This is an optimization exercise on Yosys and OpenROAD, whose aim is small area, a short achievable clock period and few clock cycles per item, not a production implementation.
At most, simulation tests tie the RTL to the original design; equivalence was not proved.
Not every run is shown, and edits may drop behaviour that the tests do not exercise.
For runs 1 to 5, only the layout was checked, not whether the RTL still works.
Power and IR drop assume default switching activity.

Run 1, layout detail:
Window x 110 to 160, y 164 to 214 µm. Cells in grey, sequential cells in the stronger grey; small squares are vias.
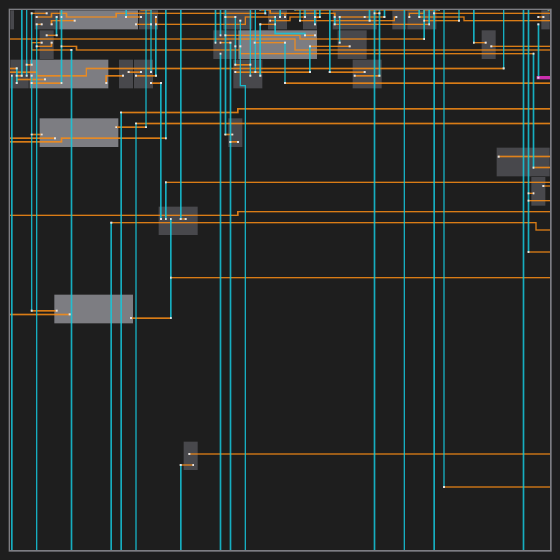
Run 1, cell area per tile:
Scale bar: 100 µm. The die is cut into 27 by 27 equal tiles; white is low, dark blue is high, 0 to 100% covered.
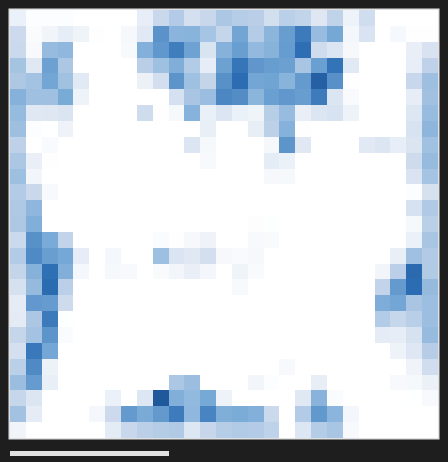
Run 1, routing congestion map:
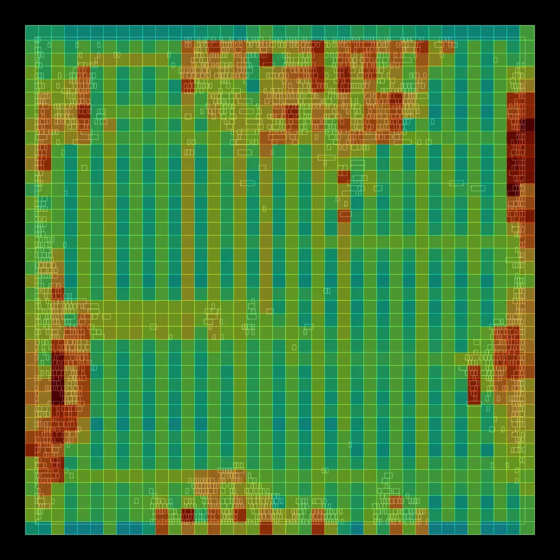
Run 1, metal layers overlaid:
Only two layers are drawn.
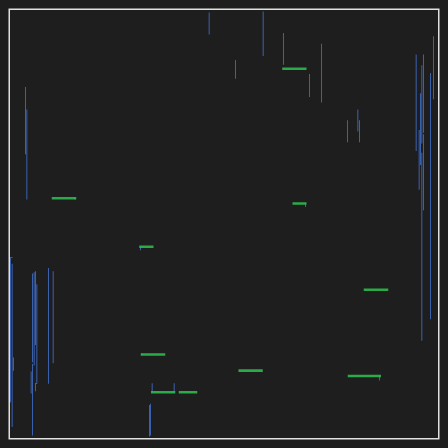
--- flow/config.mk ---
export PLATFORM = sky130hd
export DESIGN_NAME = decision_tree_classifier
export DESIGN_NICKNAME = decision_tree_classifier
export VERILOG_FILES = /design/flow/design.v
export SDC_FILE = /design/flow/constraint.sdc
export NUM_CORES = 4
export LEC_CHECK = 0
export CAP_MARGIN = 20
export CORE_AREA = 5 5 265 265
export DIE_AREA = 0 0 270 270
export PLACE_DENSITY = 0.6
export SLEW_MARGIN = 20
export SYNTH_MEMORY_MAX_BITS = 65536
--- flow/constraint.sdc ---
create_clock -name core_clock -period 14.0 [get_ports {clk}]
set_input_delay 2.8000 -clock core_clock [delete_from_list [all_inputs] [get_ports {clk}]]
set_output_delay 2.8000 -clock core_clock [all_outputs]
set_load 0.01 [all_outputs]
--- flow/design.v ---
`timescale 1ns / 1ps
module decision_tree_classifier (
    input   wire    clk,
    input   wire    rst,
    input   wire    start,
    input   signed  [31:0]  psd_gamma,
    input   signed  [31:0]  psd_beta,
    input   signed  [31:0]  psd_alpha,
    input   signed  [31:0]  psd_theta,
    input   signed  [31:0]  psd_delta,
    input   signed  [31:0]  peak_amplitude,
    input           [ 7:0]  zero_counter,
    input   signed  [31:0]  dwt_gamma_max,
    input   signed  [31:0]  dwt_gamma_min,
    input   signed  [31:0]  dwt_gamma_mean,
    input   signed  [31:0]  dwt_gamma_sum,
    input   signed  [31:0]  dwt_beta_max,
    input   signed  [31:0]  dwt_beta_min,
    input   signed  [31:0]  dwt_beta_mean,
    input   signed  [31:0]  dwt_beta_sum,
    input   signed  [31:0]  dwt_alpha_max,
    input   signed  [31:0]  dwt_alpha_min,
    input   signed  [31:0]  dwt_alpha_mean,
    input   signed  [31:0]  dwt_alpha_sum,
    input   signed  [31:0]  dwt_theta_max,
    input   signed  [31:0]  dwt_theta_min,
    input   signed  [31:0]  dwt_theta_mean,
    input   signed  [31:0]  dwt_theta_sum,
    input   signed  [31:0]  dwt_delta_max,
    input   signed  [31:0]  dwt_delta_min,
    input   signed  [31:0]  dwt_delta_mean,
    input   signed  [31:0]  dwt_delta_sum,
    output  reg             done,
    output  wire    [3:0]   class_label
);
wire c0 = ~(~psd_gamma[31] & (psd_gamma[30] | (psd_gamma[29] | (psd_gamma[28] | (psd_gamma[27] | (psd_gamma[26] | (psd_gamma[25] | (psd_gamma[24] | (psd_gamma[23] | (psd_gamma[22] | (psd_gamma[21] | (psd_gamma[20] | (psd_gamma[19] & (psd_gamma[18] & (psd_gamma[17] | (psd_gamma[16] | (psd_gamma[15] | (psd_gamma[14] & (psd_gamma[13] & (psd_gamma[12] | (psd_gamma[11] & (psd_gamma[10] & (psd_gamma[9] & (psd_gamma[8] & (psd_gamma[7] & (psd_gamma[6] | (psd_gamma[5] & (psd_gamma[4] & (psd_gamma[3] & psd_gamma[2])))))))))))))))))))))))))))));
wire c1 = ~(~psd_gamma[31] & (psd_gamma[30] | (psd_gamma[29] | (psd_gamma[28] | (psd_gamma[27] | (psd_gamma[26] | (psd_gamma[25] | (psd_gamma[24] | (psd_gamma[23] | (psd_gamma[22] | (psd_gamma[21] | (psd_gamma[20] | (psd_gamma[19] & (psd_gamma[18] & (psd_gamma[17] | (psd_gamma[16] & (psd_gamma[15] | (psd_gamma[14] & (psd_gamma[13] | (psd_gamma[12] & (psd_gamma[11] & (psd_gamma[10] | (psd_gamma[9] & (psd_gamma[8] & (psd_gamma[7] & (psd_gamma[6] & psd_gamma[5]))))))))))))))))))))))))));
wire c2 = ~(~psd_gamma[31] & (psd_gamma[30] | (psd_gamma[29] | (psd_gamma[28] | (psd_gamma[27] | (psd_gamma[26] | (psd_gamma[25] | (psd_gamma[24] | (psd_gamma[23] | (psd_gamma[22] | (psd_gamma[21] | (psd_gamma[20] & (psd_gamma[19] | (psd_gamma[18] | (psd_gamma[17] & (psd_gamma[16] | (psd_gamma[15] | (psd_gamma[14] | (psd_gamma[13] | (psd_gamma[12] | (psd_gamma[11] & (psd_gamma[10] | (psd_gamma[9] & (psd_gamma[8] | (psd_gamma[7] | (psd_gamma[6] & (psd_gamma[5] | (psd_gamma[4] | (psd_gamma[3] | (psd_gamma[2] | (psd_gamma[1] & psd_gamma[0])))))))))))))))))))))))))))))));
wire c3 = ~(~psd_gamma[31] & (psd_gamma[30] | (psd_gamma[29] | (psd_gamma[28] | (psd_gamma[27] | (psd_gamma[26] | (psd_gamma[25] | (psd_gamma[24] | (psd_gamma[23] | (psd_gamma[22] | (psd_gamma[21] | (psd_gamma[20] & (psd_gamma[19] | (psd_gamma[18] | (psd_gamma[17] & (psd_gamma[16] | (psd_gamma[15] & (psd_gamma[14] | (psd_gamma[13] | (psd_gamma[12] & (psd_gamma[11] | (psd_gamma[10] | (psd_gamma[9] & (psd_gamma[8] | (psd_gamma[7] & (psd_gamma[6] & (psd_gamma[5] & (psd_gamma[4] & (psd_gamma[3] & (psd_gamma[2] & psd_gamma[1]))))))))))))))))))))))))))))));
wire c4 = ~(~psd_gamma[31] & (psd_gamma[30] | (psd_gamma[29] | (psd_gamma[28] | (psd_gamma[27] | (psd_gamma[26] | (psd_gamma[25] | (psd_gamma[24] | (psd_gamma[23] | (psd_gamma[22] | (psd_gamma[21] | (psd_gamma[20] & (psd_gamma[19] | (psd_gamma[18] & (psd_gamma[17] | (psd_gamma[16] | (psd_gamma[15] & (psd_gamma[14] & (psd_gamma[13] | (psd_gamma[12] & (psd_gamma[11] & (psd_gamma[10] | (psd_gamma[9] | (psd_gamma[8] | (psd_gamma[7] | (psd_gamma[6] | (psd_gamma[5] & (psd_gamma[4] & (psd_gamma[3] & (psd_gamma[2] & (psd_gamma[1] & psd_gamma[0])))))))))))))))))))))))))))))));
wire c5 = ~(~psd_gamma[31] & (psd_gamma[30] | (psd_gamma[29] | (psd_gamma[28] | (psd_gamma[27] | (psd_gamma[26] | (psd_gamma[25] | (psd_gamma[24] | (psd_gamma[23] | (psd_gamma[22] | (psd_gamma[21] | (psd_gamma[20] & (psd_gamma[19] | (psd_gamma[18] & (psd_gamma[17] | (psd_gamma[16] | (psd_gamma[15] & (psd_gamma[14] & (psd_gamma[13] & (psd_gamma[12] | (psd_gamma[11] & (psd_gamma[10] | (psd_gamma[9] & (psd_gamma[8] & (psd_gamma[7] | (psd_gamma[6] | (psd_gamma[5] | (psd_gamma[4] & (psd_gamma[3] & (psd_gamma[2] & (psd_gamma[1] | psd_gamma[0])))))))))))))))))))))))))))))));
wire c6 = ~(~psd_gamma[31] & (psd_gamma[30] | (psd_gamma[29] | (psd_gamma[28] | (psd_gamma[27] | (psd_gamma[26] | (psd_gamma[25] | (psd_gamma[24] | (psd_gamma[23] | (psd_gamma[22] | (psd_gamma[21] | (psd_gamma[20] & (psd_gamma[19] | (psd_gamma[18] & (psd_gamma[17] & (psd_gamma[16] | (psd_gamma[15] & (psd_gamma[14] & (psd_gamma[13] & (psd_gamma[12] | (psd_gamma[11] | (psd_gamma[10] & (psd_gamma[9] & (psd_gamma[8] & (psd_gamma[7] & (psd_gamma[6] & psd_gamma[5]))))))))))))))))))))))))));
wire c7 = ~(~psd_gamma[31] & (psd_gamma[30] | (psd_gamma[29] | (psd_gamma[28] | (psd_gamma[27] | (psd_gamma[26] | (psd_gamma[25] | (psd_gamma[24] | (psd_gamma[23] | (psd_gamma[22] | (psd_gamma[21] | (psd_gamma[20] & (psd_gamma[19] & (psd_gamma[18] | (psd_gamma[17] | (psd_gamma[16] | (psd_gamma[15] | (psd_gamma[14] & (psd_gamma[13] & (psd_gamma[12] & (psd_gamma[11] & (psd_gamma[10] | (psd_gamma[9] & (psd_gamma[8] | (psd_gamma[7] & (psd_gamma[6] & (psd_gamma[5] | (psd_gamma[4] & (psd_gamma[3] & (psd_gamma[2] | psd_gamma[1]))))))))))))))))))))))))))))));
wire c8 = ~(~psd_gamma[31] & (psd_gamma[30] | (psd_gamma[29] | (psd_gamma[28] | (psd_gamma[27] | (psd_gamma[26] | (psd_gamma[25] | (psd_gamma[24] | (psd_gamma[23] | (psd_gamma[22] | (psd_gamma[21] | (psd_gamma[20] & (psd_gamma[19] & (psd_gamma[18] | (psd_gamma[17] & (psd_gamma[16] & (psd_gamma[15] | (psd_gamma[14] & (psd_gamma[13] & (psd_gamma[12] & (psd_gamma[11] & (psd_gamma[10] | (psd_gamma[9] & (psd_gamma[8] | (psd_gamma[7] | (psd_gamma[6] | (psd_gamma[5] & (psd_gamma[4] | (psd_gamma[3] & psd_gamma[2])))))))))))))))))))))))))))));
wire c9 = ~(~psd_gamma[31] & (psd_gamma[30] | (psd_gamma[29] | (psd_gamma[28] | (psd_gamma[27] | (psd_gamma[26] | (psd_gamma[25] | (psd_gamma[24] | (psd_gamma[23] | (psd_gamma[22] | (psd_gamma[21] | (psd_gamma[20] & (psd_gamma[19] & (psd_gamma[18] & (psd_gamma[17] | (psd_gamma[16] & (psd_gamma[15] | (psd_gamma[14] & (psd_gamma[13] | (psd_gamma[12] | (psd_gamma[11] & (psd_gamma[10] | (psd_gamma[9] | (psd_gamma[8] & (psd_gamma[7] & psd_gamma[6])))))))))))))))))))))))));
wire c10 = ~(~psd_gamma[31] & (psd_gamma[30] | (psd_gamma[29] | (psd_gamma[28] | (psd_gamma[27] | (psd_gamma[26] | (psd_gamma[25] | (psd_gamma[24] | (psd_gamma[23] | (psd_gamma[22] | (psd_gamma[21] & (psd_gamma[20] | (psd_gamma[19] & (psd_gamma[18] | (psd_gamma[17] | (psd_gamma[16] & (psd_gamma[15] | (psd_gamma[14] | (psd_gamma[13] | (psd_gamma[12] | (psd_gamma[11] | (psd_gamma[10] & (psd_gamma[9] | (psd_gamma[8] | (psd_gamma[7] | (psd_gamma[6] | (psd_gamma[5] | (psd_gamma[4] & (psd_gamma[3] & psd_gamma[2])))))))))))))))))))))))))))));
wire c11 = ~(~psd_gamma[31] & (psd_gamma[30] | (psd_gamma[29] | (psd_gamma[28] | (psd_gamma[27] | (psd_gamma[26] | (psd_gamma[25] | (psd_gamma[24] | (psd_gamma[23] | (psd_gamma[22] | (psd_gamma[21] & (psd_gamma[20] | (psd_gamma[19] & (psd_gamma[18] & (psd_gamma[17] | (psd_gamma[16] & (psd_gamma[15] & (psd_gamma[14] | (psd_gamma[13] & (psd_gamma[12] & (psd_gamma[11] | (psd_gamma[10] | (psd_gamma[9] & (psd_gamma[8] | (psd_gamma[7] | (psd_gamma[6] & (psd_gamma[5] & (psd_gamma[4] | (psd_gamma[3] & (psd_gamma[2] & psd_gamma[1]))))))))))))))))))))))))))))));
wire c12 = ~(~psd_gamma[31] & (psd_gamma[30] | (psd_gamma[29] | (psd_gamma[28] | (psd_gamma[27] | (psd_gamma[26] | (psd_gamma[25] | (psd_gamma[24] | (psd_gamma[23] | (psd_gamma[22] | (psd_gamma[21] & (psd_gamma[20] | (psd_gamma[19] & (psd_gamma[18] & (psd_gamma[17] & (psd_gamma[16] | (psd_gamma[15] | (psd_gamma[14] & (psd_gamma[13] & (psd_gamma[12] | (psd_gamma[11] & (psd_gamma[10] | (psd_gamma[9] & (psd_gamma[8] | (psd_gamma[7] | (psd_gamma[6] & (psd_gamma[5] | (psd_gamma[4] & (psd_gamma[3] | (psd_gamma[2] | (psd_gamma[1] & psd_gamma[0])))))))))))))))))))))))))))))));
wire c13 = ~(~psd_gamma[31] & (psd_gamma[30] | (psd_gamma[29] | (psd_gamma[28] | (psd_gamma[27] | (psd_gamma[26] | (psd_gamma[25] | (psd_gamma[24] | (psd_gamma[23] | (psd_gamma[22] | (psd_gamma[21] & (psd_gamma[20] | (psd_gamma[19] & (psd_gamma[18] & (psd_gamma[17] & (psd_gamma[16] & (psd_gamma[15] & (psd_gamma[14] & (psd_gamma[13] & (psd_gamma[12] | (psd_gamma[11] & (psd_gamma[10] & (psd_gamma[9] | (psd_gamma[8] & (psd_gamma[7] | (psd_gamma[6] & (psd_gamma[5] & (psd_gamma[4] | (psd_gamma[3] | psd_gamma[2])))))))))))))))))))))))))))));
wire c14 = ~(~psd_beta[31] & (psd_beta[30] | (psd_beta[29] | (psd_beta[28] | (psd_beta[27] | (psd_beta[26] | (psd_beta[25] | (psd_beta[24] | (psd_beta[23] | (psd_beta[22] | (psd_beta[21] & (psd_beta[20] | (psd_beta[19] & (psd_beta[18] & (psd_beta[17] & (psd_beta[16] | (psd_beta[15] | (psd_beta[14] | (psd_beta[13] & (psd_beta[12] | (psd_beta[11] & (psd_beta[10] | (psd_beta[9] & (psd_beta[8] | (psd_beta[7] | (psd_beta[6] & (psd_beta[5] & (psd_beta[4] | (psd_beta[3] & (psd_beta[2] | (psd_beta[1] | psd_beta[0])))))))))))))))))))))))))))))));
wire c15 = ~(~psd_beta[31] & (psd_beta[30] | (psd_beta[29] | (psd_beta[28] | (psd_beta[27] | (psd_beta[26] | (psd_beta[25] | (psd_beta[24] | (psd_beta[23] | (psd_beta[22] | (psd_beta[21] & (psd_beta[20] | (psd_beta[19] & (psd_beta[18] & (psd_beta[17] & (psd_beta[16] & (psd_beta[15] & (psd_beta[14] & (psd_beta[13] & (psd_beta[12] & (psd_beta[11] & (psd_beta[10] | (psd_beta[9] | (psd_beta[8] | (psd_beta[7] | (psd_beta[6] | (psd_beta[5] | (psd_beta[4] | (psd_beta[3] & (psd_beta[2] & (psd_beta[1] & psd_beta[0])))))))))))))))))))))))))))))));
wire c16 = ~(~psd_beta[31] & (psd_beta[30] | (psd_beta[29] | (psd_beta[28] | (psd_beta[27] | (psd_beta[26] | (psd_beta[25] | (psd_beta[24] | (psd_beta[23] | (psd_beta[22] | (psd_beta[21] & (psd_beta[20] & (psd_beta[19] | (psd_beta[18] & (psd_beta[17] | (psd_beta[16] & (psd_beta[15] | (psd_beta[14] & (psd_beta[13] & (psd_beta[12] & (psd_beta[11] & (psd_beta[10] | (psd_beta[9] & (psd_beta[8] & (psd_beta[7] | (psd_beta[6] & (psd_beta[5] | (psd_beta[4] | psd_beta[3]))))))))))))))))))))))))))));
wire c17 = ~(~psd_beta[31] & (psd_beta[30] | (psd_beta[29] | (psd_beta[28] | (psd_beta[27] | (psd_beta[26] | (psd_beta[25] | (psd_beta[24] | (psd_beta[23] | (psd_beta[22] & (psd_beta[21] | (psd_beta[20] | (psd_beta[19] | (psd_beta[18] | (psd_beta[17] & (psd_beta[16] | (psd_beta[15] & (psd_beta[14] & (psd_beta[13] | (psd_beta[12] | (psd_beta[11] & (psd_beta[10] & (psd_beta[9] & (psd_beta[8] & (psd_beta[7] & (psd_beta[6] | (psd_beta[5] & psd_beta[4])))))))))))))))))))))))))));
wire c18 = ~(~psd_beta[31] & (psd_beta[30] | (psd_beta[29] | (psd_beta[28] | (psd_beta[27] | (psd_beta[26] | (psd_beta[25] | (psd_beta[24] | (psd_beta[23] | (psd_beta[22] & (psd_beta[21] | (psd_beta[20] | (psd_beta[19] & (psd_beta[18] & (psd_beta[17] | (psd_beta[16] | (psd_beta[15] | (psd_beta[14] | (psd_beta[13] & (psd_beta[12] | (psd_beta[11] & (psd_beta[10] | (psd_beta[9] & (psd_beta[8] | (psd_beta[7] & (psd_beta[6] | (psd_beta[5] | (psd_beta[4] & (psd_beta[3] | (psd_beta[2] & (psd_beta[1] & psd_beta[0])))))))))))))))))))))))))))))));
wire c19 = ~(~psd_beta[31] & (psd_beta[30] | (psd_beta[29] | (psd_beta[28] | (psd_beta[27] | (psd_beta[26] | (psd_beta[25] | (psd_beta[24] | (psd_beta[23] | (psd_beta[22] & (psd_beta[21] | (psd_beta[20] & (psd_beta[19] & (psd_beta[18] & (psd_beta[17] & (psd_beta[16] & (psd_beta[15] | (psd_beta[14] & (psd_beta[13] & (psd_beta[12] & (psd_beta[11] & (psd_beta[10] | (psd_beta[9] & (psd_beta[8] & (psd_beta[7] & (psd_beta[6] | (psd_beta[5] & (psd_beta[4] | (psd_beta[3] | (psd_beta[2] | (psd_beta[1] & psd_beta[0])))))))))))))))))))))))))))))));
wire c20 = ~(~psd_beta[31] & (psd_beta[30] | (psd_beta[29] | (psd_beta[28] | (psd_beta[27] | (psd_beta[26] | (psd_beta[25] | (psd_beta[24] | (psd_beta[23] | (psd_beta[22] & (psd_beta[21] & (psd_beta[20] | (psd_beta[19] & (psd_beta[18] | (psd_beta[17] | (psd_beta[16] & (psd_beta[15] & (psd_beta[14] | (psd_beta[13] | (psd_beta[12] & (psd_beta[11] & (psd_beta[10] | (psd_beta[9] | (psd_beta[8] | (psd_beta[7] | (psd_beta[6] & (psd_beta[5] | (psd_beta[4] | (psd_beta[3] | (psd_beta[2] | (psd_beta[1] | psd_beta[0])))))))))))))))))))))))))))))));
wire c21 = ~(~psd_alpha[31] & (psd_alpha[30] | (psd_alpha[29] | (psd_alpha[28] | (psd_alpha[27] | (psd_alpha[26] | (psd_alpha[25] | (psd_alpha[24] | (psd_alpha[23] | (psd_alpha[22] | (psd_alpha[21] | (psd_alpha[20] | (psd_alpha[19] | (psd_alpha[18] | (psd_alpha[17] | (psd_alpha[16] & (psd_alpha[15] & (psd_alpha[14] & (psd_alpha[13] & (psd_alpha[12] | (psd_alpha[11] & (psd_alpha[10] & (psd_alpha[9] & (psd_alpha[8] & (psd_alpha[7] & (psd_alpha[6] | (psd_alpha[5] | (psd_alpha[4] | psd_alpha[3]))))))))))))))))))))))))))));
wire c22 = ~(~psd_alpha[31] & (psd_alpha[30] | (psd_alpha[29] | (psd_alpha[28] | (psd_alpha[27] | (psd_alpha[26] | (psd_alpha[25] | (psd_alpha[24] | (psd_alpha[23] | (psd_alpha[22] | (psd_alpha[21] | (psd_alpha[20] | (psd_alpha[19] | (psd_alpha[18] | (psd_alpha[17] | (psd_alpha[16] & (psd_alpha[15] & (psd_alpha[14] & (psd_alpha[13] & (psd_alpha[12] & (psd_alpha[11] | (psd_alpha[10] & (psd_alpha[9] | (psd_alpha[8] & (psd_alpha[7] & (psd_alpha[6] | psd_alpha[5]))))))))))))))))))))))))));
wire c23 = ~(~psd_alpha[31] & (psd_alpha[30] | (psd_alpha[29] | (psd_alpha[28] | (psd_alpha[27] | (psd_alpha[26] | (psd_alpha[25] | (psd_alpha[24] | (psd_alpha[23] | (psd_alpha[22] | (psd_alpha[21] | (psd_alpha[20] | (psd_alpha[19] | (psd_alpha[18] | (psd_alpha[17] & (psd_alpha[16] & (psd_alpha[15] | (psd_alpha[14] & (psd_alpha[13] | (psd_alpha[12] | (psd_alpha[11] | (psd_alpha[10] & (psd_alpha[9] & (psd_alpha[8] & (psd_alpha[7] & (psd_alpha[6] & (psd_alpha[5] | (psd_alpha[4] & (psd_alpha[3] & (psd_alpha[2] | (psd_alpha[1] & psd_alpha[0])))))))))))))))))))))))))))))));
wire c24 = ~(~psd_alpha[31] & (psd_alpha[30] | (psd_alpha[29] | (psd_alpha[28] | (psd_alpha[27] | (psd_alpha[26] | (psd_alpha[25] | (psd_alpha[24] | (psd_alpha[23] | (psd_alpha[22] | (psd_alpha[21] | (psd_alpha[20] | (psd_alpha[19] | (psd_alpha[18] | (psd_alpha[17] & (psd_alpha[16] & (psd_alpha[15] & (psd_alpha[14] | (psd_alpha[13] & (psd_alpha[12] | (psd_alpha[11] & (psd_alpha[10] | (psd_alpha[9] | (psd_alpha[8] | (psd_alpha[7] | (psd_alpha[6] | (psd_alpha[5] | (psd_alpha[4] | (psd_alpha[3] & (psd_alpha[2] & (psd_alpha[1] & psd_alpha[0])))))))))))))))))))))))))))))));
wire c25 = ~(~psd_alpha[31] & (psd_alpha[30] | (psd_alpha[29] | (psd_alpha[28] | (psd_alpha[27] | (psd_alpha[26] | (psd_alpha[25] | (psd_alpha[24] | (psd_alpha[23] | (psd_alpha[22] | (psd_alpha[21] | (psd_alpha[20] | (psd_alpha[19] | (psd_alpha[18] | (psd_alpha[17] & (psd_alpha[16] & (psd_alpha[15] & (psd_alpha[14] | (psd_alpha[13] & (psd_alpha[12] & (psd_alpha[11] & (psd_alpha[10] | (psd_alpha[9] & (psd_alpha[8] & (psd_alpha[7] | (psd_alpha[6] | (psd_alpha[5] | (psd_alpha[4] & (psd_alpha[3] & (psd_alpha[2] & (psd_alpha[1] | psd_alpha[0])))))))))))))))))))))))))))))));
wire c26 = ~(~psd_alpha[31] & (psd_alpha[30] | (psd_alpha[29] | (psd_alpha[28] | (psd_alpha[27] | (psd_alpha[26] | (psd_alpha[25] | (psd_alpha[24] | (psd_alpha[23] | (psd_alpha[22] | (psd_alpha[21] | (psd_alpha[20] | (psd_alpha[19] | (psd_alpha[18] & (psd_alpha[17] & (psd_alpha[16] & (psd_alpha[15] | (psd_alpha[14] | (psd_alpha[13] | (psd_alpha[12] & (psd_alpha[11] | (psd_alpha[10] | (psd_alpha[9] & (psd_alpha[8] & (psd_alpha[7] & (psd_alpha[6] & (psd_alpha[5] & (psd_alpha[4] & (psd_alpha[3] | psd_alpha[2])))))))))))))))))))))))))))));
wire c27 = ~(~psd_alpha[31] & (psd_alpha[30] | (psd_alpha[29] | (psd_alpha[28] | (psd_alpha[27] | (psd_alpha[26] | (psd_alpha[25] | (psd_alpha[24] | (psd_alpha[23] | (psd_alpha[22] | (psd_alpha[21] | (psd_alpha[20] | (psd_alpha[19] & (psd_alpha[18] | (psd_alpha[17] | (psd_alpha[16] | (psd_alpha[15] | (psd_alpha[14] & (psd_alpha[13] | (psd_alpha[12] | (psd_alpha[11] | (psd_alpha[10] | (psd_alpha[9] & (psd_alpha[8] & (psd_alpha[7] | (psd_alpha[6] | (psd_alpha[5] & (psd_alpha[4] & (psd_alpha[3] & psd_alpha[2])))))))))))))))))))))))))))));
wire c28 = ~(~psd_alpha[31] & (psd_alpha[30] | (psd_alpha[29] | (psd_alpha[28] | (psd_alpha[27] | (psd_alpha[26] | (psd_alpha[25] | (psd_alpha[24] | (psd_alpha[23] | (psd_alpha[22] | (psd_alpha[21] | (psd_alpha[20] | (psd_alpha[19] & (psd_alpha[18] | (psd_alpha[17] | (psd_alpha[16] & (psd_alpha[15] | (psd_alpha[14] & (psd_alpha[13] & (psd_alpha[12] | (psd_alpha[11] | (psd_alpha[10] & (psd_alpha[9] & (psd_alpha[8] | (psd_alpha[7] | (psd_alpha[6] | (psd_alpha[5] | (psd_alpha[4] | (psd_alpha[3] | (psd_alpha[2] & psd_alpha[1]))))))))))))))))))))))))))))));
wire c29 = ~(~psd_alpha[31] & (psd_alpha[30] | (psd_alpha[29] | (psd_alpha[28] | (psd_alpha[27] | (psd_alpha[26] | (psd_alpha[25] | (psd_alpha[24] | (psd_alpha[23] | (psd_alpha[22] | (psd_alpha[21] | (psd_alpha[20] | (psd_alpha[19] & (psd_alpha[18] | (psd_alpha[17] | (psd_alpha[16] & (psd_alpha[15] & (psd_alpha[14] & (psd_alpha[13] & (psd_alpha[12] & (psd_alpha[11] | (psd_alpha[10] & (psd_alpha[9] & (psd_alpha[8] | (psd_alpha[7] | (psd_alpha[6] | (psd_alpha[5] & (psd_alpha[4] & (psd_alpha[3] | (psd_alpha[2] & (psd_alpha[1] | psd_alpha[0])))))))))))))))))))))))))))))));
wire c30 = ~(~psd_alpha[31] & (psd_alpha[30] | (psd_alpha[29] | (psd_alpha[28] | (psd_alpha[27] | (psd_alpha[26] | (psd_alpha[25] | (psd_alpha[24] | (psd_alpha[23] | (psd_alpha[22] | (psd_alpha[21] | (psd_alpha[20] | (psd_alpha[19] & (psd_alpha[18] | (psd_alpha[17] & (psd_alpha[16] | (psd_alpha[15] | (psd_alpha[14] | (psd_alpha[13] & (psd_alpha[12] & (psd_alpha[11] | (psd_alpha[10] & (psd_alpha[9] & (psd_alpha[8] | (psd_alpha[7] | (psd_alpha[6] | (psd_alpha[5] | (psd_alpha[4] | (psd_alpha[3] & (psd_alpha[2] | (psd_alpha[1] & psd_alpha[0])))))))))))))))))))))))))))))));
wire c31 = ~(~psd_alpha[31] & (psd_alpha[30] | (psd_alpha[29] | (psd_alpha[28] | (psd_alpha[27] | (psd_alpha[26] | (psd_alpha[25] | (psd_alpha[24] | (psd_alpha[23] | (psd_alpha[22] | (psd_alpha[21] | (psd_alpha[20] | (psd_alpha[19] & (psd_alpha[18] | (psd_alpha[17] & (psd_alpha[16] | (psd_alpha[15] & (psd_alpha[14] | (psd_alpha[13] & (psd_alpha[12] & (psd_alpha[11] & (psd_alpha[10] | (psd_alpha[9] & (psd_alpha[8] & (psd_alpha[7] | (psd_alpha[6] & (psd_alpha[5] & (psd_alpha[4] & (psd_alpha[3] & (psd_alpha[2] & psd_alpha[1]))))))))))))))))))))))))))))));
wire c32 = ~(~psd_theta[31] & (psd_theta[30] | (psd_theta[29] | (psd_theta[28] | (psd_theta[27] | (psd_theta[26] | (psd_theta[25] | (psd_theta[24] | (psd_theta[23] | (psd_theta[22] | (psd_theta[21] | (psd_theta[20] | (psd_theta[19] | (psd_theta[18] | (psd_theta[17] | (psd_theta[16] | (psd_theta[15] & (psd_theta[14] | (psd_theta[13] | (psd_theta[12] | (psd_theta[11] | (psd_theta[10] | (psd_theta[9] | (psd_theta[8] | (psd_theta[7] | (psd_theta[6] & (psd_theta[5] & (psd_theta[4] | (psd_theta[3] | (psd_theta[2] | (psd_theta[1] & psd_theta[0])))))))))))))))))))))))))))))));
wire c33 = ~(~psd_theta[31] & (psd_theta[30] | (psd_theta[29] | (psd_theta[28] | (psd_theta[27] | (psd_theta[26] | (psd_theta[25] | (psd_theta[24] | (psd_theta[23] | (psd_theta[22] | (psd_theta[21] | (psd_theta[20] | (psd_theta[19] | (psd_theta[18] | (psd_theta[17] | (psd_theta[16] & (psd_theta[15] | (psd_theta[14] | (psd_theta[13] & (psd_theta[12] & (psd_theta[11] & (psd_theta[10] | (psd_theta[9] | (psd_theta[8] & (psd_theta[7] | (psd_theta[6] & (psd_theta[5] | (psd_theta[4] & (psd_theta[3] | (psd_theta[2] & psd_theta[1]))))))))))))))))))))))))))))));
wire c34 = ~(~psd_theta[31] & (psd_theta[30] | (psd_theta[29] | (psd_theta[28] | (psd_theta[27] | (psd_theta[26] | (psd_theta[25] | (psd_theta[24] | (psd_theta[23] | (psd_theta[22] | (psd_theta[21] | (psd_theta[20] | (psd_theta[19] | (psd_theta[18] | (psd_theta[17] | (psd_theta[16] & (psd_theta[15] | (psd_theta[14] & (psd_theta[13] & (psd_theta[12] & (psd_theta[11] | (psd_theta[10] & (psd_theta[9] | (psd_theta[8] | (psd_theta[7] | (psd_theta[6] & (psd_theta[5] & (psd_theta[4] | (psd_theta[3] | (psd_theta[2] | psd_theta[1]))))))))))))))))))))))))))))));
wire c35 = ~(~psd_theta[31] & (psd_theta[30] | (psd_theta[29] | (psd_theta[28] | (psd_theta[27] | (psd_theta[26] | (psd_theta[25] | (psd_theta[24] | (psd_theta[23] | (psd_theta[22] | (psd_theta[21] | (psd_theta[20] | (psd_theta[19] | (psd_theta[18] & (psd_theta[17] & (psd_theta[16] | (psd_theta[15] | (psd_theta[14] | (psd_theta[13] & (psd_theta[12] | (psd_theta[11] | (psd_theta[10] | (psd_theta[9] & (psd_theta[8] & (psd_theta[7] | (psd_theta[6] | (psd_theta[5] & (psd_theta[4] | psd_theta[3]))))))))))))))))))))))))))));
wire c36 = ~(~psd_theta[31] & (psd_theta[30] | (psd_theta[29] | (psd_theta[28] | (psd_theta[27] | (psd_theta[26] | (psd_theta[25] | (psd_theta[24] | (psd_theta[23] | (psd_theta[22] | (psd_theta[21] | (psd_theta[20] | (psd_theta[19] & (psd_theta[18] | (psd_theta[17] | (psd_theta[16] | (psd_theta[15] & (psd_theta[14] | (psd_theta[13] | (psd_theta[12] | (psd_theta[11] & (psd_theta[10] | (psd_theta[9] | (psd_theta[8] | (psd_theta[7] | (psd_theta[6] | psd_theta[5]))))))))))))))))))))))))));
wire c37 = ~(~psd_theta[31] & (psd_theta[30] | (psd_theta[29] | (psd_theta[28] | (psd_theta[27] | (psd_theta[26] | (psd_theta[25] | (psd_theta[24] | (psd_theta[23] | (psd_theta[22] | (psd_theta[21] | (psd_theta[20] | (psd_theta[19] & (psd_theta[18] | (psd_theta[17] & (psd_theta[16] & (psd_theta[15] & (psd_theta[14] | (psd_theta[13] | (psd_theta[12] | (psd_theta[11] | (psd_theta[10] | (psd_theta[9] & (psd_theta[8] | (psd_theta[7] | (psd_theta[6] | (psd_theta[5] | (psd_theta[4] & (psd_theta[3] & (psd_theta[2] | psd_theta[1]))))))))))))))))))))))))))))));
wire c38 = ~(~psd_delta[31] & (psd_delta[30] | (psd_delta[29] | (psd_delta[28] | (psd_delta[27] | (psd_delta[26] | (psd_delta[25] | (psd_delta[24] | (psd_delta[23] | (psd_delta[22] | (psd_delta[21] | (psd_delta[20] | (psd_delta[19] | (psd_delta[18] | (psd_delta[17] & (psd_delta[16] & (psd_delta[15] & (psd_delta[14] & (psd_delta[13] | (psd_delta[12] & (psd_delta[11] & (psd_delta[10] | (psd_delta[9] | (psd_delta[8] & (psd_delta[7] | (psd_delta[6] | (psd_delta[5] & (psd_delta[4] | (psd_delta[3] | (psd_delta[2] & (psd_delta[1] & psd_delta[0])))))))))))))))))))))))))))))));
wire c39 = ~(~psd_delta[31] & (psd_delta[30] | (psd_delta[29] | (psd_delta[28] | (psd_delta[27] | (psd_delta[26] | (psd_delta[25] | (psd_delta[24] | (psd_delta[23] | (psd_delta[22] | (psd_delta[21] | (psd_delta[20] | (psd_delta[19] & (psd_delta[18] | (psd_delta[17] | (psd_delta[16] & (psd_delta[15] & (psd_delta[14] | (psd_delta[13] & (psd_delta[12] | (psd_delta[11] & (psd_delta[10] & (psd_delta[9] | (psd_delta[8] | (psd_delta[7] | (psd_delta[6] & (psd_delta[5] | (psd_delta[4] & (psd_delta[3] | psd_delta[2])))))))))))))))))))))))))))));
wire c40 = ~(~psd_delta[31] & (psd_delta[30] | (psd_delta[29] | (psd_delta[28] | (psd_delta[27] | (psd_delta[26] | (psd_delta[25] | (psd_delta[24] | (psd_delta[23] | (psd_delta[22] | (psd_delta[21] | (psd_delta[20] & (psd_delta[19] | (psd_delta[18] & (psd_delta[17] | (psd_delta[16] | (psd_delta[15] | (psd_delta[14] | (psd_delta[13] & (psd_delta[12] | (psd_delta[11] & (psd_delta[10] & (psd_delta[9] & (psd_delta[8] & (psd_delta[7] & (psd_delta[6] & (psd_delta[5] | (psd_delta[4] & (psd_delta[3] | (psd_delta[2] & psd_delta[1]))))))))))))))))))))))))))))));
wire c41 = ~(~psd_delta[31] & (psd_delta[30] | (psd_delta[29] | (psd_delta[28] | (psd_delta[27] | (psd_delta[26] | (psd_delta[25] | (psd_delta[24] | (psd_delta[23] | (psd_delta[22] | (psd_delta[21] | (psd_delta[20] & (psd_delta[19] | (psd_delta[18] & (psd_delta[17] | (psd_delta[16] | (psd_delta[15] | (psd_delta[14] & (psd_delta[13] & (psd_delta[12] & (psd_delta[11] & (psd_delta[10] & (psd_delta[9] & psd_delta[8])))))))))))))))))))))));
wire c42 = ~(~psd_delta[31] & (psd_delta[30] | (psd_delta[29] | (psd_delta[28] | (psd_delta[27] | (psd_delta[26] | (psd_delta[25] | (psd_delta[24] | (psd_delta[23] | (psd_delta[22] | (psd_delta[21] | (psd_delta[20] & (psd_delta[19] & (psd_delta[18] | (psd_delta[17] | (psd_delta[16] & (psd_delta[15] & (psd_delta[14] | (psd_delta[13] & (psd_delta[12] & (psd_delta[11] & (psd_delta[10] | (psd_delta[9] & (psd_delta[8] & (psd_delta[7] & (psd_delta[6] & (psd_delta[5] | (psd_delta[4] & (psd_delta[3] | (psd_delta[2] & (psd_delta[1] & psd_delta[0])))))))))))))))))))))))))))))));
wire c43 = ~(~psd_delta[31] & (psd_delta[30] | (psd_delta[29] | (psd_delta[28] | (psd_delta[27] | (psd_delta[26] | (psd_delta[25] | (psd_delta[24] | (psd_delta[23] | (psd_delta[22] | (psd_delta[21] & (psd_delta[20] | (psd_delta[19] | (psd_delta[18] | (psd_delta[17] & (psd_delta[16] & (psd_delta[15] | (psd_delta[14] & (psd_delta[13] | (psd_delta[12] | (psd_delta[11] & (psd_delta[10] | (psd_delta[9] | (psd_delta[8] & (psd_delta[7] | (psd_delta[6] & (psd_delta[5] & (psd_delta[4] | (psd_delta[3] & (psd_delta[2] | psd_delta[1]))))))))))))))))))))))))))))));
wire c44 = ~(~peak_amplitude[31] & (peak_amplitude[30] | (peak_amplitude[29] | (peak_amplitude[28] | (peak_amplitude[27] | (peak_amplitude[26] & (peak_amplitude[25] | (peak_amplitude[24] | (peak_amplitude[23] & (peak_amplitude[22] | (peak_amplitude[21] | (peak_amplitude[20] | (peak_amplitude[19] | (peak_amplitude[18] | (peak_amplitude[17] | (peak_amplitude[16] & (peak_amplitude[15] & (peak_amplitude[14] | (peak_amplitude[13] & (peak_amplitude[12] | (peak_amplitude[11] | (peak_amplitude[10] | (peak_amplitude[9] | (peak_amplitude[8] & (peak_amplitude[7] & (peak_amplitude[6] & (peak_amplitude[5] & (peak_amplitude[4] | (peak_amplitude[3] | (peak_amplitude[2] & peak_amplitude[1]))))))))))))))))))))))))))))));
wire c45 = ~(~peak_amplitude[31] & (peak_amplitude[30] | (peak_amplitude[29] | (peak_amplitude[28] | (peak_amplitude[27] | (peak_amplitude[26] & (peak_amplitude[25] | (peak_amplitude[24] & (peak_amplitude[23] | (peak_amplitude[22] | (peak_amplitude[21] | (peak_amplitude[20] | (peak_amplitude[19] & (peak_amplitude[18] & (peak_amplitude[17] & (peak_amplitude[16] | (peak_amplitude[15] & (peak_amplitude[14] & (peak_amplitude[13] & (peak_amplitude[12] & (peak_amplitude[11] & (peak_amplitude[10] | (peak_amplitude[9] | (peak_amplitude[8] | (peak_amplitude[7] & (peak_amplitude[6] & (peak_amplitude[5] & (peak_amplitude[4] & (peak_amplitude[3] & (peak_amplitude[2] & peak_amplitude[1]))))))))))))))))))))))))))))));
wire c46 = ~(~peak_amplitude[31] & (peak_amplitude[30] | (peak_amplitude[29] | (peak_amplitude[28] | (peak_amplitude[27] | (peak_amplitude[26] & (peak_amplitude[25] | (peak_amplitude[24] & (peak_amplitude[23] & (peak_amplitude[22] | (peak_amplitude[21] | (peak_amplitude[20] & (peak_amplitude[19] & (peak_amplitude[18] | (peak_amplitude[17] & (peak_amplitude[16] & (peak_amplitude[15] & (peak_amplitude[14] & (peak_amplitude[13] | (peak_amplitude[12] & (peak_amplitude[11] | (peak_amplitude[10] | (peak_amplitude[9] & (peak_amplitude[8] | (peak_amplitude[7] & (peak_amplitude[6] & (peak_amplitude[5] | (peak_amplitude[4] | (peak_amplitude[3] | (peak_amplitude[2] & peak_amplitude[1]))))))))))))))))))))))))))))));
wire c47 = ~(~peak_amplitude[31] & (peak_amplitude[30] | (peak_amplitude[29] | (peak_amplitude[28] | (peak_amplitude[27] | (peak_amplitude[26] & (peak_amplitude[25] & (peak_amplitude[24] | (peak_amplitude[23] | (peak_amplitude[22] & (peak_amplitude[21] | (peak_amplitude[20] | (peak_amplitude[19] & (peak_amplitude[18] | (peak_amplitude[17] | (peak_amplitude[16] & (peak_amplitude[15] | (peak_amplitude[14] | (peak_amplitude[13] | (peak_amplitude[12] & (peak_amplitude[11] | (peak_amplitude[10] & (peak_amplitude[9] | (peak_amplitude[8] & (peak_amplitude[7] & (peak_amplitude[6] & (peak_amplitude[5] & (peak_amplitude[4] & (peak_amplitude[3] | peak_amplitude[2])))))))))))))))))))))))))))));
wire c48 = ~(~peak_amplitude[31] & (peak_amplitude[30] | (peak_amplitude[29] | (peak_amplitude[28] | (peak_amplitude[27] | (peak_amplitude[26] & (peak_amplitude[25] & (peak_amplitude[24] | (peak_amplitude[23] & (peak_amplitude[22] | (peak_amplitude[21] | (peak_amplitude[20] | (peak_amplitude[19] & (peak_amplitude[18] & (peak_amplitude[17] & (peak_amplitude[16] & (peak_amplitude[15] | (peak_amplitude[14] | (peak_amplitude[13] & (peak_amplitude[12] & (peak_amplitude[11] & (peak_amplitude[10] | (peak_amplitude[9] | (peak_amplitude[8] & (peak_amplitude[7] | (peak_amplitude[6] & (peak_amplitude[5] | (peak_amplitude[4] | (peak_amplitude[3] | peak_amplitude[2])))))))))))))))))))))))))))));
wire c49 = ~(~peak_amplitude[31] & (peak_amplitude[30] | (peak_amplitude[29] | (peak_amplitude[28] | (peak_amplitude[27] | (peak_amplitude[26] & (peak_amplitude[25] & (peak_amplitude[24] | (peak_amplitude[23] & (peak_amplitude[22] | (peak_amplitude[21] & (peak_amplitude[20] & (peak_amplitude[19] | (peak_amplitude[18] | (peak_amplitude[17] & (peak_amplitude[16] & (peak_amplitude[15] & (peak_amplitude[14] & (peak_amplitude[13] | (peak_amplitude[12] & (peak_amplitude[11] | (peak_amplitude[10] | (peak_amplitude[9] | (peak_amplitude[8] & (peak_amplitude[7] & (peak_amplitude[6] | (peak_amplitude[5] | (peak_amplitude[4] & (peak_amplitude[3] & (peak_amplitude[2] & peak_amplitude[1]))))))))))))))))))))))))))))));
wire c50 = ~(~peak_amplitude[31] & (peak_amplitude[30] | (peak_amplitude[29] | (peak_amplitude[28] | (peak_amplitude[27] | (peak_amplitude[26] & (peak_amplitude[25] & (peak_amplitude[24] & (peak_amplitude[23] & (peak_amplitude[22] | (peak_amplitude[21] & (peak_amplitude[20] & (peak_amplitude[19] | (peak_amplitude[18] & (peak_amplitude[17] | (peak_amplitude[16] & (peak_amplitude[15] & (peak_amplitude[14] & (peak_amplitude[13] | (peak_amplitude[12] | (peak_amplitude[11] | (peak_amplitude[10] | (peak_amplitude[9] & (peak_amplitude[8] | (peak_amplitude[7] | (peak_amplitude[6] & (peak_amplitude[5] | (peak_amplitude[4] & (peak_amplitude[3] & (peak_amplitude[2] | (peak_amplitude[1] | peak_amplitude[0])))))))))))))))))))))))))))))));
wire c51 = ~(~peak_amplitude[31] & (peak_amplitude[30] | (peak_amplitude[29] | (peak_amplitude[28] | (peak_amplitude[27] & (peak_amplitude[26] | (peak_amplitude[25] | (peak_amplitude[24] | (peak_amplitude[23] & (peak_amplitude[22] | (peak_amplitude[21] & (peak_amplitude[20] & (peak_amplitude[19] | (peak_amplitude[18] | (peak_amplitude[17] & (peak_amplitude[16] & (peak_amplitude[15] & (peak_amplitude[14] | (peak_amplitude[13] | (peak_amplitude[12] | (peak_amplitude[11] & (peak_amplitude[10] | (peak_amplitude[9] & (peak_amplitude[8] & (peak_amplitude[7] & (peak_amplitude[6] & (peak_amplitude[5] | (peak_amplitude[4] & (peak_amplitude[3] | (peak_amplitude[2] | peak_amplitude[1]))))))))))))))))))))))))))))));
wire c52 = ~(~peak_amplitude[31] & (peak_amplitude[30] | (peak_amplitude[29] | (peak_amplitude[28] | (peak_amplitude[27] & (peak_amplitude[26] | (peak_amplitude[25] | (peak_amplitude[24] | (peak_amplitude[23] & (peak_amplitude[22] & (peak_amplitude[21] & (peak_amplitude[20] | (peak_amplitude[19] & (peak_amplitude[18] | (peak_amplitude[17] | (peak_amplitude[16] | (peak_amplitude[15] & (peak_amplitude[14] & (peak_amplitude[13] & (peak_amplitude[12] & (peak_amplitude[11] | (peak_amplitude[10] & (peak_amplitude[9] | (peak_amplitude[8] & (peak_amplitude[7] & (peak_amplitude[6] & (peak_amplitude[5] | (peak_amplitude[4] & (peak_amplitude[3] | (peak_amplitude[2] & (peak_amplitude[1] & peak_amplitude[0])))))))))))))))))))))))))))))));
wire c53 = ~(~peak_amplitude[31] & (peak_amplitude[30] | (peak_amplitude[29] | (peak_amplitude[28] | (peak_amplitude[27] & (peak_amplitude[26] | (peak_amplitude[25] & (peak_amplitude[24] & (peak_amplitude[23] & (peak_amplitude[22] | (peak_amplitude[21] | (peak_amplitude[20] | (peak_amplitude[19] | (peak_amplitude[18] | (peak_amplitude[17] | (peak_amplitude[16] | (peak_amplitude[15] | (peak_amplitude[14] & (peak_amplitude[13] | (peak_amplitude[12] & (peak_amplitude[11] | (peak_amplitude[10] | (peak_amplitude[9] & (peak_amplitude[8] | (peak_amplitude[7] | (peak_amplitude[6] | (peak_amplitude[5] & (peak_amplitude[4] | peak_amplitude[3]))))))))))))))))))))))))))));
wire c54 = ~(zero_counter[7] | (zero_counter[6] | (zero_counter[5] | (zero_counter[4] & (zero_counter[3] | (zero_counter[2] | zero_counter[1]))))));
wire c55 = ~(zero_counter[7] | (zero_counter[6] | (zero_counter[5] | (zero_counter[4] & (zero_counter[3] & (zero_counter[2] & (zero_counter[1] | zero_counter[0])))))));
wire c56 = ~(zero_counter[7] | (zero_counter[6] | (zero_counter[5] & (zero_counter[4] | (zero_counter[3] | (zero_counter[2] | zero_counter[1]))))));
wire c57 = ~(zero_counter[7] | (zero_counter[6] | (zero_counter[5] & (zero_counter[4] | (zero_counter[3] | (zero_counter[2] | (zero_counter[1] & zero_counter[0])))))));
wire c58 = ~(zero_counter[7] | (zero_counter[6] | (zero_counter[5] & (zero_counter[4] | (zero_counter[3] | (zero_counter[2] & (zero_counter[1] & zero_counter[0])))))));
wire c59 = ~(zero_counter[7] | (zero_counter[6] | (zero_counter[5] & (zero_counter[4] | (zero_counter[3] & (zero_counter[2] | (zero_counter[1] | zero_counter[0])))))));
wire c60 = ~(zero_counter[7] | (zero_counter[6] | (zero_counter[5] & zero_counter[4])));
wire c61 = ~(zero_counter[7] | (zero_counter[6] | (zero_counter[5] & (zero_counter[4] & (zero_counter[3] | (zero_counter[2] | zero_counter[1]))))));
wire c62 = ~(zero_counter[7] | (zero_counter[6] | (zero_counter[5] & (zero_counter[4] & (zero_counter[3] | (zero_counter[2] | (zero_counter[1] & zero_counter[0])))))));
wire c63 = ~(~dwt_gamma_max[31] & (dwt_gamma_max[30] | (dwt_gamma_max[29] | (dwt_gamma_max[28] | (dwt_gamma_max[27] | (dwt_gamma_max[26] | (dwt_gamma_max[25] & (dwt_gamma_max[24] & (dwt_gamma_max[23] & (dwt_gamma_max[22] | (dwt_gamma_max[21] & (dwt_gamma_max[20] | (dwt_gamma_max[19] & (dwt_gamma_max[18] & (dwt_gamma_max[17] & (dwt_gamma_max[16] & (dwt_gamma_max[15] | (dwt_gamma_max[14] & (dwt_gamma_max[13] & (dwt_gamma_max[12] | (dwt_gamma_max[11] | (dwt_gamma_max[10] | (dwt_gamma_max[9] & (dwt_gamma_max[8] | (dwt_gamma_max[7] & (dwt_gamma_max[6] | (dwt_gamma_max[5] | (dwt_gamma_max[4] & (dwt_gamma_max[3] | dwt_gamma_max[2])))))))))))))))))))))))))))));
wire c64 = ~(~dwt_gamma_max[31] & (dwt_gamma_max[30] | (dwt_gamma_max[29] | (dwt_gamma_max[28] | (dwt_gamma_max[27] | (dwt_gamma_max[26] | (dwt_gamma_max[25] & (dwt_gamma_max[24] & (dwt_gamma_max[23] & (dwt_gamma_max[22] & (dwt_gamma_max[21] & (dwt_gamma_max[20] | (dwt_gamma_max[19] | (dwt_gamma_max[18] & (dwt_gamma_max[17] & (dwt_gamma_max[16] | (dwt_gamma_max[15] & (dwt_gamma_max[14] | (dwt_gamma_max[13] | (dwt_gamma_max[12] | (dwt_gamma_max[11] | (dwt_gamma_max[10] | (dwt_gamma_max[9] | (dwt_gamma_max[8] & (dwt_gamma_max[7] | (dwt_gamma_max[6] | (dwt_gamma_max[5] & (dwt_gamma_max[4] & (dwt_gamma_max[3] & (dwt_gamma_max[2] & (dwt_gamma_max[1] & dwt_gamma_max[0])))))))))))))))))))))))))))))));
wire c65 = ~(~dwt_gamma_max[31] & (dwt_gamma_max[30] | (dwt_gamma_max[29] | (dwt_gamma_max[28] | (dwt_gamma_max[27] | (dwt_gamma_max[26] & (dwt_gamma_max[25] & (dwt_gamma_max[24] | (dwt_gamma_max[23] & (dwt_gamma_max[22] & (dwt_gamma_max[21] | (dwt_gamma_max[20] & (dwt_gamma_max[19] | (dwt_gamma_max[18] | (dwt_gamma_max[17] | (dwt_gamma_max[16] & (dwt_gamma_max[15] & (dwt_gamma_max[14] | (dwt_gamma_max[13] | (dwt_gamma_max[12] | (dwt_gamma_max[11] | (dwt_gamma_max[10] & (dwt_gamma_max[9] | (dwt_gamma_max[8] | (dwt_gamma_max[7] & (dwt_gamma_max[6] | (dwt_gamma_max[5] & (dwt_gamma_max[4] & (dwt_gamma_max[3] & (dwt_gamma_max[2] & (dwt_gamma_max[1] | dwt_gamma_max[0])))))))))))))))))))))))))))))));
wire c66 = ~(~dwt_gamma_max[31] & (dwt_gamma_max[30] | (dwt_gamma_max[29] | (dwt_gamma_max[28] | (dwt_gamma_max[27] | (dwt_gamma_max[26] & (dwt_gamma_max[25] & (dwt_gamma_max[24] & (dwt_gamma_max[23] & (dwt_gamma_max[22] & (dwt_gamma_max[21] | (dwt_gamma_max[20] & (dwt_gamma_max[19] | (dwt_gamma_max[18] & (dwt_gamma_max[17] & (dwt_gamma_max[16] & (dwt_gamma_max[15] & (dwt_gamma_max[14] | (dwt_gamma_max[13] & (dwt_gamma_max[12] & (dwt_gamma_max[11] | (dwt_gamma_max[10] & (dwt_gamma_max[9] | (dwt_gamma_max[8] | (dwt_gamma_max[7] & (dwt_gamma_max[6] | (dwt_gamma_max[5] & (dwt_gamma_max[4] & (dwt_gamma_max[3] | (dwt_gamma_max[2] & dwt_gamma_max[1]))))))))))))))))))))))))))))));
wire c67 = ~(~dwt_gamma_max[31] & (dwt_gamma_max[30] | (dwt_gamma_max[29] | (dwt_gamma_max[28] | (dwt_gamma_max[27] & (dwt_gamma_max[26] | (dwt_gamma_max[25] | (dwt_gamma_max[24] | (dwt_gamma_max[23] | (dwt_gamma_max[22] | (dwt_gamma_max[21] | (dwt_gamma_max[20] | (dwt_gamma_max[19] | (dwt_gamma_max[18] | (dwt_gamma_max[17] | (dwt_gamma_max[16] | (dwt_gamma_max[15] | (dwt_gamma_max[14] | (dwt_gamma_max[13] & (dwt_gamma_max[12] | (dwt_gamma_max[11] | (dwt_gamma_max[10] & (dwt_gamma_max[9] | (dwt_gamma_max[8] | (dwt_gamma_max[7] | (dwt_gamma_max[6] | (dwt_gamma_max[5] & (dwt_gamma_max[4] | (dwt_gamma_max[3] | (dwt_gamma_max[2] | dwt_gamma_max[1]))))))))))))))))))))))))))))));
wire c68 = ~(~dwt_gamma_min[31] | (dwt_gamma_min[30] & (dwt_gamma_min[29] & (dwt_gamma_min[28] & (dwt_gamma_min[27] & (dwt_gamma_min[26] | (dwt_gamma_min[25] | (dwt_gamma_min[24] & (dwt_gamma_min[23] & (dwt_gamma_min[22] & (dwt_gamma_min[21] & (dwt_gamma_min[20] | (dwt_gamma_min[19] & (dwt_gamma_min[18] | (dwt_gamma_min[17] | (dwt_gamma_min[16] & (dwt_gamma_min[15] & (dwt_gamma_min[14] & (dwt_gamma_min[13] & (dwt_gamma_min[12] & (dwt_gamma_min[11] | (dwt_gamma_min[10] | (dwt_gamma_min[9] | (dwt_gamma_min[8] | (dwt_gamma_min[7] | (dwt_gamma_min[6] & (dwt_gamma_min[5] | (dwt_gamma_min[4] | (dwt_gamma_min[3] | (dwt_gamma_min[2] | dwt_gamma_min[1]))))))))))))))))))))))))))))));
wire c69 = ~(~dwt_gamma_mean[31] & (dwt_gamma_mean[30] | (dwt_gamma_mean[29] | (dwt_gamma_mean[28] | (dwt_gamma_mean[27] | (dwt_gamma_mean[26] | (dwt_gamma_mean[25] | (dwt_gamma_mean[24] | (dwt_gamma_mean[23] | (dwt_gamma_mean[22] | (dwt_gamma_mean[21] | (dwt_gamma_mean[20] & (dwt_gamma_mean[19] | (dwt_gamma_mean[18] & (dwt_gamma_mean[17] & (dwt_gamma_mean[16] & (dwt_gamma_mean[15] & (dwt_gamma_mean[14] & (dwt_gamma_mean[13] | (dwt_gamma_mean[12] & (dwt_gamma_mean[11] | (dwt_gamma_mean[10] | (dwt_gamma_mean[9] | (dwt_gamma_mean[8] | (dwt_gamma_mean[7] | (dwt_gamma_mean[6] | (dwt_gamma_mean[5] & (dwt_gamma_mean[4] | dwt_gamma_mean[3]))))))))))))))))))))))))))));
wire c70 = ~(~dwt_gamma_sum[31] & (dwt_gamma_sum[30] | (dwt_gamma_sum[29] | (dwt_gamma_sum[28] | (dwt_gamma_sum[27] | (dwt_gamma_sum[26] | (dwt_gamma_sum[25] | (dwt_gamma_sum[24] & (dwt_gamma_sum[23] & (dwt_gamma_sum[22] | (dwt_gamma_sum[21] | (dwt_gamma_sum[20] | (dwt_gamma_sum[19] & (dwt_gamma_sum[18] & (dwt_gamma_sum[17] & (dwt_gamma_sum[16] & (dwt_gamma_sum[15] | (dwt_gamma_sum[14] | (dwt_gamma_sum[13] | (dwt_gamma_sum[12] | (dwt_gamma_sum[11] & (dwt_gamma_sum[10] & (dwt_gamma_sum[9] | (dwt_gamma_sum[8] & (dwt_gamma_sum[7] | (dwt_gamma_sum[6] | (dwt_gamma_sum[5] & (dwt_gamma_sum[4] | dwt_gamma_sum[3]))))))))))))))))))))))))))));
wire c71 = ~(~dwt_gamma_sum[31] & (dwt_gamma_sum[30] | (dwt_gamma_sum[29] | (dwt_gamma_sum[28] | (dwt_gamma_sum[27] | (dwt_gamma_sum[26] | (dwt_gamma_sum[25] | (dwt_gamma_sum[24] & (dwt_gamma_sum[23] & (dwt_gamma_sum[22] | (dwt_gamma_sum[21] & (dwt_gamma_sum[20] | (dwt_gamma_sum[19] | (dwt_gamma_sum[18] | (dwt_gamma_sum[17] & (dwt_gamma_sum[16] | (dwt_gamma_sum[15] & (dwt_gamma_sum[14] & (dwt_gamma_sum[13] | (dwt_gamma_sum[12] & (dwt_gamma_sum[11] | (dwt_gamma_sum[10] & (dwt_gamma_sum[9] & (dwt_gamma_sum[8] & (dwt_gamma_sum[7] & (dwt_gamma_sum[6] & (dwt_gamma_sum[5] | (dwt_gamma_sum[4] & (dwt_gamma_sum[3] | (dwt_gamma_sum[2] | dwt_gamma_sum[1]))))))))))))))))))))))))))))));
wire c72 = ~(~dwt_gamma_sum[31] & (dwt_gamma_sum[30] | (dwt_gamma_sum[29] | (dwt_gamma_sum[28] | (dwt_gamma_sum[27] | (dwt_gamma_sum[26] | (dwt_gamma_sum[25] | (dwt_gamma_sum[24] & (dwt_gamma_sum[23] & (dwt_gamma_sum[22] | (dwt_gamma_sum[21] & (dwt_gamma_sum[20] | (dwt_gamma_sum[19] & (dwt_gamma_sum[18] & (dwt_gamma_sum[17] | (dwt_gamma_sum[16] & (dwt_gamma_sum[15] & (dwt_gamma_sum[14] | (dwt_gamma_sum[13] & (dwt_gamma_sum[12] | (dwt_gamma_sum[11] & (dwt_gamma_sum[10] & (dwt_gamma_sum[9] | (dwt_gamma_sum[8] | (dwt_gamma_sum[7] | (dwt_gamma_sum[6] & (dwt_gamma_sum[5] & (dwt_gamma_sum[4] | (dwt_gamma_sum[3] & (dwt_gamma_sum[2] | dwt_gamma_sum[1]))))))))))))))))))))))))))))));
wire c73 = ~(~dwt_beta_max[31] & (dwt_beta_max[30] | (dwt_beta_max[29] | (dwt_beta_max[28] | (dwt_beta_max[27] | (dwt_beta_max[26] & (dwt_beta_max[25] | (dwt_beta_max[24] | (dwt_beta_max[23] & (dwt_beta_max[22] & (dwt_beta_max[21] & (dwt_beta_max[20] | (dwt_beta_max[19] | (dwt_beta_max[18] | (dwt_beta_max[17] & (dwt_beta_max[16] & (dwt_beta_max[15] & (dwt_beta_max[14] | (dwt_beta_max[13] & (dwt_beta_max[12] & (dwt_beta_max[11] & (dwt_beta_max[10] | (dwt_beta_max[9] & (dwt_beta_max[8] & (dwt_beta_max[7] & (dwt_beta_max[6] | dwt_beta_max[5]))))))))))))))))))))))))));
wire c74 = ~(~dwt_beta_max[31] & (dwt_beta_max[30] | (dwt_beta_max[29] | (dwt_beta_max[28] | (dwt_beta_max[27] | (dwt_beta_max[26] & (dwt_beta_max[25] & (dwt_beta_max[24] & (dwt_beta_max[23] & (dwt_beta_max[22] | (dwt_beta_max[21] | (dwt_beta_max[20] & (dwt_beta_max[19] & (dwt_beta_max[18] | (dwt_beta_max[17] & (dwt_beta_max[16] | (dwt_beta_max[15] | (dwt_beta_max[14] & (dwt_beta_max[13] & (dwt_beta_max[12] & (dwt_beta_max[11] | (dwt_beta_max[10] | (dwt_beta_max[9] & (dwt_beta_max[8] | (dwt_beta_max[7] & (dwt_beta_max[6] | (dwt_beta_max[5] & (dwt_beta_max[4] & (dwt_beta_max[3] & (dwt_beta_max[2] | dwt_beta_max[1]))))))))))))))))))))))))))))));
wire c75 = ~(~dwt_beta_max[31] & (dwt_beta_max[30] | (dwt_beta_max[29] | (dwt_beta_max[28] | (dwt_beta_max[27] & (dwt_beta_max[26] | (dwt_beta_max[25] & (dwt_beta_max[24] | (dwt_beta_max[23] | (dwt_beta_max[22] | (dwt_beta_max[21] | (dwt_beta_max[20] | (dwt_beta_max[19] | (dwt_beta_max[18] | (dwt_beta_max[17] | (dwt_beta_max[16] & (dwt_beta_max[15] & (dwt_beta_max[14] | (dwt_beta_max[13] | (dwt_beta_max[12] | (dwt_beta_max[11] | (dwt_beta_max[10] & (dwt_beta_max[9] | (dwt_beta_max[8] & (dwt_beta_max[7] & (dwt_beta_max[6] | (dwt_beta_max[5] & (dwt_beta_max[4] & (dwt_beta_max[3] & (dwt_beta_max[2] | dwt_beta_max[1]))))))))))))))))))))))))))))));
wire c76 = ~(~dwt_beta_min[31] | (dwt_beta_min[30] & (dwt_beta_min[29] & (dwt_beta_min[28] & (dwt_beta_min[27] | (dwt_beta_min[26] & (dwt_beta_min[25] & (dwt_beta_min[24] & (dwt_beta_min[23] | (dwt_beta_min[22] | (dwt_beta_min[21] & (dwt_beta_min[20] & (dwt_beta_min[19] | (dwt_beta_min[18] | (dwt_beta_min[17] & (dwt_beta_min[16] & (dwt_beta_min[15] & (dwt_beta_min[14] & (dwt_beta_min[13] | (dwt_beta_min[12] & (dwt_beta_min[11] | (dwt_beta_min[10] | (dwt_beta_min[9] | (dwt_beta_min[8] & (dwt_beta_min[7] & (dwt_beta_min[6] | (dwt_beta_min[5] | (dwt_beta_min[4] | (dwt_beta_min[3] | (dwt_beta_min[2] & (dwt_beta_min[1] & dwt_beta_min[0])))))))))))))))))))))))))))))));
wire c77 = ~(~dwt_beta_min[31] | (dwt_beta_min[30] & (dwt_beta_min[29] & (dwt_beta_min[28] & (dwt_beta_min[27] & (dwt_beta_min[26] | (dwt_beta_min[25] & (dwt_beta_min[24] | (dwt_beta_min[23] | (dwt_beta_min[22] | (dwt_beta_min[21] & (dwt_beta_min[20] & (dwt_beta_min[19] & (dwt_beta_min[18] & (dwt_beta_min[17] & (dwt_beta_min[16] & (dwt_beta_min[15] | (dwt_beta_min[14] & (dwt_beta_min[13] | (dwt_beta_min[12] & (dwt_beta_min[11] & (dwt_beta_min[10] & (dwt_beta_min[9] | (dwt_beta_min[8] & (dwt_beta_min[7] & (dwt_beta_min[6] & (dwt_beta_min[5] | (dwt_beta_min[4] | (dwt_beta_min[3] | (dwt_beta_min[2] & dwt_beta_min[1]))))))))))))))))))))))))))))));
wire c78 = ~(~dwt_beta_min[31] | (dwt_beta_min[30] & (dwt_beta_min[29] & (dwt_beta_min[28] & (dwt_beta_min[27] & (dwt_beta_min[26] & (dwt_beta_min[25] | (dwt_beta_min[24] | (dwt_beta_min[23] | (dwt_beta_min[22] & (dwt_beta_min[21] & (dwt_beta_min[20] & (dwt_beta_min[19] | (dwt_beta_min[18] & (dwt_beta_min[17] | (dwt_beta_min[16] & (dwt_beta_min[15] & (dwt_beta_min[14] & (dwt_beta_min[13] & (dwt_beta_min[12] & (dwt_beta_min[11] | (dwt_beta_min[10] | (dwt_beta_min[9] | (dwt_beta_min[8] | (dwt_beta_min[7] & (dwt_beta_min[6] | (dwt_beta_min[5] | (dwt_beta_min[4] & (dwt_beta_min[3] | (dwt_beta_min[2] | dwt_beta_min[1]))))))))))))))))))))))))))))));
wire c79 = ~(~dwt_beta_sum[31] & (dwt_beta_sum[30] | (dwt_beta_sum[29] | (dwt_beta_sum[28] | (dwt_beta_sum[27] | (dwt_beta_sum[26] | (dwt_beta_sum[25] | (dwt_beta_sum[24] & (dwt_beta_sum[23] | (dwt_beta_sum[22] & (dwt_beta_sum[21] | (dwt_beta_sum[20] | (dwt_beta_sum[19] & (dwt_beta_sum[18] & (dwt_beta_sum[17] | (dwt_beta_sum[16] & (dwt_beta_sum[15] & (dwt_beta_sum[14] | (dwt_beta_sum[13] | (dwt_beta_sum[12] | (dwt_beta_sum[11] & (dwt_beta_sum[10] | (dwt_beta_sum[9] | (dwt_beta_sum[8] | (dwt_beta_sum[7] | (dwt_beta_sum[6] | (dwt_beta_sum[5] & (dwt_beta_sum[4] & (dwt_beta_sum[3] | (dwt_beta_sum[2] & (dwt_beta_sum[1] | dwt_beta_sum[0])))))))))))))))))))))))))))))));
wire c80 = ~(~dwt_beta_sum[31] & (dwt_beta_sum[30] | (dwt_beta_sum[29] | (dwt_beta_sum[28] | (dwt_beta_sum[27] | (dwt_beta_sum[26] | (dwt_beta_sum[25] | (dwt_beta_sum[24] & (dwt_beta_sum[23] & (dwt_beta_sum[22] | (dwt_beta_sum[21] | (dwt_beta_sum[20] | (dwt_beta_sum[19] | (dwt_beta_sum[18] | (dwt_beta_sum[17] | (dwt_beta_sum[16] & (dwt_beta_sum[15] & (dwt_beta_sum[14] | (dwt_beta_sum[13] & (dwt_beta_sum[12] | (dwt_beta_sum[11] | (dwt_beta_sum[10] & (dwt_beta_sum[9] | (dwt_beta_sum[8] | (dwt_beta_sum[7] | (dwt_beta_sum[6] | (dwt_beta_sum[5] | (dwt_beta_sum[4] | (dwt_beta_sum[3] | (dwt_beta_sum[2] & dwt_beta_sum[1]))))))))))))))))))))))))))))));
wire c81 = ~(~dwt_alpha_max[31] & (dwt_alpha_max[30] | (dwt_alpha_max[29] | (dwt_alpha_max[28] | (dwt_alpha_max[27] & (dwt_alpha_max[26] | (dwt_alpha_max[25] | (dwt_alpha_max[24] & (dwt_alpha_max[23] & (dwt_alpha_max[22] & (dwt_alpha_max[21] | (dwt_alpha_max[20] & (dwt_alpha_max[19] & (dwt_alpha_max[18] & (dwt_alpha_max[17] | (dwt_alpha_max[16] & (dwt_alpha_max[15] | (dwt_alpha_max[14] | (dwt_alpha_max[13] & (dwt_alpha_max[12] | (dwt_alpha_max[11] | (dwt_alpha_max[10] | (dwt_alpha_max[9] & (dwt_alpha_max[8] | (dwt_alpha_max[7] | (dwt_alpha_max[6] & (dwt_alpha_max[5] & (dwt_alpha_max[4] | (dwt_alpha_max[3] & dwt_alpha_max[2])))))))))))))))))))))))))))));
wire c82 = ~(~dwt_alpha_min[31] | (dwt_alpha_min[30] & (dwt_alpha_min[29] & (dwt_alpha_min[28] & (dwt_alpha_min[27] | (dwt_alpha_min[26] | (dwt_alpha_min[25] | (dwt_alpha_min[24] | (dwt_alpha_min[23] | (dwt_alpha_min[22] & (dwt_alpha_min[21] | (dwt_alpha_min[20] | (dwt_alpha_min[19] & (dwt_alpha_min[18] | (dwt_alpha_min[17] | (dwt_alpha_min[16] | (dwt_alpha_min[15] & (dwt_alpha_min[14] | (dwt_alpha_min[13] & (dwt_alpha_min[12] & (dwt_alpha_min[11] & (dwt_alpha_min[10] & (dwt_alpha_min[9] | (dwt_alpha_min[8] & (dwt_alpha_min[7] | (dwt_alpha_min[6] & (dwt_alpha_min[5] & (dwt_alpha_min[4] | (dwt_alpha_min[3] & (dwt_alpha_min[2] & (dwt_alpha_min[1] | dwt_alpha_min[0])))))))))))))))))))))))))))))));
wire c83 = ~(~dwt_alpha_min[31] | (dwt_alpha_min[30] & (dwt_alpha_min[29] & (dwt_alpha_min[28] & (dwt_alpha_min[27] & (dwt_alpha_min[26] | (dwt_alpha_min[25] & (dwt_alpha_min[24] | (dwt_alpha_min[23] | (dwt_alpha_min[22] & (dwt_alpha_min[21] & (dwt_alpha_min[20] & (dwt_alpha_min[19] & (dwt_alpha_min[18] | (dwt_alpha_min[17] | (dwt_alpha_min[16] & (dwt_alpha_min[15] | (dwt_alpha_min[14] & (dwt_alpha_min[13] | (dwt_alpha_min[12] | (dwt_alpha_min[11] & (dwt_alpha_min[10] & (dwt_alpha_min[9] | (dwt_alpha_min[8] | (dwt_alpha_min[7] & (dwt_alpha_min[6] | (dwt_alpha_min[5] | (dwt_alpha_min[4] | (dwt_alpha_min[3] | (dwt_alpha_min[2] & dwt_alpha_min[1]))))))))))))))))))))))))))))));
wire c84 = ~(~dwt_alpha_min[31] | (dwt_alpha_min[30] & (dwt_alpha_min[29] & (dwt_alpha_min[28] & (dwt_alpha_min[27] & (dwt_alpha_min[26] | (dwt_alpha_min[25] & (dwt_alpha_min[24] & (dwt_alpha_min[23] | (dwt_alpha_min[22] & (dwt_alpha_min[21] & (dwt_alpha_min[20] & (dwt_alpha_min[19] | (dwt_alpha_min[18] | (dwt_alpha_min[17] | (dwt_alpha_min[16] | (dwt_alpha_min[15] | (dwt_alpha_min[14] | (dwt_alpha_min[13] | (dwt_alpha_min[12] | (dwt_alpha_min[11] | (dwt_alpha_min[10] & (dwt_alpha_min[9] | (dwt_alpha_min[8] & (dwt_alpha_min[7] | (dwt_alpha_min[6] | (dwt_alpha_min[5] & (dwt_alpha_min[4] | (dwt_alpha_min[3] | (dwt_alpha_min[2] & (dwt_alpha_min[1] & dwt_alpha_min[0])))))))))))))))))))))))))))))));
wire c85 = ~(~dwt_alpha_min[31] | (dwt_alpha_min[30] & (dwt_alpha_min[29] & (dwt_alpha_min[28] & (dwt_alpha_min[27] & (dwt_alpha_min[26] & (dwt_alpha_min[25] | (dwt_alpha_min[24] | (dwt_alpha_min[23] | (dwt_alpha_min[22] & (dwt_alpha_min[21] & (dwt_alpha_min[20] & (dwt_alpha_min[19] & (dwt_alpha_min[18] | (dwt_alpha_min[17] & (dwt_alpha_min[16] | (dwt_alpha_min[15] | (dwt_alpha_min[14] & (dwt_alpha_min[13] & (dwt_alpha_min[12] | (dwt_alpha_min[11] | (dwt_alpha_min[10] | (dwt_alpha_min[9] & (dwt_alpha_min[8] | (dwt_alpha_min[7] & (dwt_alpha_min[6] | (dwt_alpha_min[5] & dwt_alpha_min[4])))))))))))))))))))))))))));
wire c86 = ~(~dwt_alpha_mean[31] | (dwt_alpha_mean[30] & (dwt_alpha_mean[29] & (dwt_alpha_mean[28] & (dwt_alpha_mean[27] & (dwt_alpha_mean[26] & (dwt_alpha_mean[25] & (dwt_alpha_mean[24] & (dwt_alpha_mean[23] & (dwt_alpha_mean[22] & (dwt_alpha_mean[21] & (dwt_alpha_mean[20] | (dwt_alpha_mean[19] & (dwt_alpha_mean[18] & (dwt_alpha_mean[17] | (dwt_alpha_mean[16] | (dwt_alpha_mean[15] | (dwt_alpha_mean[14] | (dwt_alpha_mean[13] | (dwt_alpha_mean[12] | (dwt_alpha_mean[11] | (dwt_alpha_mean[10] | (dwt_alpha_mean[9] | (dwt_alpha_mean[8] & (dwt_alpha_mean[7] & (dwt_alpha_mean[6] & dwt_alpha_mean[5]))))))))))))))))))))))))));
wire c87 = ~(~dwt_alpha_sum[31] & (dwt_alpha_sum[30] | (dwt_alpha_sum[29] | (dwt_alpha_sum[28] | (dwt_alpha_sum[27] | (dwt_alpha_sum[26] | (dwt_alpha_sum[25] & (dwt_alpha_sum[24] | (dwt_alpha_sum[23] & (dwt_alpha_sum[22] | (dwt_alpha_sum[21] & (dwt_alpha_sum[20] | (dwt_alpha_sum[19] | (dwt_alpha_sum[18] | (dwt_alpha_sum[17] | (dwt_alpha_sum[16] | (dwt_alpha_sum[15] & (dwt_alpha_sum[14] & (dwt_alpha_sum[13] | (dwt_alpha_sum[12] & (dwt_alpha_sum[11] & (dwt_alpha_sum[10] & (dwt_alpha_sum[9] & (dwt_alpha_sum[8] & (dwt_alpha_sum[7] | (dwt_alpha_sum[6] & (dwt_alpha_sum[5] & (dwt_alpha_sum[4] & (dwt_alpha_sum[3] & (dwt_alpha_sum[2] | (dwt_alpha_sum[1] & dwt_alpha_sum[0])))))))))))))))))))))))))))))));
wire c88 = ~(~dwt_theta_max[31] & (dwt_theta_max[30] | (dwt_theta_max[29] | (dwt_theta_max[28] | (dwt_theta_max[27] | (dwt_theta_max[26] & (dwt_theta_max[25] | (dwt_theta_max[24] & (dwt_theta_max[23] | (dwt_theta_max[22] & (dwt_theta_max[21] | (dwt_theta_max[20] & (dwt_theta_max[19] & (dwt_theta_max[18] & (dwt_theta_max[17] | (dwt_theta_max[16] | (dwt_theta_max[15] | (dwt_theta_max[14] | (dwt_theta_max[13] & (dwt_theta_max[12] | (dwt_theta_max[11] | (dwt_theta_max[10] & (dwt_theta_max[9] | (dwt_theta_max[8] | (dwt_theta_max[7] | (dwt_theta_max[6] & (dwt_theta_max[5] | (dwt_theta_max[4] | (dwt_theta_max[3] & (dwt_theta_max[2] & (dwt_theta_max[1] & dwt_theta_max[0])))))))))))))))))))))))))))))));
wire c89 = ~(~dwt_theta_mean[31] | (dwt_theta_mean[30] & (dwt_theta_mean[29] & (dwt_theta_mean[28] & (dwt_theta_mean[27] & (dwt_theta_mean[26] & (dwt_theta_mean[25] & (dwt_theta_mean[24] | (dwt_theta_mean[23] & (dwt_theta_mean[22] | (dwt_theta_mean[21] & (dwt_theta_mean[20] & (dwt_theta_mean[19] & (dwt_theta_mean[18] & (dwt_theta_mean[17] & (dwt_theta_mean[16] | (dwt_theta_mean[15] & (dwt_theta_mean[14] & (dwt_theta_mean[13] & (dwt_theta_mean[12] | (dwt_theta_mean[11] & (dwt_theta_mean[10] | (dwt_theta_mean[9] & (dwt_theta_mean[8] | (dwt_theta_mean[7] & (dwt_theta_mean[6] & (dwt_theta_mean[5] | (dwt_theta_mean[4] & (dwt_theta_mean[3] & (dwt_theta_mean[2] | dwt_theta_mean[1]))))))))))))))))))))))))))))));
wire c90 = ~(~dwt_delta_max[31] & (dwt_delta_max[30] | (dwt_delta_max[29] | (dwt_delta_max[28] | (dwt_delta_max[27] & (dwt_delta_max[26] | (dwt_delta_max[25] | (dwt_delta_max[24] | (dwt_delta_max[23] & (dwt_delta_max[22] | (dwt_delta_max[21] & (dwt_delta_max[20] | (dwt_delta_max[19] | (dwt_delta_max[18] | (dwt_delta_max[17] | (dwt_delta_max[16] | (dwt_delta_max[15] & (dwt_delta_max[14] | (dwt_delta_max[13] | (dwt_delta_max[12] & (dwt_delta_max[11] & (dwt_delta_max[10] & (dwt_delta_max[9] & (dwt_delta_max[8] & (dwt_delta_max[7] | (dwt_delta_max[6] | (dwt_delta_max[5] | (dwt_delta_max[4] & (dwt_delta_max[3] & dwt_delta_max[2])))))))))))))))))))))))))))));
wire c91 = ~(~dwt_delta_sum[31] & (dwt_delta_sum[30] | (dwt_delta_sum[29] | (dwt_delta_sum[28] | (dwt_delta_sum[27] | (dwt_delta_sum[26] & (dwt_delta_sum[25] | (dwt_delta_sum[24] | (dwt_delta_sum[23] & (dwt_delta_sum[22] | (dwt_delta_sum[21] | (dwt_delta_sum[20] | (dwt_delta_sum[19] & (dwt_delta_sum[18] | (dwt_delta_sum[17] | (dwt_delta_sum[16] & (dwt_delta_sum[15] & (dwt_delta_sum[14] | (dwt_delta_sum[13] | (dwt_delta_sum[12] & (dwt_delta_sum[11] | (dwt_delta_sum[10] & (dwt_delta_sum[9] | (dwt_delta_sum[8] & (dwt_delta_sum[7] & (dwt_delta_sum[6] | (dwt_delta_sum[5] | (dwt_delta_sum[4] & (dwt_delta_sum[3] | (dwt_delta_sum[2] | (dwt_delta_sum[1] | dwt_delta_sum[0])))))))))))))))))))))))))))))));
reg cmp_q0;
reg cmp_q1;
reg cmp_q2;
reg sub_q3;
reg sub_q4;
reg cmp_q5;
reg sub_q6;
reg sub_q7;
reg cmp_q8;
reg cmp_q9;
reg sub_q10;
reg sub_q11;
reg cmp_q12;
reg sub_q13;
always_ff @(posedge clk or posedge rst) begin
    if (rst) done <= 1'b0;
    else     done <= start;
end
always_ff @(posedge clk) begin
    cmp_q0 <= c51;
    cmp_q1 <= c59;
    cmp_q2 <= c31;
    sub_q3 <= (c73 ? (c64 ? (c14 ? (c10 ? (c42 ? (c79 ? 1'b0 : 1'b1) : 1'b0) : 1'b0) : (c87 ? (c27 ? (c1 ? 1'b0 : (c35 ? 1'b1 : 1'b0)) : (c34 ? 1'b1 : 1'b0)) : (c47 ? (c80 ? 1'b1 : (c45 ? 1'b1 : 1'b0)) : (c25 ? (c50 ? 1'b0 : 1'b1) : 1'b1)))) : (c22 ? (c91 ? (c84 ? 1'b0 : 1'b1) : 1'b1) : (c41 ? (c69 ? 1'b1 : 1'b0) : 1'b0))) : (c11 ? (c82 ? 1'b0 : (c44 ? 1'b0 : (c43 ? (c76 ? (c57 ? 1'b1 : 1'b0) : 1'b1) : 1'b0))) : (c83 ? (c26 ? (c21 ? 1'b0 : (c16 ? 1'b0 : 1'b1)) : (c72 ? (c12 ? 1'b1 : 1'b0) : 1'b1)) : (c46 ? 1'b1 : (c71 ? (c78 ? 1'b0 : 1'b1) : 1'b1)))));
    sub_q4 <= (c55 ? (c54 ? 1'b0 : 1'b1) : 1'b0);
    cmp_q5 <= c5;
    sub_q6 <= (c49 ? (c61 ? (c39 ? (c60 ? 1'b1 : (c0 ? 1'b0 : 1'b1)) : (c15 ? 1'b1 : 1'b0)) : (c23 ? 1'b0 : (c4 ? 1'b1 : 1'b0))) : (c85 ? 1'b0 : 1'b1));
    sub_q7 <= (c70 ? (c47 ? (c65 ? (c90 ? (c6 ? (c86 ? 1'b1 : 1'b0) : (c40 ? 1'b0 : 1'b1)) : (c28 ? 1'b1 : 1'b0)) : 1'b1) : (c77 ? (c19 ? 1'b0 : 1'b1) : (c7 ? 1'b0 : 1'b1))) : (c48 ? (c62 ? (c63 ? 1'b0 : (c29 ? 1'b1 : 1'b0)) : 1'b0) : 1'b0));
    cmp_q8 <= c37;
    cmp_q9 <= c81;
    sub_q10 <= (c68 ? (c53 ? (c56 ? 1'b1 : 1'b0) : (c74 ? 1'b0 : (c8 ? 1'b1 : 1'b0))) : (c18 ? (c17 ? (c30 ? 1'b0 : 1'b1) : (c33 ? 1'b0 : (c38 ? 1'b0 : 1'b1))) : (c58 ? (c36 ? (c89 ? 1'b1 : 1'b0) : 1'b1) : (c13 ? 1'b1 : 1'b0))));
    sub_q11 <= (c75 ? (c52 ? (c3 ? 1'b0 : 1'b1) : (c32 ? (c24 ? (c2 ? 1'b0 : 1'b1) : 1'b0) : (c66 ? 1'b0 : (c67 ? 1'b1 : 1'b0)))) : (c88 ? 1'b0 : 1'b1));
    cmp_q12 <= c9;
    sub_q13 <= (c20 ? 1'b1 : 1'b0);
end
assign class_label = {3'd0, (cmp_q0 ? (cmp_q1 ? (cmp_q2 ? sub_q3 : sub_q4) : (cmp_q5 ? sub_q6 : sub_q7)) : (cmp_q8 ? (cmp_q9 ? sub_q10 : sub_q11) : (cmp_q12 ? sub_q13 : 1'b1)))};
endmodule
--- flow/flow/run.sh ---
#!/bin/bash
# Own layout flow: the standard ORFS flow and synthesis script, with three changes:
#  - ABC maps the logic with flow/abc.script (delay-targeted map) instead of ORFS's script;
#  - the port buffers are buf_1 instead of buffer_ports' default pick;
#  - the flow's timing repair aims at the setup margin set in flow/opts.sh.
# Each tool's output goes to the ORFS logs (orfs/logs/...) and to standard.log here.
set -euo pipefail
cd "$(dirname "$0")/.."
W=$(pwd)
source flow/opts.sh
cat > my_synth.tcl <<EOT
# synth_recipe.tcl with ABC's script replaced by flow/abc.script
proc abc {args} {
  set i [lsearch -exact \$args -script]
  if {\$i >= 0} { lset args [expr {\$i + 1}] $W/flow/abc.script }
  yosys abc {*}\$args
}
source $W/synth_recipe.tcl
EOT
sed "s#SYNTH_SCRIPT=[^ ]*synth_recipe.tcl#SYNTH_SCRIPT=$W/my_synth.tcl#" standard.sh > my_standard.sh
grep -q "SYNTH_SCRIPT=$W/my_synth.tcl" my_standard.sh
bash my_standard.sh > standard.log 2>&1
--- flow/flow/abc.script ---
strash
balance
rewrite
refactor
balance
rewrite
rewrite -z
balance
refactor -z
rewrite -z
balance
dch
map -D 1200
topo
stime -c
buffer -c
upsize -c
dnsize -c
--- flow/flow/opts.sh ---
export BUFFER_PORTS_ARGS="-buffer_cell sky130_fd_sc_hd__buf_1"
export SETUP_SLACK_MARGIN=9
export SETUP_SLACK_MARGIN=11
--- flow/standard.sh ---
#!/bin/bash
# synth_recipe.tcl (not shown) runs the flow's synth.tcl, then flattens the netlist and writes it again
# the make line also repeats each setting of config.mk as NAME=value (left out here)
make -C /OpenROAD-flow-scripts/flow DESIGN_CONFIG=/design/flow/config.mk WORK_HOME=/design/flow/orfs CLKGATE_MAP_FILE= SYNTH_SCRIPT=/design/flow/synth_recipe.tcl "${@:-finish}"
==> reports/metrics.yaml, run 1 <==
status:
  status: "timing/DRC/antenna clean"
sta:
  worst_pin_slew_ps: 764
  hold_violations: 0
  slew_violations: 0
  rsz0062_at_grt: "true"
route:
  ant_nets: 0
  vias_per_cell: 4.19
  drt_first_pass_iters: 5
  drt_iter0_drc: 681
  vias: 11600
worst_setup_path:
  slowest_stage: "o21bai_4"
  critPathKind: "input pin to flop"
  worst_ep_arrival_time_ps: 4990
  worstPathCellList: "buf_1, inv_2, nor2_4, o21ai_0, a31oi_1, o21ai_0, nand2_1, nand4_1, o21bai_4, o2bb2ai_1, a32oi_1, o2bb2ai_2"
floorplan:
  fp.coreArea_um2: 67200
pwr:
  p_leak_nw: 3.77
  vdd_ir_drop_max_uv: 36.2
logic_synthesis:
  synth.area.top_cells: "inv_1, nor2_1, nand2_1"
  synth.distinct_cells: 57
  synth-edff-count: 0
global_routing:
  grt_overflow: 0
  grt_pass1_wl_mm: 68.2
cells_and_area:
  final_cell_mix: "buf_1, inv_1, nor2_1"
  fin_util: 0.161
cts:
  path_clk_slew_ps: 60
  ctsHtreeMaxLevel: 1
place:
  hpwl_mm: 46.0
-- 'layout detail' (at the start) --
Magenta shows metal 3. Orange shows metal 1. Cyan shows metal 2.
28 logic cells have their middle in the window. Sequential cells in the window: 5. Most frequent: inv_1 (5), dfxtp_1 (5), buf_4 (4).

-- 'cell area per tile' (at the start) --
1.0% of the tiles are over 75% full. The fullest tile reaches 83%. The emptiest ninth of the die: centre. The mean over all tiles is 13%. 55% of the tiles are nearly empty. The densest ninth of the die: north.

-- 'routing congestion map' (at the start) --
Global Route met1 Usage: 0.136
Total GRT Usage: 0.124
Avg WL per Cell: 18.2 µm
grt met3 use: 0.0467
met2 Use GR: 0.225

-- 'metal layers overlaid' (at the start) --
Blue shows metal 4, wire length 1540 µm. Green shows metal 5, wire length 127 µm.

## run 1: cell families (layout without fill, tap and decap cells)
kind of cell | Yosys count | in the layout | synth area share
AOI/OAI and AO/OA | 378 | 378 | 0.392
buffers and inverters | 223 | 906 | 0.136
DFF | 15 | 15 | 0.0491
other | 1 | 13 | 0.000603
and+or+nand+nor | 573 | 573 | 0.422
## run 1: cells in the mapped netlist (3+ instances only)
master,instances
a31oi_1,51
buf_4,3
o21a_1,5
and3_1,5
nand2_1,142
dfxtp_1,14
nor2_2,3
o2111ai_1,12
a31o_2,3
nand3_1,92
a311oi_1,7
a211oi_1,11
o31ai_1,19
o21bai_1,16
o211ai_1,20
o21ai_0,85
o31a_1,3
nand4_1,36
nor4_1,35
a41oi_1,5
or2_2,10
nor3_1,64
a2111oi_0,6
a21boi_0,8
o311ai_0,10
inv_1,218
a21oi_1,88
nor2_1,171
or4_1,5
o41ai_1,8
## run 1: where the power goes
part,switching [mW],internal [mW]
Clock,0.0247,0.0387
Combinational,0.154,0.0947
Sequential,0.00143,0.0461
Total,0.180,0.180
## run 1: worst paths after layout
path | from | endpoint | slack (ps) | depth (start not counted)
max in group asynchronous | rst | done | 11570 | 2
worst min-delay path | rst | done | 2340 | 2
min in group core_clock | start | done | 2640 | 1
worst max-delay path | psd_gamma[9] | sub_q3 | 9150 | 12
## run 1: cell type report
class | count | area (µm²)
fill | 7873 | 56300
multi-input combinational | 954 | 5780
timing repair buffer | 684 | 2710
tap | 873 | 1090
inverter | 218 | 826
sequential | 15 | 305
clock buffer | 3 | 75.1
antenna | 10 | 25.0
clock inverter | 1 | 7.51
## run 1: metrics by stage
| step | power, mW | area [µm²] | std cells | hold WS (ps) |
|---|---|---|---|---|
| after global placement | 0.274 | 9910 | 2730 | 2610 |
| after CTS | 0.352 | 10400 | 2739 | 2340 |
| final | 0.359 | 10800 | 2758 | 2340 |
| after global routing | 0.391 | 10800 | 2752 | 2350 |
| after floorplan | 0.138 | 6320 | 1192 | 2530 |
| after detailed placement | 0.275 | 9910 | 2730 | 2620 |
## run 1: routing by layer
layer	share of wire	wire length, µm	track usage	vias to the layer above
li1	-	-	-	5695
met1	0.37	18800	0.136	5146
met2	0.49	24800	0.225	618
met3	0.10	5040	0.0467	86
met4	0.031	1540	0.0340	20
met5	0.0025	126	0	-
Run 1, the metal 3 layer:
Scale bar: 100 µm.
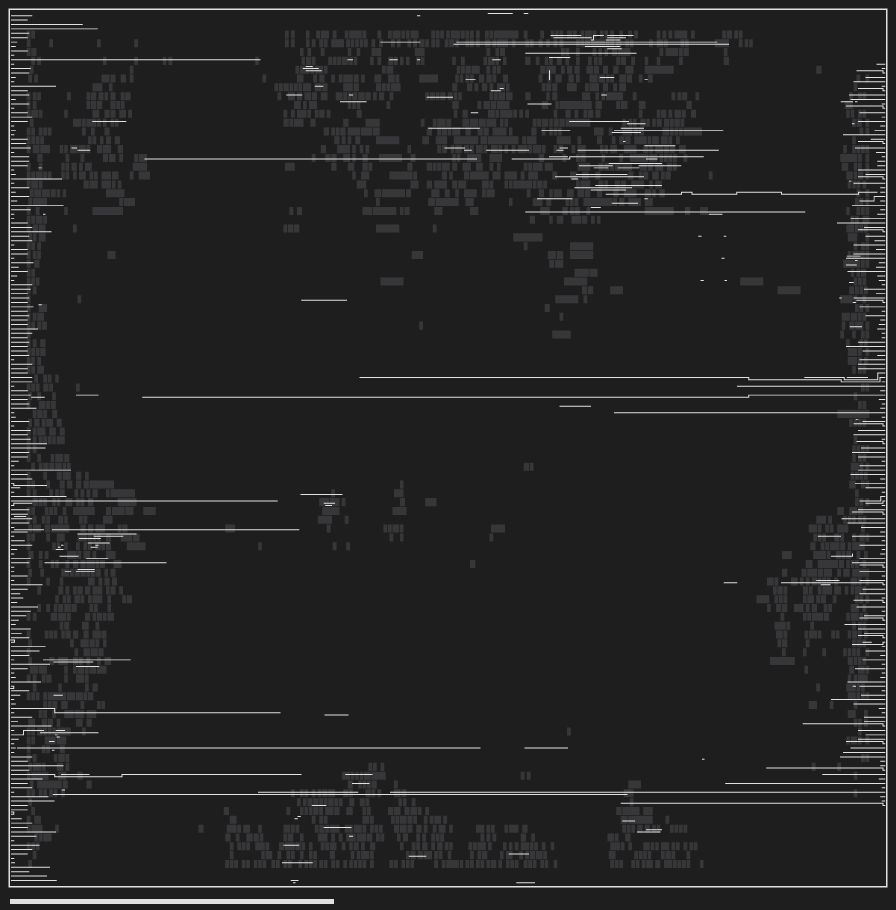

--- run 2 (changed files replaced; the others as in run 1) ---
==> flow/design.v <==
`timescale 1ns / 1ps
module decision_tree_classifier (
    input   wire    clk,
    input   wire    rst,
    input   wire    start,
    input   signed  [31:0]  psd_gamma,
    input   signed  [31:0]  psd_beta,
    input   signed  [31:0]  psd_alpha,
    input   signed  [31:0]  psd_theta,
    input   signed  [31:0]  psd_delta,
    input   signed  [31:0]  peak_amplitude,
    input           [ 7:0]  zero_counter,
    input   signed  [31:0]  dwt_gamma_max,
    input   signed  [31:0]  dwt_gamma_min,
    input   signed  [31:0]  dwt_gamma_mean,
    input   signed  [31:0]  dwt_gamma_sum,
    input   signed  [31:0]  dwt_beta_max,
    input   signed  [31:0]  dwt_beta_min,
    input   signed  [31:0]  dwt_beta_mean,
    input   signed  [31:0]  dwt_beta_sum,
    input   signed  [31:0]  dwt_alpha_max,
    input   signed  [31:0]  dwt_alpha_min,
    input   signed  [31:0]  dwt_alpha_mean,
    input   signed  [31:0]  dwt_alpha_sum,
    input   signed  [31:0]  dwt_theta_max,
    input   signed  [31:0]  dwt_theta_min,
    input   signed  [31:0]  dwt_theta_mean,
    input   signed  [31:0]  dwt_theta_sum,
    input   signed  [31:0]  dwt_delta_max,
    input   signed  [31:0]  dwt_delta_min,
    input   signed  [31:0]  dwt_delta_mean,
    input   signed  [31:0]  dwt_delta_sum,
    output  reg             done,
    output  wire    [3:0]   class_label
);
wire c0 = ~(~psd_gamma[31] & (psd_gamma[30] | (psd_gamma[29] | (psd_gamma[28] | (psd_gamma[27] | (psd_gamma[26] | (psd_gamma[25] | (psd_gamma[24] | (psd_gamma[23] | (psd_gamma[22] | (psd_gamma[21] | (psd_gamma[20] | (psd_gamma[19] & (psd_gamma[18] & (psd_gamma[17] | (psd_gamma[16] | (psd_gamma[15] | (psd_gamma[14] & (psd_gamma[13] & (psd_gamma[12] | (psd_gamma[11] & (psd_gamma[10] & (psd_gamma[9] & (psd_gamma[8] & (psd_gamma[7] & (psd_gamma[6] | (psd_gamma[5] & (psd_gamma[4] & (psd_gamma[3] & psd_gamma[2])))))))))))))))))))))))))))));    
wire c1 = ~(~psd_gamma[31] & (psd_gamma[30] | (psd_gamma[29] | (psd_gamma[28] | (psd_gamma[27] | (psd_gamma[26] | (psd_gamma[25] | (psd_gamma[24] | (psd_gamma[23] | (psd_gamma[22] | (psd_gamma[21] | (psd_gamma[20] | (psd_gamma[19] & (psd_gamma[18] & (psd_gamma[17] | (psd_gamma[16] & (psd_gamma[15] | (psd_gamma[14] & (psd_gamma[13] | (psd_gamma[12] & (psd_gamma[11] & (psd_gamma[10] | (psd_gamma[9] & (psd_gamma[8] & (psd_gamma[7] & (psd_gamma[6] & psd_gamma[5]))))))))))))))))))))))))));    
wire c2 = ~(~psd_gamma[31] & (psd_gamma[30] | (psd_gamma[29] | (psd_gamma[28] | (psd_gamma[27] | (psd_gamma[26] | (psd_gamma[25] | (psd_gamma[24] | (psd_gamma[23] | (psd_gamma[22] | (psd_gamma[21] | (psd_gamma[20] & (psd_gamma[19] | (psd_gamma[18] | (psd_gamma[17] & (psd_gamma[16] | (psd_gamma[15] | (psd_gamma[14] | (psd_gamma[13] | (psd_gamma[12] | (psd_gamma[11] & (psd_gamma[10] | (psd_gamma[9] & (psd_gamma[8] | (psd_gamma[7] | (psd_gamma[6] & (psd_gamma[5] | (psd_gamma[4] | (psd_gamma[3] | (psd_gamma[2] | (psd_gamma[1] & psd_gamma[0])))))))))))))))))))))))))))))));    
wire c3 = ~(~psd_gamma[31] & (psd_gamma[30] | (psd_gamma[29] | (psd_gamma[28] | (psd_gamma[27] | (psd_gamma[26] | (psd_gamma[25] | (psd_gamma[24] | (psd_gamma[23] | (psd_gamma[22] | (psd_gamma[21] | (psd_gamma[20] & (psd_gamma[19] | (psd_gamma[18] | (psd_gamma[17] & (psd_gamma[16] | (psd_gamma[15] & (psd_gamma[14] | (psd_gamma[13] | (psd_gamma[12] & (psd_gamma[11] | (psd_gamma[10] | (psd_gamma[9] & (psd_gamma[8] | (psd_gamma[7] & (psd_gamma[6] & (psd_gamma[5] & (psd_gamma[4] & (psd_gamma[3] & (psd_gamma[2] & psd_gamma[1]))))))))))))))))))))))))))))));    
wire c4 = ~(~psd_gamma[31] & (psd_gamma[30] | (psd_gamma[29] | (psd_gamma[28] | (psd_gamma[27] | (psd_gamma[26] | (psd_gamma[25] | (psd_gamma[24] | (psd_gamma[23] | (psd_gamma[22] | (psd_gamma[21] | (psd_gamma[20] & (psd_gamma[19] | (psd_gamma[18] & (psd_gamma[17] | (psd_gamma[16] | (psd_gamma[15] & (psd_gamma[14] & (psd_gamma[13] | (psd_gamma[12] & (psd_gamma[11] & (psd_gamma[10] | (psd_gamma[9] | (psd_gamma[8] | (psd_gamma[7] | (psd_gamma[6] | (psd_gamma[5] & (psd_gamma[4] & (psd_gamma[3] & (psd_gamma[2] & (psd_gamma[1] & psd_gamma[0])))))))))))))))))))))))))))))));    
wire c5 = ~(~psd_gamma[31] & (psd_gamma[30] | (psd_gamma[29] | (psd_gamma[28] | (psd_gamma[27] | (psd_gamma[26] | (psd_gamma[25] | (psd_gamma[24] | (psd_gamma[23] | (psd_gamma[22] | (psd_gamma[21] | (psd_gamma[20] & (psd_gamma[19] | (psd_gamma[18] & (psd_gamma[17] | (psd_gamma[16] | (psd_gamma[15] & (psd_gamma[14] & (psd_gamma[13] & (psd_gamma[12] | (psd_gamma[11] & (psd_gamma[10] | (psd_gamma[9] & (psd_gamma[8] & (psd_gamma[7] | (psd_gamma[6] | (psd_gamma[5] | (psd_gamma[4] & (psd_gamma[3] & (psd_gamma[2] & (psd_gamma[1] | psd_gamma[0])))))))))))))))))))))))))))))));    
wire c6 = ~(~psd_gamma[31] & (psd_gamma[30] | (psd_gamma[29] | (psd_gamma[28] | (psd_gamma[27] | (psd_gamma[26] | (psd_gamma[25] | (psd_gamma[24] | (psd_gamma[23] | (psd_gamma[22] | (psd_gamma[21] | (psd_gamma[20] & (psd_gamma[19] | (psd_gamma[18] & (psd_gamma[17] & (psd_gamma[16] | (psd_gamma[15] & (psd_gamma[14] & (psd_gamma[13] & (psd_gamma[12] | (psd_gamma[11] | (psd_gamma[10] & (psd_gamma[9] & (psd_gamma[8] & (psd_gamma[7] & (psd_gamma[6] & psd_gamma[5]))))))))))))))))))))))))));    
wire c7 = ~(~psd_gamma[31] & (psd_gamma[30] | (psd_gamma[29] | (psd_gamma[28] | (psd_gamma[27] | (psd_gamma[26] | (psd_gamma[25] | (psd_gamma[24] | (psd_gamma[23] | (psd_gamma[22] | (psd_gamma[21] | (psd_gamma[20] & (psd_gamma[19] & (psd_gamma[18] | (psd_gamma[17] | (psd_gamma[16] | (psd_gamma[15] | (psd_gamma[14] & (psd_gamma[13] & (psd_gamma[12] & (psd_gamma[11] & (psd_gamma[10] | (psd_gamma[9] & (psd_gamma[8] | (psd_gamma[7] & (psd_gamma[6] & (psd_gamma[5] | (psd_gamma[4] & (psd_gamma[3] & (psd_gamma[2] | psd_gamma[1]))))))))))))))))))))))))))))));    
wire c8 = ~(~psd_gamma[31] & (psd_gamma[30] | (psd_gamma[29] | (psd_gamma[28] | (psd_gamma[27] | (psd_gamma[26] | (psd_gamma[25] | (psd_gamma[24] | (psd_gamma[23] | (psd_gamma[22] | (psd_gamma[21] | (psd_gamma[20] & (psd_gamma[19] & (psd_gamma[18] | (psd_gamma[17] & (psd_gamma[16] & (psd_gamma[15] | (psd_gamma[14] & (psd_gamma[13] & (psd_gamma[12] & (psd_gamma[11] & (psd_gamma[10] | (psd_gamma[9] & (psd_gamma[8] | (psd_gamma[7] | (psd_gamma[6] | (psd_gamma[5] & (psd_gamma[4] | (psd_gamma[3] & psd_gamma[2])))))))))))))))))))))))))))));    
wire c9 = ~(~psd_gamma[31] & (psd_gamma[30] | (psd_gamma[29] | (psd_gamma[28] | (psd_gamma[27] | (psd_gamma[26] | (psd_gamma[25] | (psd_gamma[24] | (psd_gamma[23] | (psd_gamma[22] | (psd_gamma[21] | (psd_gamma[20] & (psd_gamma[19] & (psd_gamma[18] & (psd_gamma[17] | (psd_gamma[16] & (psd_gamma[15] | (psd_gamma[14] & (psd_gamma[13] | (psd_gamma[12] | (psd_gamma[11] & (psd_gamma[10] | (psd_gamma[9] | (psd_gamma[8] & (psd_gamma[7] & psd_gamma[6])))))))))))))))))))))))));    
wire c10 = ~(~psd_gamma[31] & (psd_gamma[30] | (psd_gamma[29] | (psd_gamma[28] | (psd_gamma[27] | (psd_gamma[26] | (psd_gamma[25] | (psd_gamma[24] | (psd_gamma[23] | (psd_gamma[22] | (psd_gamma[21] & (psd_gamma[20] | (psd_gamma[19] & (psd_gamma[18] | (psd_gamma[17] | (psd_gamma[16] & (psd_gamma[15] | (psd_gamma[14] | (psd_gamma[13] | (psd_gamma[12] | (psd_gamma[11] | (psd_gamma[10] & (psd_gamma[9] | (psd_gamma[8] | (psd_gamma[7] | (psd_gamma[6] | (psd_gamma[5] | (psd_gamma[4] & (psd_gamma[3] & psd_gamma[2])))))))))))))))))))))))))))));    
wire c11 = ~(~psd_gamma[31] & (psd_gamma[30] | (psd_gamma[29] | (psd_gamma[28] | (psd_gamma[27] | (psd_gamma[26] | (psd_gamma[25] | (psd_gamma[24] | (psd_gamma[23] | (psd_gamma[22] | (psd_gamma[21] & (psd_gamma[20] | (psd_gamma[19] & (psd_gamma[18] & (psd_gamma[17] | (psd_gamma[16] & (psd_gamma[15] & (psd_gamma[14] | (psd_gamma[13] & (psd_gamma[12] & (psd_gamma[11] | (psd_gamma[10] | (psd_gamma[9] & (psd_gamma[8] | (psd_gamma[7] | (psd_gamma[6] & (psd_gamma[5] & (psd_gamma[4] | (psd_gamma[3] & (psd_gamma[2] & psd_gamma[1]))))))))))))))))))))))))))))));    
wire c12 = ~(~psd_gamma[31] & (psd_gamma[30] | (psd_gamma[29] | (psd_gamma[28] | (psd_gamma[27] | (psd_gamma[26] | (psd_gamma[25] | (psd_gamma[24] | (psd_gamma[23] | (psd_gamma[22] | (psd_gamma[21] & (psd_gamma[20] | (psd_gamma[19] & (psd_gamma[18] & (psd_gamma[17] & (psd_gamma[16] | (psd_gamma[15] | (psd_gamma[14] & (psd_gamma[13] & (psd_gamma[12] | (psd_gamma[11] & (psd_gamma[10] | (psd_gamma[9] & (psd_gamma[8] | (psd_gamma[7] | (psd_gamma[6] & (psd_gamma[5] | (psd_gamma[4] & (psd_gamma[3] | (psd_gamma[2] | (psd_gamma[1] & psd_gamma[0])))))))))))))))))))))))))))))));    
wire c13 = ~(~psd_gamma[31] & (psd_gamma[30] | (psd_gamma[29] | (psd_gamma[28] | (psd_gamma[27] | (psd_gamma[26] | (psd_gamma[25] | (psd_gamma[24] | (psd_gamma[23] | (psd_gamma[22] | (psd_gamma[21] & (psd_gamma[20] | (psd_gamma[19] & (psd_gamma[18] & (psd_gamma[17] & (psd_gamma[16] & (psd_gamma[15] & (psd_gamma[14] & (psd_gamma[13] & (psd_gamma[12] | (psd_gamma[11] & (psd_gamma[10] & (psd_gamma[9] | (psd_gamma[8] & (psd_gamma[7] | (psd_gamma[6] & (psd_gamma[5] & (psd_gamma[4] | (psd_gamma[3] | psd_gamma[2])))))))))))))))))))))))))))));    
wire c14 = ~(~psd_beta[31] & (psd_beta[30] | (psd_beta[29] | (psd_beta[28] | (psd_beta[27] | (psd_beta[26] | (psd_beta[25] | (psd_beta[24] | (psd_beta[23] | (psd_beta[22] | (psd_beta[21] & (psd_beta[20] | (psd_beta[19] & (psd_beta[18] & (psd_beta[17] & (psd_beta[16] | (psd_beta[15] | (psd_beta[14] | (psd_beta[13] & (psd_beta[12] | (psd_beta[11] & (psd_beta[10] | (psd_beta[9] & (psd_beta[8] | (psd_beta[7] | (psd_beta[6] & (psd_beta[5] & (psd_beta[4] | (psd_beta[3] & (psd_beta[2] | (psd_beta[1] | psd_beta[0])))))))))))))))))))))))))))))));    
wire c15 = ~(~psd_beta[31] & (psd_beta[30] | (psd_beta[29] | (psd_beta[28] | (psd_beta[27] | (psd_beta[26] | (psd_beta[25] | (psd_beta[24] | (psd_beta[23] | (psd_beta[22] | (psd_beta[21] & (psd_beta[20] | (psd_beta[19] & (psd_beta[18] & (psd_beta[17] & (psd_beta[16] & (psd_beta[15] & (psd_beta[14] & (psd_beta[13] & (psd_beta[12] & (psd_beta[11] & (psd_beta[10] | (psd_beta[9] | (psd_beta[8] | (psd_beta[7] | (psd_beta[6] | (psd_beta[5] | (psd_beta[4] | (psd_beta[3] & (psd_beta[2] & (psd_beta[1] & psd_beta[0])))))))))))))))))))))))))))))));    
wire c16 = ~(~psd_beta[31] & (psd_beta[30] | (psd_beta[29] | (psd_beta[28] | (psd_beta[27] | (psd_beta[26] | (psd_beta[25] | (psd_beta[24] | (psd_beta[23] | (psd_beta[22] | (psd_beta[21] & (psd_beta[20] & (psd_beta[19] | (psd_beta[18] & (psd_beta[17] | (psd_beta[16] & (psd_beta[15] | (psd_beta[14] & (psd_beta[13] & (psd_beta[12] & (psd_beta[11] & (psd_beta[10] | (psd_beta[9] & (psd_beta[8] & (psd_beta[7] | (psd_beta[6] & (psd_beta[5] | (psd_beta[4] | psd_beta[3]))))))))))))))))))))))))))));    
wire c17 = ~(~psd_beta[31] & (psd_beta[30] | (psd_beta[29] | (psd_beta[28] | (psd_beta[27] | (psd_beta[26] | (psd_beta[25] | (psd_beta[24] | (psd_beta[23] | (psd_beta[22] & (psd_beta[21] | (psd_beta[20] | (psd_beta[19] | (psd_beta[18] | (psd_beta[17] & (psd_beta[16] | (psd_beta[15] & (psd_beta[14] & (psd_beta[13] | (psd_beta[12] | (psd_beta[11] & (psd_beta[10] & (psd_beta[9] & (psd_beta[8] & (psd_beta[7] & (psd_beta[6] | (psd_beta[5] & psd_beta[4])))))))))))))))))))))))))));    
wire c18 = ~(~psd_beta[31] & (psd_beta[30] | (psd_beta[29] | (psd_beta[28] | (psd_beta[27] | (psd_beta[26] | (psd_beta[25] | (psd_beta[24] | (psd_beta[23] | (psd_beta[22] & (psd_beta[21] | (psd_beta[20] | (psd_beta[19] & (psd_beta[18] & (psd_beta[17] | (psd_beta[16] | (psd_beta[15] | (psd_beta[14] | (psd_beta[13] & (psd_beta[12] | (psd_beta[11] & (psd_beta[10] | (psd_beta[9] & (psd_beta[8] | (psd_beta[7] & (psd_beta[6] | (psd_beta[5] | (psd_beta[4] & (psd_beta[3] | (psd_beta[2] & (psd_beta[1] & psd_beta[0])))))))))))))))))))))))))))))));    
wire c19 = ~(~psd_beta[31] & (psd_beta[30] | (psd_beta[29] | (psd_beta[28] | (psd_beta[27] | (psd_beta[26] | (psd_beta[25] | (psd_beta[24] | (psd_beta[23] | (psd_beta[22] & (psd_beta[21] | (psd_beta[20] & (psd_beta[19] & (psd_beta[18] & (psd_beta[17] & (psd_beta[16] & (psd_beta[15] | (psd_beta[14] & (psd_beta[13] & (psd_beta[12] & (psd_beta[11] & (psd_beta[10] | (psd_beta[9] & (psd_beta[8] & (psd_beta[7] & (psd_beta[6] | (psd_beta[5] & (psd_beta[4] | (psd_beta[3] | (psd_beta[2] | (psd_beta[1] & psd_beta[0])))))))))))))))))))))))))))))));    
wire c20 = ~(~psd_beta[31] & (psd_beta[30] | (psd_beta[29] | (psd_beta[28] | (psd_beta[27] | (psd_beta[26] | (psd_beta[25] | (psd_beta[24] | (psd_beta[23] | (psd_beta[22] & (psd_beta[21] & (psd_beta[20] | (psd_beta[19] & (psd_beta[18] | (psd_beta[17] | (psd_beta[16] & (psd_beta[15] & (psd_beta[14] | (psd_beta[13] | (psd_beta[12] & (psd_beta[11] & (psd_beta[10] | (psd_beta[9] | (psd_beta[8] | (psd_beta[7] | (psd_beta[6] & (psd_beta[5] | (psd_beta[4] | (psd_beta[3] | (psd_beta[2] | (psd_beta[1] | psd_beta[0])))))))))))))))))))))))))))))));    
wire c21 = ~(~psd_alpha[31] & (psd_alpha[30] | (psd_alpha[29] | (psd_alpha[28] | (psd_alpha[27] | (psd_alpha[26] | (psd_alpha[25] | (psd_alpha[24] | (psd_alpha[23] | (psd_alpha[22] | (psd_alpha[21] | (psd_alpha[20] | (psd_alpha[19] | (psd_alpha[18] | (psd_alpha[17] | (psd_alpha[16] & (psd_alpha[15] & (psd_alpha[14] & (psd_alpha[13] & (psd_alpha[12] | (psd_alpha[11] & (psd_alpha[10] & (psd_alpha[9] & (psd_alpha[8] & (psd_alpha[7] & (psd_alpha[6] | (psd_alpha[5] | (psd_alpha[4] | psd_alpha[3]))))))))))))))))))))))))))));    
wire c22 = ~(~psd_alpha[31] & (psd_alpha[30] | (psd_alpha[29] | (psd_alpha[28] | (psd_alpha[27] | (psd_alpha[26] | (psd_alpha[25] | (psd_alpha[24] | (psd_alpha[23] | (psd_alpha[22] | (psd_alpha[21] | (psd_alpha[20] | (psd_alpha[19] | (psd_alpha[18] | (psd_alpha[17] | (psd_alpha[16] & (psd_alpha[15] & (psd_alpha[14] & (psd_alpha[13] & (psd_alpha[12] & (psd_alpha[11] | (psd_alpha[10] & (psd_alpha[9] | (psd_alpha[8] & (psd_alpha[7] & (psd_alpha[6] | psd_alpha[5]))))))))))))))))))))))))));    
wire c23 = ~(~psd_alpha[31] & (psd_alpha[30] | (psd_alpha[29] | (psd_alpha[28] | (psd_alpha[27] | (psd_alpha[26] | (psd_alpha[25] | (psd_alpha[24] | (psd_alpha[23] | (psd_alpha[22] | (psd_alpha[21] | (psd_alpha[20] | (psd_alpha[19] | (psd_alpha[18] | (psd_alpha[17] & (psd_alpha[16] & (psd_alpha[15] | (psd_alpha[14] & (psd_alpha[13] | (psd_alpha[12] | (psd_alpha[11] | (psd_alpha[10] & (psd_alpha[9] & (psd_alpha[8] & (psd_alpha[7] & (psd_alpha[6] & (psd_alpha[5] | (psd_alpha[4] & (psd_alpha[3] & (psd_alpha[2] | (psd_alpha[1] & psd_alpha[0])))))))))))))))))))))))))))))));    
wire c24 = ~(~psd_alpha[31] & (psd_alpha[30] | (psd_alpha[29] | (psd_alpha[28] | (psd_alpha[27] | (psd_alpha[26] | (psd_alpha[25] | (psd_alpha[24] | (psd_alpha[23] | (psd_alpha[22] | (psd_alpha[21] | (psd_alpha[20] | (psd_alpha[19] | (psd_alpha[18] | (psd_alpha[17] & (psd_alpha[16] & (psd_alpha[15] & (psd_alpha[14] | (psd_alpha[13] & (psd_alpha[12] | (psd_alpha[11] & (psd_alpha[10] | (psd_alpha[9] | (psd_alpha[8] | (psd_alpha[7] | (psd_alpha[6] | (psd_alpha[5] | (psd_alpha[4] | (psd_alpha[3] & (psd_alpha[2] & (psd_alpha[1] & psd_alpha[0])))))))))))))))))))))))))))))));    
wire c25 = ~(~psd_alpha[31] & (psd_alpha[30] | (psd_alpha[29] | (psd_alpha[28] | (psd_alpha[27] | (psd_alpha[26] | (psd_alpha[25] | (psd_alpha[24] | (psd_alpha[23] | (psd_alpha[22] | (psd_alpha[21] | (psd_alpha[20] | (psd_alpha[19] | (psd_alpha[18] | (psd_alpha[17] & (psd_alpha[16] & (psd_alpha[15] & (psd_alpha[14] | (psd_alpha[13] & (psd_alpha[12] & (psd_alpha[11] & (psd_alpha[10] | (psd_alpha[9] & (psd_alpha[8] & (psd_alpha[7] | (psd_alpha[6] | (psd_alpha[5] | (psd_alpha[4] & (psd_alpha[3] & (psd_alpha[2] & (psd_alpha[1] | psd_alpha[0])))))))))))))))))))))))))))))));    
wire c26 = ~(~psd_alpha[31] & (psd_alpha[30] | (psd_alpha[29] | (psd_alpha[28] | (psd_alpha[27] | (psd_alpha[26] | (psd_alpha[25] | (psd_alpha[24] | (psd_alpha[23] | (psd_alpha[22] | (psd_alpha[21] | (psd_alpha[20] | (psd_alpha[19] | (psd_alpha[18] & (psd_alpha[17] & (psd_alpha[16] & (psd_alpha[15] | (psd_alpha[14] | (psd_alpha[13] | (psd_alpha[12] & (psd_alpha[11] | (psd_alpha[10] | (psd_alpha[9] & (psd_alpha[8] & (psd_alpha[7] & (psd_alpha[6] & (psd_alpha[5] & (psd_alpha[4] & (psd_alpha[3] | psd_alpha[2])))))))))))))))))))))))))))));    
wire c27 = ~(~psd_alpha[31] & (psd_alpha[30] | (psd_alpha[29] | (psd_alpha[28] | (psd_alpha[27] | (psd_alpha[26] | (psd_alpha[25] | (psd_alpha[24] | (psd_alpha[23] | (psd_alpha[22] | (psd_alpha[21] | (psd_alpha[20] | (psd_alpha[19] & (psd_alpha[18] | (psd_alpha[17] | (psd_alpha[16] | (psd_alpha[15] | (psd_alpha[14] & (psd_alpha[13] | (psd_alpha[12] | (psd_alpha[11] | (psd_alpha[10] | (psd_alpha[9] & (psd_alpha[8] & (psd_alpha[7] | (psd_alpha[6] | (psd_alpha[5] & (psd_alpha[4] & (psd_alpha[3] & psd_alpha[2])))))))))))))))))))))))))))));    
wire c28 = ~(~psd_alpha[31] & (psd_alpha[30] | (psd_alpha[29] | (psd_alpha[28] | (psd_alpha[27] | (psd_alpha[26] | (psd_alpha[25] | (psd_alpha[24] | (psd_alpha[23] | (psd_alpha[22] | (psd_alpha[21] | (psd_alpha[20] | (psd_alpha[19] & (psd_alpha[18] | (psd_alpha[17] | (psd_alpha[16] & (psd_alpha[15] | (psd_alpha[14] & (psd_alpha[13] & (psd_alpha[12] | (psd_alpha[11] | (psd_alpha[10] & (psd_alpha[9] & (psd_alpha[8] | (psd_alpha[7] | (psd_alpha[6] | (psd_alpha[5] | (psd_alpha[4] | (psd_alpha[3] | (psd_alpha[2] & psd_alpha[1]))))))))))))))))))))))))))))));    
wire c29 = ~(~psd_alpha[31] & (psd_alpha[30] | (psd_alpha[29] | (psd_alpha[28] | (psd_alpha[27] | (psd_alpha[26] | (psd_alpha[25] | (psd_alpha[24] | (psd_alpha[23] | (psd_alpha[22] | (psd_alpha[21] | (psd_alpha[20] | (psd_alpha[19] & (psd_alpha[18] | (psd_alpha[17] | (psd_alpha[16] & (psd_alpha[15] & (psd_alpha[14] & (psd_alpha[13] & (psd_alpha[12] & (psd_alpha[11] | (psd_alpha[10] & (psd_alpha[9] & (psd_alpha[8] | (psd_alpha[7] | (psd_alpha[6] | (psd_alpha[5] & (psd_alpha[4] & (psd_alpha[3] | (psd_alpha[2] & (psd_alpha[1] | psd_alpha[0])))))))))))))))))))))))))))))));    
wire c30 = ~(~psd_alpha[31] & (psd_alpha[30] | (psd_alpha[29] | (psd_alpha[28] | (psd_alpha[27] | (psd_alpha[26] | (psd_alpha[25] | (psd_alpha[24] | (psd_alpha[23] | (psd_alpha[22] | (psd_alpha[21] | (psd_alpha[20] | (psd_alpha[19] & (psd_alpha[18] | (psd_alpha[17] & (psd_alpha[16] | (psd_alpha[15] | (psd_alpha[14] | (psd_alpha[13] & (psd_alpha[12] & (psd_alpha[11] | (psd_alpha[10] & (psd_alpha[9] & (psd_alpha[8] | (psd_alpha[7] | (psd_alpha[6] | (psd_alpha[5] | (psd_alpha[4] | (psd_alpha[3] & (psd_alpha[2] | (psd_alpha[1] & psd_alpha[0])))))))))))))))))))))))))))))));    
wire c31 = ~(~psd_alpha[31] & (psd_alpha[30] | (psd_alpha[29] | (psd_alpha[28] | (psd_alpha[27] | (psd_alpha[26] | (psd_alpha[25] | (psd_alpha[24] | (psd_alpha[23] | (psd_alpha[22] | (psd_alpha[21] | (psd_alpha[20] | (psd_alpha[19] & (psd_alpha[18] | (psd_alpha[17] & (psd_alpha[16] | (psd_alpha[15] & (psd_alpha[14] | (psd_alpha[13] & (psd_alpha[12] & (psd_alpha[11] & (psd_alpha[10] | (psd_alpha[9] & (psd_alpha[8] & (psd_alpha[7] | (psd_alpha[6] & (psd_alpha[5] & (psd_alpha[4] & (psd_alpha[3] & (psd_alpha[2] & psd_alpha[1]))))))))))))))))))))))))))))));    
wire c32 = ~(~psd_theta[31] & (psd_theta[30] | (psd_theta[29] | (psd_theta[28] | (psd_theta[27] | (psd_theta[26] | (psd_theta[25] | (psd_theta[24] | (psd_theta[23] | (psd_theta[22] | (psd_theta[21] | (psd_theta[20] | (psd_theta[19] | (psd_theta[18] | (psd_theta[17] | (psd_theta[16] | (psd_theta[15] & (psd_theta[14] | (psd_theta[13] | (psd_theta[12] | (psd_theta[11] | (psd_theta[10] | (psd_theta[9] | (psd_theta[8] | (psd_theta[7] | (psd_theta[6] & (psd_theta[5] & (psd_theta[4] | (psd_theta[3] | (psd_theta[2] | (psd_theta[1] & psd_theta[0])))))))))))))))))))))))))))))));    
wire c33 = ~(~psd_theta[31] & (psd_theta[30] | (psd_theta[29] | (psd_theta[28] | (psd_theta[27] | (psd_theta[26] | (psd_theta[25] | (psd_theta[24] | (psd_theta[23] | (psd_theta[22] | (psd_theta[21] | (psd_theta[20] | (psd_theta[19] | (psd_theta[18] | (psd_theta[17] | (psd_theta[16] & (psd_theta[15] | (psd_theta[14] | (psd_theta[13] & (psd_theta[12] & (psd_theta[11] & (psd_theta[10] | (psd_theta[9] | (psd_theta[8] & (psd_theta[7] | (psd_theta[6] & (psd_theta[5] | (psd_theta[4] & (psd_theta[3] | (psd_theta[2] & psd_theta[1]))))))))))))))))))))))))))))));    
wire c34 = ~(~psd_theta[31] & (psd_theta[30] | (psd_theta[29] | (psd_theta[28] | (psd_theta[27] | (psd_theta[26] | (psd_theta[25] | (psd_theta[24] | (psd_theta[23] | (psd_theta[22] | (psd_theta[21] | (psd_theta[20] | (psd_theta[19] | (psd_theta[18] | (psd_theta[17] | (psd_theta[16] & (psd_theta[15] | (psd_theta[14] & (psd_theta[13] & (psd_theta[12] & (psd_theta[11] | (psd_theta[10] & (psd_theta[9] | (psd_theta[8] | (psd_theta[7] | (psd_theta[6] & (psd_theta[5] & (psd_theta[4] | (psd_theta[3] | (psd_theta[2] | psd_theta[1]))))))))))))))))))))))))))))));    
wire c35 = ~(~psd_theta[31] & (psd_theta[30] | (psd_theta[29] | (psd_theta[28] | (psd_theta[27] | (psd_theta[26] | (psd_theta[25] | (psd_theta[24] | (psd_theta[23] | (psd_theta[22] | (psd_theta[21] | (psd_theta[20] | (psd_theta[19] | (psd_theta[18] & (psd_theta[17] & (psd_theta[16] | (psd_theta[15] | (psd_theta[14] | (psd_theta[13] & (psd_theta[12] | (psd_theta[11] | (psd_theta[10] | (psd_theta[9] & (psd_theta[8] & (psd_theta[7] | (psd_theta[6] | (psd_theta[5] & (psd_theta[4] | psd_theta[3]))))))))))))))))))))))))))));    
wire c36 = ~(~psd_theta[31] & (psd_theta[30] | (psd_theta[29] | (psd_theta[28] | (psd_theta[27] | (psd_theta[26] | (psd_theta[25] | (psd_theta[24] | (psd_theta[23] | (psd_theta[22] | (psd_theta[21] | (psd_theta[20] | (psd_theta[19] & (psd_theta[18] | (psd_theta[17] | (psd_theta[16] | (psd_theta[15] & (psd_theta[14] | (psd_theta[13] | (psd_theta[12] | (psd_theta[11] & (psd_theta[10] | (psd_theta[9] | (psd_theta[8] | (psd_theta[7] | (psd_theta[6] | psd_theta[5]))))))))))))))))))))))))));    
wire c37 = ~(~psd_theta[31] & (psd_theta[30] | (psd_theta[29] | (psd_theta[28] | (psd_theta[27] | (psd_theta[26] | (psd_theta[25] | (psd_theta[24] | (psd_theta[23] | (psd_theta[22] | (psd_theta[21] | (psd_theta[20] | (psd_theta[19] & (psd_theta[18] | (psd_theta[17] & (psd_theta[16] & (psd_theta[15] & (psd_theta[14] | (psd_theta[13] | (psd_theta[12] | (psd_theta[11] | (psd_theta[10] | (psd_theta[9] & (psd_theta[8] | (psd_theta[7] | (psd_theta[6] | (psd_theta[5] | (psd_theta[4] & (psd_theta[3] & (psd_theta[2] | psd_theta[1]))))))))))))))))))))))))))))));    
wire c38 = ~(~psd_delta[31] & (psd_delta[30] | (psd_delta[29] | (psd_delta[28] | (psd_delta[27] | (psd_delta[26] | (psd_delta[25] | (psd_delta[24] | (psd_delta[23] | (psd_delta[22] | (psd_delta[21] | (psd_delta[20] | (psd_delta[19] | (psd_delta[18] | (psd_delta[17] & (psd_delta[16] & (psd_delta[15] & (psd_delta[14] & (psd_delta[13] | (psd_delta[12] & (psd_delta[11] & (psd_delta[10] | (psd_delta[9] | (psd_delta[8] & (psd_delta[7] | (psd_delta[6] | (psd_delta[5] & (psd_delta[4] | (psd_delta[3] | (psd_delta[2] & (psd_delta[1] & psd_delta[0])))))))))))))))))))))))))))))));    
wire c39 = ~(~psd_delta[31] & (psd_delta[30] | (psd_delta[29] | (psd_delta[28] | (psd_delta[27] | (psd_delta[26] | (psd_delta[25] | (psd_delta[24] | (psd_delta[23] | (psd_delta[22] | (psd_delta[21] | (psd_delta[20] | (psd_delta[19] & (psd_delta[18] | (psd_delta[17] | (psd_delta[16] & (psd_delta[15] & (psd_delta[14] | (psd_delta[13] & (psd_delta[12] | (psd_delta[11] & (psd_delta[10] & (psd_delta[9] | (psd_delta[8] | (psd_delta[7] | (psd_delta[6] & (psd_delta[5] | (psd_delta[4] & (psd_delta[3] | psd_delta[2])))))))))))))))))))))))))))));    
wire c40 = ~(~psd_delta[31] & (psd_delta[30] | (psd_delta[29] | (psd_delta[28] | (psd_delta[27] | (psd_delta[26] | (psd_delta[25] | (psd_delta[24] | (psd_delta[23] | (psd_delta[22] | (psd_delta[21] | (psd_delta[20] & (psd_delta[19] | (psd_delta[18] & (psd_delta[17] | (psd_delta[16] | (psd_delta[15] | (psd_delta[14] | (psd_delta[13] & (psd_delta[12] | (psd_delta[11] & (psd_delta[10] & (psd_delta[9] & (psd_delta[8] & (psd_delta[7] & (psd_delta[6] & (psd_delta[5] | (psd_delta[4] & (psd_delta[3] | (psd_delta[2] & psd_delta[1]))))))))))))))))))))))))))))));    
wire c41 = ~(~psd_delta[31] & (psd_delta[30] | (psd_delta[29] | (psd_delta[28] | (psd_delta[27] | (psd_delta[26] | (psd_delta[25] | (psd_delta[24] | (psd_delta[23] | (psd_delta[22] | (psd_delta[21] | (psd_delta[20] & (psd_delta[19] | (psd_delta[18] & (psd_delta[17] | (psd_delta[16] | (psd_delta[15] | (psd_delta[14] & (psd_delta[13] & (psd_delta[12] & (psd_delta[11] & (psd_delta[10] & (psd_delta[9] & psd_delta[8])))))))))))))))))))))));    
wire c42 = ~(~psd_delta[31] & (psd_delta[30] | (psd_delta[29] | (psd_delta[28] | (psd_delta[27] | (psd_delta[26] | (psd_delta[25] | (psd_delta[24] | (psd_delta[23] | (psd_delta[22] | (psd_delta[21] | (psd_delta[20] & (psd_delta[19] & (psd_delta[18] | (psd_delta[17] | (psd_delta[16] & (psd_delta[15] & (psd_delta[14] | (psd_delta[13] & (psd_delta[12] & (psd_delta[11] & (psd_delta[10] | (psd_delta[9] & (psd_delta[8] & (psd_delta[7] & (psd_delta[6] & (psd_delta[5] | (psd_delta[4] & (psd_delta[3] | (psd_delta[2] & (psd_delta[1] & psd_delta[0])))))))))))))))))))))))))))))));    
wire c43 = ~(~psd_delta[31] & (psd_delta[30] | (psd_delta[29] | (psd_delta[28] | (psd_delta[27] | (psd_delta[26] | (psd_delta[25] | (psd_delta[24] | (psd_delta[23] | (psd_delta[22] | (psd_delta[21] & (psd_delta[20] | (psd_delta[19] | (psd_delta[18] | (psd_delta[17] & (psd_delta[16] & (psd_delta[15] | (psd_delta[14] & (psd_delta[13] | (psd_delta[12] | (psd_delta[11] & (psd_delta[10] | (psd_delta[9] | (psd_delta[8] & (psd_delta[7] | (psd_delta[6] & (psd_delta[5] & (psd_delta[4] | (psd_delta[3] & (psd_delta[2] | psd_delta[1]))))))))))))))))))))))))))))));    
wire c44 = ~(~peak_amplitude[31] & (peak_amplitude[30] | (peak_amplitude[29] | (peak_amplitude[28] | (peak_amplitude[27] | (peak_amplitude[26] & (peak_amplitude[25] | (peak_amplitude[24] | (peak_amplitude[23] & (peak_amplitude[22] | (peak_amplitude[21] | (peak_amplitude[20] | (peak_amplitude[19] | (peak_amplitude[18] | (peak_amplitude[17] | (peak_amplitude[16] & (peak_amplitude[15] & (peak_amplitude[14] | (peak_amplitude[13] & (peak_amplitude[12] | (peak_amplitude[11] | (peak_amplitude[10] | (peak_amplitude[9] | (peak_amplitude[8] & (peak_amplitude[7] & (peak_amplitude[6] & (peak_amplitude[5] & (peak_amplitude[4] | (peak_amplitude[3] | (peak_amplitude[2] & peak_amplitude[1]))))))))))))))))))))))))))))));    
wire c45 = ~(~peak_amplitude[31] & (peak_amplitude[30] | (peak_amplitude[29] | (peak_amplitude[28] | (peak_amplitude[27] | (peak_amplitude[26] & (peak_amplitude[25] | (peak_amplitude[24] & (peak_amplitude[23] | (peak_amplitude[22] | (peak_amplitude[21] | (peak_amplitude[20] | (peak_amplitude[19] & (peak_amplitude[18] & (peak_amplitude[17] & (peak_amplitude[16] | (peak_amplitude[15] & (peak_amplitude[14] & (peak_amplitude[13] & (peak_amplitude[12] & (peak_amplitude[11] & (peak_amplitude[10] | (peak_amplitude[9] | (peak_amplitude[8] | (peak_amplitude[7] & (peak_amplitude[6] & (peak_amplitude[5] & (peak_amplitude[4] & (peak_amplitude[3] & (peak_amplitude[2] & peak_amplitude[1]))))))))))))))))))))))))))))));    
wire c46 = ~(~peak_amplitude[31] & (peak_amplitude[30] | (peak_amplitude[29] | (peak_amplitude[28] | (peak_amplitude[27] | (peak_amplitude[26] & (peak_amplitude[25] | (peak_amplitude[24] & (peak_amplitude[23] & (peak_amplitude[22] | (peak_amplitude[21] | (peak_amplitude[20] & (peak_amplitude[19] & (peak_amplitude[18] | (peak_amplitude[17] & (peak_amplitude[16] & (peak_amplitude[15] & (peak_amplitude[14] & (peak_amplitude[13] | (peak_amplitude[12] & (peak_amplitude[11] | (peak_amplitude[10] | (peak_amplitude[9] & (peak_amplitude[8] | (peak_amplitude[7] & (peak_amplitude[6] & (peak_amplitude[5] | (peak_amplitude[4] | (peak_amplitude[3] | (peak_amplitude[2] & peak_amplitude[1]))))))))))))))))))))))))))))));    
wire c47 = ~(~peak_amplitude[31] & (peak_amplitude[30] | (peak_amplitude[29] | (peak_amplitude[28] | (peak_amplitude[27] | (peak_amplitude[26] & (peak_amplitude[25] & (peak_amplitude[24] | (peak_amplitude[23] | (peak_amplitude[22] & (peak_amplitude[21] | (peak_amplitude[20] | (peak_amplitude[19] & (peak_amplitude[18] | (peak_amplitude[17] | (peak_amplitude[16] & (peak_amplitude[15] | (peak_amplitude[14] | (peak_amplitude[13] | (peak_amplitude[12] & (peak_amplitude[11] | (peak_amplitude[10] & (peak_amplitude[9] | (peak_amplitude[8] & (peak_amplitude[7] & (peak_amplitude[6] & (peak_amplitude[5] & (peak_amplitude[4] & (peak_amplitude[3] | peak_amplitude[2])))))))))))))))))))))))))))));    
wire c48 = ~(~peak_amplitude[31] & (peak_amplitude[30] | (peak_amplitude[29] | (peak_amplitude[28] | (peak_amplitude[27] | (peak_amplitude[26] & (peak_amplitude[25] & (peak_amplitude[24] | (peak_amplitude[23] & (peak_amplitude[22] | (peak_amplitude[21] | (peak_amplitude[20] | (peak_amplitude[19] & (peak_amplitude[18] & (peak_amplitude[17] & (peak_amplitude[16] & (peak_amplitude[15] | (peak_amplitude[14] | (peak_amplitude[13] & (peak_amplitude[12] & (peak_amplitude[11] & (peak_amplitude[10] | (peak_amplitude[9] | (peak_amplitude[8] & (peak_amplitude[7] | (peak_amplitude[6] & (peak_amplitude[5] | (peak_amplitude[4] | (peak_amplitude[3] | peak_amplitude[2])))))))))))))))))))))))))))));    
wire c49 = ~(~peak_amplitude[31] & (peak_amplitude[30] | (peak_amplitude[29] | (peak_amplitude[28] | (peak_amplitude[27] | (peak_amplitude[26] & (peak_amplitude[25] & (peak_amplitude[24] | (peak_amplitude[23] & (peak_amplitude[22] | (peak_amplitude[21] & (peak_amplitude[20] & (peak_amplitude[19] | (peak_amplitude[18] | (peak_amplitude[17] & (peak_amplitude[16] & (peak_amplitude[15] & (peak_amplitude[14] & (peak_amplitude[13] | (peak_amplitude[12] & (peak_amplitude[11] | (peak_amplitude[10] | (peak_amplitude[9] | (peak_amplitude[8] & (peak_amplitude[7] & (peak_amplitude[6] | (peak_amplitude[5] | (peak_amplitude[4] & (peak_amplitude[3] & (peak_amplitude[2] & peak_amplitude[1]))))))))))))))))))))))))))))));    
wire c50 = ~(~peak_amplitude[31] & (peak_amplitude[30] | (peak_amplitude[29] | (peak_amplitude[28] | (peak_amplitude[27] | (peak_amplitude[26] & (peak_amplitude[25] & (peak_amplitude[24] & (peak_amplitude[23] & (peak_amplitude[22] | (peak_amplitude[21] & (peak_amplitude[20] & (peak_amplitude[19] | (peak_amplitude[18] & (peak_amplitude[17] | (peak_amplitude[16] & (peak_amplitude[15] & (peak_amplitude[14] & (peak_amplitude[13] | (peak_amplitude[12] | (peak_amplitude[11] | (peak_amplitude[10] | (peak_amplitude[9] & (peak_amplitude[8] | (peak_amplitude[7] | (peak_amplitude[6] & (peak_amplitude[5] | (peak_amplitude[4] & (peak_amplitude[3] & (peak_amplitude[2] | (peak_amplitude[1] | peak_amplitude[0])))))))))))))))))))))))))))))));    
wire c51 = ~(~peak_amplitude[31] & (peak_amplitude[30] | (peak_amplitude[29] | (peak_amplitude[28] | (peak_amplitude[27] & (peak_amplitude[26] | (peak_amplitude[25] | (peak_amplitude[24] | (peak_amplitude[23] & (peak_amplitude[22] | (peak_amplitude[21] & (peak_amplitude[20] & (peak_amplitude[19] | (peak_amplitude[18] | (peak_amplitude[17] & (peak_amplitude[16] & (peak_amplitude[15] & (peak_amplitude[14] | (peak_amplitude[13] | (peak_amplitude[12] | (peak_amplitude[11] & (peak_amplitude[10] | (peak_amplitude[9] & (peak_amplitude[8] & (peak_amplitude[7] & (peak_amplitude[6] & (peak_amplitude[5] | (peak_amplitude[4] & (peak_amplitude[3] | (peak_amplitude[2] | peak_amplitude[1]))))))))))))))))))))))))))))));    
wire c52 = ~(~peak_amplitude[31] & (peak_amplitude[30] | (peak_amplitude[29] | (peak_amplitude[28] | (peak_amplitude[27] & (peak_amplitude[26] | (peak_amplitude[25] | (peak_amplitude[24] | (peak_amplitude[23] & (peak_amplitude[22] & (peak_amplitude[21] & (peak_amplitude[20] | (peak_amplitude[19] & (peak_amplitude[18] | (peak_amplitude[17] | (peak_amplitude[16] | (peak_amplitude[15] & (peak_amplitude[14] & (peak_amplitude[13] & (peak_amplitude[12] & (peak_amplitude[11] | (peak_amplitude[10] & (peak_amplitude[9] | (peak_amplitude[8] & (peak_amplitude[7] & (peak_amplitude[6] & (peak_amplitude[5] | (peak_amplitude[4] & (peak_amplitude[3] | (peak_amplitude[2] & (peak_amplitude[1] & peak_amplitude[0])))))))))))))))))))))))))))))));    
wire c53 = ~(~peak_amplitude[31] & (peak_amplitude[30] | (peak_amplitude[29] | (peak_amplitude[28] | (peak_amplitude[27] & (peak_amplitude[26] | (peak_amplitude[25] & (peak_amplitude[24] & (peak_amplitude[23] & (peak_amplitude[22] | (peak_amplitude[21] | (peak_amplitude[20] | (peak_amplitude[19] | (peak_amplitude[18] | (peak_amplitude[17] | (peak_amplitude[16] | (peak_amplitude[15] | (peak_amplitude[14] & (peak_amplitude[13] | (peak_amplitude[12] & (peak_amplitude[11] | (peak_amplitude[10] | (peak_amplitude[9] & (peak_amplitude[8] | (peak_amplitude[7] | (peak_amplitude[6] | (peak_amplitude[5] & (peak_amplitude[4] | peak_amplitude[3]))))))))))))))))))))))))))));    
wire c54 = ~(zero_counter[7] | (zero_counter[6] | (zero_counter[5] | (zero_counter[4] & (zero_counter[3] | (zero_counter[2] | zero_counter[1]))))));    
wire c55 = ~(zero_counter[7] | (zero_counter[6] | (zero_counter[5] | (zero_counter[4] & (zero_counter[3] & (zero_counter[2] & (zero_counter[1] | zero_counter[0])))))));    
wire c56 = ~(zero_counter[7] | (zero_counter[6] | (zero_counter[5] & (zero_counter[4] | (zero_counter[3] | (zero_counter[2] | zero_counter[1]))))));    
wire c57 = ~(zero_counter[7] | (zero_counter[6] | (zero_counter[5] & (zero_counter[4] | (zero_counter[3] | (zero_counter[2] | (zero_counter[1] & zero_counter[0])))))));    
wire c58 = ~(zero_counter[7] | (zero_counter[6] | (zero_counter[5] & (zero_counter[4] | (zero_counter[3] | (zero_counter[2] & (zero_counter[1] & zero_counter[0])))))));    
wire c59 = ~(zero_counter[7] | (zero_counter[6] | (zero_counter[5] & (zero_counter[4] | (zero_counter[3] & (zero_counter[2] | (zero_counter[1] | zero_counter[0])))))));    
wire c60 = ~(zero_counter[7] | (zero_counter[6] | (zero_counter[5] & zero_counter[4])));    
wire c61 = ~(zero_counter[7] | (zero_counter[6] | (zero_counter[5] & (zero_counter[4] & (zero_counter[3] | (zero_counter[2] | zero_counter[1]))))));    
wire c62 = ~(zero_counter[7] | (zero_counter[6] | (zero_counter[5] & (zero_counter[4] & (zero_counter[3] | (zero_counter[2] | (zero_counter[1] & zero_counter[0])))))));    
wire c63 = ~(~dwt_gamma_max[31] & (dwt_gamma_max[30] | (dwt_gamma_max[29] | (dwt_gamma_max[28] | (dwt_gamma_max[27] | (dwt_gamma_max[26] | (dwt_gamma_max[25] & (dwt_gamma_max[24] & (dwt_gamma_max[23] & (dwt_gamma_max[22] | (dwt_gamma_max[21] & (dwt_gamma_max[20] | (dwt_gamma_max[19] & (dwt_gamma_max[18] & (dwt_gamma_max[17] & (dwt_gamma_max[16] & (dwt_gamma_max[15] | (dwt_gamma_max[14] & (dwt_gamma_max[13] & (dwt_gamma_max[12] | (dwt_gamma_max[11] | (dwt_gamma_max[10] | (dwt_gamma_max[9] & (dwt_gamma_max[8] | (dwt_gamma_max[7] & (dwt_gamma_max[6] | (dwt_gamma_max[5] | (dwt_gamma_max[4] & (dwt_gamma_max[3] | dwt_gamma_max[2])))))))))))))))))))))))))))));    
wire c64 = ~(~dwt_gamma_max[31] & (dwt_gamma_max[30] | (dwt_gamma_max[29] | (dwt_gamma_max[28] | (dwt_gamma_max[27] | (dwt_gamma_max[26] | (dwt_gamma_max[25] & (dwt_gamma_max[24] & (dwt_gamma_max[23] & (dwt_gamma_max[22] & (dwt_gamma_max[21] & (dwt_gamma_max[20] | (dwt_gamma_max[19] | (dwt_gamma_max[18] & (dwt_gamma_max[17] & (dwt_gamma_max[16] | (dwt_gamma_max[15] & (dwt_gamma_max[14] | (dwt_gamma_max[13] | (dwt_gamma_max[12] | (dwt_gamma_max[11] | (dwt_gamma_max[10] | (dwt_gamma_max[9] | (dwt_gamma_max[8] & (dwt_gamma_max[7] | (dwt_gamma_max[6] | (dwt_gamma_max[5] & (dwt_gamma_max[4] & (dwt_gamma_max[3] & (dwt_gamma_max[2] & (dwt_gamma_max[1] & dwt_gamma_max[0])))))))))))))))))))))))))))))));    
wire c65 = ~(~dwt_gamma_max[31] & (dwt_gamma_max[30] | (dwt_gamma_max[29] | (dwt_gamma_max[28] | (dwt_gamma_max[27] | (dwt_gamma_max[26] & (dwt_gamma_max[25] & (dwt_gamma_max[24] | (dwt_gamma_max[23] & (dwt_gamma_max[22] & (dwt_gamma_max[21] | (dwt_gamma_max[20] & (dwt_gamma_max[19] | (dwt_gamma_max[18] | (dwt_gamma_max[17] | (dwt_gamma_max[16] & (dwt_gamma_max[15] & (dwt_gamma_max[14] | (dwt_gamma_max[13] | (dwt_gamma_max[12] | (dwt_gamma_max[11] | (dwt_gamma_max[10] & (dwt_gamma_max[9] | (dwt_gamma_max[8] | (dwt_gamma_max[7] & (dwt_gamma_max[6] | (dwt_gamma_max[5] & (dwt_gamma_max[4] & (dwt_gamma_max[3] & (dwt_gamma_max[2] & (dwt_gamma_max[1] | dwt_gamma_max[0])))))))))))))))))))))))))))))));    
wire c66 = ~(~dwt_gamma_max[31] & (dwt_gamma_max[30] | (dwt_gamma_max[29] | (dwt_gamma_max[28] | (dwt_gamma_max[27] | (dwt_gamma_max[26] & (dwt_gamma_max[25] & (dwt_gamma_max[24] & (dwt_gamma_max[23] & (dwt_gamma_max[22] & (dwt_gamma_max[21] | (dwt_gamma_max[20] & (dwt_gamma_max[19] | (dwt_gamma_max[18] & (dwt_gamma_max[17] & (dwt_gamma_max[16] & (dwt_gamma_max[15] & (dwt_gamma_max[14] | (dwt_gamma_max[13] & (dwt_gamma_max[12] & (dwt_gamma_max[11] | (dwt_gamma_max[10] & (dwt_gamma_max[9] | (dwt_gamma_max[8] | (dwt_gamma_max[7] & (dwt_gamma_max[6] | (dwt_gamma_max[5] & (dwt_gamma_max[4] & (dwt_gamma_max[3] | (dwt_gamma_max[2] & dwt_gamma_max[1]))))))))))))))))))))))))))))));    
wire c67 = ~(~dwt_gamma_max[31] & (dwt_gamma_max[30] | (dwt_gamma_max[29] | (dwt_gamma_max[28] | (dwt_gamma_max[27] & (dwt_gamma_max[26] | (dwt_gamma_max[25] | (dwt_gamma_max[24] | (dwt_gamma_max[23] | (dwt_gamma_max[22] | (dwt_gamma_max[21] | (dwt_gamma_max[20] | (dwt_gamma_max[19] | (dwt_gamma_max[18] | (dwt_gamma_max[17] | (dwt_gamma_max[16] | (dwt_gamma_max[15] | (dwt_gamma_max[14] | (dwt_gamma_max[13] & (dwt_gamma_max[12] | (dwt_gamma_max[11] | (dwt_gamma_max[10] & (dwt_gamma_max[9] | (dwt_gamma_max[8] | (dwt_gamma_max[7] | (dwt_gamma_max[6] | (dwt_gamma_max[5] & (dwt_gamma_max[4] | (dwt_gamma_max[3] | (dwt_gamma_max[2] | dwt_gamma_max[1]))))))))))))))))))))))))))))));    
wire c68 = ~(~dwt_gamma_min[31] | (dwt_gamma_min[30] & (dwt_gamma_min[29] & (dwt_gamma_min[28] & (dwt_gamma_min[27] & (dwt_gamma_min[26] | (dwt_gamma_min[25] | (dwt_gamma_min[24] & (dwt_gamma_min[23] & (dwt_gamma_min[22] & (dwt_gamma_min[21] & (dwt_gamma_min[20] | (dwt_gamma_min[19] & (dwt_gamma_min[18] | (dwt_gamma_min[17] | (dwt_gamma_min[16] & (dwt_gamma_min[15] & (dwt_gamma_min[14] & (dwt_gamma_min[13] & (dwt_gamma_min[12] & (dwt_gamma_min[11] | (dwt_gamma_min[10] | (dwt_gamma_min[9] | (dwt_gamma_min[8] | (dwt_gamma_min[7] | (dwt_gamma_min[6] & (dwt_gamma_min[5] | (dwt_gamma_min[4] | (dwt_gamma_min[3] | (dwt_gamma_min[2] | dwt_gamma_min[1]))))))))))))))))))))))))))))));    
wire c69 = ~(~dwt_gamma_mean[31] & (dwt_gamma_mean[30] | (dwt_gamma_mean[29] | (dwt_gamma_mean[28] | (dwt_gamma_mean[27] | (dwt_gamma_mean[26] | (dwt_gamma_mean[25] | (dwt_gamma_mean[24] | (dwt_gamma_mean[23] | (dwt_gamma_mean[22] | (dwt_gamma_mean[21] | (dwt_gamma_mean[20] & (dwt_gamma_mean[19] | (dwt_gamma_mean[18] & (dwt_gamma_mean[17] & (dwt_gamma_mean[16] & (dwt_gamma_mean[15] & (dwt_gamma_mean[14] & (dwt_gamma_mean[13] | (dwt_gamma_mean[12] & (dwt_gamma_mean[11] | (dwt_gamma_mean[10] | (dwt_gamma_mean[9] | (dwt_gamma_mean[8] | (dwt_gamma_mean[7] | (dwt_gamma_mean[6] | (dwt_gamma_mean[5] & (dwt_gamma_mean[4] | dwt_gamma_mean[3]))))))))))))))))))))))))))));    
wire c70 = ~(~dwt_gamma_sum[31] & (dwt_gamma_sum[30] | (dwt_gamma_sum[29] | (dwt_gamma_sum[28] | (dwt_gamma_sum[27] | (dwt_gamma_sum[26] | (dwt_gamma_sum[25] | (dwt_gamma_sum[24] & (dwt_gamma_sum[23] & (dwt_gamma_sum[22] | (dwt_gamma_sum[21] | (dwt_gamma_sum[20] | (dwt_gamma_sum[19] & (dwt_gamma_sum[18] & (dwt_gamma_sum[17] & (dwt_gamma_sum[16] & (dwt_gamma_sum[15] | (dwt_gamma_sum[14] | (dwt_gamma_sum[13] | (dwt_gamma_sum[12] | (dwt_gamma_sum[11] & (dwt_gamma_sum[10] & (dwt_gamma_sum[9] | (dwt_gamma_sum[8] & (dwt_gamma_sum[7] | (dwt_gamma_sum[6] | (dwt_gamma_sum[5] & (dwt_gamma_sum[4] | dwt_gamma_sum[3]))))))))))))))))))))))))))));    
wire c71 = ~(~dwt_gamma_sum[31] & (dwt_gamma_sum[30] | (dwt_gamma_sum[29] | (dwt_gamma_sum[28] | (dwt_gamma_sum[27] | (dwt_gamma_sum[26] | (dwt_gamma_sum[25] | (dwt_gamma_sum[24] & (dwt_gamma_sum[23] & (dwt_gamma_sum[22] | (dwt_gamma_sum[21] & (dwt_gamma_sum[20] | (dwt_gamma_sum[19] | (dwt_gamma_sum[18] | (dwt_gamma_sum[17] & (dwt_gamma_sum[16] | (dwt_gamma_sum[15] & (dwt_gamma_sum[14] & (dwt_gamma_sum[13] | (dwt_gamma_sum[12] & (dwt_gamma_sum[11] | (dwt_gamma_sum[10] & (dwt_gamma_sum[9] & (dwt_gamma_sum[8] & (dwt_gamma_sum[7] & (dwt_gamma_sum[6] & (dwt_gamma_sum[5] | (dwt_gamma_sum[4] & (dwt_gamma_sum[3] | (dwt_gamma_sum[2] | dwt_gamma_sum[1]))))))))))))))))))))))))))))));    
wire c72 = ~(~dwt_gamma_sum[31] & (dwt_gamma_sum[30] | (dwt_gamma_sum[29] | (dwt_gamma_sum[28] | (dwt_gamma_sum[27] | (dwt_gamma_sum[26] | (dwt_gamma_sum[25] | (dwt_gamma_sum[24] & (dwt_gamma_sum[23] & (dwt_gamma_sum[22] | (dwt_gamma_sum[21] & (dwt_gamma_sum[20] | (dwt_gamma_sum[19] & (dwt_gamma_sum[18] & (dwt_gamma_sum[17] | (dwt_gamma_sum[16] & (dwt_gamma_sum[15] & (dwt_gamma_sum[14] | (dwt_gamma_sum[13] & (dwt_gamma_sum[12] | (dwt_gamma_sum[11] & (dwt_gamma_sum[10] & (dwt_gamma_sum[9] | (dwt_gamma_sum[8] | (dwt_gamma_sum[7] | (dwt_gamma_sum[6] & (dwt_gamma_sum[5] & (dwt_gamma_sum[4] | (dwt_gamma_sum[3] & (dwt_gamma_sum[2] | dwt_gamma_sum[1]))))))))))))))))))))))))))))));    
wire c73 = ~(~dwt_beta_max[31] & (dwt_beta_max[30] | (dwt_beta_max[29] | (dwt_beta_max[28] | (dwt_beta_max[27] | (dwt_beta_max[26] & (dwt_beta_max[25] | (dwt_beta_max[24] | (dwt_beta_max[23] & (dwt_beta_max[22] & (dwt_beta_max[21] & (dwt_beta_max[20] | (dwt_beta_max[19] | (dwt_beta_max[18] | (dwt_beta_max[17] & (dwt_beta_max[16] & (dwt_beta_max[15] & (dwt_beta_max[14] | (dwt_beta_max[13] & (dwt_beta_max[12] & (dwt_beta_max[11] & (dwt_beta_max[10] | (dwt_beta_max[9] & (dwt_beta_max[8] & (dwt_beta_max[7] & (dwt_beta_max[6] | dwt_beta_max[5]))))))))))))))))))))))))));    
wire c74 = ~(~dwt_beta_max[31] & (dwt_beta_max[30] | (dwt_beta_max[29] | (dwt_beta_max[28] | (dwt_beta_max[27] | (dwt_beta_max[26] & (dwt_beta_max[25] & (dwt_beta_max[24] & (dwt_beta_max[23] & (dwt_beta_max[22] | (dwt_beta_max[21] | (dwt_beta_max[20] & (dwt_beta_max[19] & (dwt_beta_max[18] | (dwt_beta_max[17] & (dwt_beta_max[16] | (dwt_beta_max[15] | (dwt_beta_max[14] & (dwt_beta_max[13] & (dwt_beta_max[12] & (dwt_beta_max[11] | (dwt_beta_max[10] | (dwt_beta_max[9] & (dwt_beta_max[8] | (dwt_beta_max[7] & (dwt_beta_max[6] | (dwt_beta_max[5] & (dwt_beta_max[4] & (dwt_beta_max[3] & (dwt_beta_max[2] | dwt_beta_max[1]))))))))))))))))))))))))))))));    
wire c75 = ~(~dwt_beta_max[31] & (dwt_beta_max[30] | (dwt_beta_max[29] | (dwt_beta_max[28] | (dwt_beta_max[27] & (dwt_beta_max[26] | (dwt_beta_max[25] & (dwt_beta_max[24] | (dwt_beta_max[23] | (dwt_beta_max[22] | (dwt_beta_max[21] | (dwt_beta_max[20] | (dwt_beta_max[19] | (dwt_beta_max[18] | (dwt_beta_max[17] | (dwt_beta_max[16] & (dwt_beta_max[15] & (dwt_beta_max[14] | (dwt_beta_max[13] | (dwt_beta_max[12] | (dwt_beta_max[11] | (dwt_beta_max[10] & (dwt_beta_max[9] | (dwt_beta_max[8] & (dwt_beta_max[7] & (dwt_beta_max[6] | (dwt_beta_max[5] & (dwt_beta_max[4] & (dwt_beta_max[3] & (dwt_beta_max[2] | dwt_beta_max[1]))))))))))))))))))))))))))))));    
wire c76 = ~(~dwt_beta_min[31] | (dwt_beta_min[30] & (dwt_beta_min[29] & (dwt_beta_min[28] & (dwt_beta_min[27] | (dwt_beta_min[26] & (dwt_beta_min[25] & (dwt_beta_min[24] & (dwt_beta_min[23] | (dwt_beta_min[22] | (dwt_beta_min[21] & (dwt_beta_min[20] & (dwt_beta_min[19] | (dwt_beta_min[18] | (dwt_beta_min[17] & (dwt_beta_min[16] & (dwt_beta_min[15] & (dwt_beta_min[14] & (dwt_beta_min[13] | (dwt_beta_min[12] & (dwt_beta_min[11] | (dwt_beta_min[10] | (dwt_beta_min[9] | (dwt_beta_min[8] & (dwt_beta_min[7] & (dwt_beta_min[6] | (dwt_beta_min[5] | (dwt_beta_min[4] | (dwt_beta_min[3] | (dwt_beta_min[2] & (dwt_beta_min[1] & dwt_beta_min[0])))))))))))))))))))))))))))))));    
wire c77 = ~(~dwt_beta_min[31] | (dwt_beta_min[30] & (dwt_beta_min[29] & (dwt_beta_min[28] & (dwt_beta_min[27] & (dwt_beta_min[26] | (dwt_beta_min[25] & (dwt_beta_min[24] | (dwt_beta_min[23] | (dwt_beta_min[22] | (dwt_beta_min[21] & (dwt_beta_min[20] & (dwt_beta_min[19] & (dwt_beta_min[18] & (dwt_beta_min[17] & (dwt_beta_min[16] & (dwt_beta_min[15] | (dwt_beta_min[14] & (dwt_beta_min[13] | (dwt_beta_min[12] & (dwt_beta_min[11] & (dwt_beta_min[10] & (dwt_beta_min[9] | (dwt_beta_min[8] & (dwt_beta_min[7] & (dwt_beta_min[6] & (dwt_beta_min[5] | (dwt_beta_min[4] | (dwt_beta_min[3] | (dwt_beta_min[2] & dwt_beta_min[1]))))))))))))))))))))))))))))));    
wire c78 = ~(~dwt_beta_min[31] | (dwt_beta_min[30] & (dwt_beta_min[29] & (dwt_beta_min[28] & (dwt_beta_min[27] & (dwt_beta_min[26] & (dwt_beta_min[25] | (dwt_beta_min[24] | (dwt_beta_min[23] | (dwt_beta_min[22] & (dwt_beta_min[21] & (dwt_beta_min[20] & (dwt_beta_min[19] | (dwt_beta_min[18] & (dwt_beta_min[17] | (dwt_beta_min[16] & (dwt_beta_min[15] & (dwt_beta_min[14] & (dwt_beta_min[13] & (dwt_beta_min[12] & (dwt_beta_min[11] | (dwt_beta_min[10] | (dwt_beta_min[9] | (dwt_beta_min[8] | (dwt_beta_min[7] & (dwt_beta_min[6] | (dwt_beta_min[5] | (dwt_beta_min[4] & (dwt_beta_min[3] | (dwt_beta_min[2] | dwt_beta_min[1]))))))))))))))))))))))))))))));    
wire c79 = ~(~dwt_beta_sum[31] & (dwt_beta_sum[30] | (dwt_beta_sum[29] | (dwt_beta_sum[28] | (dwt_beta_sum[27] | (dwt_beta_sum[26] | (dwt_beta_sum[25] | (dwt_beta_sum[24] & (dwt_beta_sum[23] | (dwt_beta_sum[22] & (dwt_beta_sum[21] | (dwt_beta_sum[20] | (dwt_beta_sum[19] & (dwt_beta_sum[18] & (dwt_beta_sum[17] | (dwt_beta_sum[16] & (dwt_beta_sum[15] & (dwt_beta_sum[14] | (dwt_beta_sum[13] | (dwt_beta_sum[12] | (dwt_beta_sum[11] & (dwt_beta_sum[10] | (dwt_beta_sum[9] | (dwt_beta_sum[8] | (dwt_beta_sum[7] | (dwt_beta_sum[6] | (dwt_beta_sum[5] & (dwt_beta_sum[4] & (dwt_beta_sum[3] | (dwt_beta_sum[2] & (dwt_beta_sum[1] | dwt_beta_sum[0])))))))))))))))))))))))))))))));    
wire c80 = ~(~dwt_beta_sum[31] & (dwt_beta_sum[30] | (dwt_beta_sum[29] | (dwt_beta_sum[28] | (dwt_beta_sum[27] | (dwt_beta_sum[26] | (dwt_beta_sum[25] | (dwt_beta_sum[24] & (dwt_beta_sum[23] & (dwt_beta_sum[22] | (dwt_beta_sum[21] | (dwt_beta_sum[20] | (dwt_beta_sum[19] | (dwt_beta_sum[18] | (dwt_beta_sum[17] | (dwt_beta_sum[16] & (dwt_beta_sum[15] & (dwt_beta_sum[14] | (dwt_beta_sum[13] & (dwt_beta_sum[12] | (dwt_beta_sum[11] | (dwt_beta_sum[10] & (dwt_beta_sum[9] | (dwt_beta_sum[8] | (dwt_beta_sum[7] | (dwt_beta_sum[6] | (dwt_beta_sum[5] | (dwt_beta_sum[4] | (dwt_beta_sum[3] | (dwt_beta_sum[2] & dwt_beta_sum[1]))))))))))))))))))))))))))))));    
wire c81 = ~(~dwt_alpha_max[31] & (dwt_alpha_max[30] | (dwt_alpha_max[29] | (dwt_alpha_max[28] | (dwt_alpha_max[27] & (dwt_alpha_max[26] | (dwt_alpha_max[25] | (dwt_alpha_max[24] & (dwt_alpha_max[23] & (dwt_alpha_max[22] & (dwt_alpha_max[21] | (dwt_alpha_max[20] & (dwt_alpha_max[19] & (dwt_alpha_max[18] & (dwt_alpha_max[17] | (dwt_alpha_max[16] & (dwt_alpha_max[15] | (dwt_alpha_max[14] | (dwt_alpha_max[13] & (dwt_alpha_max[12] | (dwt_alpha_max[11] | (dwt_alpha_max[10] | (dwt_alpha_max[9] & (dwt_alpha_max[8] | (dwt_alpha_max[7] | (dwt_alpha_max[6] & (dwt_alpha_max[5] & (dwt_alpha_max[4] | (dwt_alpha_max[3] & dwt_alpha_max[2])))))))))))))))))))))))))))));    
wire c82 = ~(~dwt_alpha_min[31] | (dwt_alpha_min[30] & (dwt_alpha_min[29] & (dwt_alpha_min[28] & (dwt_alpha_min[27] | (dwt_alpha_min[26] | (dwt_alpha_min[25] | (dwt_alpha_min[24] | (dwt_alpha_min[23] | (dwt_alpha_min[22] & (dwt_alpha_min[21] | (dwt_alpha_min[20] | (dwt_alpha_min[19] & (dwt_alpha_min[18] | (dwt_alpha_min[17] | (dwt_alpha_min[16] | (dwt_alpha_min[15] & (dwt_alpha_min[14] | (dwt_alpha_min[13] & (dwt_alpha_min[12] & (dwt_alpha_min[11] & (dwt_alpha_min[10] & (dwt_alpha_min[9] | (dwt_alpha_min[8] & (dwt_alpha_min[7] | (dwt_alpha_min[6] & (dwt_alpha_min[5] & (dwt_alpha_min[4] | (dwt_alpha_min[3] & (dwt_alpha_min[2] & (dwt_alpha_min[1] | dwt_alpha_min[0])))))))))))))))))))))))))))))));    
wire c83 = ~(~dwt_alpha_min[31] | (dwt_alpha_min[30] & (dwt_alpha_min[29] & (dwt_alpha_min[28] & (dwt_alpha_min[27] & (dwt_alpha_min[26] | (dwt_alpha_min[25] & (dwt_alpha_min[24] | (dwt_alpha_min[23] | (dwt_alpha_min[22] & (dwt_alpha_min[21] & (dwt_alpha_min[20] & (dwt_alpha_min[19] & (dwt_alpha_min[18] | (dwt_alpha_min[17] | (dwt_alpha_min[16] & (dwt_alpha_min[15] | (dwt_alpha_min[14] & (dwt_alpha_min[13] | (dwt_alpha_min[12] | (dwt_alpha_min[11] & (dwt_alpha_min[10] & (dwt_alpha_min[9] | (dwt_alpha_min[8] | (dwt_alpha_min[7] & (dwt_alpha_min[6] | (dwt_alpha_min[5] | (dwt_alpha_min[4] | (dwt_alpha_min[3] | (dwt_alpha_min[2] & dwt_alpha_min[1]))))))))))))))))))))))))))))));    
wire c84 = ~(~dwt_alpha_min[31] | (dwt_alpha_min[30] & (dwt_alpha_min[29] & (dwt_alpha_min[28] & (dwt_alpha_min[27] & (dwt_alpha_min[26] | (dwt_alpha_min[25] & (dwt_alpha_min[24] & (dwt_alpha_min[23] | (dwt_alpha_min[22] & (dwt_alpha_min[21] & (dwt_alpha_min[20] & (dwt_alpha_min[19] | (dwt_alpha_min[18] | (dwt_alpha_min[17] | (dwt_alpha_min[16] | (dwt_alpha_min[15] | (dwt_alpha_min[14] | (dwt_alpha_min[13] | (dwt_alpha_min[12] | (dwt_alpha_min[11] | (dwt_alpha_min[10] & (dwt_alpha_min[9] | (dwt_alpha_min[8] & (dwt_alpha_min[7] | (dwt_alpha_min[6] | (dwt_alpha_min[5] & (dwt_alpha_min[4] | (dwt_alpha_min[3] | (dwt_alpha_min[2] & (dwt_alpha_min[1] & dwt_alpha_min[0])))))))))))))))))))))))))))))));    
wire c85 = ~(~dwt_alpha_min[31] | (dwt_alpha_min[30] & (dwt_alpha_min[29] & (dwt_alpha_min[28] & (dwt_alpha_min[27] & (dwt_alpha_min[26] & (dwt_alpha_min[25] | (dwt_alpha_min[24] | (dwt_alpha_min[23] | (dwt_alpha_min[22] & (dwt_alpha_min[21] & (dwt_alpha_min[20] & (dwt_alpha_min[19] & (dwt_alpha_min[18] | (dwt_alpha_min[17] & (dwt_alpha_min[16] | (dwt_alpha_min[15] | (dwt_alpha_min[14] & (dwt_alpha_min[13] & (dwt_alpha_min[12] | (dwt_alpha_min[11] | (dwt_alpha_min[10] | (dwt_alpha_min[9] & (dwt_alpha_min[8] | (dwt_alpha_min[7] & (dwt_alpha_min[6] | (dwt_alpha_min[5] & dwt_alpha_min[4])))))))))))))))))))))))))));    
wire c86 = ~(~dwt_alpha_mean[31] | (dwt_alpha_mean[30] & (dwt_alpha_mean[29] & (dwt_alpha_mean[28] & (dwt_alpha_mean[27] & (dwt_alpha_mean[26] & (dwt_alpha_mean[25] & (dwt_alpha_mean[24] & (dwt_alpha_mean[23] & (dwt_alpha_mean[22] & (dwt_alpha_mean[21] & (dwt_alpha_mean[20] | (dwt_alpha_mean[19] & (dwt_alpha_mean[18] & (dwt_alpha_mean[17] | (dwt_alpha_mean[16] | (dwt_alpha_mean[15] | (dwt_alpha_mean[14] | (dwt_alpha_mean[13] | (dwt_alpha_mean[12] | (dwt_alpha_mean[11] | (dwt_alpha_mean[10] | (dwt_alpha_mean[9] | (dwt_alpha_mean[8] & (dwt_alpha_mean[7] & (dwt_alpha_mean[6] & dwt_alpha_mean[5]))))))))))))))))))))))))));    
wire c87 = ~(~dwt_alpha_sum[31] & (dwt_alpha_sum[30] | (dwt_alpha_sum[29] | (dwt_alpha_sum[28] | (dwt_alpha_sum[27] | (dwt_alpha_sum[26] | (dwt_alpha_sum[25] & (dwt_alpha_sum[24] | (dwt_alpha_sum[23] & (dwt_alpha_sum[22] | (dwt_alpha_sum[21] & (dwt_alpha_sum[20] | (dwt_alpha_sum[19] | (dwt_alpha_sum[18] | (dwt_alpha_sum[17] | (dwt_alpha_sum[16] | (dwt_alpha_sum[15] & (dwt_alpha_sum[14] & (dwt_alpha_sum[13] | (dwt_alpha_sum[12] & (dwt_alpha_sum[11] & (dwt_alpha_sum[10] & (dwt_alpha_sum[9] & (dwt_alpha_sum[8] & (dwt_alpha_sum[7] | (dwt_alpha_sum[6] & (dwt_alpha_sum[5] & (dwt_alpha_sum[4] & (dwt_alpha_sum[3] & (dwt_alpha_sum[2] | (dwt_alpha_sum[1] & dwt_alpha_sum[0])))))))))))))))))))))))))))))));    
wire c88 = ~(~dwt_theta_max[31] & (dwt_theta_max[30] | (dwt_theta_max[29] | (dwt_theta_max[28] | (dwt_theta_max[27] | (dwt_theta_max[26] & (dwt_theta_max[25] | (dwt_theta_max[24] & (dwt_theta_max[23] | (dwt_theta_max[22] & (dwt_theta_max[21] | (dwt_theta_max[20] & (dwt_theta_max[19] & (dwt_theta_max[18] & (dwt_theta_max[17] | (dwt_theta_max[16] | (dwt_theta_max[15] | (dwt_theta_max[14] | (dwt_theta_max[13] & (dwt_theta_max[12] | (dwt_theta_max[11] | (dwt_theta_max[10] & (dwt_theta_max[9] | (dwt_theta_max[8] | (dwt_theta_max[7] | (dwt_theta_max[6] & (dwt_theta_max[5] | (dwt_theta_max[4] | (dwt_theta_max[3] & (dwt_theta_max[2] & (dwt_theta_max[1] & dwt_theta_max[0])))))))))))))))))))))))))))))));    
wire c89 = ~(~dwt_theta_mean[31] | (dwt_theta_mean[30] & (dwt_theta_mean[29] & (dwt_theta_mean[28] & (dwt_theta_mean[27] & (dwt_theta_mean[26] & (dwt_theta_mean[25] & (dwt_theta_mean[24] | (dwt_theta_mean[23] & (dwt_theta_mean[22] | (dwt_theta_mean[21] & (dwt_theta_mean[20] & (dwt_theta_mean[19] & (dwt_theta_mean[18] & (dwt_theta_mean[17] & (dwt_theta_mean[16] | (dwt_theta_mean[15] & (dwt_theta_mean[14] & (dwt_theta_mean[13] & (dwt_theta_mean[12] | (dwt_theta_mean[11] & (dwt_theta_mean[10] | (dwt_theta_mean[9] & (dwt_theta_mean[8] | (dwt_theta_mean[7] & (dwt_theta_mean[6] & (dwt_theta_mean[5] | (dwt_theta_mean[4] & (dwt_theta_mean[3] & (dwt_theta_mean[2] | dwt_theta_mean[1]))))))))))))))))))))))))))))));    
wire c90 = ~(~dwt_delta_max[31] & (dwt_delta_max[30] | (dwt_delta_max[29] | (dwt_delta_max[28] | (dwt_delta_max[27] & (dwt_delta_max[26] | (dwt_delta_max[25] | (dwt_delta_max[24] | (dwt_delta_max[23] & (dwt_delta_max[22] | (dwt_delta_max[21] & (dwt_delta_max[20] | (dwt_delta_max[19] | (dwt_delta_max[18] | (dwt_delta_max[17] | (dwt_delta_max[16] | (dwt_delta_max[15] & (dwt_delta_max[14] | (dwt_delta_max[13] | (dwt_delta_max[12] & (dwt_delta_max[11] & (dwt_delta_max[10] & (dwt_delta_max[9] & (dwt_delta_max[8] & (dwt_delta_max[7] | (dwt_delta_max[6] | (dwt_delta_max[5] | (dwt_delta_max[4] & (dwt_delta_max[3] & dwt_delta_max[2])))))))))))))))))))))))))))));    
wire c91 = ~(~dwt_delta_sum[31] & (dwt_delta_sum[30] | (dwt_delta_sum[29] | (dwt_delta_sum[28] | (dwt_delta_sum[27] | (dwt_delta_sum[26] & (dwt_delta_sum[25] | (dwt_delta_sum[24] | (dwt_delta_sum[23] & (dwt_delta_sum[22] | (dwt_delta_sum[21] | (dwt_delta_sum[20] | (dwt_delta_sum[19] & (dwt_delta_sum[18] | (dwt_delta_sum[17] | (dwt_delta_sum[16] & (dwt_delta_sum[15] & (dwt_delta_sum[14] | (dwt_delta_sum[13] | (dwt_delta_sum[12] & (dwt_delta_sum[11] | (dwt_delta_sum[10] & (dwt_delta_sum[9] | (dwt_delta_sum[8] & (dwt_delta_sum[7] & (dwt_delta_sum[6] | (dwt_delta_sum[5] | (dwt_delta_sum[4] & (dwt_delta_sum[3] | (dwt_delta_sum[2] | (dwt_delta_sum[1] | dwt_delta_sum[0])))))))))))))))))))))))))))))));    
reg cmp_q0;
reg cmp_q1;
reg cmp_q2;
reg sub_q3;
reg sub_q4;
reg sub_q5;
reg sub_q6;
always_ff @(posedge clk or posedge rst) begin
    if (rst) done <= 1'b0;
    else     done <= start;
end
always_ff @(posedge clk) begin
    cmp_q0 <= c51;
    cmp_q1 <= c59;
    cmp_q2 <= c31;
    sub_q3 <= (c73 ? (c64 ? (c14 ? (c10 ? (c42 ? (c79 ? 1'b0 : 1'b1) : 1'b0) : 1'b0) : (c87 ? (c27 ? (c1 ? 1'b0 : (c35 ? 1'b1 : 1'b0)) : (c34 ? 1'b1 : 1'b0)) : (c47 ? (c80 ? 1'b1 : (c45 ? 1'b1 : 1'b0)) : (c25 ? (c50 ? 1'b0 : 1'b1) : 1'b1)))) : (c22 ? (c91 ? (c84 ? 1'b0 : 1'b1) : 1'b1) : (c41 ? (c69 ? 1'b1 : 1'b0) : 1'b0))) : (c11 ? (c82 ? 1'b0 : (c44 ? 1'b0 : (c43 ? (c76 ? (c57 ? 1'b1 : 1'b0) : 1'b1) : 1'b0))) : (c83 ? (c26 ? (c21 ? 1'b0 : (c16 ? 1'b0 : 1'b1)) : (c72 ? (c12 ? 1'b1 : 1'b0) : 1'b1)) : (c46 ? 1'b1 : (c71 ? (c78 ? 1'b0 : 1'b1) : 1'b1)))));
    sub_q4 <= (c55 ? (c54 ? 1'b0 : 1'b1) : 1'b0);
    sub_q5 <= (c5 ? (c49 ? (c61 ? (c39 ? (c60 ? 1'b1 : (c0 ? 1'b0 : 1'b1)) : (c15 ? 1'b1 : 1'b0)) : (c23 ? 1'b0 : (c4 ? 1'b1 : 1'b0))) : (c85 ? 1'b0 : 1'b1)) : (c70 ? (c47 ? (c65 ? (c90 ? (c6 ? (c86 ? 1'b1 : 1'b0) : (c40 ? 1'b0 : 1'b1)) : (c28 ? 1'b1 : 1'b0)) : 1'b1) : (c77 ? (c19 ? 1'b0 : 1'b1) : (c7 ? 1'b0 : 1'b1))) : (c48 ? (c62 ? (c63 ? 1'b0 : (c29 ? 1'b1 : 1'b0)) : 1'b0) : 1'b0)));
    sub_q6 <= (c37 ? (c81 ? (c68 ? (c53 ? (c56 ? 1'b1 : 1'b0) : (c74 ? 1'b0 : (c8 ? 1'b1 : 1'b0))) : (c18 ? (c17 ? (c30 ? 1'b0 : 1'b1) : (c33 ? 1'b0 : (c38 ? 1'b0 : 1'b1))) : (c58 ? (c36 ? (c89 ? 1'b1 : 1'b0) : 1'b1) : (c13 ? 1'b1 : 1'b0)))) : (c75 ? (c52 ? (c3 ? 1'b0 : 1'b1) : (c32 ? (c24 ? (c2 ? 1'b0 : 1'b1) : 1'b0) : (c66 ? 1'b0 : (c67 ? 1'b1 : 1'b0)))) : (c88 ? 1'b0 : 1'b1))) : (c9 ? (c20 ? 1'b1 : 1'b0) : 1'b1));
end
assign class_label = {3'd0, (cmp_q0 ? (cmp_q1 ? (cmp_q2 ? sub_q3 : sub_q4) : sub_q5) : sub_q6)};
endmodule
==> flow/flow/opts.sh <==
export BUFFER_PORTS_ARGS="-buffer_cell sky130_fd_sc_hd__buf_1"
export SETUP_SLACK_MARGIN=9
==> flow/config.mk <==
export PLATFORM = sky130hd
export DESIGN_NAME = decision_tree_classifier
export DESIGN_NICKNAME = decision_tree_classifier
export VERILOG_FILES = /design/flow/design.v
export SDC_FILE = /design/flow/constraint.sdc
export NUM_CORES = 4
export LEC_CHECK = 0
export CAP_MARGIN = 20
export CORE_AREA = 5 5 265 265
export CTS_BUF_LIST = sky130_fd_sc_hd__clkbuf_4
export DIE_AREA = 0 0 270 270
export PLACE_DENSITY = 0.6
export SLEW_MARGIN = 20
export SYNTH_MEMORY_MAX_BITS = 65536
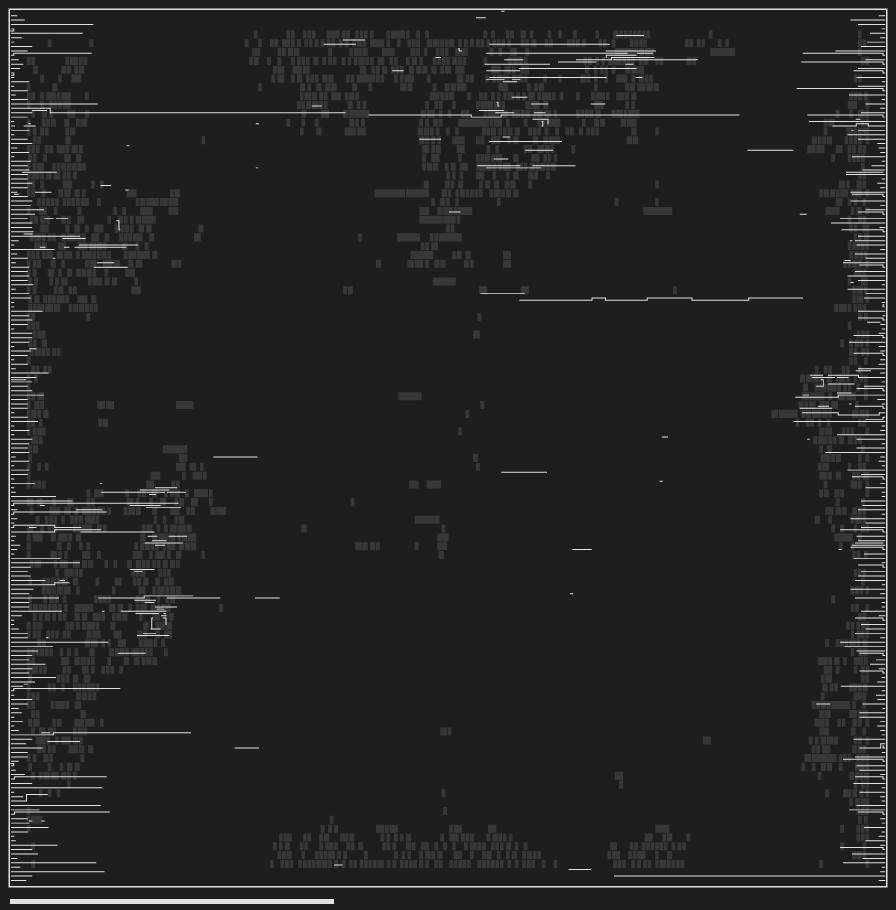
Run 2: the metal 3 layer
Scale bar: 100 µm.
500 nets have wire on it. The layer holds 7.8% of the routed length. The layer carries 4160 µm of wire. The longest straight run is 90.9 µm. The wires run mostly horizontal.

==> run 2 against run 1 <==
  * Critical path type unchanged
  * Cell count down 0.65%
  * Count of clock-buffer cells in the layout increased by 1
  * Design area down 7.0%
  * Still clean on timing, DRC and antenna
  * Via count shrank 0.33%
  * Global-route usage increased by 0.98 points
  * Sequential power shrank 47%
  * Sequential cell count down 7
==> reports/metrics.yaml, run 2 <==
place:
  port_buffers: 668
  hpwl_mm: 49.3  # +7.1%
  placed_cells: 2722  # -0.29%
cts:
  path_clk_slew_ps: 90  # +30 ps
  ctsHtreeMaxLevel: 1  # unchanged
worst_setup_path:
  end_kind: "flop"
  critical_path.startpoint: "zero_counter[5]"
  worst_ep_arrival_time_ps: 5010  # +20 ps
  critPathCapture: "sub_q5"
  critPathKind: "input pin to flop"
floorplan:
  initial_core_util: 0.0919
  fp.coreArea_um2: 67200  # unchanged
  dieArea_um2: 72900
pwr:
  pwr-share-clk: 0.091  # -0.085
  cell_internal_pwr_mw: 0.125  # -30%
  switchingPower_mw: 0.160  # -11%
  p_sw_frac: 0.562  # +0.0611
  combPwrFrac: 0.820  # +0.129
  power_frac_seq: 0.089  # -0.043
  vdd_ir_drop_max_uv: 18.0  # -50%
  p_leak_nw: 3.44  # -8.7%
route:
  drt_iter0_drc: 864  # +27%
  vias_per_cell: 4.21  # +0.33%
  met1_length_mm: 21.8  # +16%
  top_layer: "met5"
  dr_wl_met3_mm: 4.16  # -18%
  ant_nets: 0  # unchanged
  drt_first_pass_iters: 5  # unchanged
  met2_length_mm: 26.1  # +5.5%
  vias: 11500  # -0.33%
  drc_errors: 0
  avgRoutedWirePerCell_um: 19.4  # +6.6%
logic_synthesis:
  yosysMostFrequentCell: "inv_1"
  synth_warnings: 1
  synth.distinct_cells: 64  # +12%
  ys_top_cells_by_count: "inv_1, nor2_1, nand2_1"
  synth-edff-count: 0  # unchanged
  synth.area.top_cells: "inv_1, nor2_1, nand2_1"
cells_and_area:
  layoutNonFillerInstCount: 2740  # -0.65%
  final_cell_mix: "buf_1, inv_1, nor2_1"
status:
  status: "timing/DRC/antenna clean"
sta:
  hold_violations: 0  # unchanged
  slew_violations: 0  # unchanged
  min_period_ps: 4840
  rsz0062_at_grt: "true"
  worst_pin_slew_ps: 1040  # +273 ps
  max_freq_mhz: 207
global_routing:
  track_usage: 0.134  # +0.00981
  grt_overflow: 0  # unchanged
  grt_pass1_wl_mm: 73.0  # +7.1%
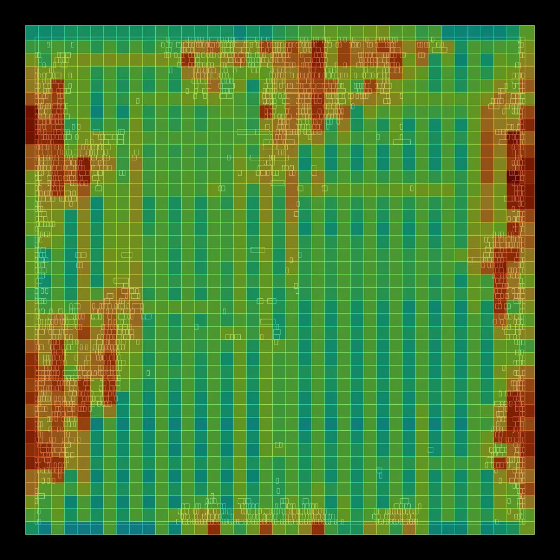
Run 2: routing congestion map
grt met3 use: 0.0281
Global Route met1 Usage: 0.163

-- run 2: worst min path at each step --
stage           end  slack, ps  depth (start not counted)
2_1_floorplan  done       2530                          1
3_3_place_gp   done       2610                          2
3_5_place_dp   done       2620                          2
4_1_cts        done       2300                          2
5_1_grt        done       2300                          2
6_report       done       2310                          2
-- run 2: power groups by stage --
stage	Sequential, mW	Combinational, mW	Clock, mW
after floorplan	0.0257	0.0916	0
after global placement	0.0260	0.226	0
after detailed placement	0.0260	0.227	0
after CTS	0.0255	0.232	0.0273
after global routing	0.0257	0.262	0.0286
final	0.0254	0.234	0.0258
-- run 2: cell type report --
cell class | instances | area, µm²
fill | 7959 | 57100
multi-input combinational | 961 | 5410
timing repair buffer | 672 | 2550
tap | 873 | 1090
inverter | 210 | 788
sequential | 8 | 165
clock buffer | 4 | 30.0
antenna | 12 | 30.0
-- run 2: worst max-delay path, stage by stage --
cell      delay [ps]
buf_1            120
inv_1             80
nor2_1           400
inv_1            140
o21ai_0          830
a311oi_1         210
nor2_1           300
o22ai_1          110
-- run 2: timing repair --
| item | in CTS | in global routing |
|---|---|---|
| setup endpoints to repair | 3 | 3 |
| pin swaps | 2 | 2 |
| setup buffers | 1 | 1 |
| hold buffers | 0 | 0 |
| resized for setup | 20 | 21 |
-- run 2: logic make-up after synthesis --
family | Yosys count | share of synthesized area
DFF | 8 | 0.0268
buffers and inverters | 216 | 0.133
AOI/OAI and AO/OA | 374 | 0.401
and+or+nand+nor | 584 | 0.438
other | 1 | 0.000607
-- run 2: metal layers --
| metal | track usage | up-vias |
|---|---|---|
| met4 | 0.0248 | 4 |
| li1 | - | 5652 |
| met5 | 0 | - |
| met1 | 0.163 | 5169 |
| met3 | 0.0281 | 59 |
| met2 | 0.244 | 643 |
-- run 2: through the flow --
| stage | total power [mW] | setup WS (ps) | cell area, µm² | utilization | hold WS (ps) |
|---|---|---|---|---|---|
| after global placement | 0.252 | 7920 | 9760 | 0.145 | 2610 |
| after global routing | 0.316 | 8910 | 10000 | 0.150 | 2300 |
| after floorplan | 0.117 | 9690 | 6180 | - | 2530 |
| after CTS | 0.284 | 8960 | 9930 | 0.148 | 2300 |
| final | 0.285 | 9160 | 10100 | 0.150 | 2310 |
| after detailed placement | 0.253 | 7860 | 9760 | 0.145 | 2620 |
Run 2, layout detail:
Window x 110 to 160, y 164 to 214 µm. Cells in grey, sequential cells in the stronger grey; small squares are vias.
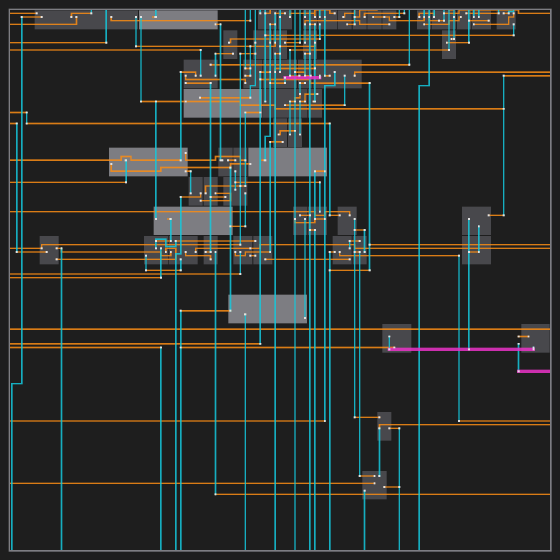

==> run 3: changes to the inputs <==
==> flow/flow/opts.sh (replaced) <==
# Settings for flow/run.sh (environment variables the ORFS scripts read).
# Port buffers: the smallest buffer rather than buffer_ports' default pick.
export BUFFER_PORTS_ARGS="-buffer_cell sky130_fd_sc_hd__buf_1"
# Timing repair aims below the real period (14 ns - 9.6 ns); config.mk's
# TNS_END_PERCENT 0 keeps it to the worst path.
export SETUP_SLACK_MARGIN=9.6
--- a/flow/config.mk
+++ b/flow/config.mk
@@ -9,3 +9,3 @@
 export CORE_AREA = 5 5 265 265
-export CTS_BUF_LIST = sky130_fd_sc_hd__clkbuf_4
+export CTS_BUF_LIST = sky130_fd_sc_hd__clkbuf_8
 export DIE_AREA = 0 0 270 270
@@ -14 +14,2 @@
 export SYNTH_MEMORY_MAX_BITS = 65536
+export TNS_END_PERCENT = 0
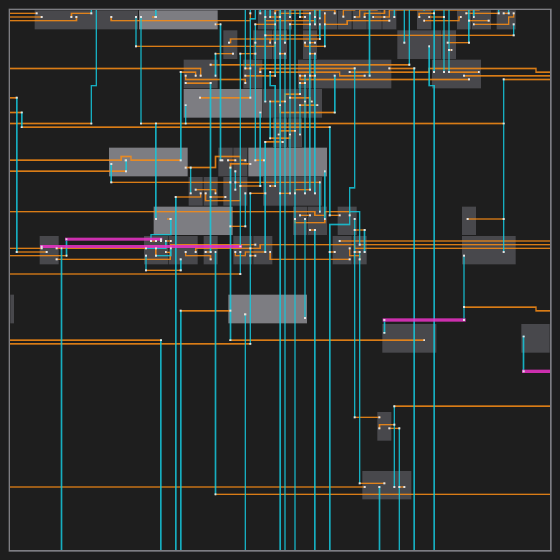
Run 3: layout detail
Window x 110 to 160, y 164 to 214 µm. Cells in grey, sequential cells in the stronger grey; small squares are vias.
Orange shows metal 1. Magenta shows metal 3. Cyan shows metal 2.
57 logic cells have their middle in the window. Sequential cells in the window: 6. Most frequent: nor2_1 (11), inv_1 (9), dfxtp_1 (6).

==> run 3 against run 2 <==
  * Routed wire length up 1.2%
  * Cell count up 0.44%
  * Sequential cell count unchanged
  * Still clean
==> reports/metrics.yaml, run 3 <==
worst_setup_path:
  critPathKind: "input pin to flop"
  end_kind: "flop"
  cp.depth: 13  # +5
  crit_family: "compound AO/OA/AOI/OAI gates"
  worst_ep_arrival_time_ps: 4840  # -170 ps
  slowest_stage: "nor2_2"
  worstPathCellList: "clkbuf_2, nand3_1, nor3b_1, o31a_1, nor4_2, o21ai_0, nand2_1, nand2_1, a31oi_2, nor2_2, o21ai_0, o21bai_1, o2bb2ai_2"
sta:
  hold_violations: 0  # unchanged
  worst_pin_slew_ps: 649  # -389 ps
  holdWs_ps: 2350  # +40.5 ps
  max_freq_mhz: 212  # +2.4%
logic_synthesis:
  ys_top_cells_by_count: "inv_1, nor2_1, nand2_1"
  synth_warnings: 1  # unchanged
  synth.area.top_cells: "inv_1, nor2_1, nand2_1"
route:
  drc_errors: 0  # unchanged
  vias_per_cell: 4.23  # +0.63%
  avgRoutedWirePerCell_um: 19.6  # +0.78%
  drt_first_pass_iters: 6  # +1
  drt_iter0_drc: 909  # +5.2%
pwr:
  power_frac_seq: 0.083  # -0.006
  cell_internal_pwr_mw: 0.138  # +10%
  vdd_ir_drop_max_uv: 19.6  # +9.2%
  switchingPower_mw: 0.168  # +5.1%
  p_leak_nw: 3.64  # +5.6%
  pwr-share-clk: 0.108  # +0.017
global_routing:
  grt_pass1_wl_mm: 73.7  # +0.86%
  track_usage: 0.135  # +0.00106
status:
  status: "timing/DRC/antenna clean"
place:
  port_buffers: 668  # unchanged
floorplan:
  fp.coreArea_um2: 67200  # unchanged
cts:
  ctsHtreeMaxLevel: 1  # unchanged
cells_and_area:
  fill_cells: 7922  # -0.46%
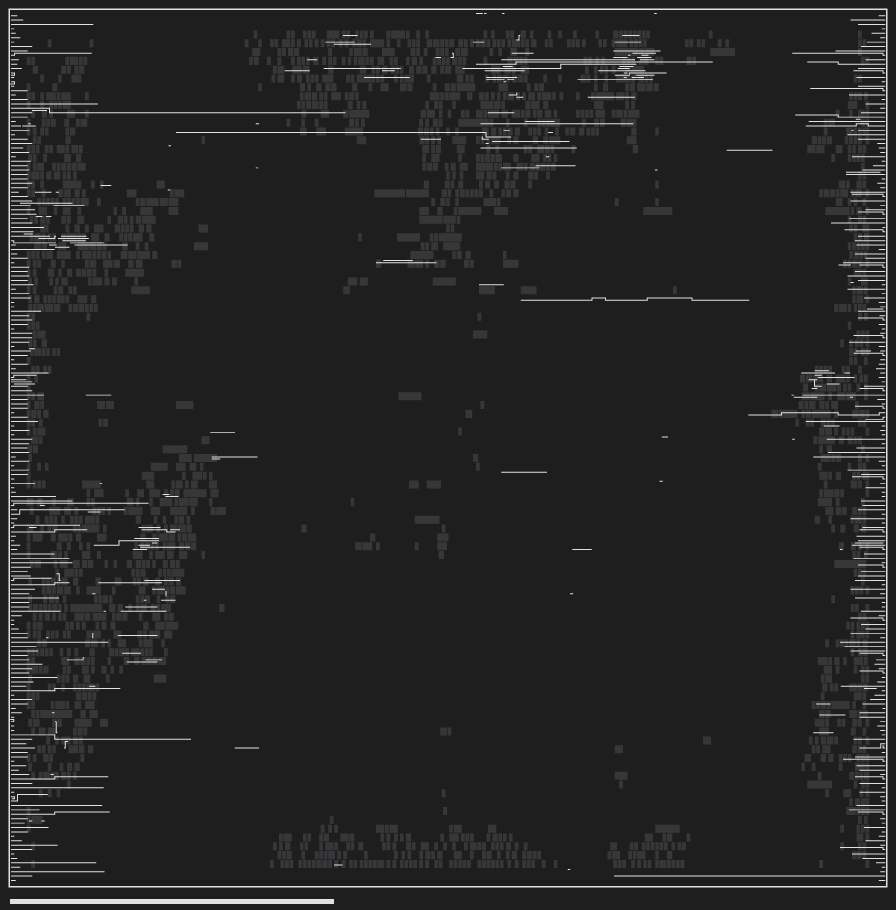
Run 3: the metal 3 layer
Scale bar: 100 µm.
The layer holds 7.8% of the routed length. 516 nets have wire on it.

[run 3: metrics by stage]
stage                     area, µm²  setup WS, ps
after floorplan                6180          9690
after global placement         9760          7920
after detailed placement       9760          7860
after CTS                     10200          9190
after global routing          10600          9020
final                         10600          9280
[run 3: cell type report]
class	count	area, µm²	share of cell area
Clock buffer	3	41.3	0.00390
Antenna cell	11	27.5	0.00260
Timing Repair Buffer	685	2690	0.254
Clock inverter	1	3.75	0.000355
Multi-Input combinational cell	961	5770	0.545
Inverter	210	788	0.0745
Tap cell	873	1090	0.103
Sequential cell	8	165	0.0156
[run 3: metal layers]
layer | vias to the layer above | track usage | part of all wire
met3 | 76 | 0.0288 | 0.078
met1 | 5232 | 0.164 | 0.41
li1 | 5671 | - | -
met2 | 668 | 0.245 | 0.49
met5 | - | 0 | 0.00050
met4 | 4 | 0.0285 | 0.027
[run 3: power groups by stage]
stage               clock [mW]  sequential [mW]  combinational [mW]
floorplan                    0           0.0257              0.0916
global placement             0           0.0260               0.226
detailed placement           0           0.0260               0.227
CTS                     0.0345           0.0255               0.239
global route            0.0361           0.0257               0.276
finish                  0.0331           0.0255               0.247
[run 3: worst paths after layout]
kind | slack [ps] | start | to
worst max-delay path | 9280 | dwt_gamma_max[5] | sub_q3
worst min-delay path | 2350 | rst | done
max in group asynchronous | 11560 | rst | done
min in group core_clock | 2670 | start | done
[run 3: cells by family (layout without fill, tap and decap cells)]
group | after synthesis | count (layout) | synth area share
AOI/OAI and AO/OA | 374 | 374 | 0.401
buffers and inverters | 216 | 899 | 0.133
DFF | 8 | 8 | 0.0268
other | 1 | 14 | 0.000607
and+or+nand+nor | 584 | 584 | 0.438
[run 3: what timing repair did]
| item | in CTS | in global routing |
|---|---|---|
| setup endpoints to repair | 3 | 3 |
| hold buffers | 0 | 0 |
| buffers inserted | 10 | 5 |
| gates resized for setup | 66 | 77 |
| pin swaps | 14 | 32 |
Run 3, metal layers overlaid:
Only two layers are drawn.
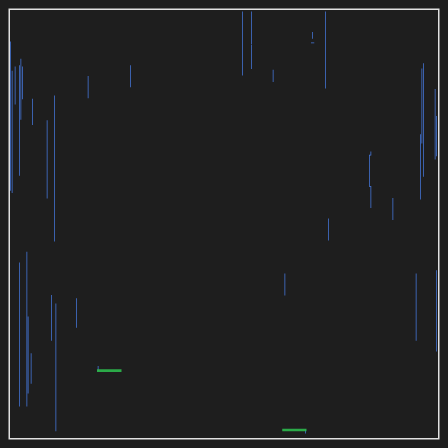

==> run 4: changes to the inputs <==
--- a/flow/design.v
+++ b/flow/design.v
@@ -130,6 +130,20 @@
 reg cmp_q2;
-reg sub_q3;
-reg sub_q4;
+reg cmp_q3;
+reg cmp_q4;
 reg sub_q5;
 reg sub_q6;
+reg cmp_q7;
+reg sub_q8;
+reg sub_q9;
+reg sub_q10;
+reg cmp_q11;
+reg sub_q12;
+reg cmp_q13;
+reg sub_q14;
+reg sub_q15;
+reg cmp_q16;
+reg cmp_q17;
+reg sub_q18;
+reg sub_q19;
+reg sub_q20;
 always_ff @(posedge clk or posedge rst) begin
@@ -142,8 +156,22 @@
     cmp_q2 <= c31;
-    sub_q3 <= (c73 ? (c64 ? (c14 ? (c10 ? (c42 ? (c79 ? 1'b0 : 1'b1) : 1'b0) : 1'b0) : (c87 ? (c27 ? (c1 ? 1'b0 : (c35 ? 1'b1 : 1'b0)) : (c34 ? 1'b1 : 1'b0)) : (c47 ? (c80 ? 1'b1 : (c45 ? 1'b1 : 1'b0)) : (c25 ? (c50 ? 1'b0 : 1'b1) : 1'b1)))) : (c22 ? (c91 ? (c84 ? 1'b0 : 1'b1) : 1'b1) : (c41 ? (c69 ? 1'b1 : 1'b0) : 1'b0))) : (c11 ? (c82 ? 1'b0 : (c44 ? 1'b0 : (c43 ? (c76 ? (c57 ? 1'b1 : 1'b0) : 1'b1) : 1'b0))) : (c83 ? (c26 ? (c21 ? 1'b0 : (c16 ? 1'b0 : 1'b1)) : (c72 ? (c12 ? 1'b1 : 1'b0) : 1'b1)) : (c46 ? 1'b1 : (c71 ? (c78 ? 1'b0 : 1'b1) : 1'b1)))));
-    sub_q4 <= (c55 ? (c54 ? 1'b0 : 1'b1) : 1'b0);
-    sub_q5 <= (c5 ? (c49 ? (c61 ? (c39 ? (c60 ? 1'b1 : (c0 ? 1'b0 : 1'b1)) : (c15 ? 1'b1 : 1'b0)) : (c23 ? 1'b0 : (c4 ? 1'b1 : 1'b0))) : (c85 ? 1'b0 : 1'b1)) : (c70 ? (c47 ? (c65 ? (c90 ? (c6 ? (c86 ? 1'b1 : 1'b0) : (c40 ? 1'b0 : 1'b1)) : (c28 ? 1'b1 : 1'b0)) : 1'b1) : (c77 ? (c19 ? 1'b0 : 1'b1) : (c7 ? 1'b0 : 1'b1))) : (c48 ? (c62 ? (c63 ? 1'b0 : (c29 ? 1'b1 : 1'b0)) : 1'b0) : 1'b0)));
-    sub_q6 <= (c37 ? (c81 ? (c68 ? (c53 ? (c56 ? 1'b1 : 1'b0) : (c74 ? 1'b0 : (c8 ? 1'b1 : 1'b0))) : (c18 ? (c17 ? (c30 ? 1'b0 : 1'b1) : (c33 ? 1'b0 : (c38 ? 1'b0 : 1'b1))) : (c58 ? (c36 ? (c89 ? 1'b1 : 1'b0) : 1'b1) : (c13 ? 1'b1 : 1'b0)))) : (c75 ? (c52 ? (c3 ? 1'b0 : 1'b1) : (c32 ? (c24 ? (c2 ? 1'b0 : 1'b1) : 1'b0) : (c66 ? 1'b0 : (c67 ? 1'b1 : 1'b0)))) : (c88 ? 1'b0 : 1'b1))) : (c9 ? (c20 ? 1'b1 : 1'b0) : 1'b1));
+    cmp_q3 <= c73;
+    cmp_q4 <= c64;
+    sub_q5 <= (c14 ? (c10 ? (c42 ? (c79 ? 1'b0 : 1'b1) : 1'b0) : 1'b0) : (c87 ? (c27 ? (c1 ? 1'b0 : (c35 ? 1'b1 : 1'b0)) : (c34 ? 1'b1 : 1'b0)) : (c47 ? (c80 ? 1'b1 : (c45 ? 1'b1 : 1'b0)) : (c25 ? (c50 ? 1'b0 : 1'b1) : 1'b1))));
+    sub_q6 <= (c22 ? (c91 ? (c84 ? 1'b0 : 1'b1) : 1'b1) : (c41 ? (c69 ? 1'b1 : 1'b0) : 1'b0));
+    cmp_q7 <= c11;
+    sub_q8 <= (c82 ? 1'b0 : (c44 ? 1'b0 : (c43 ? (c76 ? (c57 ? 1'b1 : 1'b0) : 1'b1) : 1'b0)));
+    sub_q9 <= (c83 ? (c26 ? (c21 ? 1'b0 : (c16 ? 1'b0 : 1'b1)) : (c72 ? (c12 ? 1'b1 : 1'b0) : 1'b1)) : (c46 ? 1'b1 : (c71 ? (c78 ? 1'b0 : 1'b1) : 1'b1)));
+    sub_q10 <= (c55 ? (c54 ? 1'b0 : 1'b1) : 1'b0);
+    cmp_q11 <= c5;
+    sub_q12 <= (c49 ? (c61 ? (c39 ? (c60 ? 1'b1 : (c0 ? 1'b0 : 1'b1)) : (c15 ? 1'b1 : 1'b0)) : (c23 ? 1'b0 : (c4 ? 1'b1 : 1'b0))) : (c85 ? 1'b0 : 1'b1));
+    cmp_q13 <= c70;
+    sub_q14 <= (c47 ? (c65 ? (c90 ? (c6 ? (c86 ? 1'b1 : 1'b0) : (c40 ? 1'b0 : 1'b1)) : (c28 ? 1'b1 : 1'b0)) : 1'b1) : (c77 ? (c19 ? 1'b0 : 1'b1) : (c7 ? 1'b0 : 1'b1)));
+    sub_q15 <= (c48 ? (c62 ? (c63 ? 1'b0 : (c29 ? 1'b1 : 1'b0)) : 1'b0) : 1'b0);
+    cmp_q16 <= c37;
+    cmp_q17 <= c81;
+    sub_q18 <= (c68 ? (c53 ? (c56 ? 1'b1 : 1'b0) : (c74 ? 1'b0 : (c8 ? 1'b1 : 1'b0))) : (c18 ? (c17 ? (c30 ? 1'b0 : 1'b1) : (c33 ? 1'b0 : (c38 ? 1'b0 : 1'b1))) : (c58 ? (c36 ? (c89 ? 1'b1 : 1'b0) : 1'b1) : (c13 ? 1'b1 : 1'b0))));
+    sub_q19 <= (c75 ? (c52 ? (c3 ? 1'b0 : 1'b1) : (c32 ? (c24 ? (c2 ? 1'b0 : 1'b1) : 1'b0) : (c66 ? 1'b0 : (c67 ? 1'b1 : 1'b0)))) : (c88 ? 1'b0 : 1'b1));
+    sub_q20 <= (c9 ? (c20 ? 1'b1 : 1'b0) : 1'b1);
 end
-assign class_label = {3'd0, (cmp_q0 ? (cmp_q1 ? (cmp_q2 ? sub_q3 : sub_q4) : sub_q5) : sub_q6)};
+assign class_label = {3'd0, (cmp_q0 ? (cmp_q1 ? (cmp_q2 ? (cmp_q3 ? (cmp_q4 ? sub_q5 : sub_q6) : (cmp_q7 ? sub_q8 : sub_q9)) : sub_q10) : (cmp_q11 ? sub_q12 : (cmp_q13 ? sub_q14 : sub_q15))) : (cmp_q16 ? (cmp_q17 ? sub_q18 : sub_q19) : sub_q20))};
 endmodule
==> flow/flow/opts.sh (replaced) <==
export BUFFER_PORTS_ARGS="-buffer_cell sky130_fd_sc_hd__buf_1"
export SETUP_SLACK_MARGIN=9
--- a/flow/config.mk
+++ b/flow/config.mk
@@ -14,2 +14 @@
 export SYNTH_MEMORY_MAX_BITS = 65536
-export TNS_END_PERCENT = 0
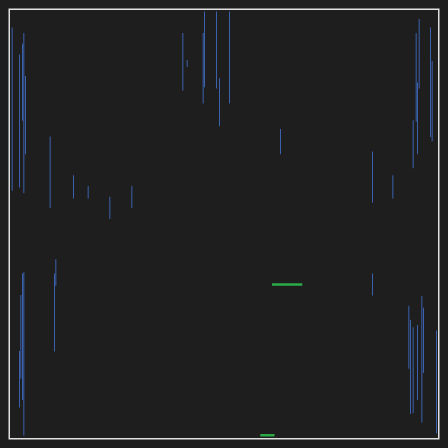
Run 4: metal layers overlaid
Only two layers are drawn.
Blue shows metal 4, wire length 1830 µm. Green shows metal 5, wire length 24.8 µm.

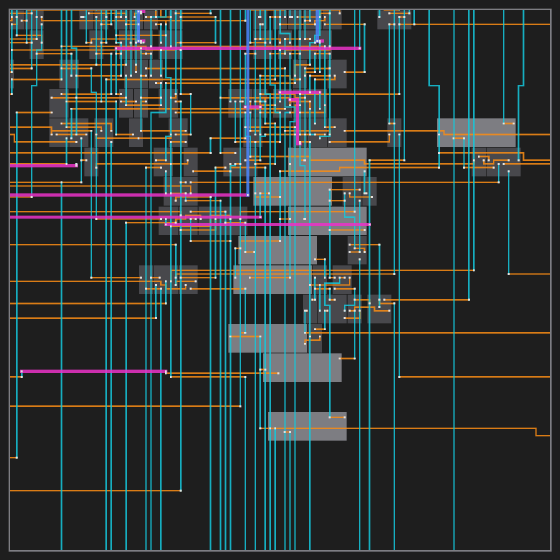
Run 4: layout detail
Window x 110 to 160, y 164 to 214 µm. Cells in grey, sequential cells in the stronger grey; small squares are vias.
Magenta shows metal 3. Orange shows metal 1. Blue shows metal 4. Cyan shows metal 2.
Sequential cells in the window: 9. 77 logic cells have their middle in the window. Most frequent: nor2_1 (11).

==> run 4 against run 3 <==
  * Cell count fell by 1.2%
  * Sequential cell count is 14 higher
  * Design area decreased by 5.2%
  * Non-clock buffer count fell by 16
  * Setup slack worse by 210 ps
  * Count of clock-buffer cells in the layout unchanged
  * Sequential power grew to 2.7 times the previous value
  * Die area did not move
  * Synthesized area is 2.8% higher
  * Combinational power shrank 8.9%
  * Global-route usage fell by 1.1 points
  * Maximum frequency is 4.3% lower
  * Critical path type unchanged
  * Highest routed layer unchanged
==> reports/metrics.yaml, run 4 <==
cts:
  clock-sinks: 22
  hold_buffers: 0  # unchanged
  post_cts_buffers: 0  # -10
  ctsHtreeMaxLevel: 1  # unchanged
  tritoncts: "done"
worst_setup_path:
  critical_path.startpoint: "peak_amplitude[4]"
  worst_ep_arrival_time_ps: 5140  # +300 ps
  critPathKind: "input pin to flop"
  end_kind: "flop"
pwr:
  vdd_ir_drop_max_uv: 20.8  # +5.9%
  p_leak_nw: 3.43  # -5.6%
cells_and_area:
  multiInputGateArea_um2: 5190  # -10%
  final_layout_size_suffix_gt1_frac: 0.0250
  fill_cells: 7907  # -0.19%
  seq_area_um2: 445  # +170%
place:
  port_buffers: 668  # unchanged
  dp_slack_ps: 8250  # +388 ps
route:
  avgRoutedWirePerCell_um: 18.1  # -7.8%
  drc_errors: 0  # unchanged
  vias_per_cell: 4.21  # -0.50%
  drt_iter0_drc: 481  # -47%
  drt_first_pass_iters: 7  # +1
sta:
  setup_viol: 0
  worst_pin_slew_ps: 1110  # +465 ps
  max_freq_mhz: 203  # -4.3%
  hold_violations: 0  # unchanged
  worst_slack_ps: 9060  # -212 ps
global_routing:
  track_usage: 0.124  # -0.0115
  grtUsageMet1: 0.139  # -0.0250
  grtUsageMet2: 0.234  # -0.0110
  grt_pass1_wl_mm: 68.5  # -7.0%
  busiest_layer: "met2"
logic_synthesis:
  synth_warnings: 1  # unchanged
  ys_top_cells_by_count: "inv_1, nor2_1, nand2_1"
  syn_area_um2: 6350
floorplan:
  die_x_um: 270
  num_rows: 95
  fp.coreArea_um2: 67200  # unchanged
status:
  status: "timing/DRC/antenna clean"
run 4: cell count changes in the layout (fill, tap and decap cells not counted), moves of 13 or more:
cell      change
nand2_1      -19
o21ai_0      +29
buf_1        +21
clkbuf_2     -17
dfxtp_1      +14
a21oi_1      +32
buf_4        -13
inv_1        -19
run 4: cell type report:
class	count	share of cell area
diodes	8	0.00200
clock buffers	3	0.00412
clock inverters	1	0.000374
inverters	191	0.0715
multi-input cells	951	0.518
flip-flops and latches	22	0.0444
well taps	873	0.109
repair buffers	669	0.251
run 4: stage by stage:
step	area (µm²)	cells	util
6_report	10000	2718	0.149
5_1_grt	10000	2717	0.149
4_1_cts	9990	2710	0.149
3_5_place_dp	9940	2706	0.148
3_3_place_gp	9940	2706	0.148
2_1_floorplan	6360	1168	-
run 4: layer usage:
metal	vias to the layer above	routed length, µm
li1	5616	-
met1	5085	18800
met2	658	24700
met3	86	3730
met4	4	1830
met5	-	24
run 4: cells by family (layout without fill, tap and decap cells):
logic type,Yosys count,in the layout,synth area share
AO/OA/AOI/OAI,382,382,0.389
buffers and inverters,195,864,0.117
flip-flops,22,22,0.0702
multiplexers,1,1,0.00158
other,1,11,0.000591
AND/OR/NAND/NOR,565,565,0.422
run 4: where the power goes:
| group | internal (mW) | switching [mW] | leakage (nW) |
|---|---|---|---|
| Clock | 0.0197 | 0.0247 | 0.0269 |
| Sequential | 0.0671 | 0.00190 | 0.188 |
| Combinational | 0.0846 | 0.140 | 3.22 |
| Total | 0.171 | 0.167 | 3.43 |
run 4: how the worst max path moves through the flow:
| stage | end | slack [ps] | cells after the start |
|---|---|---|---|
| after floorplan | sub_q5 | 9650 | 10 |
| after global placement | sub_q12 | 8270 | 9 |
| after detailed placement | sub_q12 | 8250 | 9 |
| after CTS | sub_q12 | 9030 | 9 |
| after global routing | sub_q19 | 9000 | 10 |
| final | sub_q18 | 9060 | 9 |
run 4: worst max-delay path: stages:
cell       delay [ps]
buf_1             130
or2_1             280
a211oi_1          230
nor3_1             80
o31ai_1           310
a211oi_1          130
o21ai_1           660
o2111ai_1         260
a32oi_1           250
run 4: what timing repair did:
item                                    4_1_cts  5_1_grt
endpoints found under the setup margin        3        3
gates cloned                                  0        0
resized for setup                             5        3
Run 4, the metal 3 layer:
Scale bar: 100 µm.
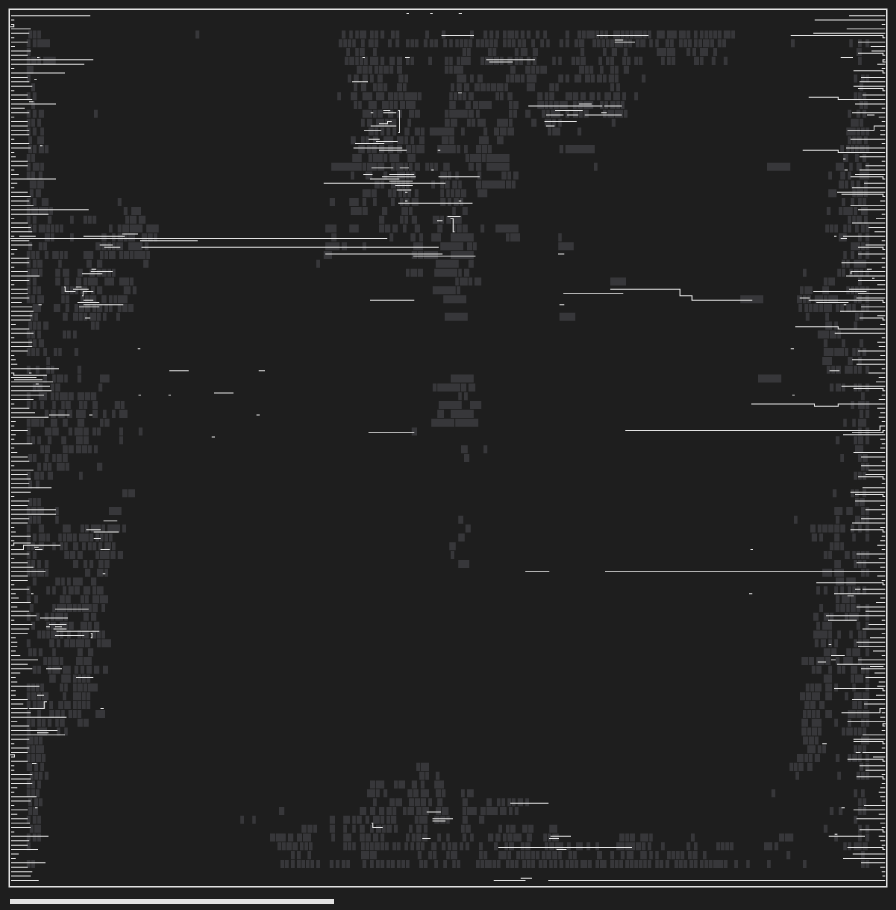

==> run 5: changes to the inputs <==
==> flow/flow/opts.sh (replaced) <==
export BUFFER_PORTS_ARGS="-buffer_cell sky130_fd_sc_hd__buf_1"
export SETUP_SLACK_MARGIN=9
export SETUP_SLACK_MARGIN=9.8
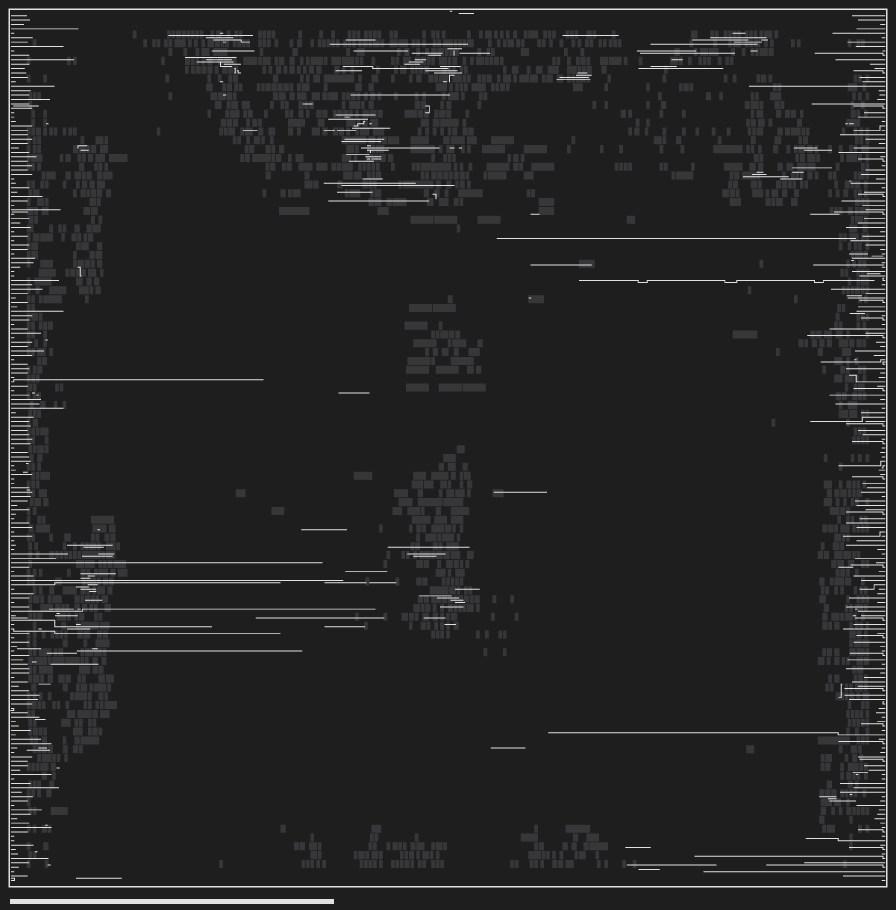
Run 5: the metal 3 layer
Scale bar: 100 µm.
The longest straight run is 110 µm. The layer holds 8.9% of the routed length. The layer carries 4850 µm of wire. The wires run mostly horizontal. 525 nets have wire on it.

==> run 5 against run 4 <==
  * First-iteration DRC count grew 30%
  * Largest cell class unchanged
  * Via count up 2.4%
  * Critical path type unchanged
  * Global-route usage up 1.2 points
  * Utilization up 1.2 points
  * Critical path depth up 2
  * Setup slack improved by 280 ps
==> reports/metrics.yaml, run 5 <==
status:
  status: "timing/DRC/antenna clean"
pwr:
  cell_internal_pwr_mw: 0.187  # +8.9%
  pwr-share-clk: 0.138  # +0.007
  switchingPower_mw: 0.178  # +6.8%
  p_leak_nw: 3.67  # +6.8%
  vdd_ir_drop_max_uv: 23.9  # +15%
  combPwrFrac: 0.672  # +0.008
route:
  drt_first_pass_iters: 5  # -2
  avgRoutedWirePerCell_um: 19.8  # +9.8%
  drc_errors: 0  # unchanged
  ant_nets: 0
  vias_per_cell: 4.28  # +1.5%
logic_synthesis:
  ys_top_cells_by_count: "inv_1, nor2_1, nand2_1"
  synth_warnings: 1  # unchanged
cts:
  ctsHtreeMaxLevel: 1  # unchanged
  hold_buffers: 0  # unchanged
  clock-sinks: 22  # unchanged
cells_and_area:
  final_layout_size_suffix_gt1_frac: 0.0887  # +0.0637
sta:
  worst_pin_slew_ps: 814  # -300 ps
  hold_violations: 0  # unchanged
  max_freq_mhz: 215  # +5.9%
place:
  port_buffers: 668  # unchanged
  placed_cells: 2707  # +0.037%
worst_setup_path:
  critPathKind: "input pin to flop"
  end_kind: "flop"
  worst_ep_arrival_time_ps: 4770  # -370 ps
global_routing:
  grt_pass1_wl_mm: 73.4  # +7.2%
  track_usage: 0.135  # +0.0119
floorplan:
  fp.coreArea_um2: 67200  # unchanged
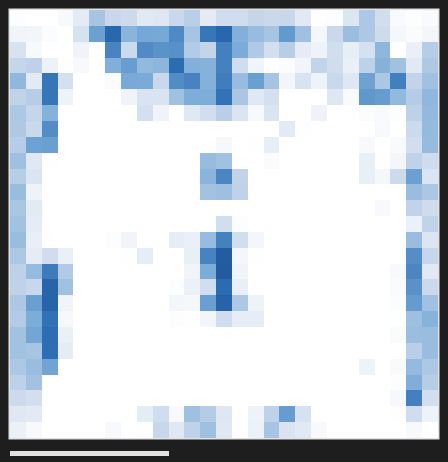
Run 5: cell area per tile
Scale bar: 100 µm. The die is cut into 27 by 27 equal tiles; white is low, dark blue is high, 0 to 100% covered.
The fullest tile reaches 82%. The densest ninth of the die: north. 1.5% of the tiles are over 75% full. The mean over all tiles is 13%. 55% of the tiles are nearly empty.

[run 5: cell counts after synthesis]
No cell type changed its count.
[run 5: cells by family (layout without fill, tap and decap cells)]
logic type             count (synthesis)  count (layout)  share of synthesized area
flip-flops                            22              22                     0.0702
AND/OR/NAND/NOR                      565             565                      0.422
multiplexers                           1               1                    0.00158
AO/OA/AOI/OAI                        382             382                      0.389
buffers and inverters                195             875                      0.117
other                                  1              23                   0.000591
[run 5: per-layer routing]
| layer | routed length, µm | GRT usage | vias up | share of wire |
|---|---|---|---|---|
| li1 | - | - | 5647 | - |
| met4 | 1870 | 0.0415 | 18 | 0.034 |
| met5 | 107 | 0 | - | 0.0020 |
| met1 | 21300 | 0.160 | 5274 | 0.39 |
| met3 | 4850 | 0.0335 | 85 | 0.089 |
| met2 | 26300 | 0.242 | 695 | 0.48 |
[run 5: cell type report]
class	count	area, µm²
clock buffer	4	55.1
tap	873	1090
sequential	22	448
fill	7888	56300
antenna	20	50.0
multi-input combinational	951	5720
timing repair buffer	680	2730
inverter	191	718
[run 5: path summary, 6_finish.rpt]
path                               from      end  slack, ps  cells after the start
max                        psd_delta[4]  sub_q12       9340                     11
min                                 rst     done       2310                      2
max in group asynchronous           rst     done      11610                      2
min in group core_clock           start     done       2670                      1
[run 5: stage by stage]
step           hold slack [ps]  worst slack, ps  instance area [µm²]  utilization
2_1_floorplan             2530             9650                 6360            -
3_3_place_gp              2610             8440                 9950        0.148
3_5_place_dp              2610             8410                 9950        0.148
4_1_cts                   2300             9210                10500        0.156
5_1_grt                   2300             9190                10800        0.161
6_report                  2310             9340                10800        0.161
[run 5: timing repair]
action | CTS | global route
setup buffers | 6 | 4
endpoints found under the setup margin | 13 | 14
gates cloned | 0 | 0
gates resized for setup | 106 | 72
pin swaps | 25 | 25
[run 5: power groups by stage]
stage	clock (mW)	sequential [mW]	combinational, mW
finish	0.0504	0.0693	0.245
global route	0.0561	0.0698	0.272
detailed placement	0	0.0707	0.224
CTS	0.0530	0.0694	0.238
floorplan	0	0.0697	0.0890
global placement	0	0.0708	0.224
[run 5: critical path, stage by stage]
cell and delay [ps]:
buf_1 180, o211ai_1 130, nand3_1 90, a31oi_1 80, o21ai_1 150, nand3_1 90, a31oi_1 150, o21ai_1 220
or3_1 480, a21oi_2 260, o22ai_1 130
Run 5, routing congestion map:
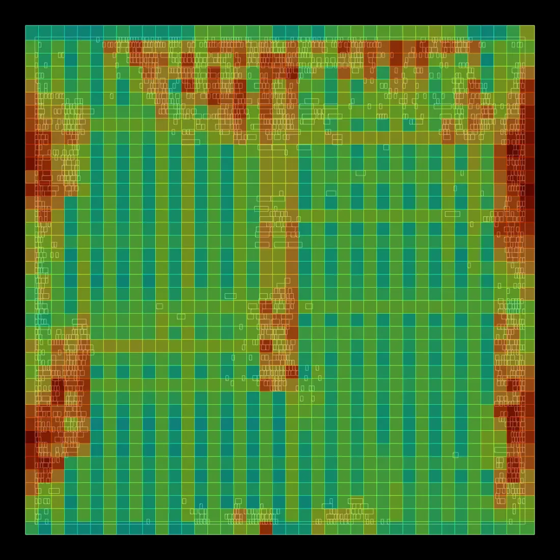

==> run 6: changes to the inputs <==
--- a/flow/design.v
+++ b/flow/design.v
@@ -131,3 +131,3 @@
 reg cmp_q3;
-reg cmp_q4;
+reg sub_q4;
 reg sub_q5;
@@ -137,13 +137,5 @@
 reg sub_q9;
-reg sub_q10;
-reg cmp_q11;
+reg cmp_q10;
+reg sub_q11;
 reg sub_q12;
-reg cmp_q13;
-reg sub_q14;
-reg sub_q15;
-reg cmp_q16;
-reg cmp_q17;
-reg sub_q18;
-reg sub_q19;
-reg sub_q20;
 always_ff @(posedge clk or posedge rst) begin
@@ -157,21 +149,13 @@
     cmp_q3 <= c73;
-    cmp_q4 <= c64;
-    sub_q5 <= (c14 ? (c10 ? (c42 ? (c79 ? 1'b0 : 1'b1) : 1'b0) : 1'b0) : (c87 ? (c27 ? (c1 ? 1'b0 : (c35 ? 1'b1 : 1'b0)) : (c34 ? 1'b1 : 1'b0)) : (c47 ? (c80 ? 1'b1 : (c45 ? 1'b1 : 1'b0)) : (c25 ? (c50 ? 1'b0 : 1'b1) : 1'b1))));
-    sub_q6 <= (c22 ? (c91 ? (c84 ? 1'b0 : 1'b1) : 1'b1) : (c41 ? (c69 ? 1'b1 : 1'b0) : 1'b0));
-    cmp_q7 <= c11;
-    sub_q8 <= (c82 ? 1'b0 : (c44 ? 1'b0 : (c43 ? (c76 ? (c57 ? 1'b1 : 1'b0) : 1'b1) : 1'b0)));
-    sub_q9 <= (c83 ? (c26 ? (c21 ? 1'b0 : (c16 ? 1'b0 : 1'b1)) : (c72 ? (c12 ? 1'b1 : 1'b0) : 1'b1)) : (c46 ? 1'b1 : (c71 ? (c78 ? 1'b0 : 1'b1) : 1'b1)));
-    sub_q10 <= (c55 ? (c54 ? 1'b0 : 1'b1) : 1'b0);
-    cmp_q11 <= c5;
-    sub_q12 <= (c49 ? (c61 ? (c39 ? (c60 ? 1'b1 : (c0 ? 1'b0 : 1'b1)) : (c15 ? 1'b1 : 1'b0)) : (c23 ? 1'b0 : (c4 ? 1'b1 : 1'b0))) : (c85 ? 1'b0 : 1'b1));
-    cmp_q13 <= c70;
-    sub_q14 <= (c47 ? (c65 ? (c90 ? (c6 ? (c86 ? 1'b1 : 1'b0) : (c40 ? 1'b0 : 1'b1)) : (c28 ? 1'b1 : 1'b0)) : 1'b1) : (c77 ? (c19 ? 1'b0 : 1'b1) : (c7 ? 1'b0 : 1'b1)));
-    sub_q15 <= (c48 ? (c62 ? (c63 ? 1'b0 : (c29 ? 1'b1 : 1'b0)) : 1'b0) : 1'b0);
-    cmp_q16 <= c37;
-    cmp_q17 <= c81;
-    sub_q18 <= (c68 ? (c53 ? (c56 ? 1'b1 : 1'b0) : (c74 ? 1'b0 : (c8 ? 1'b1 : 1'b0))) : (c18 ? (c17 ? (c30 ? 1'b0 : 1'b1) : (c33 ? 1'b0 : (c38 ? 1'b0 : 1'b1))) : (c58 ? (c36 ? (c89 ? 1'b1 : 1'b0) : 1'b1) : (c13 ? 1'b1 : 1'b0))));
-    sub_q19 <= (c75 ? (c52 ? (c3 ? 1'b0 : 1'b1) : (c32 ? (c24 ? (c2 ? 1'b0 : 1'b1) : 1'b0) : (c66 ? 1'b0 : (c67 ? 1'b1 : 1'b0)))) : (c88 ? 1'b0 : 1'b1));
-    sub_q20 <= (c9 ? (c20 ? 1'b1 : 1'b0) : 1'b1);
+    sub_q4 <= (c64 ? (c14 ? (c10 ? (c42 ? (c79 ? 1'b0 : 1'b1) : 1'b0) : 1'b0) : (c87 ? (c27 ? (c1 ? 1'b0 : (c35 ? 1'b1 : 1'b0)) : (c34 ? 1'b1 : 1'b0)) : (c47 ? (c80 ? 1'b1 : (c45 ? 1'b1 : 1'b0)) : (c25 ? (c50 ? 1'b0 : 1'b1) : 1'b1)))) : (c22 ? (c91 ? (c84 ? 1'b0 : 1'b1) : 1'b1) : (c41 ? (c69 ? 1'b1 : 1'b0) : 1'b0)));
+    sub_q5 <= (c11 ? (c82 ? 1'b0 : (c44 ? 1'b0 : (c43 ? (c76 ? (c57 ? 1'b1 : 1'b0) : 1'b1) : 1'b0))) : (c83 ? (c26 ? (c21 ? 1'b0 : (c16 ? 1'b0 : 1'b1)) : (c72 ? (c12 ? 1'b1 : 1'b0) : 1'b1)) : (c46 ? 1'b1 : (c71 ? (c78 ? 1'b0 : 1'b1) : 1'b1))));
+    sub_q6 <= (c55 ? (c54 ? 1'b0 : 1'b1) : 1'b0);
+    cmp_q7 <= c5;
+    sub_q8 <= (c49 ? (c61 ? (c39 ? (c60 ? 1'b1 : (c0 ? 1'b0 : 1'b1)) : (c15 ? 1'b1 : 1'b0)) : (c23 ? 1'b0 : (c4 ? 1'b1 : 1'b0))) : (c85 ? 1'b0 : 1'b1));
+    sub_q9 <= (c70 ? (c47 ? (c65 ? (c90 ? (c6 ? (c86 ? 1'b1 : 1'b0) : (c40 ? 1'b0 : 1'b1)) : (c28 ? 1'b1 : 1'b0)) : 1'b1) : (c77 ? (c19 ? 1'b0 : 1'b1) : (c7 ? 1'b0 : 1'b1))) : (c48 ? (c62 ? (c63 ? 1'b0 : (c29 ? 1'b1 : 1'b0)) : 1'b0) : 1'b0));
+    cmp_q10 <= c37;
+    sub_q11 <= (c81 ? (c68 ? (c53 ? (c56 ? 1'b1 : 1'b0) : (c74 ? 1'b0 : (c8 ? 1'b1 : 1'b0))) : (c18 ? (c17 ? (c30 ? 1'b0 : 1'b1) : (c33 ? 1'b0 : (c38 ? 1'b0 : 1'b1))) : (c58 ? (c36 ? (c89 ? 1'b1 : 1'b0) : 1'b1) : (c13 ? 1'b1 : 1'b0)))) : (c75 ? (c52 ? (c3 ? 1'b0 : 1'b1) : (c32 ? (c24 ? (c2 ? 1'b0 : 1'b1) : 1'b0) : (c66 ? 1'b0 : (c67 ? 1'b1 : 1'b0)))) : (c88 ? 1'b0 : 1'b1)));
+    sub_q12 <= (c9 ? (c20 ? 1'b1 : 1'b0) : 1'b1);
 end
-assign class_label = {3'd0, (cmp_q0 ? (cmp_q1 ? (cmp_q2 ? (cmp_q3 ? (cmp_q4 ? sub_q5 : sub_q6) : (cmp_q7 ? sub_q8 : sub_q9)) : sub_q10) : (cmp_q11 ? sub_q12 : (cmp_q13 ? sub_q14 : sub_q15))) : (cmp_q16 ? (cmp_q17 ? sub_q18 : sub_q19) : sub_q20))};
+assign class_label = {3'd0, (cmp_q0 ? (cmp_q1 ? (cmp_q2 ? (cmp_q3 ? sub_q4 : sub_q5) : sub_q6) : (cmp_q7 ? sub_q8 : sub_q9)) : (cmp_q10 ? sub_q11 : sub_q12))};
 endmodule
==> flow/flow/opts.sh (replaced) <==
export BUFFER_PORTS_ARGS="-buffer_cell sky130_fd_sc_hd__buf_1"
export SETUP_SLACK_MARGIN=9
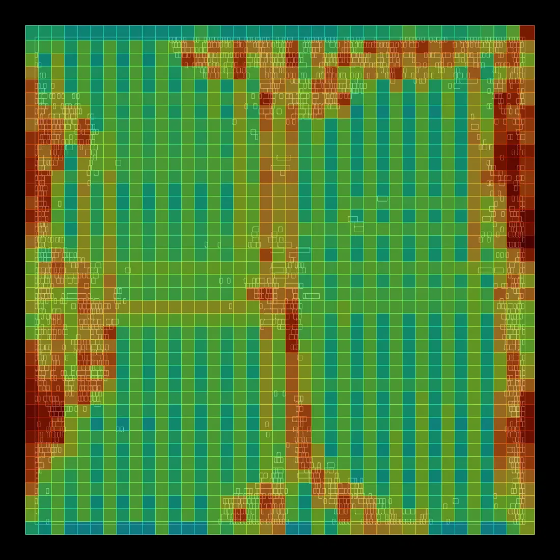
Run 6: routing congestion map
fin util: 0.149
Global Route met1 Usage: 0.150
Total GRT Usage: 0.138
Top Usage Layer GRT: met2

==> run 6 against run 5 <==
  * Still clean
  * Cell count is 0.26% lower
  * Via count fell by 2.4%
  * Global-route usage increased by 0.21 points
  * Sequential share of layout area fell by 1.3 points
  * Count of clock-buffer cells in the layout unchanged
  * Largest cell class unchanged
==> reports/metrics.yaml, run 6 <==
status:
  status: "timing/DRC/antenna clean"
cts:
  path_clk_slew_ps: 100
  ctsHtreeMaxLevel: 1  # unchanged
  hold_buffers: 0  # unchanged
  clock-sinks: 14  # -36%
  post_cts_buffers: 0  # -6
worst_setup_path:
  worst_ep_arrival_time_ps: 5030  # +260 ps
  end_kind: "flop"
  worstPathCellList: "buf_1, a31o_1, o21ai_1, nand3_1, a21boi_1, o21ai_0, a311oi_2, o22ai_1, a21oi_1, a21boi_0, buf_4, o22ai_2"
  crit_family: "compound AO/OA/AOI/OAI gates"
  critPathBufInv: 2  # +1
  slowest_stage: "a311oi_2"
  critical_path_required_ps: 14170
  critPathKind: "input pin to flop"
  slowest_delay_ps: 480  # about the same
logic_synthesis:
  synth_warnings: 1  # unchanged
  synth-main-ff-cell: "dfxtp_1"
sta:
  max_freq_mhz: 206  # -4.2%
  worst_pin_slew_ps: 1000  # +190 ps
  hold_violations: 0  # unchanged
pwr:
  vdd_ir_drop_max_uv: 25.8  # +8.0%
  p_leak_nw: 3.42  # -6.7%
route:
  vias_per_cell: 4.19  # -2.1%
  drc_errors: 0  # unchanged
  avgRoutedWirePerCell_um: 20.0  # +0.58%
  ant_nets: 0  # unchanged
  drt_first_pass_iters: 8  # +3
floorplan:
  initial_core_util: 0.0932
  fp.coreArea_um2: 67200  # unchanged
global_routing:
  antenna_found_initial: 36
  grt_pass1_wl_mm: 74.6  # +1.6%
place:
  port_buffers: 668  # unchanged
cells_and_area:
  area_growth_syn_to_layout_pct: 60.3
  multiInputGateArea_um2: 5290  # -7.6%
  fill_cells: 8014  # +1.6%
  final_layout_size_suffix_gt1_frac: 0.0303  # -0.0584
  seq_area_um2: 285  # -36%
Testbench counts for the RTL of run 6, summed over its fixed seeds: cycles 3,200, items 3,200.
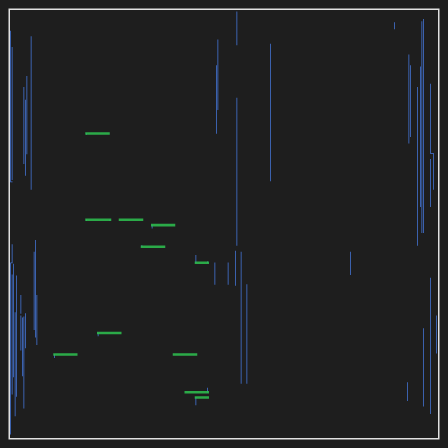
Run 6: metal layers overlaid
Only two layers are drawn.
Blue shows metal 4, wire length 2470 µm. Green shows metal 5, wire length 140 µm.

[run 6: cell count changes after synthesis, moves of 6 or more]
cell | previous run | this run
nand2_1 | 137 | 148
o311ai_1 | 1 | 7
nand3_1 | 87 | 81
dfxtp_1 | 21 | 13
o21ai_0 | 88 | 70
nor2_1 | 148 | 156
nand4_1 | 37 | 30
o21ai_1 | 5 | 13
[run 6: worst paths after layout]
| check | cells past startpoint | endpoint | slack (ps) | startpoint |
|---|---|---|---|---|
| min in group core_clock | 1 | done | 2710 | start |
| max | 12 | sub_q11 | 9130 | psd_delta[2] |
| min | 2 | done | 2310 | rst |
| max in group asynchronous | 2 | done | 11600 | rst |
[run 6: routing by layer]
| layer | GRT usage | vias to the layer above | share of wire |
|---|---|---|---|
| met2 | 0.255 | 619 | 0.50 |
| li1 | - | 5641 | - |
| met1 | 0.150 | 5052 | 0.38 |
| met4 | 0.0507 | 22 | 0.045 |
| met5 | 0 | - | 0.0025 |
| met3 | 0.0363 | 108 | 0.079 |
[run 6: stage by stage]
| step | worst slack, ps | area, µm² | hold WS (ps) | power, mW | std cells |
|---|---|---|---|---|---|
| after global placement | 7790 | 9860 | 2610 | 0.272 | 2715 |
| after floorplan | 9740 | 6260 | 2530 | 0.135 | 1175 |
| final | 9130 | 10000 | 2310 | 0.323 | 2734 |
| after CTS | 8850 | 9950 | 2280 | 0.328 | 2719 |
| after global routing | 8890 | 10000 | 2310 | 0.355 | 2734 |
| after detailed placement | 8340 | 9870 | 2610 | 0.273 | 2715 |
[run 6: what timing repair did]
action | 4_1_cts | 5_1_grt
gates resized for setup | 7 | 7
cloned | 0 | 0
endpoints found under the hold margin | 0 | 0
setup endpoints to repair | 3 | 4
[run 6: where the power goes]
part / internal [mW] / leakage, nW / switching (mW) / total [mW]
combinational: 0.0857 / 3.27 / 0.144 / 0.230
sequential: 0.0430 / 0.121 / 0.00166 / 0.0446
clock: 0.0251 / 0.0289 / 0.0237 / 0.0488
[run 6: final cells by class]
cell class	count	area share
Antenna cell	15	0.00374
Clock buffer	4	0.00549
Inverter	195	0.0732
Multi-Input combinational cell	961	0.527
Sequential cell	14	0.0285
Tap cell	873	0.109
Timing Repair Buffer	672	0.253
[run 6: kinds of logic after synthesis]
group | share of synthesized area
other | 0.000599
AND/OR/NAND/NOR | 0.431
AO/OA/AOI/OAI | 0.397
multiplexers | 0.00320
buffers and inverters | 0.122
flip-flops | 0.0456
Run 6, layout detail:
Window x 110 to 160, y 164 to 214 µm. Cells in grey, sequential cells in the stronger grey; small squares are vias.
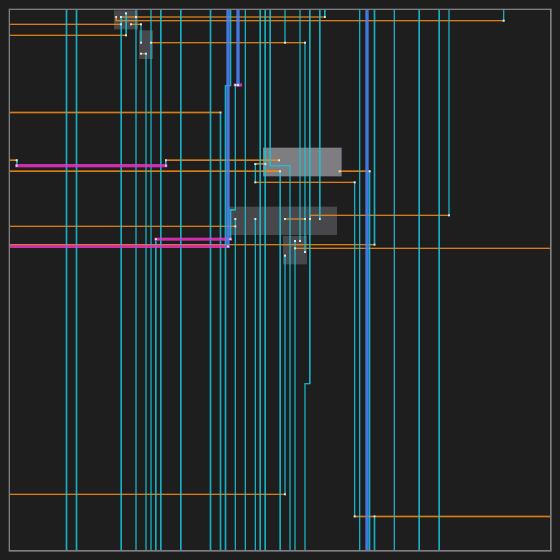

==> run 7: changes to the inputs <==
==> flow/flow/opts.sh (replaced) <==
export BUFFER_PORTS_ARGS="-buffer_cell sky130_fd_sc_hd__buf_1"
export SETUP_SLACK_MARGIN=9
export SETUP_SLACK_MARGIN=9.6
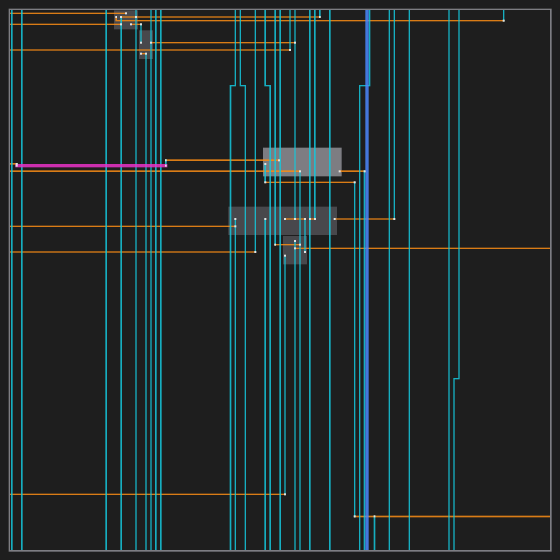
Run 7: layout detail
Window x 110 to 160, y 164 to 214 µm. Cells in grey, sequential cells in the stronger grey; small squares are vias.
Magenta shows metal 3. Orange shows metal 1. Blue shows metal 4. Cyan shows metal 2.
5 logic cells have their middle in the window. Netlist names of flops here include sub_q12 (1). Sequential cells in the window: 1.

==> run 7 against run 6 <==
  * Largest power group unchanged
  * Hold slack lost 4.8 ps
  * Design area is 8.1% higher
  * Count of clock-buffer cells in the layout stayed put
  * Largest cell class unchanged
  * Still clean
  * Synthesized cell count unchanged
  * Maximum frequency rose by 4.8%
  * Routed wire length increased by 1.3%
==> reports/metrics.yaml, run 7 <==
cts:
  hold_buffers: 0  # unchanged
  clock-sinks: 14  # unchanged
  ctsHtreeMaxLevel: 1  # unchanged
  path_clk_slew_ps: 100  # about the same
cells_and_area:
  final_common_cell: "buf_1"
  area_growth_syn_to_layout_pct: 73.3
  fin_util: 0.161  # +0.0121
  multiInputGateArea_um2: 5860  # +11%
  fill_cells: 7945  # -0.86%
  seq_area_um2: 285  # unchanged
  final_layout_size_suffix_gt1_frac: 0.102  # +0.0721
global_routing:
  grt_pass1_wl_mm: 75.1  # +0.71%
  antenna_found_initial: 36  # unchanged
  track_usage: 0.138  # +0.000595
logic_synthesis:
  synth-edff-count: 0
  synth-main-ff-cell: "dfxtp_1"
  netlist_instances: 1173
sta:
  slew_violations: 0
  hold_violations: 0  # unchanged
  max_freq_mhz: 215  # +4.8%
  worst_pin_slew_ps: 681  # -323 ps
  min_period_ps: 4640
  holdWs_ps: 2300  # -4.82 ps
floorplan:
  ios: 848
  fp.coreArea_um2: 67200  # unchanged
  initial_core_util: 0.0932  # unchanged
route:
  ant_nets: 0  # unchanged
  drc_errors: 0  # unchanged
  vias_per_cell: 4.24  # +1.2%
  drt_first_pass_iters: 7  # -1
pwr:
  pwr-share-clk: 0.143  # -0.008
  vdd_ir_drop_max_uv: 26.2  # +1.5%
  switchingPower_mw: 0.181  # +6.8%
  p_sw_frac: 0.526  # +0.00211
  combPwrFrac: 0.728  # +0.017
  power_frac_seq: 0.130  # -0.008
status:
  status: "timing/DRC/antenna clean"
worst_setup_path:
  worstPathCellList: "clkbuf_2, or2_1, a2111oi_2, o22ai_1, o21ai_2, a211oi_2, o211ai_1, a21oi_1, o21ai_1, o22ai_2"
  end_kind: "flop"
  critPathCapture: "sub_q11"
  worst_ep_arrival_time_ps: 4820  # -210 ps
  critical_path_required_ps: 14170  # about the same
  critical_path.startpoint: "peak_amplitude[3]"
  critPathKind: "input pin to flop"
  slowest_delay_ps: 490  # about the same
  slowest_stage: "o211ai_1"
place:
  port_buffers: 668  # unchanged
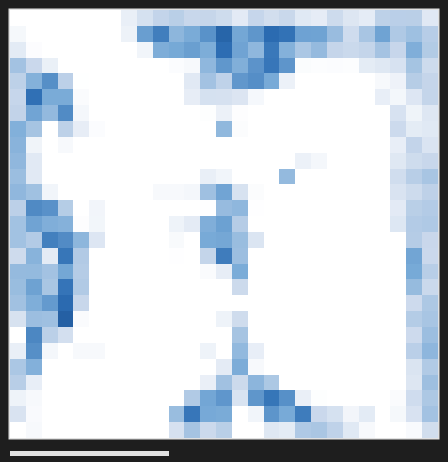
Run 7: cell area per tile
Scale bar: 100 µm. The die is cut into 27 by 27 equal tiles; white is low, dark blue is high, 0 to 100% covered.
The mean over all tiles is 13%. 0.70% of the tiles are over 75% full. 57% of the tiles are nearly empty. The densest ninth of the die: north.

run 7: layout make-up:
class	count	area share
Sequential cell	14	0.0263
Inverter	195	0.0678
Tap cell	873	0.101
Clock buffer	4	0.00508
Timing Repair Buffer	690	0.255
Antenna cell	20	0.00462
Multi-Input combinational cell	961	0.540
run 7: worst min-delay path by stage:
| stage | cells after the start | slack [ps] | from | end |
|---|---|---|---|---|
| after CTS | 2 | 2280 | rst | done |
| after floorplan | 1 | 2530 | rst | done |
| final | 2 | 2300 | rst | done |
| after detailed placement | 2 | 2610 | rst | done |
| after global placement | 2 | 2610 | rst | done |
| after global routing | 2 | 2310 | rst | done |
run 7: kinds of logic after synthesis:
kind of cell    share of synthesized area
simple gates                        0.431
mux                               0.00320
flops                              0.0456
other cells                      0.000599
compound gates                      0.397
buf+inv                             0.122
run 7: repair_timing:
action | in CTS | in global routing
cloned | 0 | 0
endpoints found under the setup margin | 7 | 6
setup buffers | 10 | 8
pin swaps | 29 | 53
resized for setup | 105 | 89
run 7: power groups by stage:
stage	clock, mW	combinational [mW]	sequential (mW)
3_3_place_gp	0	0.226	0.0456
6_report	0.0490	0.250	0.0447
5_1_grt	0.0533	0.277	0.0449
4_1_cts	0.0533	0.241	0.0447
3_5_place_dp	0	0.228	0.0456
2_1_floorplan	0	0.0900	0.0447
run 7: metrics by stage:
step / area [µm²] / instances / worst slack (ps)
floorplan: 6260 / 1175 / 9740
global placement: 9860 / 2715 / 7790
detailed placement: 9870 / 2715 / 8340
CTS: 10400 / 2729 / 9390
global route: 10800 / 2753 / 9260
finish: 10800 / 2757 / 9360
run 7: metal layers:
layer | wire length [µm] | vias to the layer above | share of wire | GRT usage
li1 | - | 5683 | - | -
met4 | 2590 | 20 | 0.047 | 0.0537
met2 | 27600 | 638 | 0.50 | 0.256
met5 | 125 | - | 0.0023 | 0
met1 | 20500 | 5232 | 0.37 | 0.150
met3 | 4440 | 109 | 0.080 | 0.0355
run 7: worst max-delay path, delay by kind of cell:
family	cells	cell delay, ps
compound gates	8	1620
buf+inv	1	120
simple gates	1	270
Run 7, the metal 3 layer:
Scale bar: 100 µm.
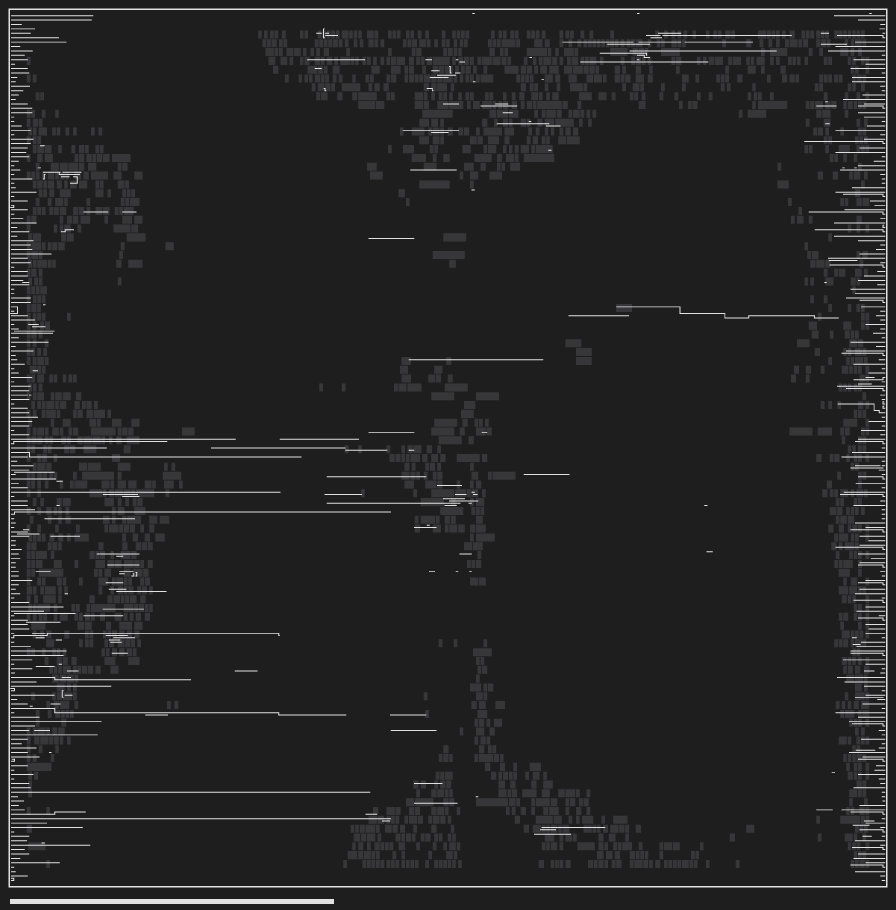

==> run 8: changes to the inputs <==
==> flow/flow/opts.sh (replaced) <==
export BUFFER_PORTS_ARGS="-buffer_cell sky130_fd_sc_hd__buf_1"
export SETUP_SLACK_MARGIN=9
export SETUP_SLACK_MARGIN=0
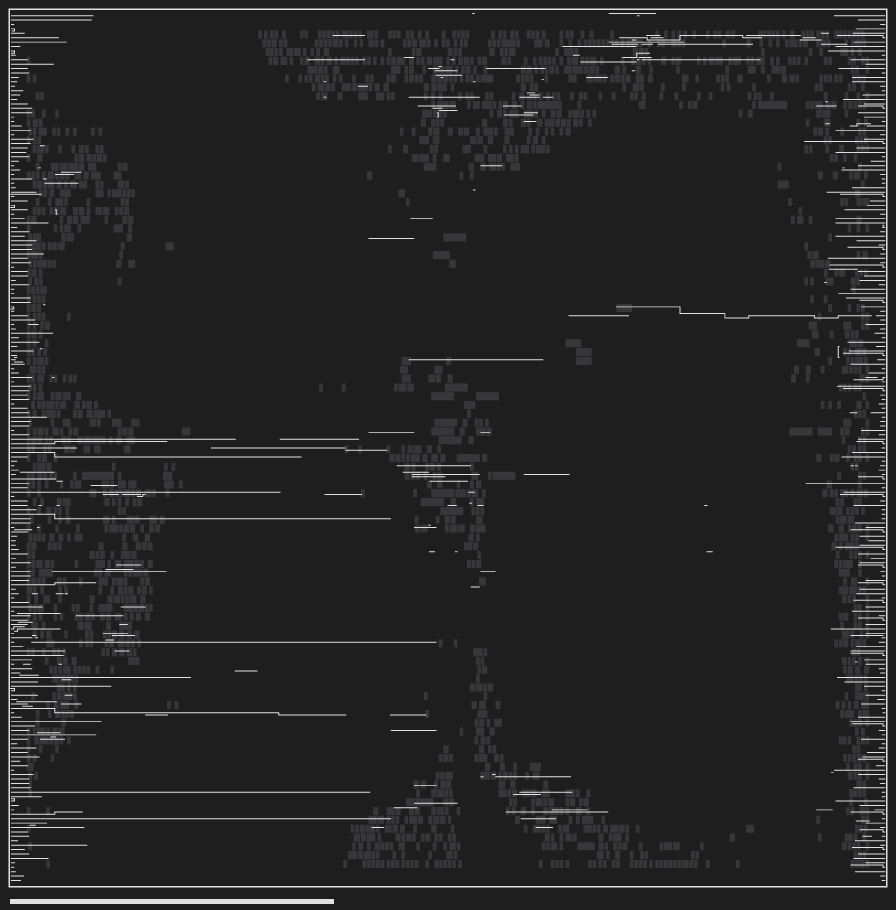
Run 8: the metal 3 layer
Scale bar: 100 µm.
The layer carries 4550 µm of wire. The wires run mostly horizontal. 504 nets have wire on it. The longest straight run is 125 µm. The layer holds 8.4% of the routed length.

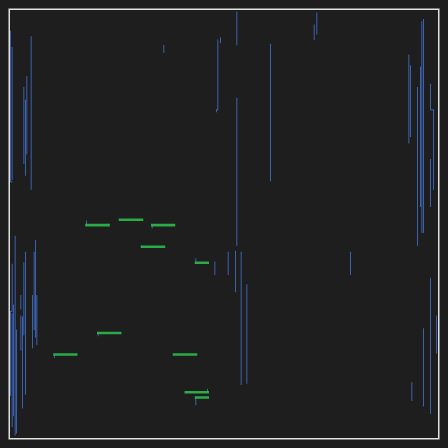
Run 8: metal layers overlaid
Only two layers are drawn.
Green shows metal 5, wire length 125 µm. Blue shows metal 4, wire length 2570 µm.

==> run 8 against run 7 <==
  * Utilization fell by 1.3 points
  * Cell count fell by 0.73%
  * Clock power fell by 1%
  * Still clean
  * Maximum frequency fell by 11%
  * Global-route usage fell by 0.052 points
==> reports/metrics.yaml, run 8 <==
route:
  drt_first_pass_iters: 6  # -1
  vias_per_cell: 4.19  # -1.0%
  drc_errors: 0  # unchanged
  ant_nets: 0  # unchanged
global_routing:
  track_usage: 0.138  # -0.000520
  antenna_found_initial: 35  # -2.8%
  grt_pass1_wl_mm: 74.6  # -0.66%
cells_and_area:
  final_common_cell: "buf_1"
  multiInputGateArea_um2: 5220  # -11%
  area_growth_syn_to_layout_pct: 59.3
  seq_area_um2: 285  # unchanged
  final_layout_size_suffix_gt1_frac: 0.0244  # -0.0781
  fill_cells: 8018  # +0.92%
logic_synthesis:
  muxShareOfSynthArea: 0.00320  # unchanged
  synth.distinct_cells: 70
  synth_top_family_by_area: "simple AND/OR/NAND/NOR gates"
  synthAdderAreaFrac: 0  # unchanged
  netlist_instances: 1173  # unchanged
  synth_compound_area_frac: 0.397  # unchanged
  synth-edff-count: 0  # unchanged
  synth_simple_gate_area_frac: 0.431  # unchanged
  synthXorXnorAreaFrac: 0  # unchanged
  syn_area_um2: 6260
place:
  port_buffers: 668  # unchanged
cts:
  ctsHtreeMaxLevel: 1  # unchanged
  cts_resized: 0  # -100%
  hold_buffers: 0  # unchanged
  post_cts_buffers: 0  # -10
  path_clk_slew_ps: 100  # about the same
sta:
  hold_violations: 0  # unchanged
  max_freq_mhz: 193  # -11%
  slew_violations: 0  # unchanged
  min_period_ps: 5190  # +549 ps
status:
  status: "timing/DRC/antenna clean"
worst_setup_path:
  critical_path_required_ps: 14210  # +40 ps
  end_kind: "flop"
  critPathKind: "input pin to flop"
  worst_ep_arrival_time_ps: 5410  # +590 ps
pwr:
  pwr-share-clk: 0.151  # +0.008
  p_sw_frac: 0.523  # -0.00303
  vdd_ir_drop_max_uv: 25.6  # -2.4%
  switchingPower_mw: 0.168  # -7.1%
  combPwrFrac: 0.711  # -0.017
floorplan:
  fp.coreArea_um2: 67200  # unchanged
  ios: 848  # unchanged
  die_x_um: 270
==> run 8: cell types whose count changed in the layout (fill, tap and decap cells not counted), sizes merged <==
cell    change
inv         -1
diode       -2
clkbuf      -9
clkinv      +1
buf         -9
==> run 8: power by group through the flow <==
stage / combinational, mW / sequential (mW) / clock [mW]
6_report: 0.228 / 0.0446 / 0.0484
5_1_grt: 0.256 / 0.0449 / 0.0533
4_1_cts: 0.229 / 0.0447 / 0.0533
3_5_place_dp: 0.228 / 0.0456 / 0
3_3_place_gp: 0.226 / 0.0456 / 0
2_1_floorplan: 0.0900 / 0.0447 / 0
==> run 8: per-layer routing <==
layer | vias to the layer above | share of wire | GRT usage
met2 | 637 | 0.50 | 0.254
met5 | - | 0.0023 | 0
met4 | 20 | 0.047 | 0.0516
li1 | 5645 | - | -
met1 | 5062 | 0.37 | 0.151
met3 | 112 | 0.083 | 0.0362
==> run 8: worst max-delay path: stages <==
cell and delay [ps]:
buf_1 80, nor4_1 540, nand3_1 310, nor2_2 230, a31oi_1 300, a21oi_1 380, nand2_1 90, a21oi_1 150
o22ai_1 190, nand2_1 110, nand3_1 90, o22ai_2 140
==> run 8: cell families (layout without fill, tap and decap cells) <==
logic type,count (synthesis),count (layout)
other,1,21
DFF,14,14
and+or+nand+nor,572,572
buffers and inverters,200,871
muxes,2,2
AOI/OAI and AO/OA,384,384
==> run 8: cell type report <==
cell class,count,area share
sequential,14,0.0286
tap,873,0.110
inverter,195,0.0737
clock buffer,4,0.00552
timing repair buffer,672,0.255
multi-input combinational,961,0.524
antenna,18,0.00452
==> run 8: worst paths after layout <==
kind | start | to
max | psd_theta[21] | sub_q11
min | rst | done
max in group asynchronous | rst | done
min in group core_clock | start | done
==> run 8: through the flow <==
step	cell area, µm²	utilization	hold WS [ps]	cells	setup slack [ps]
after floorplan	6260	-	2530	1175	9740
after global placement	9860	0.147	2610	2715	7790
after detailed placement	9870	0.147	2610	2715	8340
after CTS	9920	0.148	2280	2719	8660
after global routing	9960	0.148	2310	2734	8510
final	9970	0.148	2310	2737	8810
==> run 9: changes to the inputs <==
==> flow/flow/opts.sh (replaced) <==
export BUFFER_PORTS_ARGS="-buffer_cell sky130_fd_sc_hd__buf_1"
export SETUP_SLACK_MARGIN=9
export SETUP_SLACK_MARGIN=8.3
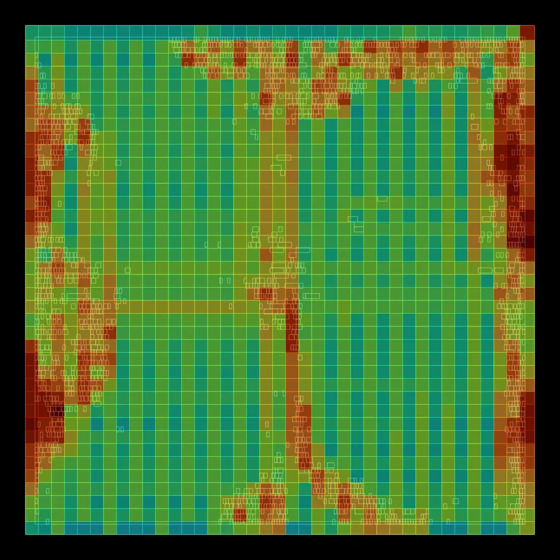
Run 9: routing congestion map
Avg WL per Cell: 19.9 µm
grt met3 use: 0.0362

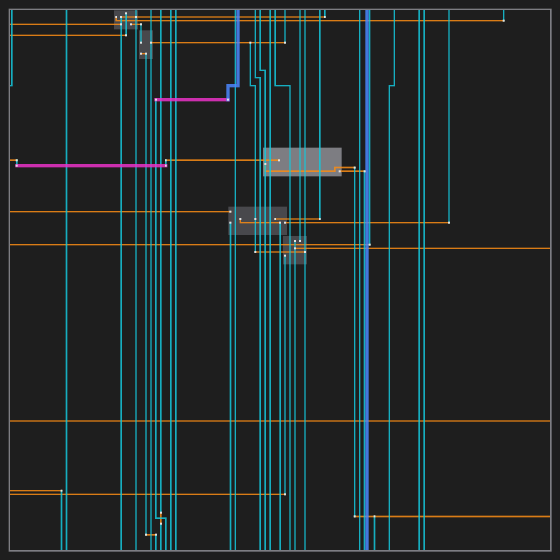
Run 9: layout detail
Window x 110 to 160, y 164 to 214 µm. Cells in grey, sequential cells in the stronger grey; small squares are vias.
Cyan shows metal 2. Orange shows metal 1. Blue shows metal 4. Magenta shows metal 3.
Sequential cells in the window: 1. 5 logic cells have their middle in the window. Netlist names of flops here include sub_q12 (1).

==> run 9 against run 8 <==
  * Global-route usage did not move
  * Design area stayed put
  * Die area unchanged
  * Count of clock-buffer cells in the layout unchanged
  * Combinational power about the same
  * Setup slack unchanged
  * Utilization stayed put
==> reports/metrics.yaml, run 9 <==
status:
  status: "timing/DRC/antenna clean"
cts:
  cts_resized: 0  # unchanged
  post_cts_buffers: 0  # unchanged
  hold_buffers: 0  # unchanged
cells_and_area:
  fin_util: 0.148  # unchanged
  fin_area_um2: 9970  # unchanged
  final_common_cell: "buf_1"
  area_growth_syn_to_layout_pct: 59.3  # unchanged
  fill_cells: 8018  # unchanged
global_routing:
  antenna_found_initial: 35  # unchanged
  track_usage: 0.138  # unchanged
  grt_pass1_wl_mm: 74.6  # unchanged
route:
  ant_nets: 0  # unchanged
  drt_first_pass_iters: 6  # unchanged
  drc_errors: 0  # unchanged
place:
  place_area_um2: 9870  # unchanged
pwr:
  pwr-share-clk: 0.151  # about the same
sta:
  hold_violations: 0  # unchanged
  min_period_ps: 5190  # unchanged
  slew_violations: 0  # unchanged
worst_setup_path:
  end_kind: "flop"
  critPathKind: "input pin to flop"
  critPathCapture: "sub_q11"
floorplan:
  die_x_um: 270  # unchanged
logic_synthesis:
  netlist_instances: 1173  # unchanged
-- run 9: cell counts after synthesis --
Identical to the previous run, type by type.
-- run 9: how the worst min path moves through the flow --
stage / to / cells after the start / slack (ps)
floorplan: done / 1 / 2530
global placement: done / 2 / 2610
detailed placement: done / 2 / 2610
CTS: done / 2 / 2280
global route: done / 2 / 2310
finish: done / 2 / 2310
-- run 9: worst max-delay path, cell delays in order --
cell and delay (ps):
buf_1 80, nor4_1 540, nand3_1 310, nor2_2 230
a31oi_1 300, a21oi_1 380, nand2_1 90, a21oi_1 150
o22ai_1 190, nand2_1 110, nand3_1 90, o22ai_2 140
-- run 9: per-layer routing --
layer	vias up	part of all wire	global-route usage
met5	-	0.0023	0
li1	5645	-	-
met3	112	0.083	0.0362
met2	637	0.50	0.254
met1	5062	0.37	0.151
met4	20	0.047	0.0516
-- run 9: area by class of cell --
| class | instances | area [µm²] | share of cell area |
|---|---|---|---|
| antenna | 18 | 45.0 | 0.00452 |
| clock buffer | 4 | 55.1 | 0.00552 |
| inverter | 195 | 734 | 0.0737 |
| multi-input combinational | 961 | 5220 | 0.524 |
| sequential | 14 | 285 | 0.0286 |
| tap | 873 | 1090 | 0.110 |
| timing repair buffer | 672 | 2540 | 0.255 |
-- run 9: kinds of logic after synthesis --
family	share of synthesized area
muxes	0.00320
DFF	0.0456
other	0.000599
AOI/OAI and AO/OA	0.397
buffers and inverters	0.122
and+or+nand+nor	0.431
-- run 9: per-stage QoR --
| stage | total power [mW] | instances | hold slack [ps] | setup WS (ps) |
|---|---|---|---|---|
| 5_1_grt | 0.354 | 2734 | 2310 | 8510 |
| 6_report | 0.321 | 2737 | 2310 | 8810 |
| 2_1_floorplan | 0.135 | 1175 | 2530 | 9740 |
| 3_3_place_gp | 0.272 | 2715 | 2610 | 7790 |
| 3_5_place_dp | 0.273 | 2715 | 2610 | 8340 |
| 4_1_cts | 0.327 | 2719 | 2280 | 8660 |
-- run 9: power by group through the flow --
stage	registers, mW	logic [mW]	clock network, mW
after floorplan	0.0447	0.0900	0
after global placement	0.0456	0.226	0
after detailed placement	0.0456	0.228	0
after CTS	0.0447	0.229	0.0533
after global routing	0.0449	0.256	0.0533
final	0.0446	0.228	0.0484
Run 9, cell area per tile:
Scale bar: 100 µm. The die is cut into 27 by 27 equal tiles; white is low, dark blue is high, 0 to 100% covered.
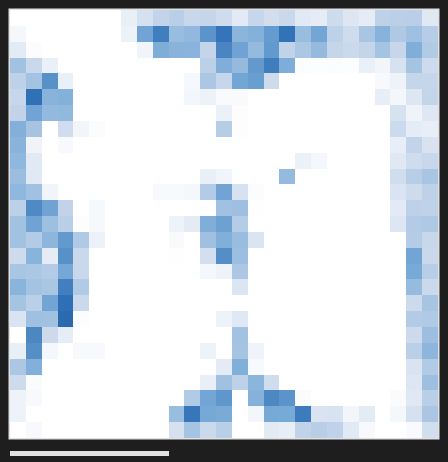

==> run 10: changes to the inputs <==
==> flow/flow/opts.sh (replaced) <==
export BUFFER_PORTS_ARGS="-buffer_cell sky130_fd_sc_hd__buf_1"
export SETUP_SLACK_MARGIN=9
export SETUP_SLACK_MARGIN=9.3
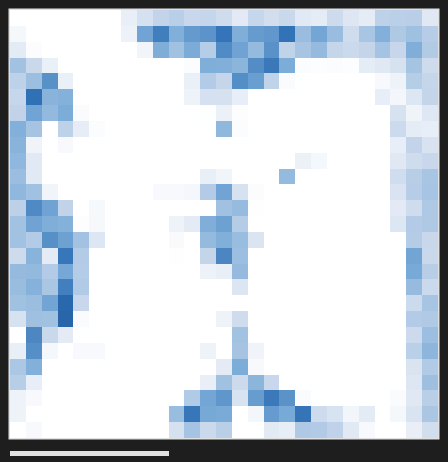
Run 10: cell area per tile
Scale bar: 100 µm. The die is cut into 27 by 27 equal tiles; white is low, dark blue is high, 0 to 100% covered.
The mean over all tiles is 13%. The densest ninth of the die: north. 0.30% of the tiles are over 75% full.

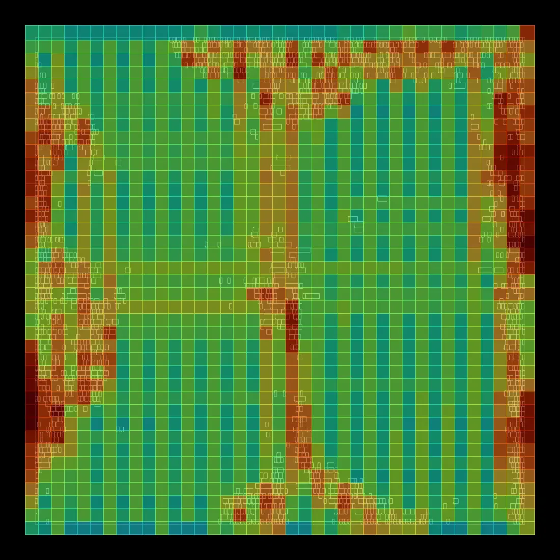
Run 10: routing congestion map
grt met3 use: 0.0361
Avg WL per Cell: 20.0 µm
fin util: 0.155
Total GRT Usage: 0.138

==> run 10 against run 9 <==
  * Still clean
  * Global-route usage hardly changed
  * Clock power is essentially flat
  * Utilization up 0.64 points
  * Hold slack better by 2.4 ps
  * Synthesized cell count is the same
  * Critical path type unchanged
  * Critical endpoint is now sub_q4
==> reports/metrics.yaml, run 10 <==
floorplan:
  die_x_um: 270  # unchanged
  num_rows: 95
logic_synthesis:
  muxShareOfSynthArea: 0.00320  # unchanged
  synthXorXnorAreaFrac: 0  # unchanged
  netlist_instances: 1173  # unchanged
  ys_top_cells_by_count: "inv_1, nor2_1, nand2_1"
  synth_top_family_by_area: "simple AND/OR/NAND/NOR gates"
  synth_compound_area_frac: 0.397  # unchanged
  synth_simple_gate_area_frac: 0.431  # unchanged
  yosysMostFrequentCell: "inv_1"
worst_setup_path:
  critPathKind: "input pin to flop"
  end_kind: "flop"
global_routing:
  grt_pass1_wl_mm: 74.9  # +0.31%
  antenna_found_initial: 36  # +2.9%
cells_and_area:
  area_growth_syn_to_layout_pct: 66.2
  final_common_cell: "buf_1"
  fin_area_um2: 10400  # +4.3%
  fill_cells: 7988  # -0.37%
route:
  drt_first_pass_iters: 8  # +2
  ant_nets: 0  # unchanged
  routed_wl_mm: 54.9
pwr:
  vdd_ir_drop_max_uv: 25.2
place:
  place_area_um2: 9870  # unchanged
sta:
  min_period_ps: 4620  # -571 ps
  slew_violations: 0  # unchanged
  hold_violations: 0  # unchanged
cts:
  hold_buffers: 0  # unchanged
status:
  status: "timing/DRC/antenna clean"
## run 10: cell families after synthesis
group | Yosys count
AND/OR/NAND/NOR | 572
AO/OA/AOI/OAI | 384
buffers and inverters | 200
flip-flops | 14
multiplexers | 2
other | 1
## run 10: what timing repair did
action	in CTS	in global routing
buffers inserted	2	6
cloned	0	0
gates resized for setup	35	55
hold endpoints to repair	0	0
endpoints found under the setup margin	5	5
pin swaps	4	17
## run 10: layout make-up
| type | instances | area, µm² | share of cell area |
|---|---|---|---|
| Sequential cell | 14 | 285 | 0.0274 |
| Multi-Input combinational cell | 961 | 5580 | 0.536 |
| Antenna cell | 16 | 40.0 | 0.00385 |
| Tap cell | 873 | 1090 | 0.105 |
| Clock buffer | 4 | 55.1 | 0.00529 |
| Timing Repair Buffer | 680 | 2610 | 0.251 |
| Inverter | 195 | 734 | 0.0706 |
## run 10: metal layers
metal / global-route usage / routed length, µm / vias up
met2: 0.255 / 27200 / 663
li1: - / - / 5654
met3: 0.0361 / 4490 / 120
met5: 0 / 125 / -
met1: 0.150 / 20500 / 5137
met4: 0.0516 / 2640 / 20
## run 10: critical path, stage by stage
cell	delay, ps
buf_1	180
nor2_1	80
a21boi_0	190
o311ai_0	150
nand4_1	140
a21oi_1	90
o21ai_0	770
o22ai_1	240
a21oi_1	170
## run 10: stage by stage
| stage | total power [mW] | hold WS (ps) | instances | worst slack, ps | util |
|---|---|---|---|---|---|
| 4_1_cts | 0.332 | 2280 | 2721 | 9210 | 0.150 |
| 3_3_place_gp | 0.272 | 2610 | 2715 | 7790 | 0.147 |
| 3_5_place_dp | 0.273 | 2610 | 2715 | 8340 | 0.147 |
| 5_1_grt | 0.365 | 2310 | 2743 | 9240 | 0.155 |
| 6_report | 0.332 | 2310 | 2743 | 9380 | 0.155 |
| 2_1_floorplan | 0.135 | 2530 | 1175 | 9740 | - |
## run 10: where the power goes
part	switching (mW)	internal (mW)
Clock	0.0231	0.0251
Sequential	0.00169	0.0430
Combinational	0.150	0.0895
## run 10: path summary, 6_finish.rpt
kind	start	to	slack, ps
setup / recovery	dwt_alpha_min[4]	sub_q4	9380
hold / removal	rst	done	2310
max in group asynchronous	rst	done	11600
min in group core_clock	start	done	2710
Run 10, metal layers overlaid:
Only two layers are drawn.
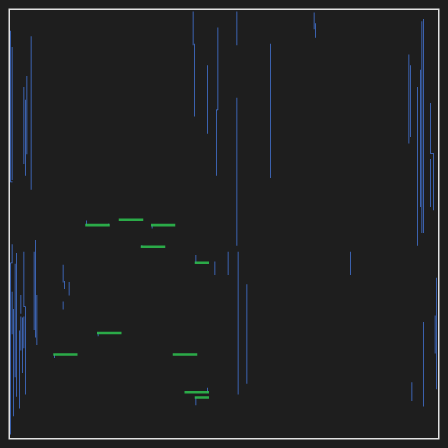

==> run 11: changes to the inputs <==
==> flow/flow/opts.sh (replaced) <==
export BUFFER_PORTS_ARGS="-buffer_cell sky130_fd_sc_hd__buf_1"
export SETUP_SLACK_MARGIN=9
export SETUP_SLACK_MARGIN=9.6
--- a/flow/config.mk
+++ b/flow/config.mk
@@ -14 +14,2 @@
 export SYNTH_MEMORY_MAX_BITS = 65536
+export TNS_END_PERCENT = 0
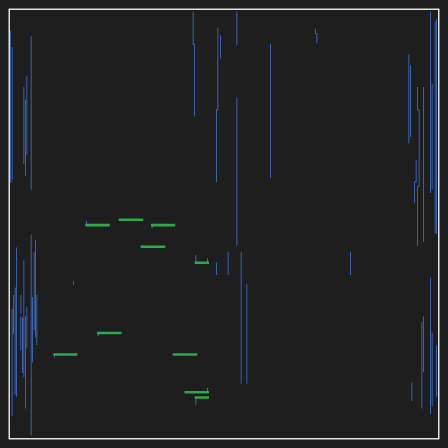
Run 11: metal layers overlaid
Only two layers are drawn.
Green shows metal 5, wire length 125 µm. Blue shows metal 4, wire length 2840 µm.

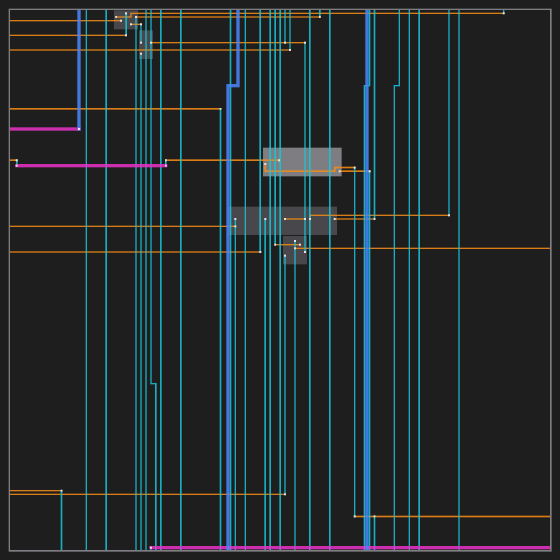
Run 11: layout detail
Window x 110 to 160, y 164 to 214 µm. Cells in grey, sequential cells in the stronger grey; small squares are vias.
Blue shows metal 4. Magenta shows metal 3. Orange shows metal 1. Cyan shows metal 2.
Sequential cells in the window: 1. 5 logic cells have their middle in the window. Netlist names of flops here include sub_q12 (1).

==> run 11 against run 10 <==
  * First-iteration DRC count down 4.8%
  * Combinational power about the same
  * Global-route usage about the same
  * Synthesized area unchanged
  * Design area up 0.16%
  * Critical path depth up 2
  * Setup slack better by 19 ps
  * Sequential cell count unchanged
  * Critical path type unchanged
  * Sequential power about the same
==> reports/metrics.yaml, run 11 <==
cells_and_area:
  multiInputGateArea_um2: 5580  # about the same
  final_cell_mix: "buf_1, inv_1, nor2_1"
  seq_area_um2: 285  # unchanged
  area_growth_syn_to_layout_pct: 66.5
  fill_cells: 7987  # -0.013%
  final_common_cell: "buf_1"
  fin_area_um2: 10400  # +0.16%
global_routing:
  track_usage: 0.138  # -0.000242
  grtUsageMet2: 0.253  # -0.00220
  antenna_found_initial: 37  # +2.8%
  use_met3: 0.0360  # -0.0000888
  busiest_layer: "met2"
  grt_overflow: 0
  grtUsageMet1: 0.150  # -0.000857
  grt_pass1_wl_mm: 74.8  # -0.12%
cts:
  hold_buffers: 0  # unchanged
  cts_buffers: 3
status:
  status: "timing/DRC/antenna clean"
logic_synthesis:
  yosysMostFrequentCell: "inv_1"
  ys_seq_area_frac: 0.0456
  syn_area_um2: 6260
  ys_top_cells_by_count: "inv_1, nor2_1, nand2_1"
worst_setup_path:
  critPathKind: "input pin to flop"
  critPathBufInv: 1  # unchanged
  crit_family: "compound AO/OA/AOI/OAI gates"
  slowest_stage: "o41ai_2"
  end_kind: "flop"
  slowest_delay_ps: 460  # -310 ps
  worstPathCellList: "buf_2, a21oi_1, nor3b_1, o31ai_1, a31oi_1, o41ai_2, nand4_1, nand2_1, nand3_1, a31oi_1, a21oi_1"
pwr:
  p_leak_nw: 3.54
  vdd_ir_drop_max_uv: 25.3  # +0.47%
  total_power_mw: 0.331  # -0.20%
route:
  drt_first_pass_iters: 8  # unchanged
  avgRoutedWirePerCell_um: 19.9  # -0.45%
  ant_nets: 0  # unchanged
  routed_wl_mm: 54.8  # -0.27%
sta:
  finalSetupTns_ps: 0
  slew_violations: 0  # unchanged
  hold_violations: 0  # unchanged
  min_period_ps: 4600  # -19.1 ps
floorplan:
  die_x_um: 270  # unchanged
  num_rows: 95  # unchanged
  die_y_um: 270
place:
  place_area_um2: 9870  # unchanged
run 11: stage by stage:
stage | setup WS [ps] | util | std cells | hold slack (ps)
after detailed placement | 8340 | 0.147 | 2715 | 2610
after floorplan | 9740 | - | 1175 | 2530
final | 9400 | 0.155 | 2748 | 2310
after global placement | 7790 | 0.147 | 2715 | 2610
after CTS | 9390 | 0.153 | 2724 | 2280
after global routing | 9270 | 0.155 | 2745 | 2310
run 11: kinds of logic after synthesis:
| kind of cell | after synthesis | share of synthesized area |
|---|---|---|
| multiplexers | 2 | 0.00320 |
| flip-flops | 14 | 0.0456 |
| AO/OA/AOI/OAI | 384 | 0.397 |
| buffers and inverters | 200 | 0.122 |
| other | 1 | 0.000599 |
| AND/OR/NAND/NOR | 572 | 0.431 |
run 11: layer usage:
layer	up-vias	routed length, µm	part of all wire
met5	-	125	0.0023
met4	20	2840	0.052
met2	622	27000	0.49
met1	5145	20200	0.37
met3	121	4610	0.084
li1	5668	-	-
run 11: power by group:
part           internal [mW]  leakage, nW  switching [mW]  total [mW]
clock                 0.0251       0.0289          0.0231      0.0482
combinational         0.0895         3.40           0.149       0.238
sequential            0.0430        0.121         0.00167      0.0446
total                  0.158         3.54           0.174       0.331
run 11: worst paths after layout:
check / startpoint / to / depth (start not counted)
max in group asynchronous: rst / done / 2
min: rst / done / 2
min in group core_clock: start / done / 1
max: peak_amplitude[5] / sub_q4 / 11
run 11: area by class of cell:
type                            instances  share of cell area
Antenna cell                           20             0.00480
Clock buffer                            4             0.00529
Multi-Input combinational cell        961               0.535
Tap cell                              873               0.105
Sequential cell                        14              0.0274
Inverter                              195              0.0705
Timing Repair Buffer                  681               0.252
run 11: repair_timing:
action	CTS	global route
gates resized for setup	74	15
endpoints found under the setup margin	7	6
pin swaps	15	9
buffers inserted	5	4
Run 11, the metal 3 layer:
Scale bar: 100 µm.
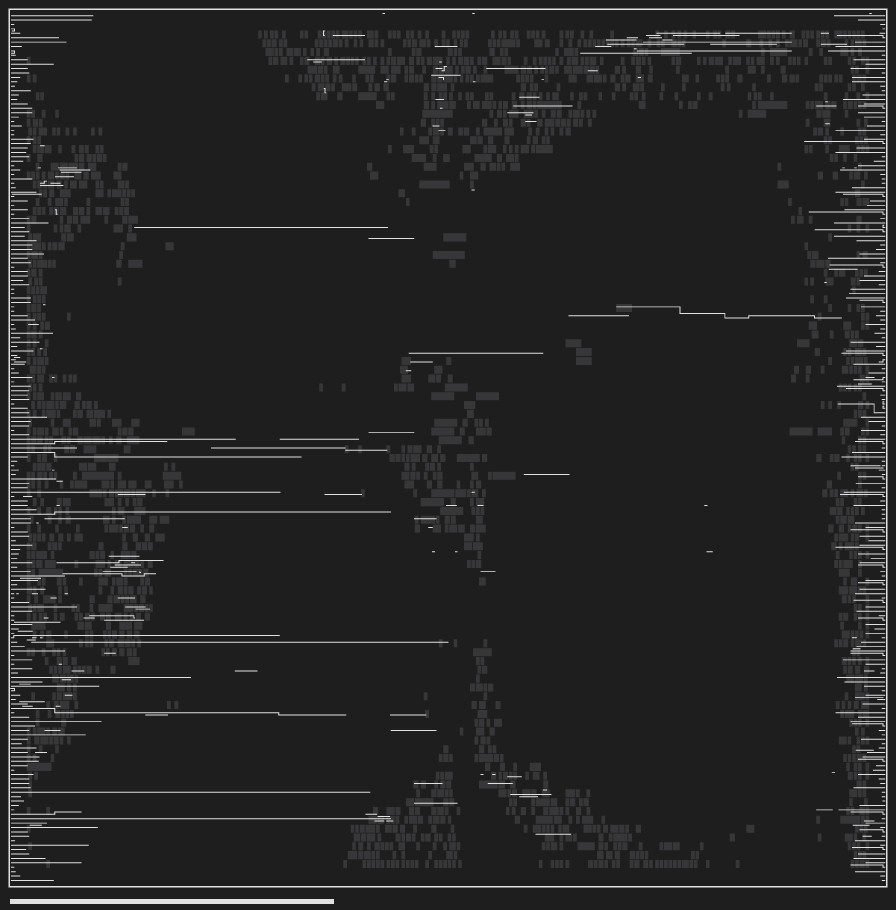

==> run 12: changes to the inputs <==
--- a/flow/flow/opts.sh
+++ b/flow/flow/opts.sh
@@ -3 +3,2 @@
 export SETUP_SLACK_MARGIN=9.6
+export SETUP_SLACK_MARGIN=9.3
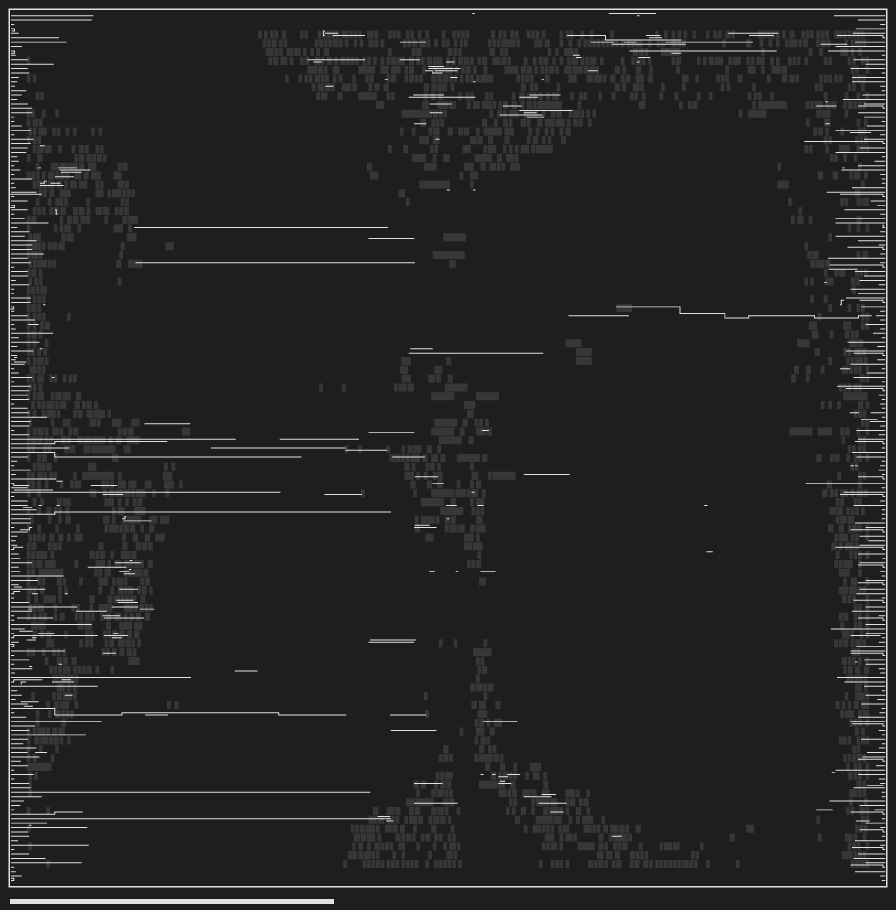
Run 12: the metal 3 layer
Scale bar: 100 µm.
The layer carries 4490 µm of wire. The layer holds 8.2% of the routed length. 511 nets have wire on it.

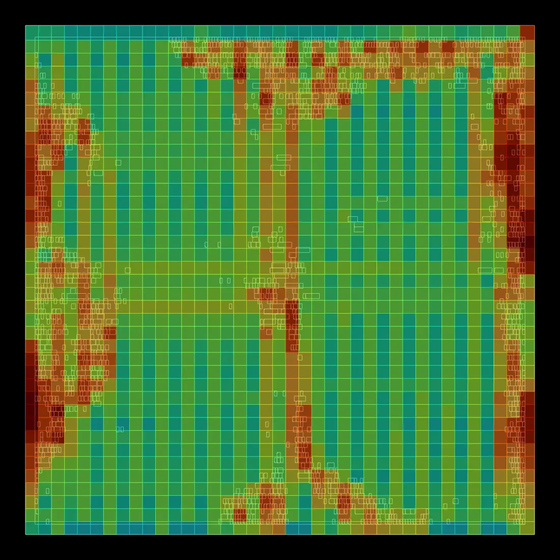
Run 12: routing congestion map
fin util: 0.154
Total GRT Usage: 0.138
Global Route met1 Usage: 0.151
Avg WL per Cell: 20.0 µm

==> run 12 against run 11 <==
  * Design area down 0.54%
  * Maximum frequency fell by 0.82%
  * Sequential power hardly changed
  * Power decreased by 0.11%
  * Via count rose by 0.14%
  * Critical endpoint is now sub_q9
  * Sequential cell count is the same
  * Clock power about the same
  * Highest routed layer unchanged
  * Hold slack improved by 0.83 ps
  * Critical path depth is 3 higher
  * Global-route usage about the same
  * Critical path type unchanged
==> reports/metrics.yaml, run 12 <==
pwr:
  pwr-share-clk: 0.146  # about the same
  p_leak_nw: 3.53  # -0.47%
  vdd_ir_drop_max_uv: 25.2  # -0.71%
  total_power_mw: 0.331  # -0.11%
  power_frac_seq: 0.135  # about the same
  cell_internal_pwr_mw: 0.157  # -0.23%
  combPwrFrac: 0.719  # about the same
  switchingPower_mw: 0.174  # about the same
  p_sw_frac: 0.525  # +0.000560
place:
  placed_cells: 2715  # unchanged
  dp_slack_ps: 8340  # unchanged
status:
  status: "timing/DRC/antenna clean"
cells_and_area:
  final_cell_mix: "buf_1, inv_1, nor2_1"
  layoutNonFillerInstCount: 2742  # -0.22%
  final_common_cell: "buf_1"
  fill_cells: 7993  # +0.075%
worst_setup_path:
  critical_path.startpoint: "psd_gamma[24]"
  cp.depth: 14  # +3
  end_kind: "flop"
  critPathKind: "input pin to flop"
  critPathCapture: "sub_q9"
  critPathBufInv: 3  # +2
  slowest_delay_ps: 270  # -190 ps
  slowest_stage: "nor4_2"
floorplan:
  num_rows: 95  # unchanged
  die_y_um: 270  # unchanged
  initial_core_util: 0.0932
logic_synthesis:
  synthXorXnorAreaFrac: 0  # unchanged
  synth_simple_gate_area_frac: 0.431  # unchanged
  synthAdderAreaFrac: 0  # unchanged
  synth_top_family_by_area: "simple AND/OR/NAND/NOR gates"
  synth_compound_area_frac: 0.397  # unchanged
  yosysMostFrequentCell: "inv_1"
  ys_seq_area_frac: 0.0456  # unchanged
  ys_top_cells_by_count: "inv_1, nor2_1, nand2_1"
  syn_area_um2: 6260  # unchanged
  muxShareOfSynthArea: 0.00320  # unchanged
global_routing:
  grt_overflow: 0  # unchanged
  grtUsageMet2: 0.255  # +0.00220
  use_met3: 0.0361  # +0.0000888
  antenna_found_initial: 36  # -2.7%
route:
  routed_wl_mm: 54.8  # about the same
sta:
  min_period_ps: 4640  # +37.8 ps
  hold_violations: 0  # unchanged
  finalSetupTns_ps: 0  # unchanged
  slew_violations: 0  # unchanged
cts:
  cts_buffers: 3  # unchanged
-- run 12: cell types whose count changed in the layout (fill, tap and decap cells not counted), moves of 2 or more --
| cell | delta |
|---|---|
| diode_2 | -4 |
| buf_2 | -9 |
| clkbuf_2 | +11 |
| nor2_2 | +3 |
| nor2_4 | -2 |
| buf_1 | -2 |
-- run 12: stage by stage --
| step | hold WS [ps] | area (µm²) |
|---|---|---|
| 2_1_floorplan | 2530 | 6260 |
| 3_3_place_gp | 2610 | 9860 |
| 3_5_place_dp | 2610 | 9870 |
| 4_1_cts | 2280 | 10100 |
| 5_1_grt | 2310 | 10400 |
| 6_report | 2310 | 10400 |
-- run 12: kinds of logic (layout without fill, tap and decap cells) --
kind of cell | Yosys count | in the layout
other | 1 | 19
DFF | 14 | 14
buffers and inverters | 200 | 878
muxes | 2 | 2
and+or+nand+nor | 572 | 572
AOI/OAI and AO/OA | 384 | 384
-- run 12: worst min-delay path by stage --
| stage | from | cells after the start | slack (ps) | endpoint |
|---|---|---|---|---|
| finish | rst | 2 | 2310 | done |
| global route | rst | 2 | 2310 | done |
| CTS | rst | 2 | 2280 | done |
| detailed placement | rst | 2 | 2610 | done |
| global placement | rst | 2 | 2610 | done |
| floorplan | rst | 1 | 2530 | done |
-- run 12: power by group through the flow --
| stage | registers, mW | logic, mW | clock network, mW |
|---|---|---|---|
| CTS | 0.0447 | 0.232 | 0.0533 |
| floorplan | 0.0447 | 0.0900 | 0 |
| global route | 0.0449 | 0.266 | 0.0533 |
| finish | 0.0447 | 0.238 | 0.0482 |
| detailed placement | 0.0456 | 0.228 | 0 |
| global placement | 0.0456 | 0.226 | 0 |
-- run 12: cell type report --
cell class,instances,area (µm²),share of cell area
tap,873,1090,0.105
clock buffer,4,55.1,0.00531
sequential,14,285,0.0275
multi-input combinational,961,5550,0.536
inverter,195,734,0.0709
timing repair buffer,679,2610,0.251
antenna,16,40.0,0.00386
-- run 12: repair_timing --
| action | CTS | global route |
|---|---|---|
| buffers inserted | 2 | 5 |
| hold buffers | 0 | 0 |
| gates resized for setup | 28 | 57 |
| pin swaps | 4 | 15 |
| setup endpoints to repair | 5 | 5 |
-- run 12: per-layer routing --
layer | part of all wire | routed length, µm
met1 | 0.37 | 20400
met2 | 0.50 | 27200
met3 | 0.082 | 4490
met4 | 0.049 | 2680
met5 | 0.0023 | 125
Run 12, cell area per tile:
Scale bar: 100 µm. The die is cut into 27 by 27 equal tiles; white is low, dark blue is high, 0 to 100% covered.
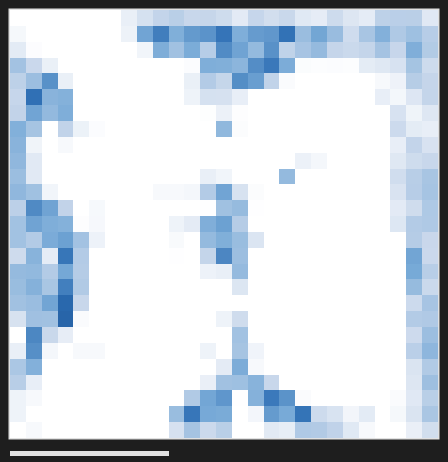

==> run 13: changes to the inputs <==
==> flow/flow/opts.sh (replaced) <==
export BUFFER_PORTS_ARGS="-buffer_cell sky130_fd_sc_hd__buf_1"
export SETUP_SLACK_MARGIN=9
export SETUP_SLACK_MARGIN=9.6
export SETUP_SLACK_MARGIN=10
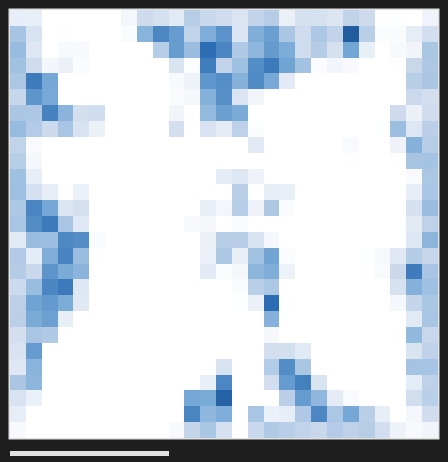
Run 13: cell area per tile
Scale bar: 100 µm. The die is cut into 27 by 27 equal tiles; white is low, dark blue is high, 0 to 100% covered.
The fullest tile reaches 83%. 0.50% of the tiles are over 75% full. The densest ninth of the die: north. 56% of the tiles are nearly empty. The mean over all tiles is 13%.

==> run 13 against run 12 <==
  * Design area up 1.9%
  * Largest power group unchanged
  * Critical path depth down 2
  * Synthesized cell count unchanged
  * Critical path type unchanged
  * Largest cell class unchanged
  * Count of clock-buffer cells in the layout down 1
  * Setup slack better by 4.1 ps
  * Sequential share of layout area down 0.051 points
  * Sequential cell count unchanged
  * Maximum frequency about the same
==> reports/metrics.yaml, run 13 <==
logic_synthesis:
  yosysMostFrequentCell: "inv_1"
  ys_top_cells_by_count: "inv_1, nor2_1, nand2_1"
  synth_top_area_frac: 0.111
  ys_seq_area_frac: 0.0456  # unchanged
  synth.area.top_cells: "inv_1, nor2_1, a21oi_1"
  ys_ff_latch: 14
  synth_top_area_cell: "inv_1"
  syn_area_um2: 6260  # unchanged
  netlist_instances: 1173
global_routing:
  antenna_found_initial: 30  # -17%
  track_usage: 0.139  # +0.00148
  grt_max_degree: 9
  grt_overflow: 0  # unchanged
worst_setup_path:
  path_max_fanout: 4
  end_kind: "flop"
  slowest_stage: "o211ai_1"
  critPathBufInv: 2  # -1
  worstPathCellList: "buf_1, nor3_2, nand3_1, nor2_4, inv_2, nor2_2, nand3_2, nand2_2, o2111ai_1, o211ai_1, a31oi_1, a21oi_1"
  critPathKind: "input pin to flop"
  slowest_delay_ps: 310  # +40 ps
cells_and_area:
  final_cell_mix: "buf_1, inv_1, nor2_1"
  multiInputGateArea_um2: 5730  # +3.2%
  final_common_cell: "buf_1"
  finalNetCount: 2697
  seq_area_um2: 285  # unchanged
  fin_area_um2: 10600  # +1.9%
  fill_cells: 7907  # -1.1%
  fin_util: 0.157  # +0.00289
pwr:
  vdd_ir_drop_max_uv: 20.7  # -18%
  p_leak_nw: 3.58  # +1.5%
route:
  vias_per_cell: 4.28
  drt_first_pass_iters: 5
  routed_wl_mm: 55.4  # +1.0%
  drc_errors: 0
  ant_nets: 0
  avgRoutedWirePerCell_um: 20.2  # +1.1%
cts:
  cts_root_buf: "clkbuf_8"
  ctsHtreeMaxLevel: 1
  cts_buffers: 3  # unchanged
  tritoncts: "done"
sta:
  max_slew_margin: 0.496
  hold_violations: 0  # unchanged
  slew_violations: 0  # unchanged
  finalSetupTns_ps: 0  # unchanged
  worst_pin_slew_ps: 746
  period_share: 0.331
  min_period_ps: 4640  # -4.15 ps
  max_freq_mhz: 216
floorplan:
  die_y_um: 270  # unchanged
  ios: 848
  initial_core_util: 0.0932  # unchanged
  num_rows: 95  # unchanged
  fp.coreArea_um2: 67200
place:
  dp_slack_ps: 8070  # -276 ps
  place_area_um2: 9870  # about the same
status:
  status: "timing/DRC/antenna clean"
hold_path:
  hp-class: "input pin to async pin"
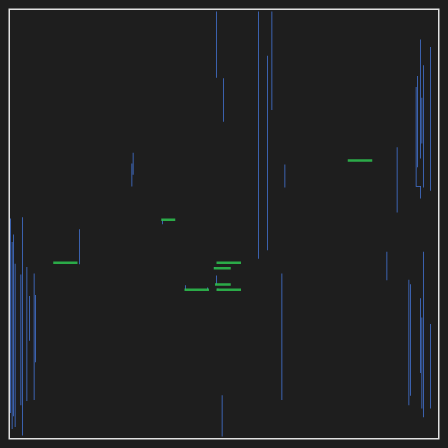
Run 13: metal layers overlaid
Only two layers are drawn.
Green shows metal 5, wire length 93.8 µm. Blue shows metal 4, wire length 2370 µm.

## run 13: final cells by class
type / count / share of cell area
multi-input cells: 961 / 0.542
repair buffers: 679 / 0.249
well taps: 873 / 0.103
inverters: 195 / 0.0698
flip-flops and latches: 14 / 0.0270
clock buffers: 3 / 0.00391
diodes: 15 / 0.00356
clock inverters: 1 / 0.000356
## run 13: kinds of logic after synthesis
logic type | count (synthesis) | synth area share
and+or+nand+nor | 572 | 0.431
AOI/OAI and AO/OA | 384 | 0.397
other | 1 | 0.000599
DFF | 14 | 0.0456
buffers and inverters | 200 | 0.122
muxes | 2 | 0.00320
## run 13: worst max path at each step
stage / from / endpoint / slack [ps] / cells after the start
after floorplan: psd_gamma[28] / sub_q9 / 9790 / 10
after global placement: psd_gamma[24] / sub_q8 / 8170 / 9
final: psd_alpha[27] / sub_q4 / 9360 / 12
after global routing: dwt_beta_max[1] / sub_q11 / 9230 / 11
after detailed placement: psd_gamma[24] / sub_q8 / 8070 / 9
after CTS: psd_delta[2] / sub_q11 / 9390 / 11
## run 13: per-layer routing
| metal | GRT usage | vias to the layer above | routed length, µm |
|---|---|---|---|
| met5 | 0 | - | 93 |
| met4 | 0.0534 | 16 | 2370 |
| met3 | 0.0372 | 87 | 4870 |
| met2 | 0.257 | 649 | 27600 |
| met1 | 0.152 | 5326 | 20400 |
| li1 | - | 5649 | - |
## run 13: what timing repair did
action                     4_1_cts  5_1_grt
setup buffers                    6        0
setup endpoints to repair       11       11
pin swaps                       28        6
gates resized for setup        120       11
hold buffers                     0        0
hold endpoints to repair         0        0
## run 13: report_power, final
group          switching, mW  internal [mW]
clock network         0.0187         0.0195
registers            0.00113         0.0430
logic                  0.154         0.0919
total                  0.174          0.154
## run 13: stage by stage
step                      power (mW)  std cells  hold WS [ps]
final                          0.328       2741          2320
after global routing           0.358       2739          2340
after CTS                      0.331       2726          2320
after detailed placement       0.276       2716          2610
after global placement         0.275       2716          2610
after floorplan                0.135       1175          2530

separate check: timing with driven ports:
Ports are ideal in the flow. The routed layouts listed here were re-timed in OpenROAD. Step 1, drivers: a clkbuf_16 drives clk and a buf_2 each remaining input, both assumed. Step 2 adds t to the input delays and takes it off the output delays; t is the mean of the earliest and latest rising clock arrival at the registers after step 1. Input paths then give back, and output paths get back, about the clock's delay inside the block. a / b / c = ideal / step 1 / step 2; a / b = the first two.
run	t (ns)	setup slack, ns	worst data-port slew with drivers (ns)
run 1	0.300	9.146 / 9.150 / 8.849	0.21
run 2	0.316	9.161 / 9.057 / 8.741	0.22
run 3	0.281	9.276 / 9.247 / 8.966	0.22
run 4	0.309	9.064 / 9.073 / 8.764	0.17
run 5	0.310	9.339 / 9.344 / 9.033	0.17
run 6	0.303	9.135 / 9.082 / 8.778	0.18
run 7	0.303	9.356 / 9.359 / 9.056	0.19
run 8	0.303	8.807 / 8.814 / 8.511	0.19
run 9	0.303	8.807 / 8.814 / 8.511	0.19
run 10	0.302	9.377 / 9.382 / 9.080	0.19
run 11	0.301	9.397 / 9.386 / 9.084	0.19
run 12	0.302	9.359 / 9.366 / 9.064	0.19
run 13	0.301	9.363 / 9.383 / 9.081	0.18
After both steps every run listed still meets setup and hold. The setup slack of run 2, which loses most, moves by -0.104 ns with the drivers and by -0.420 ns with both steps.
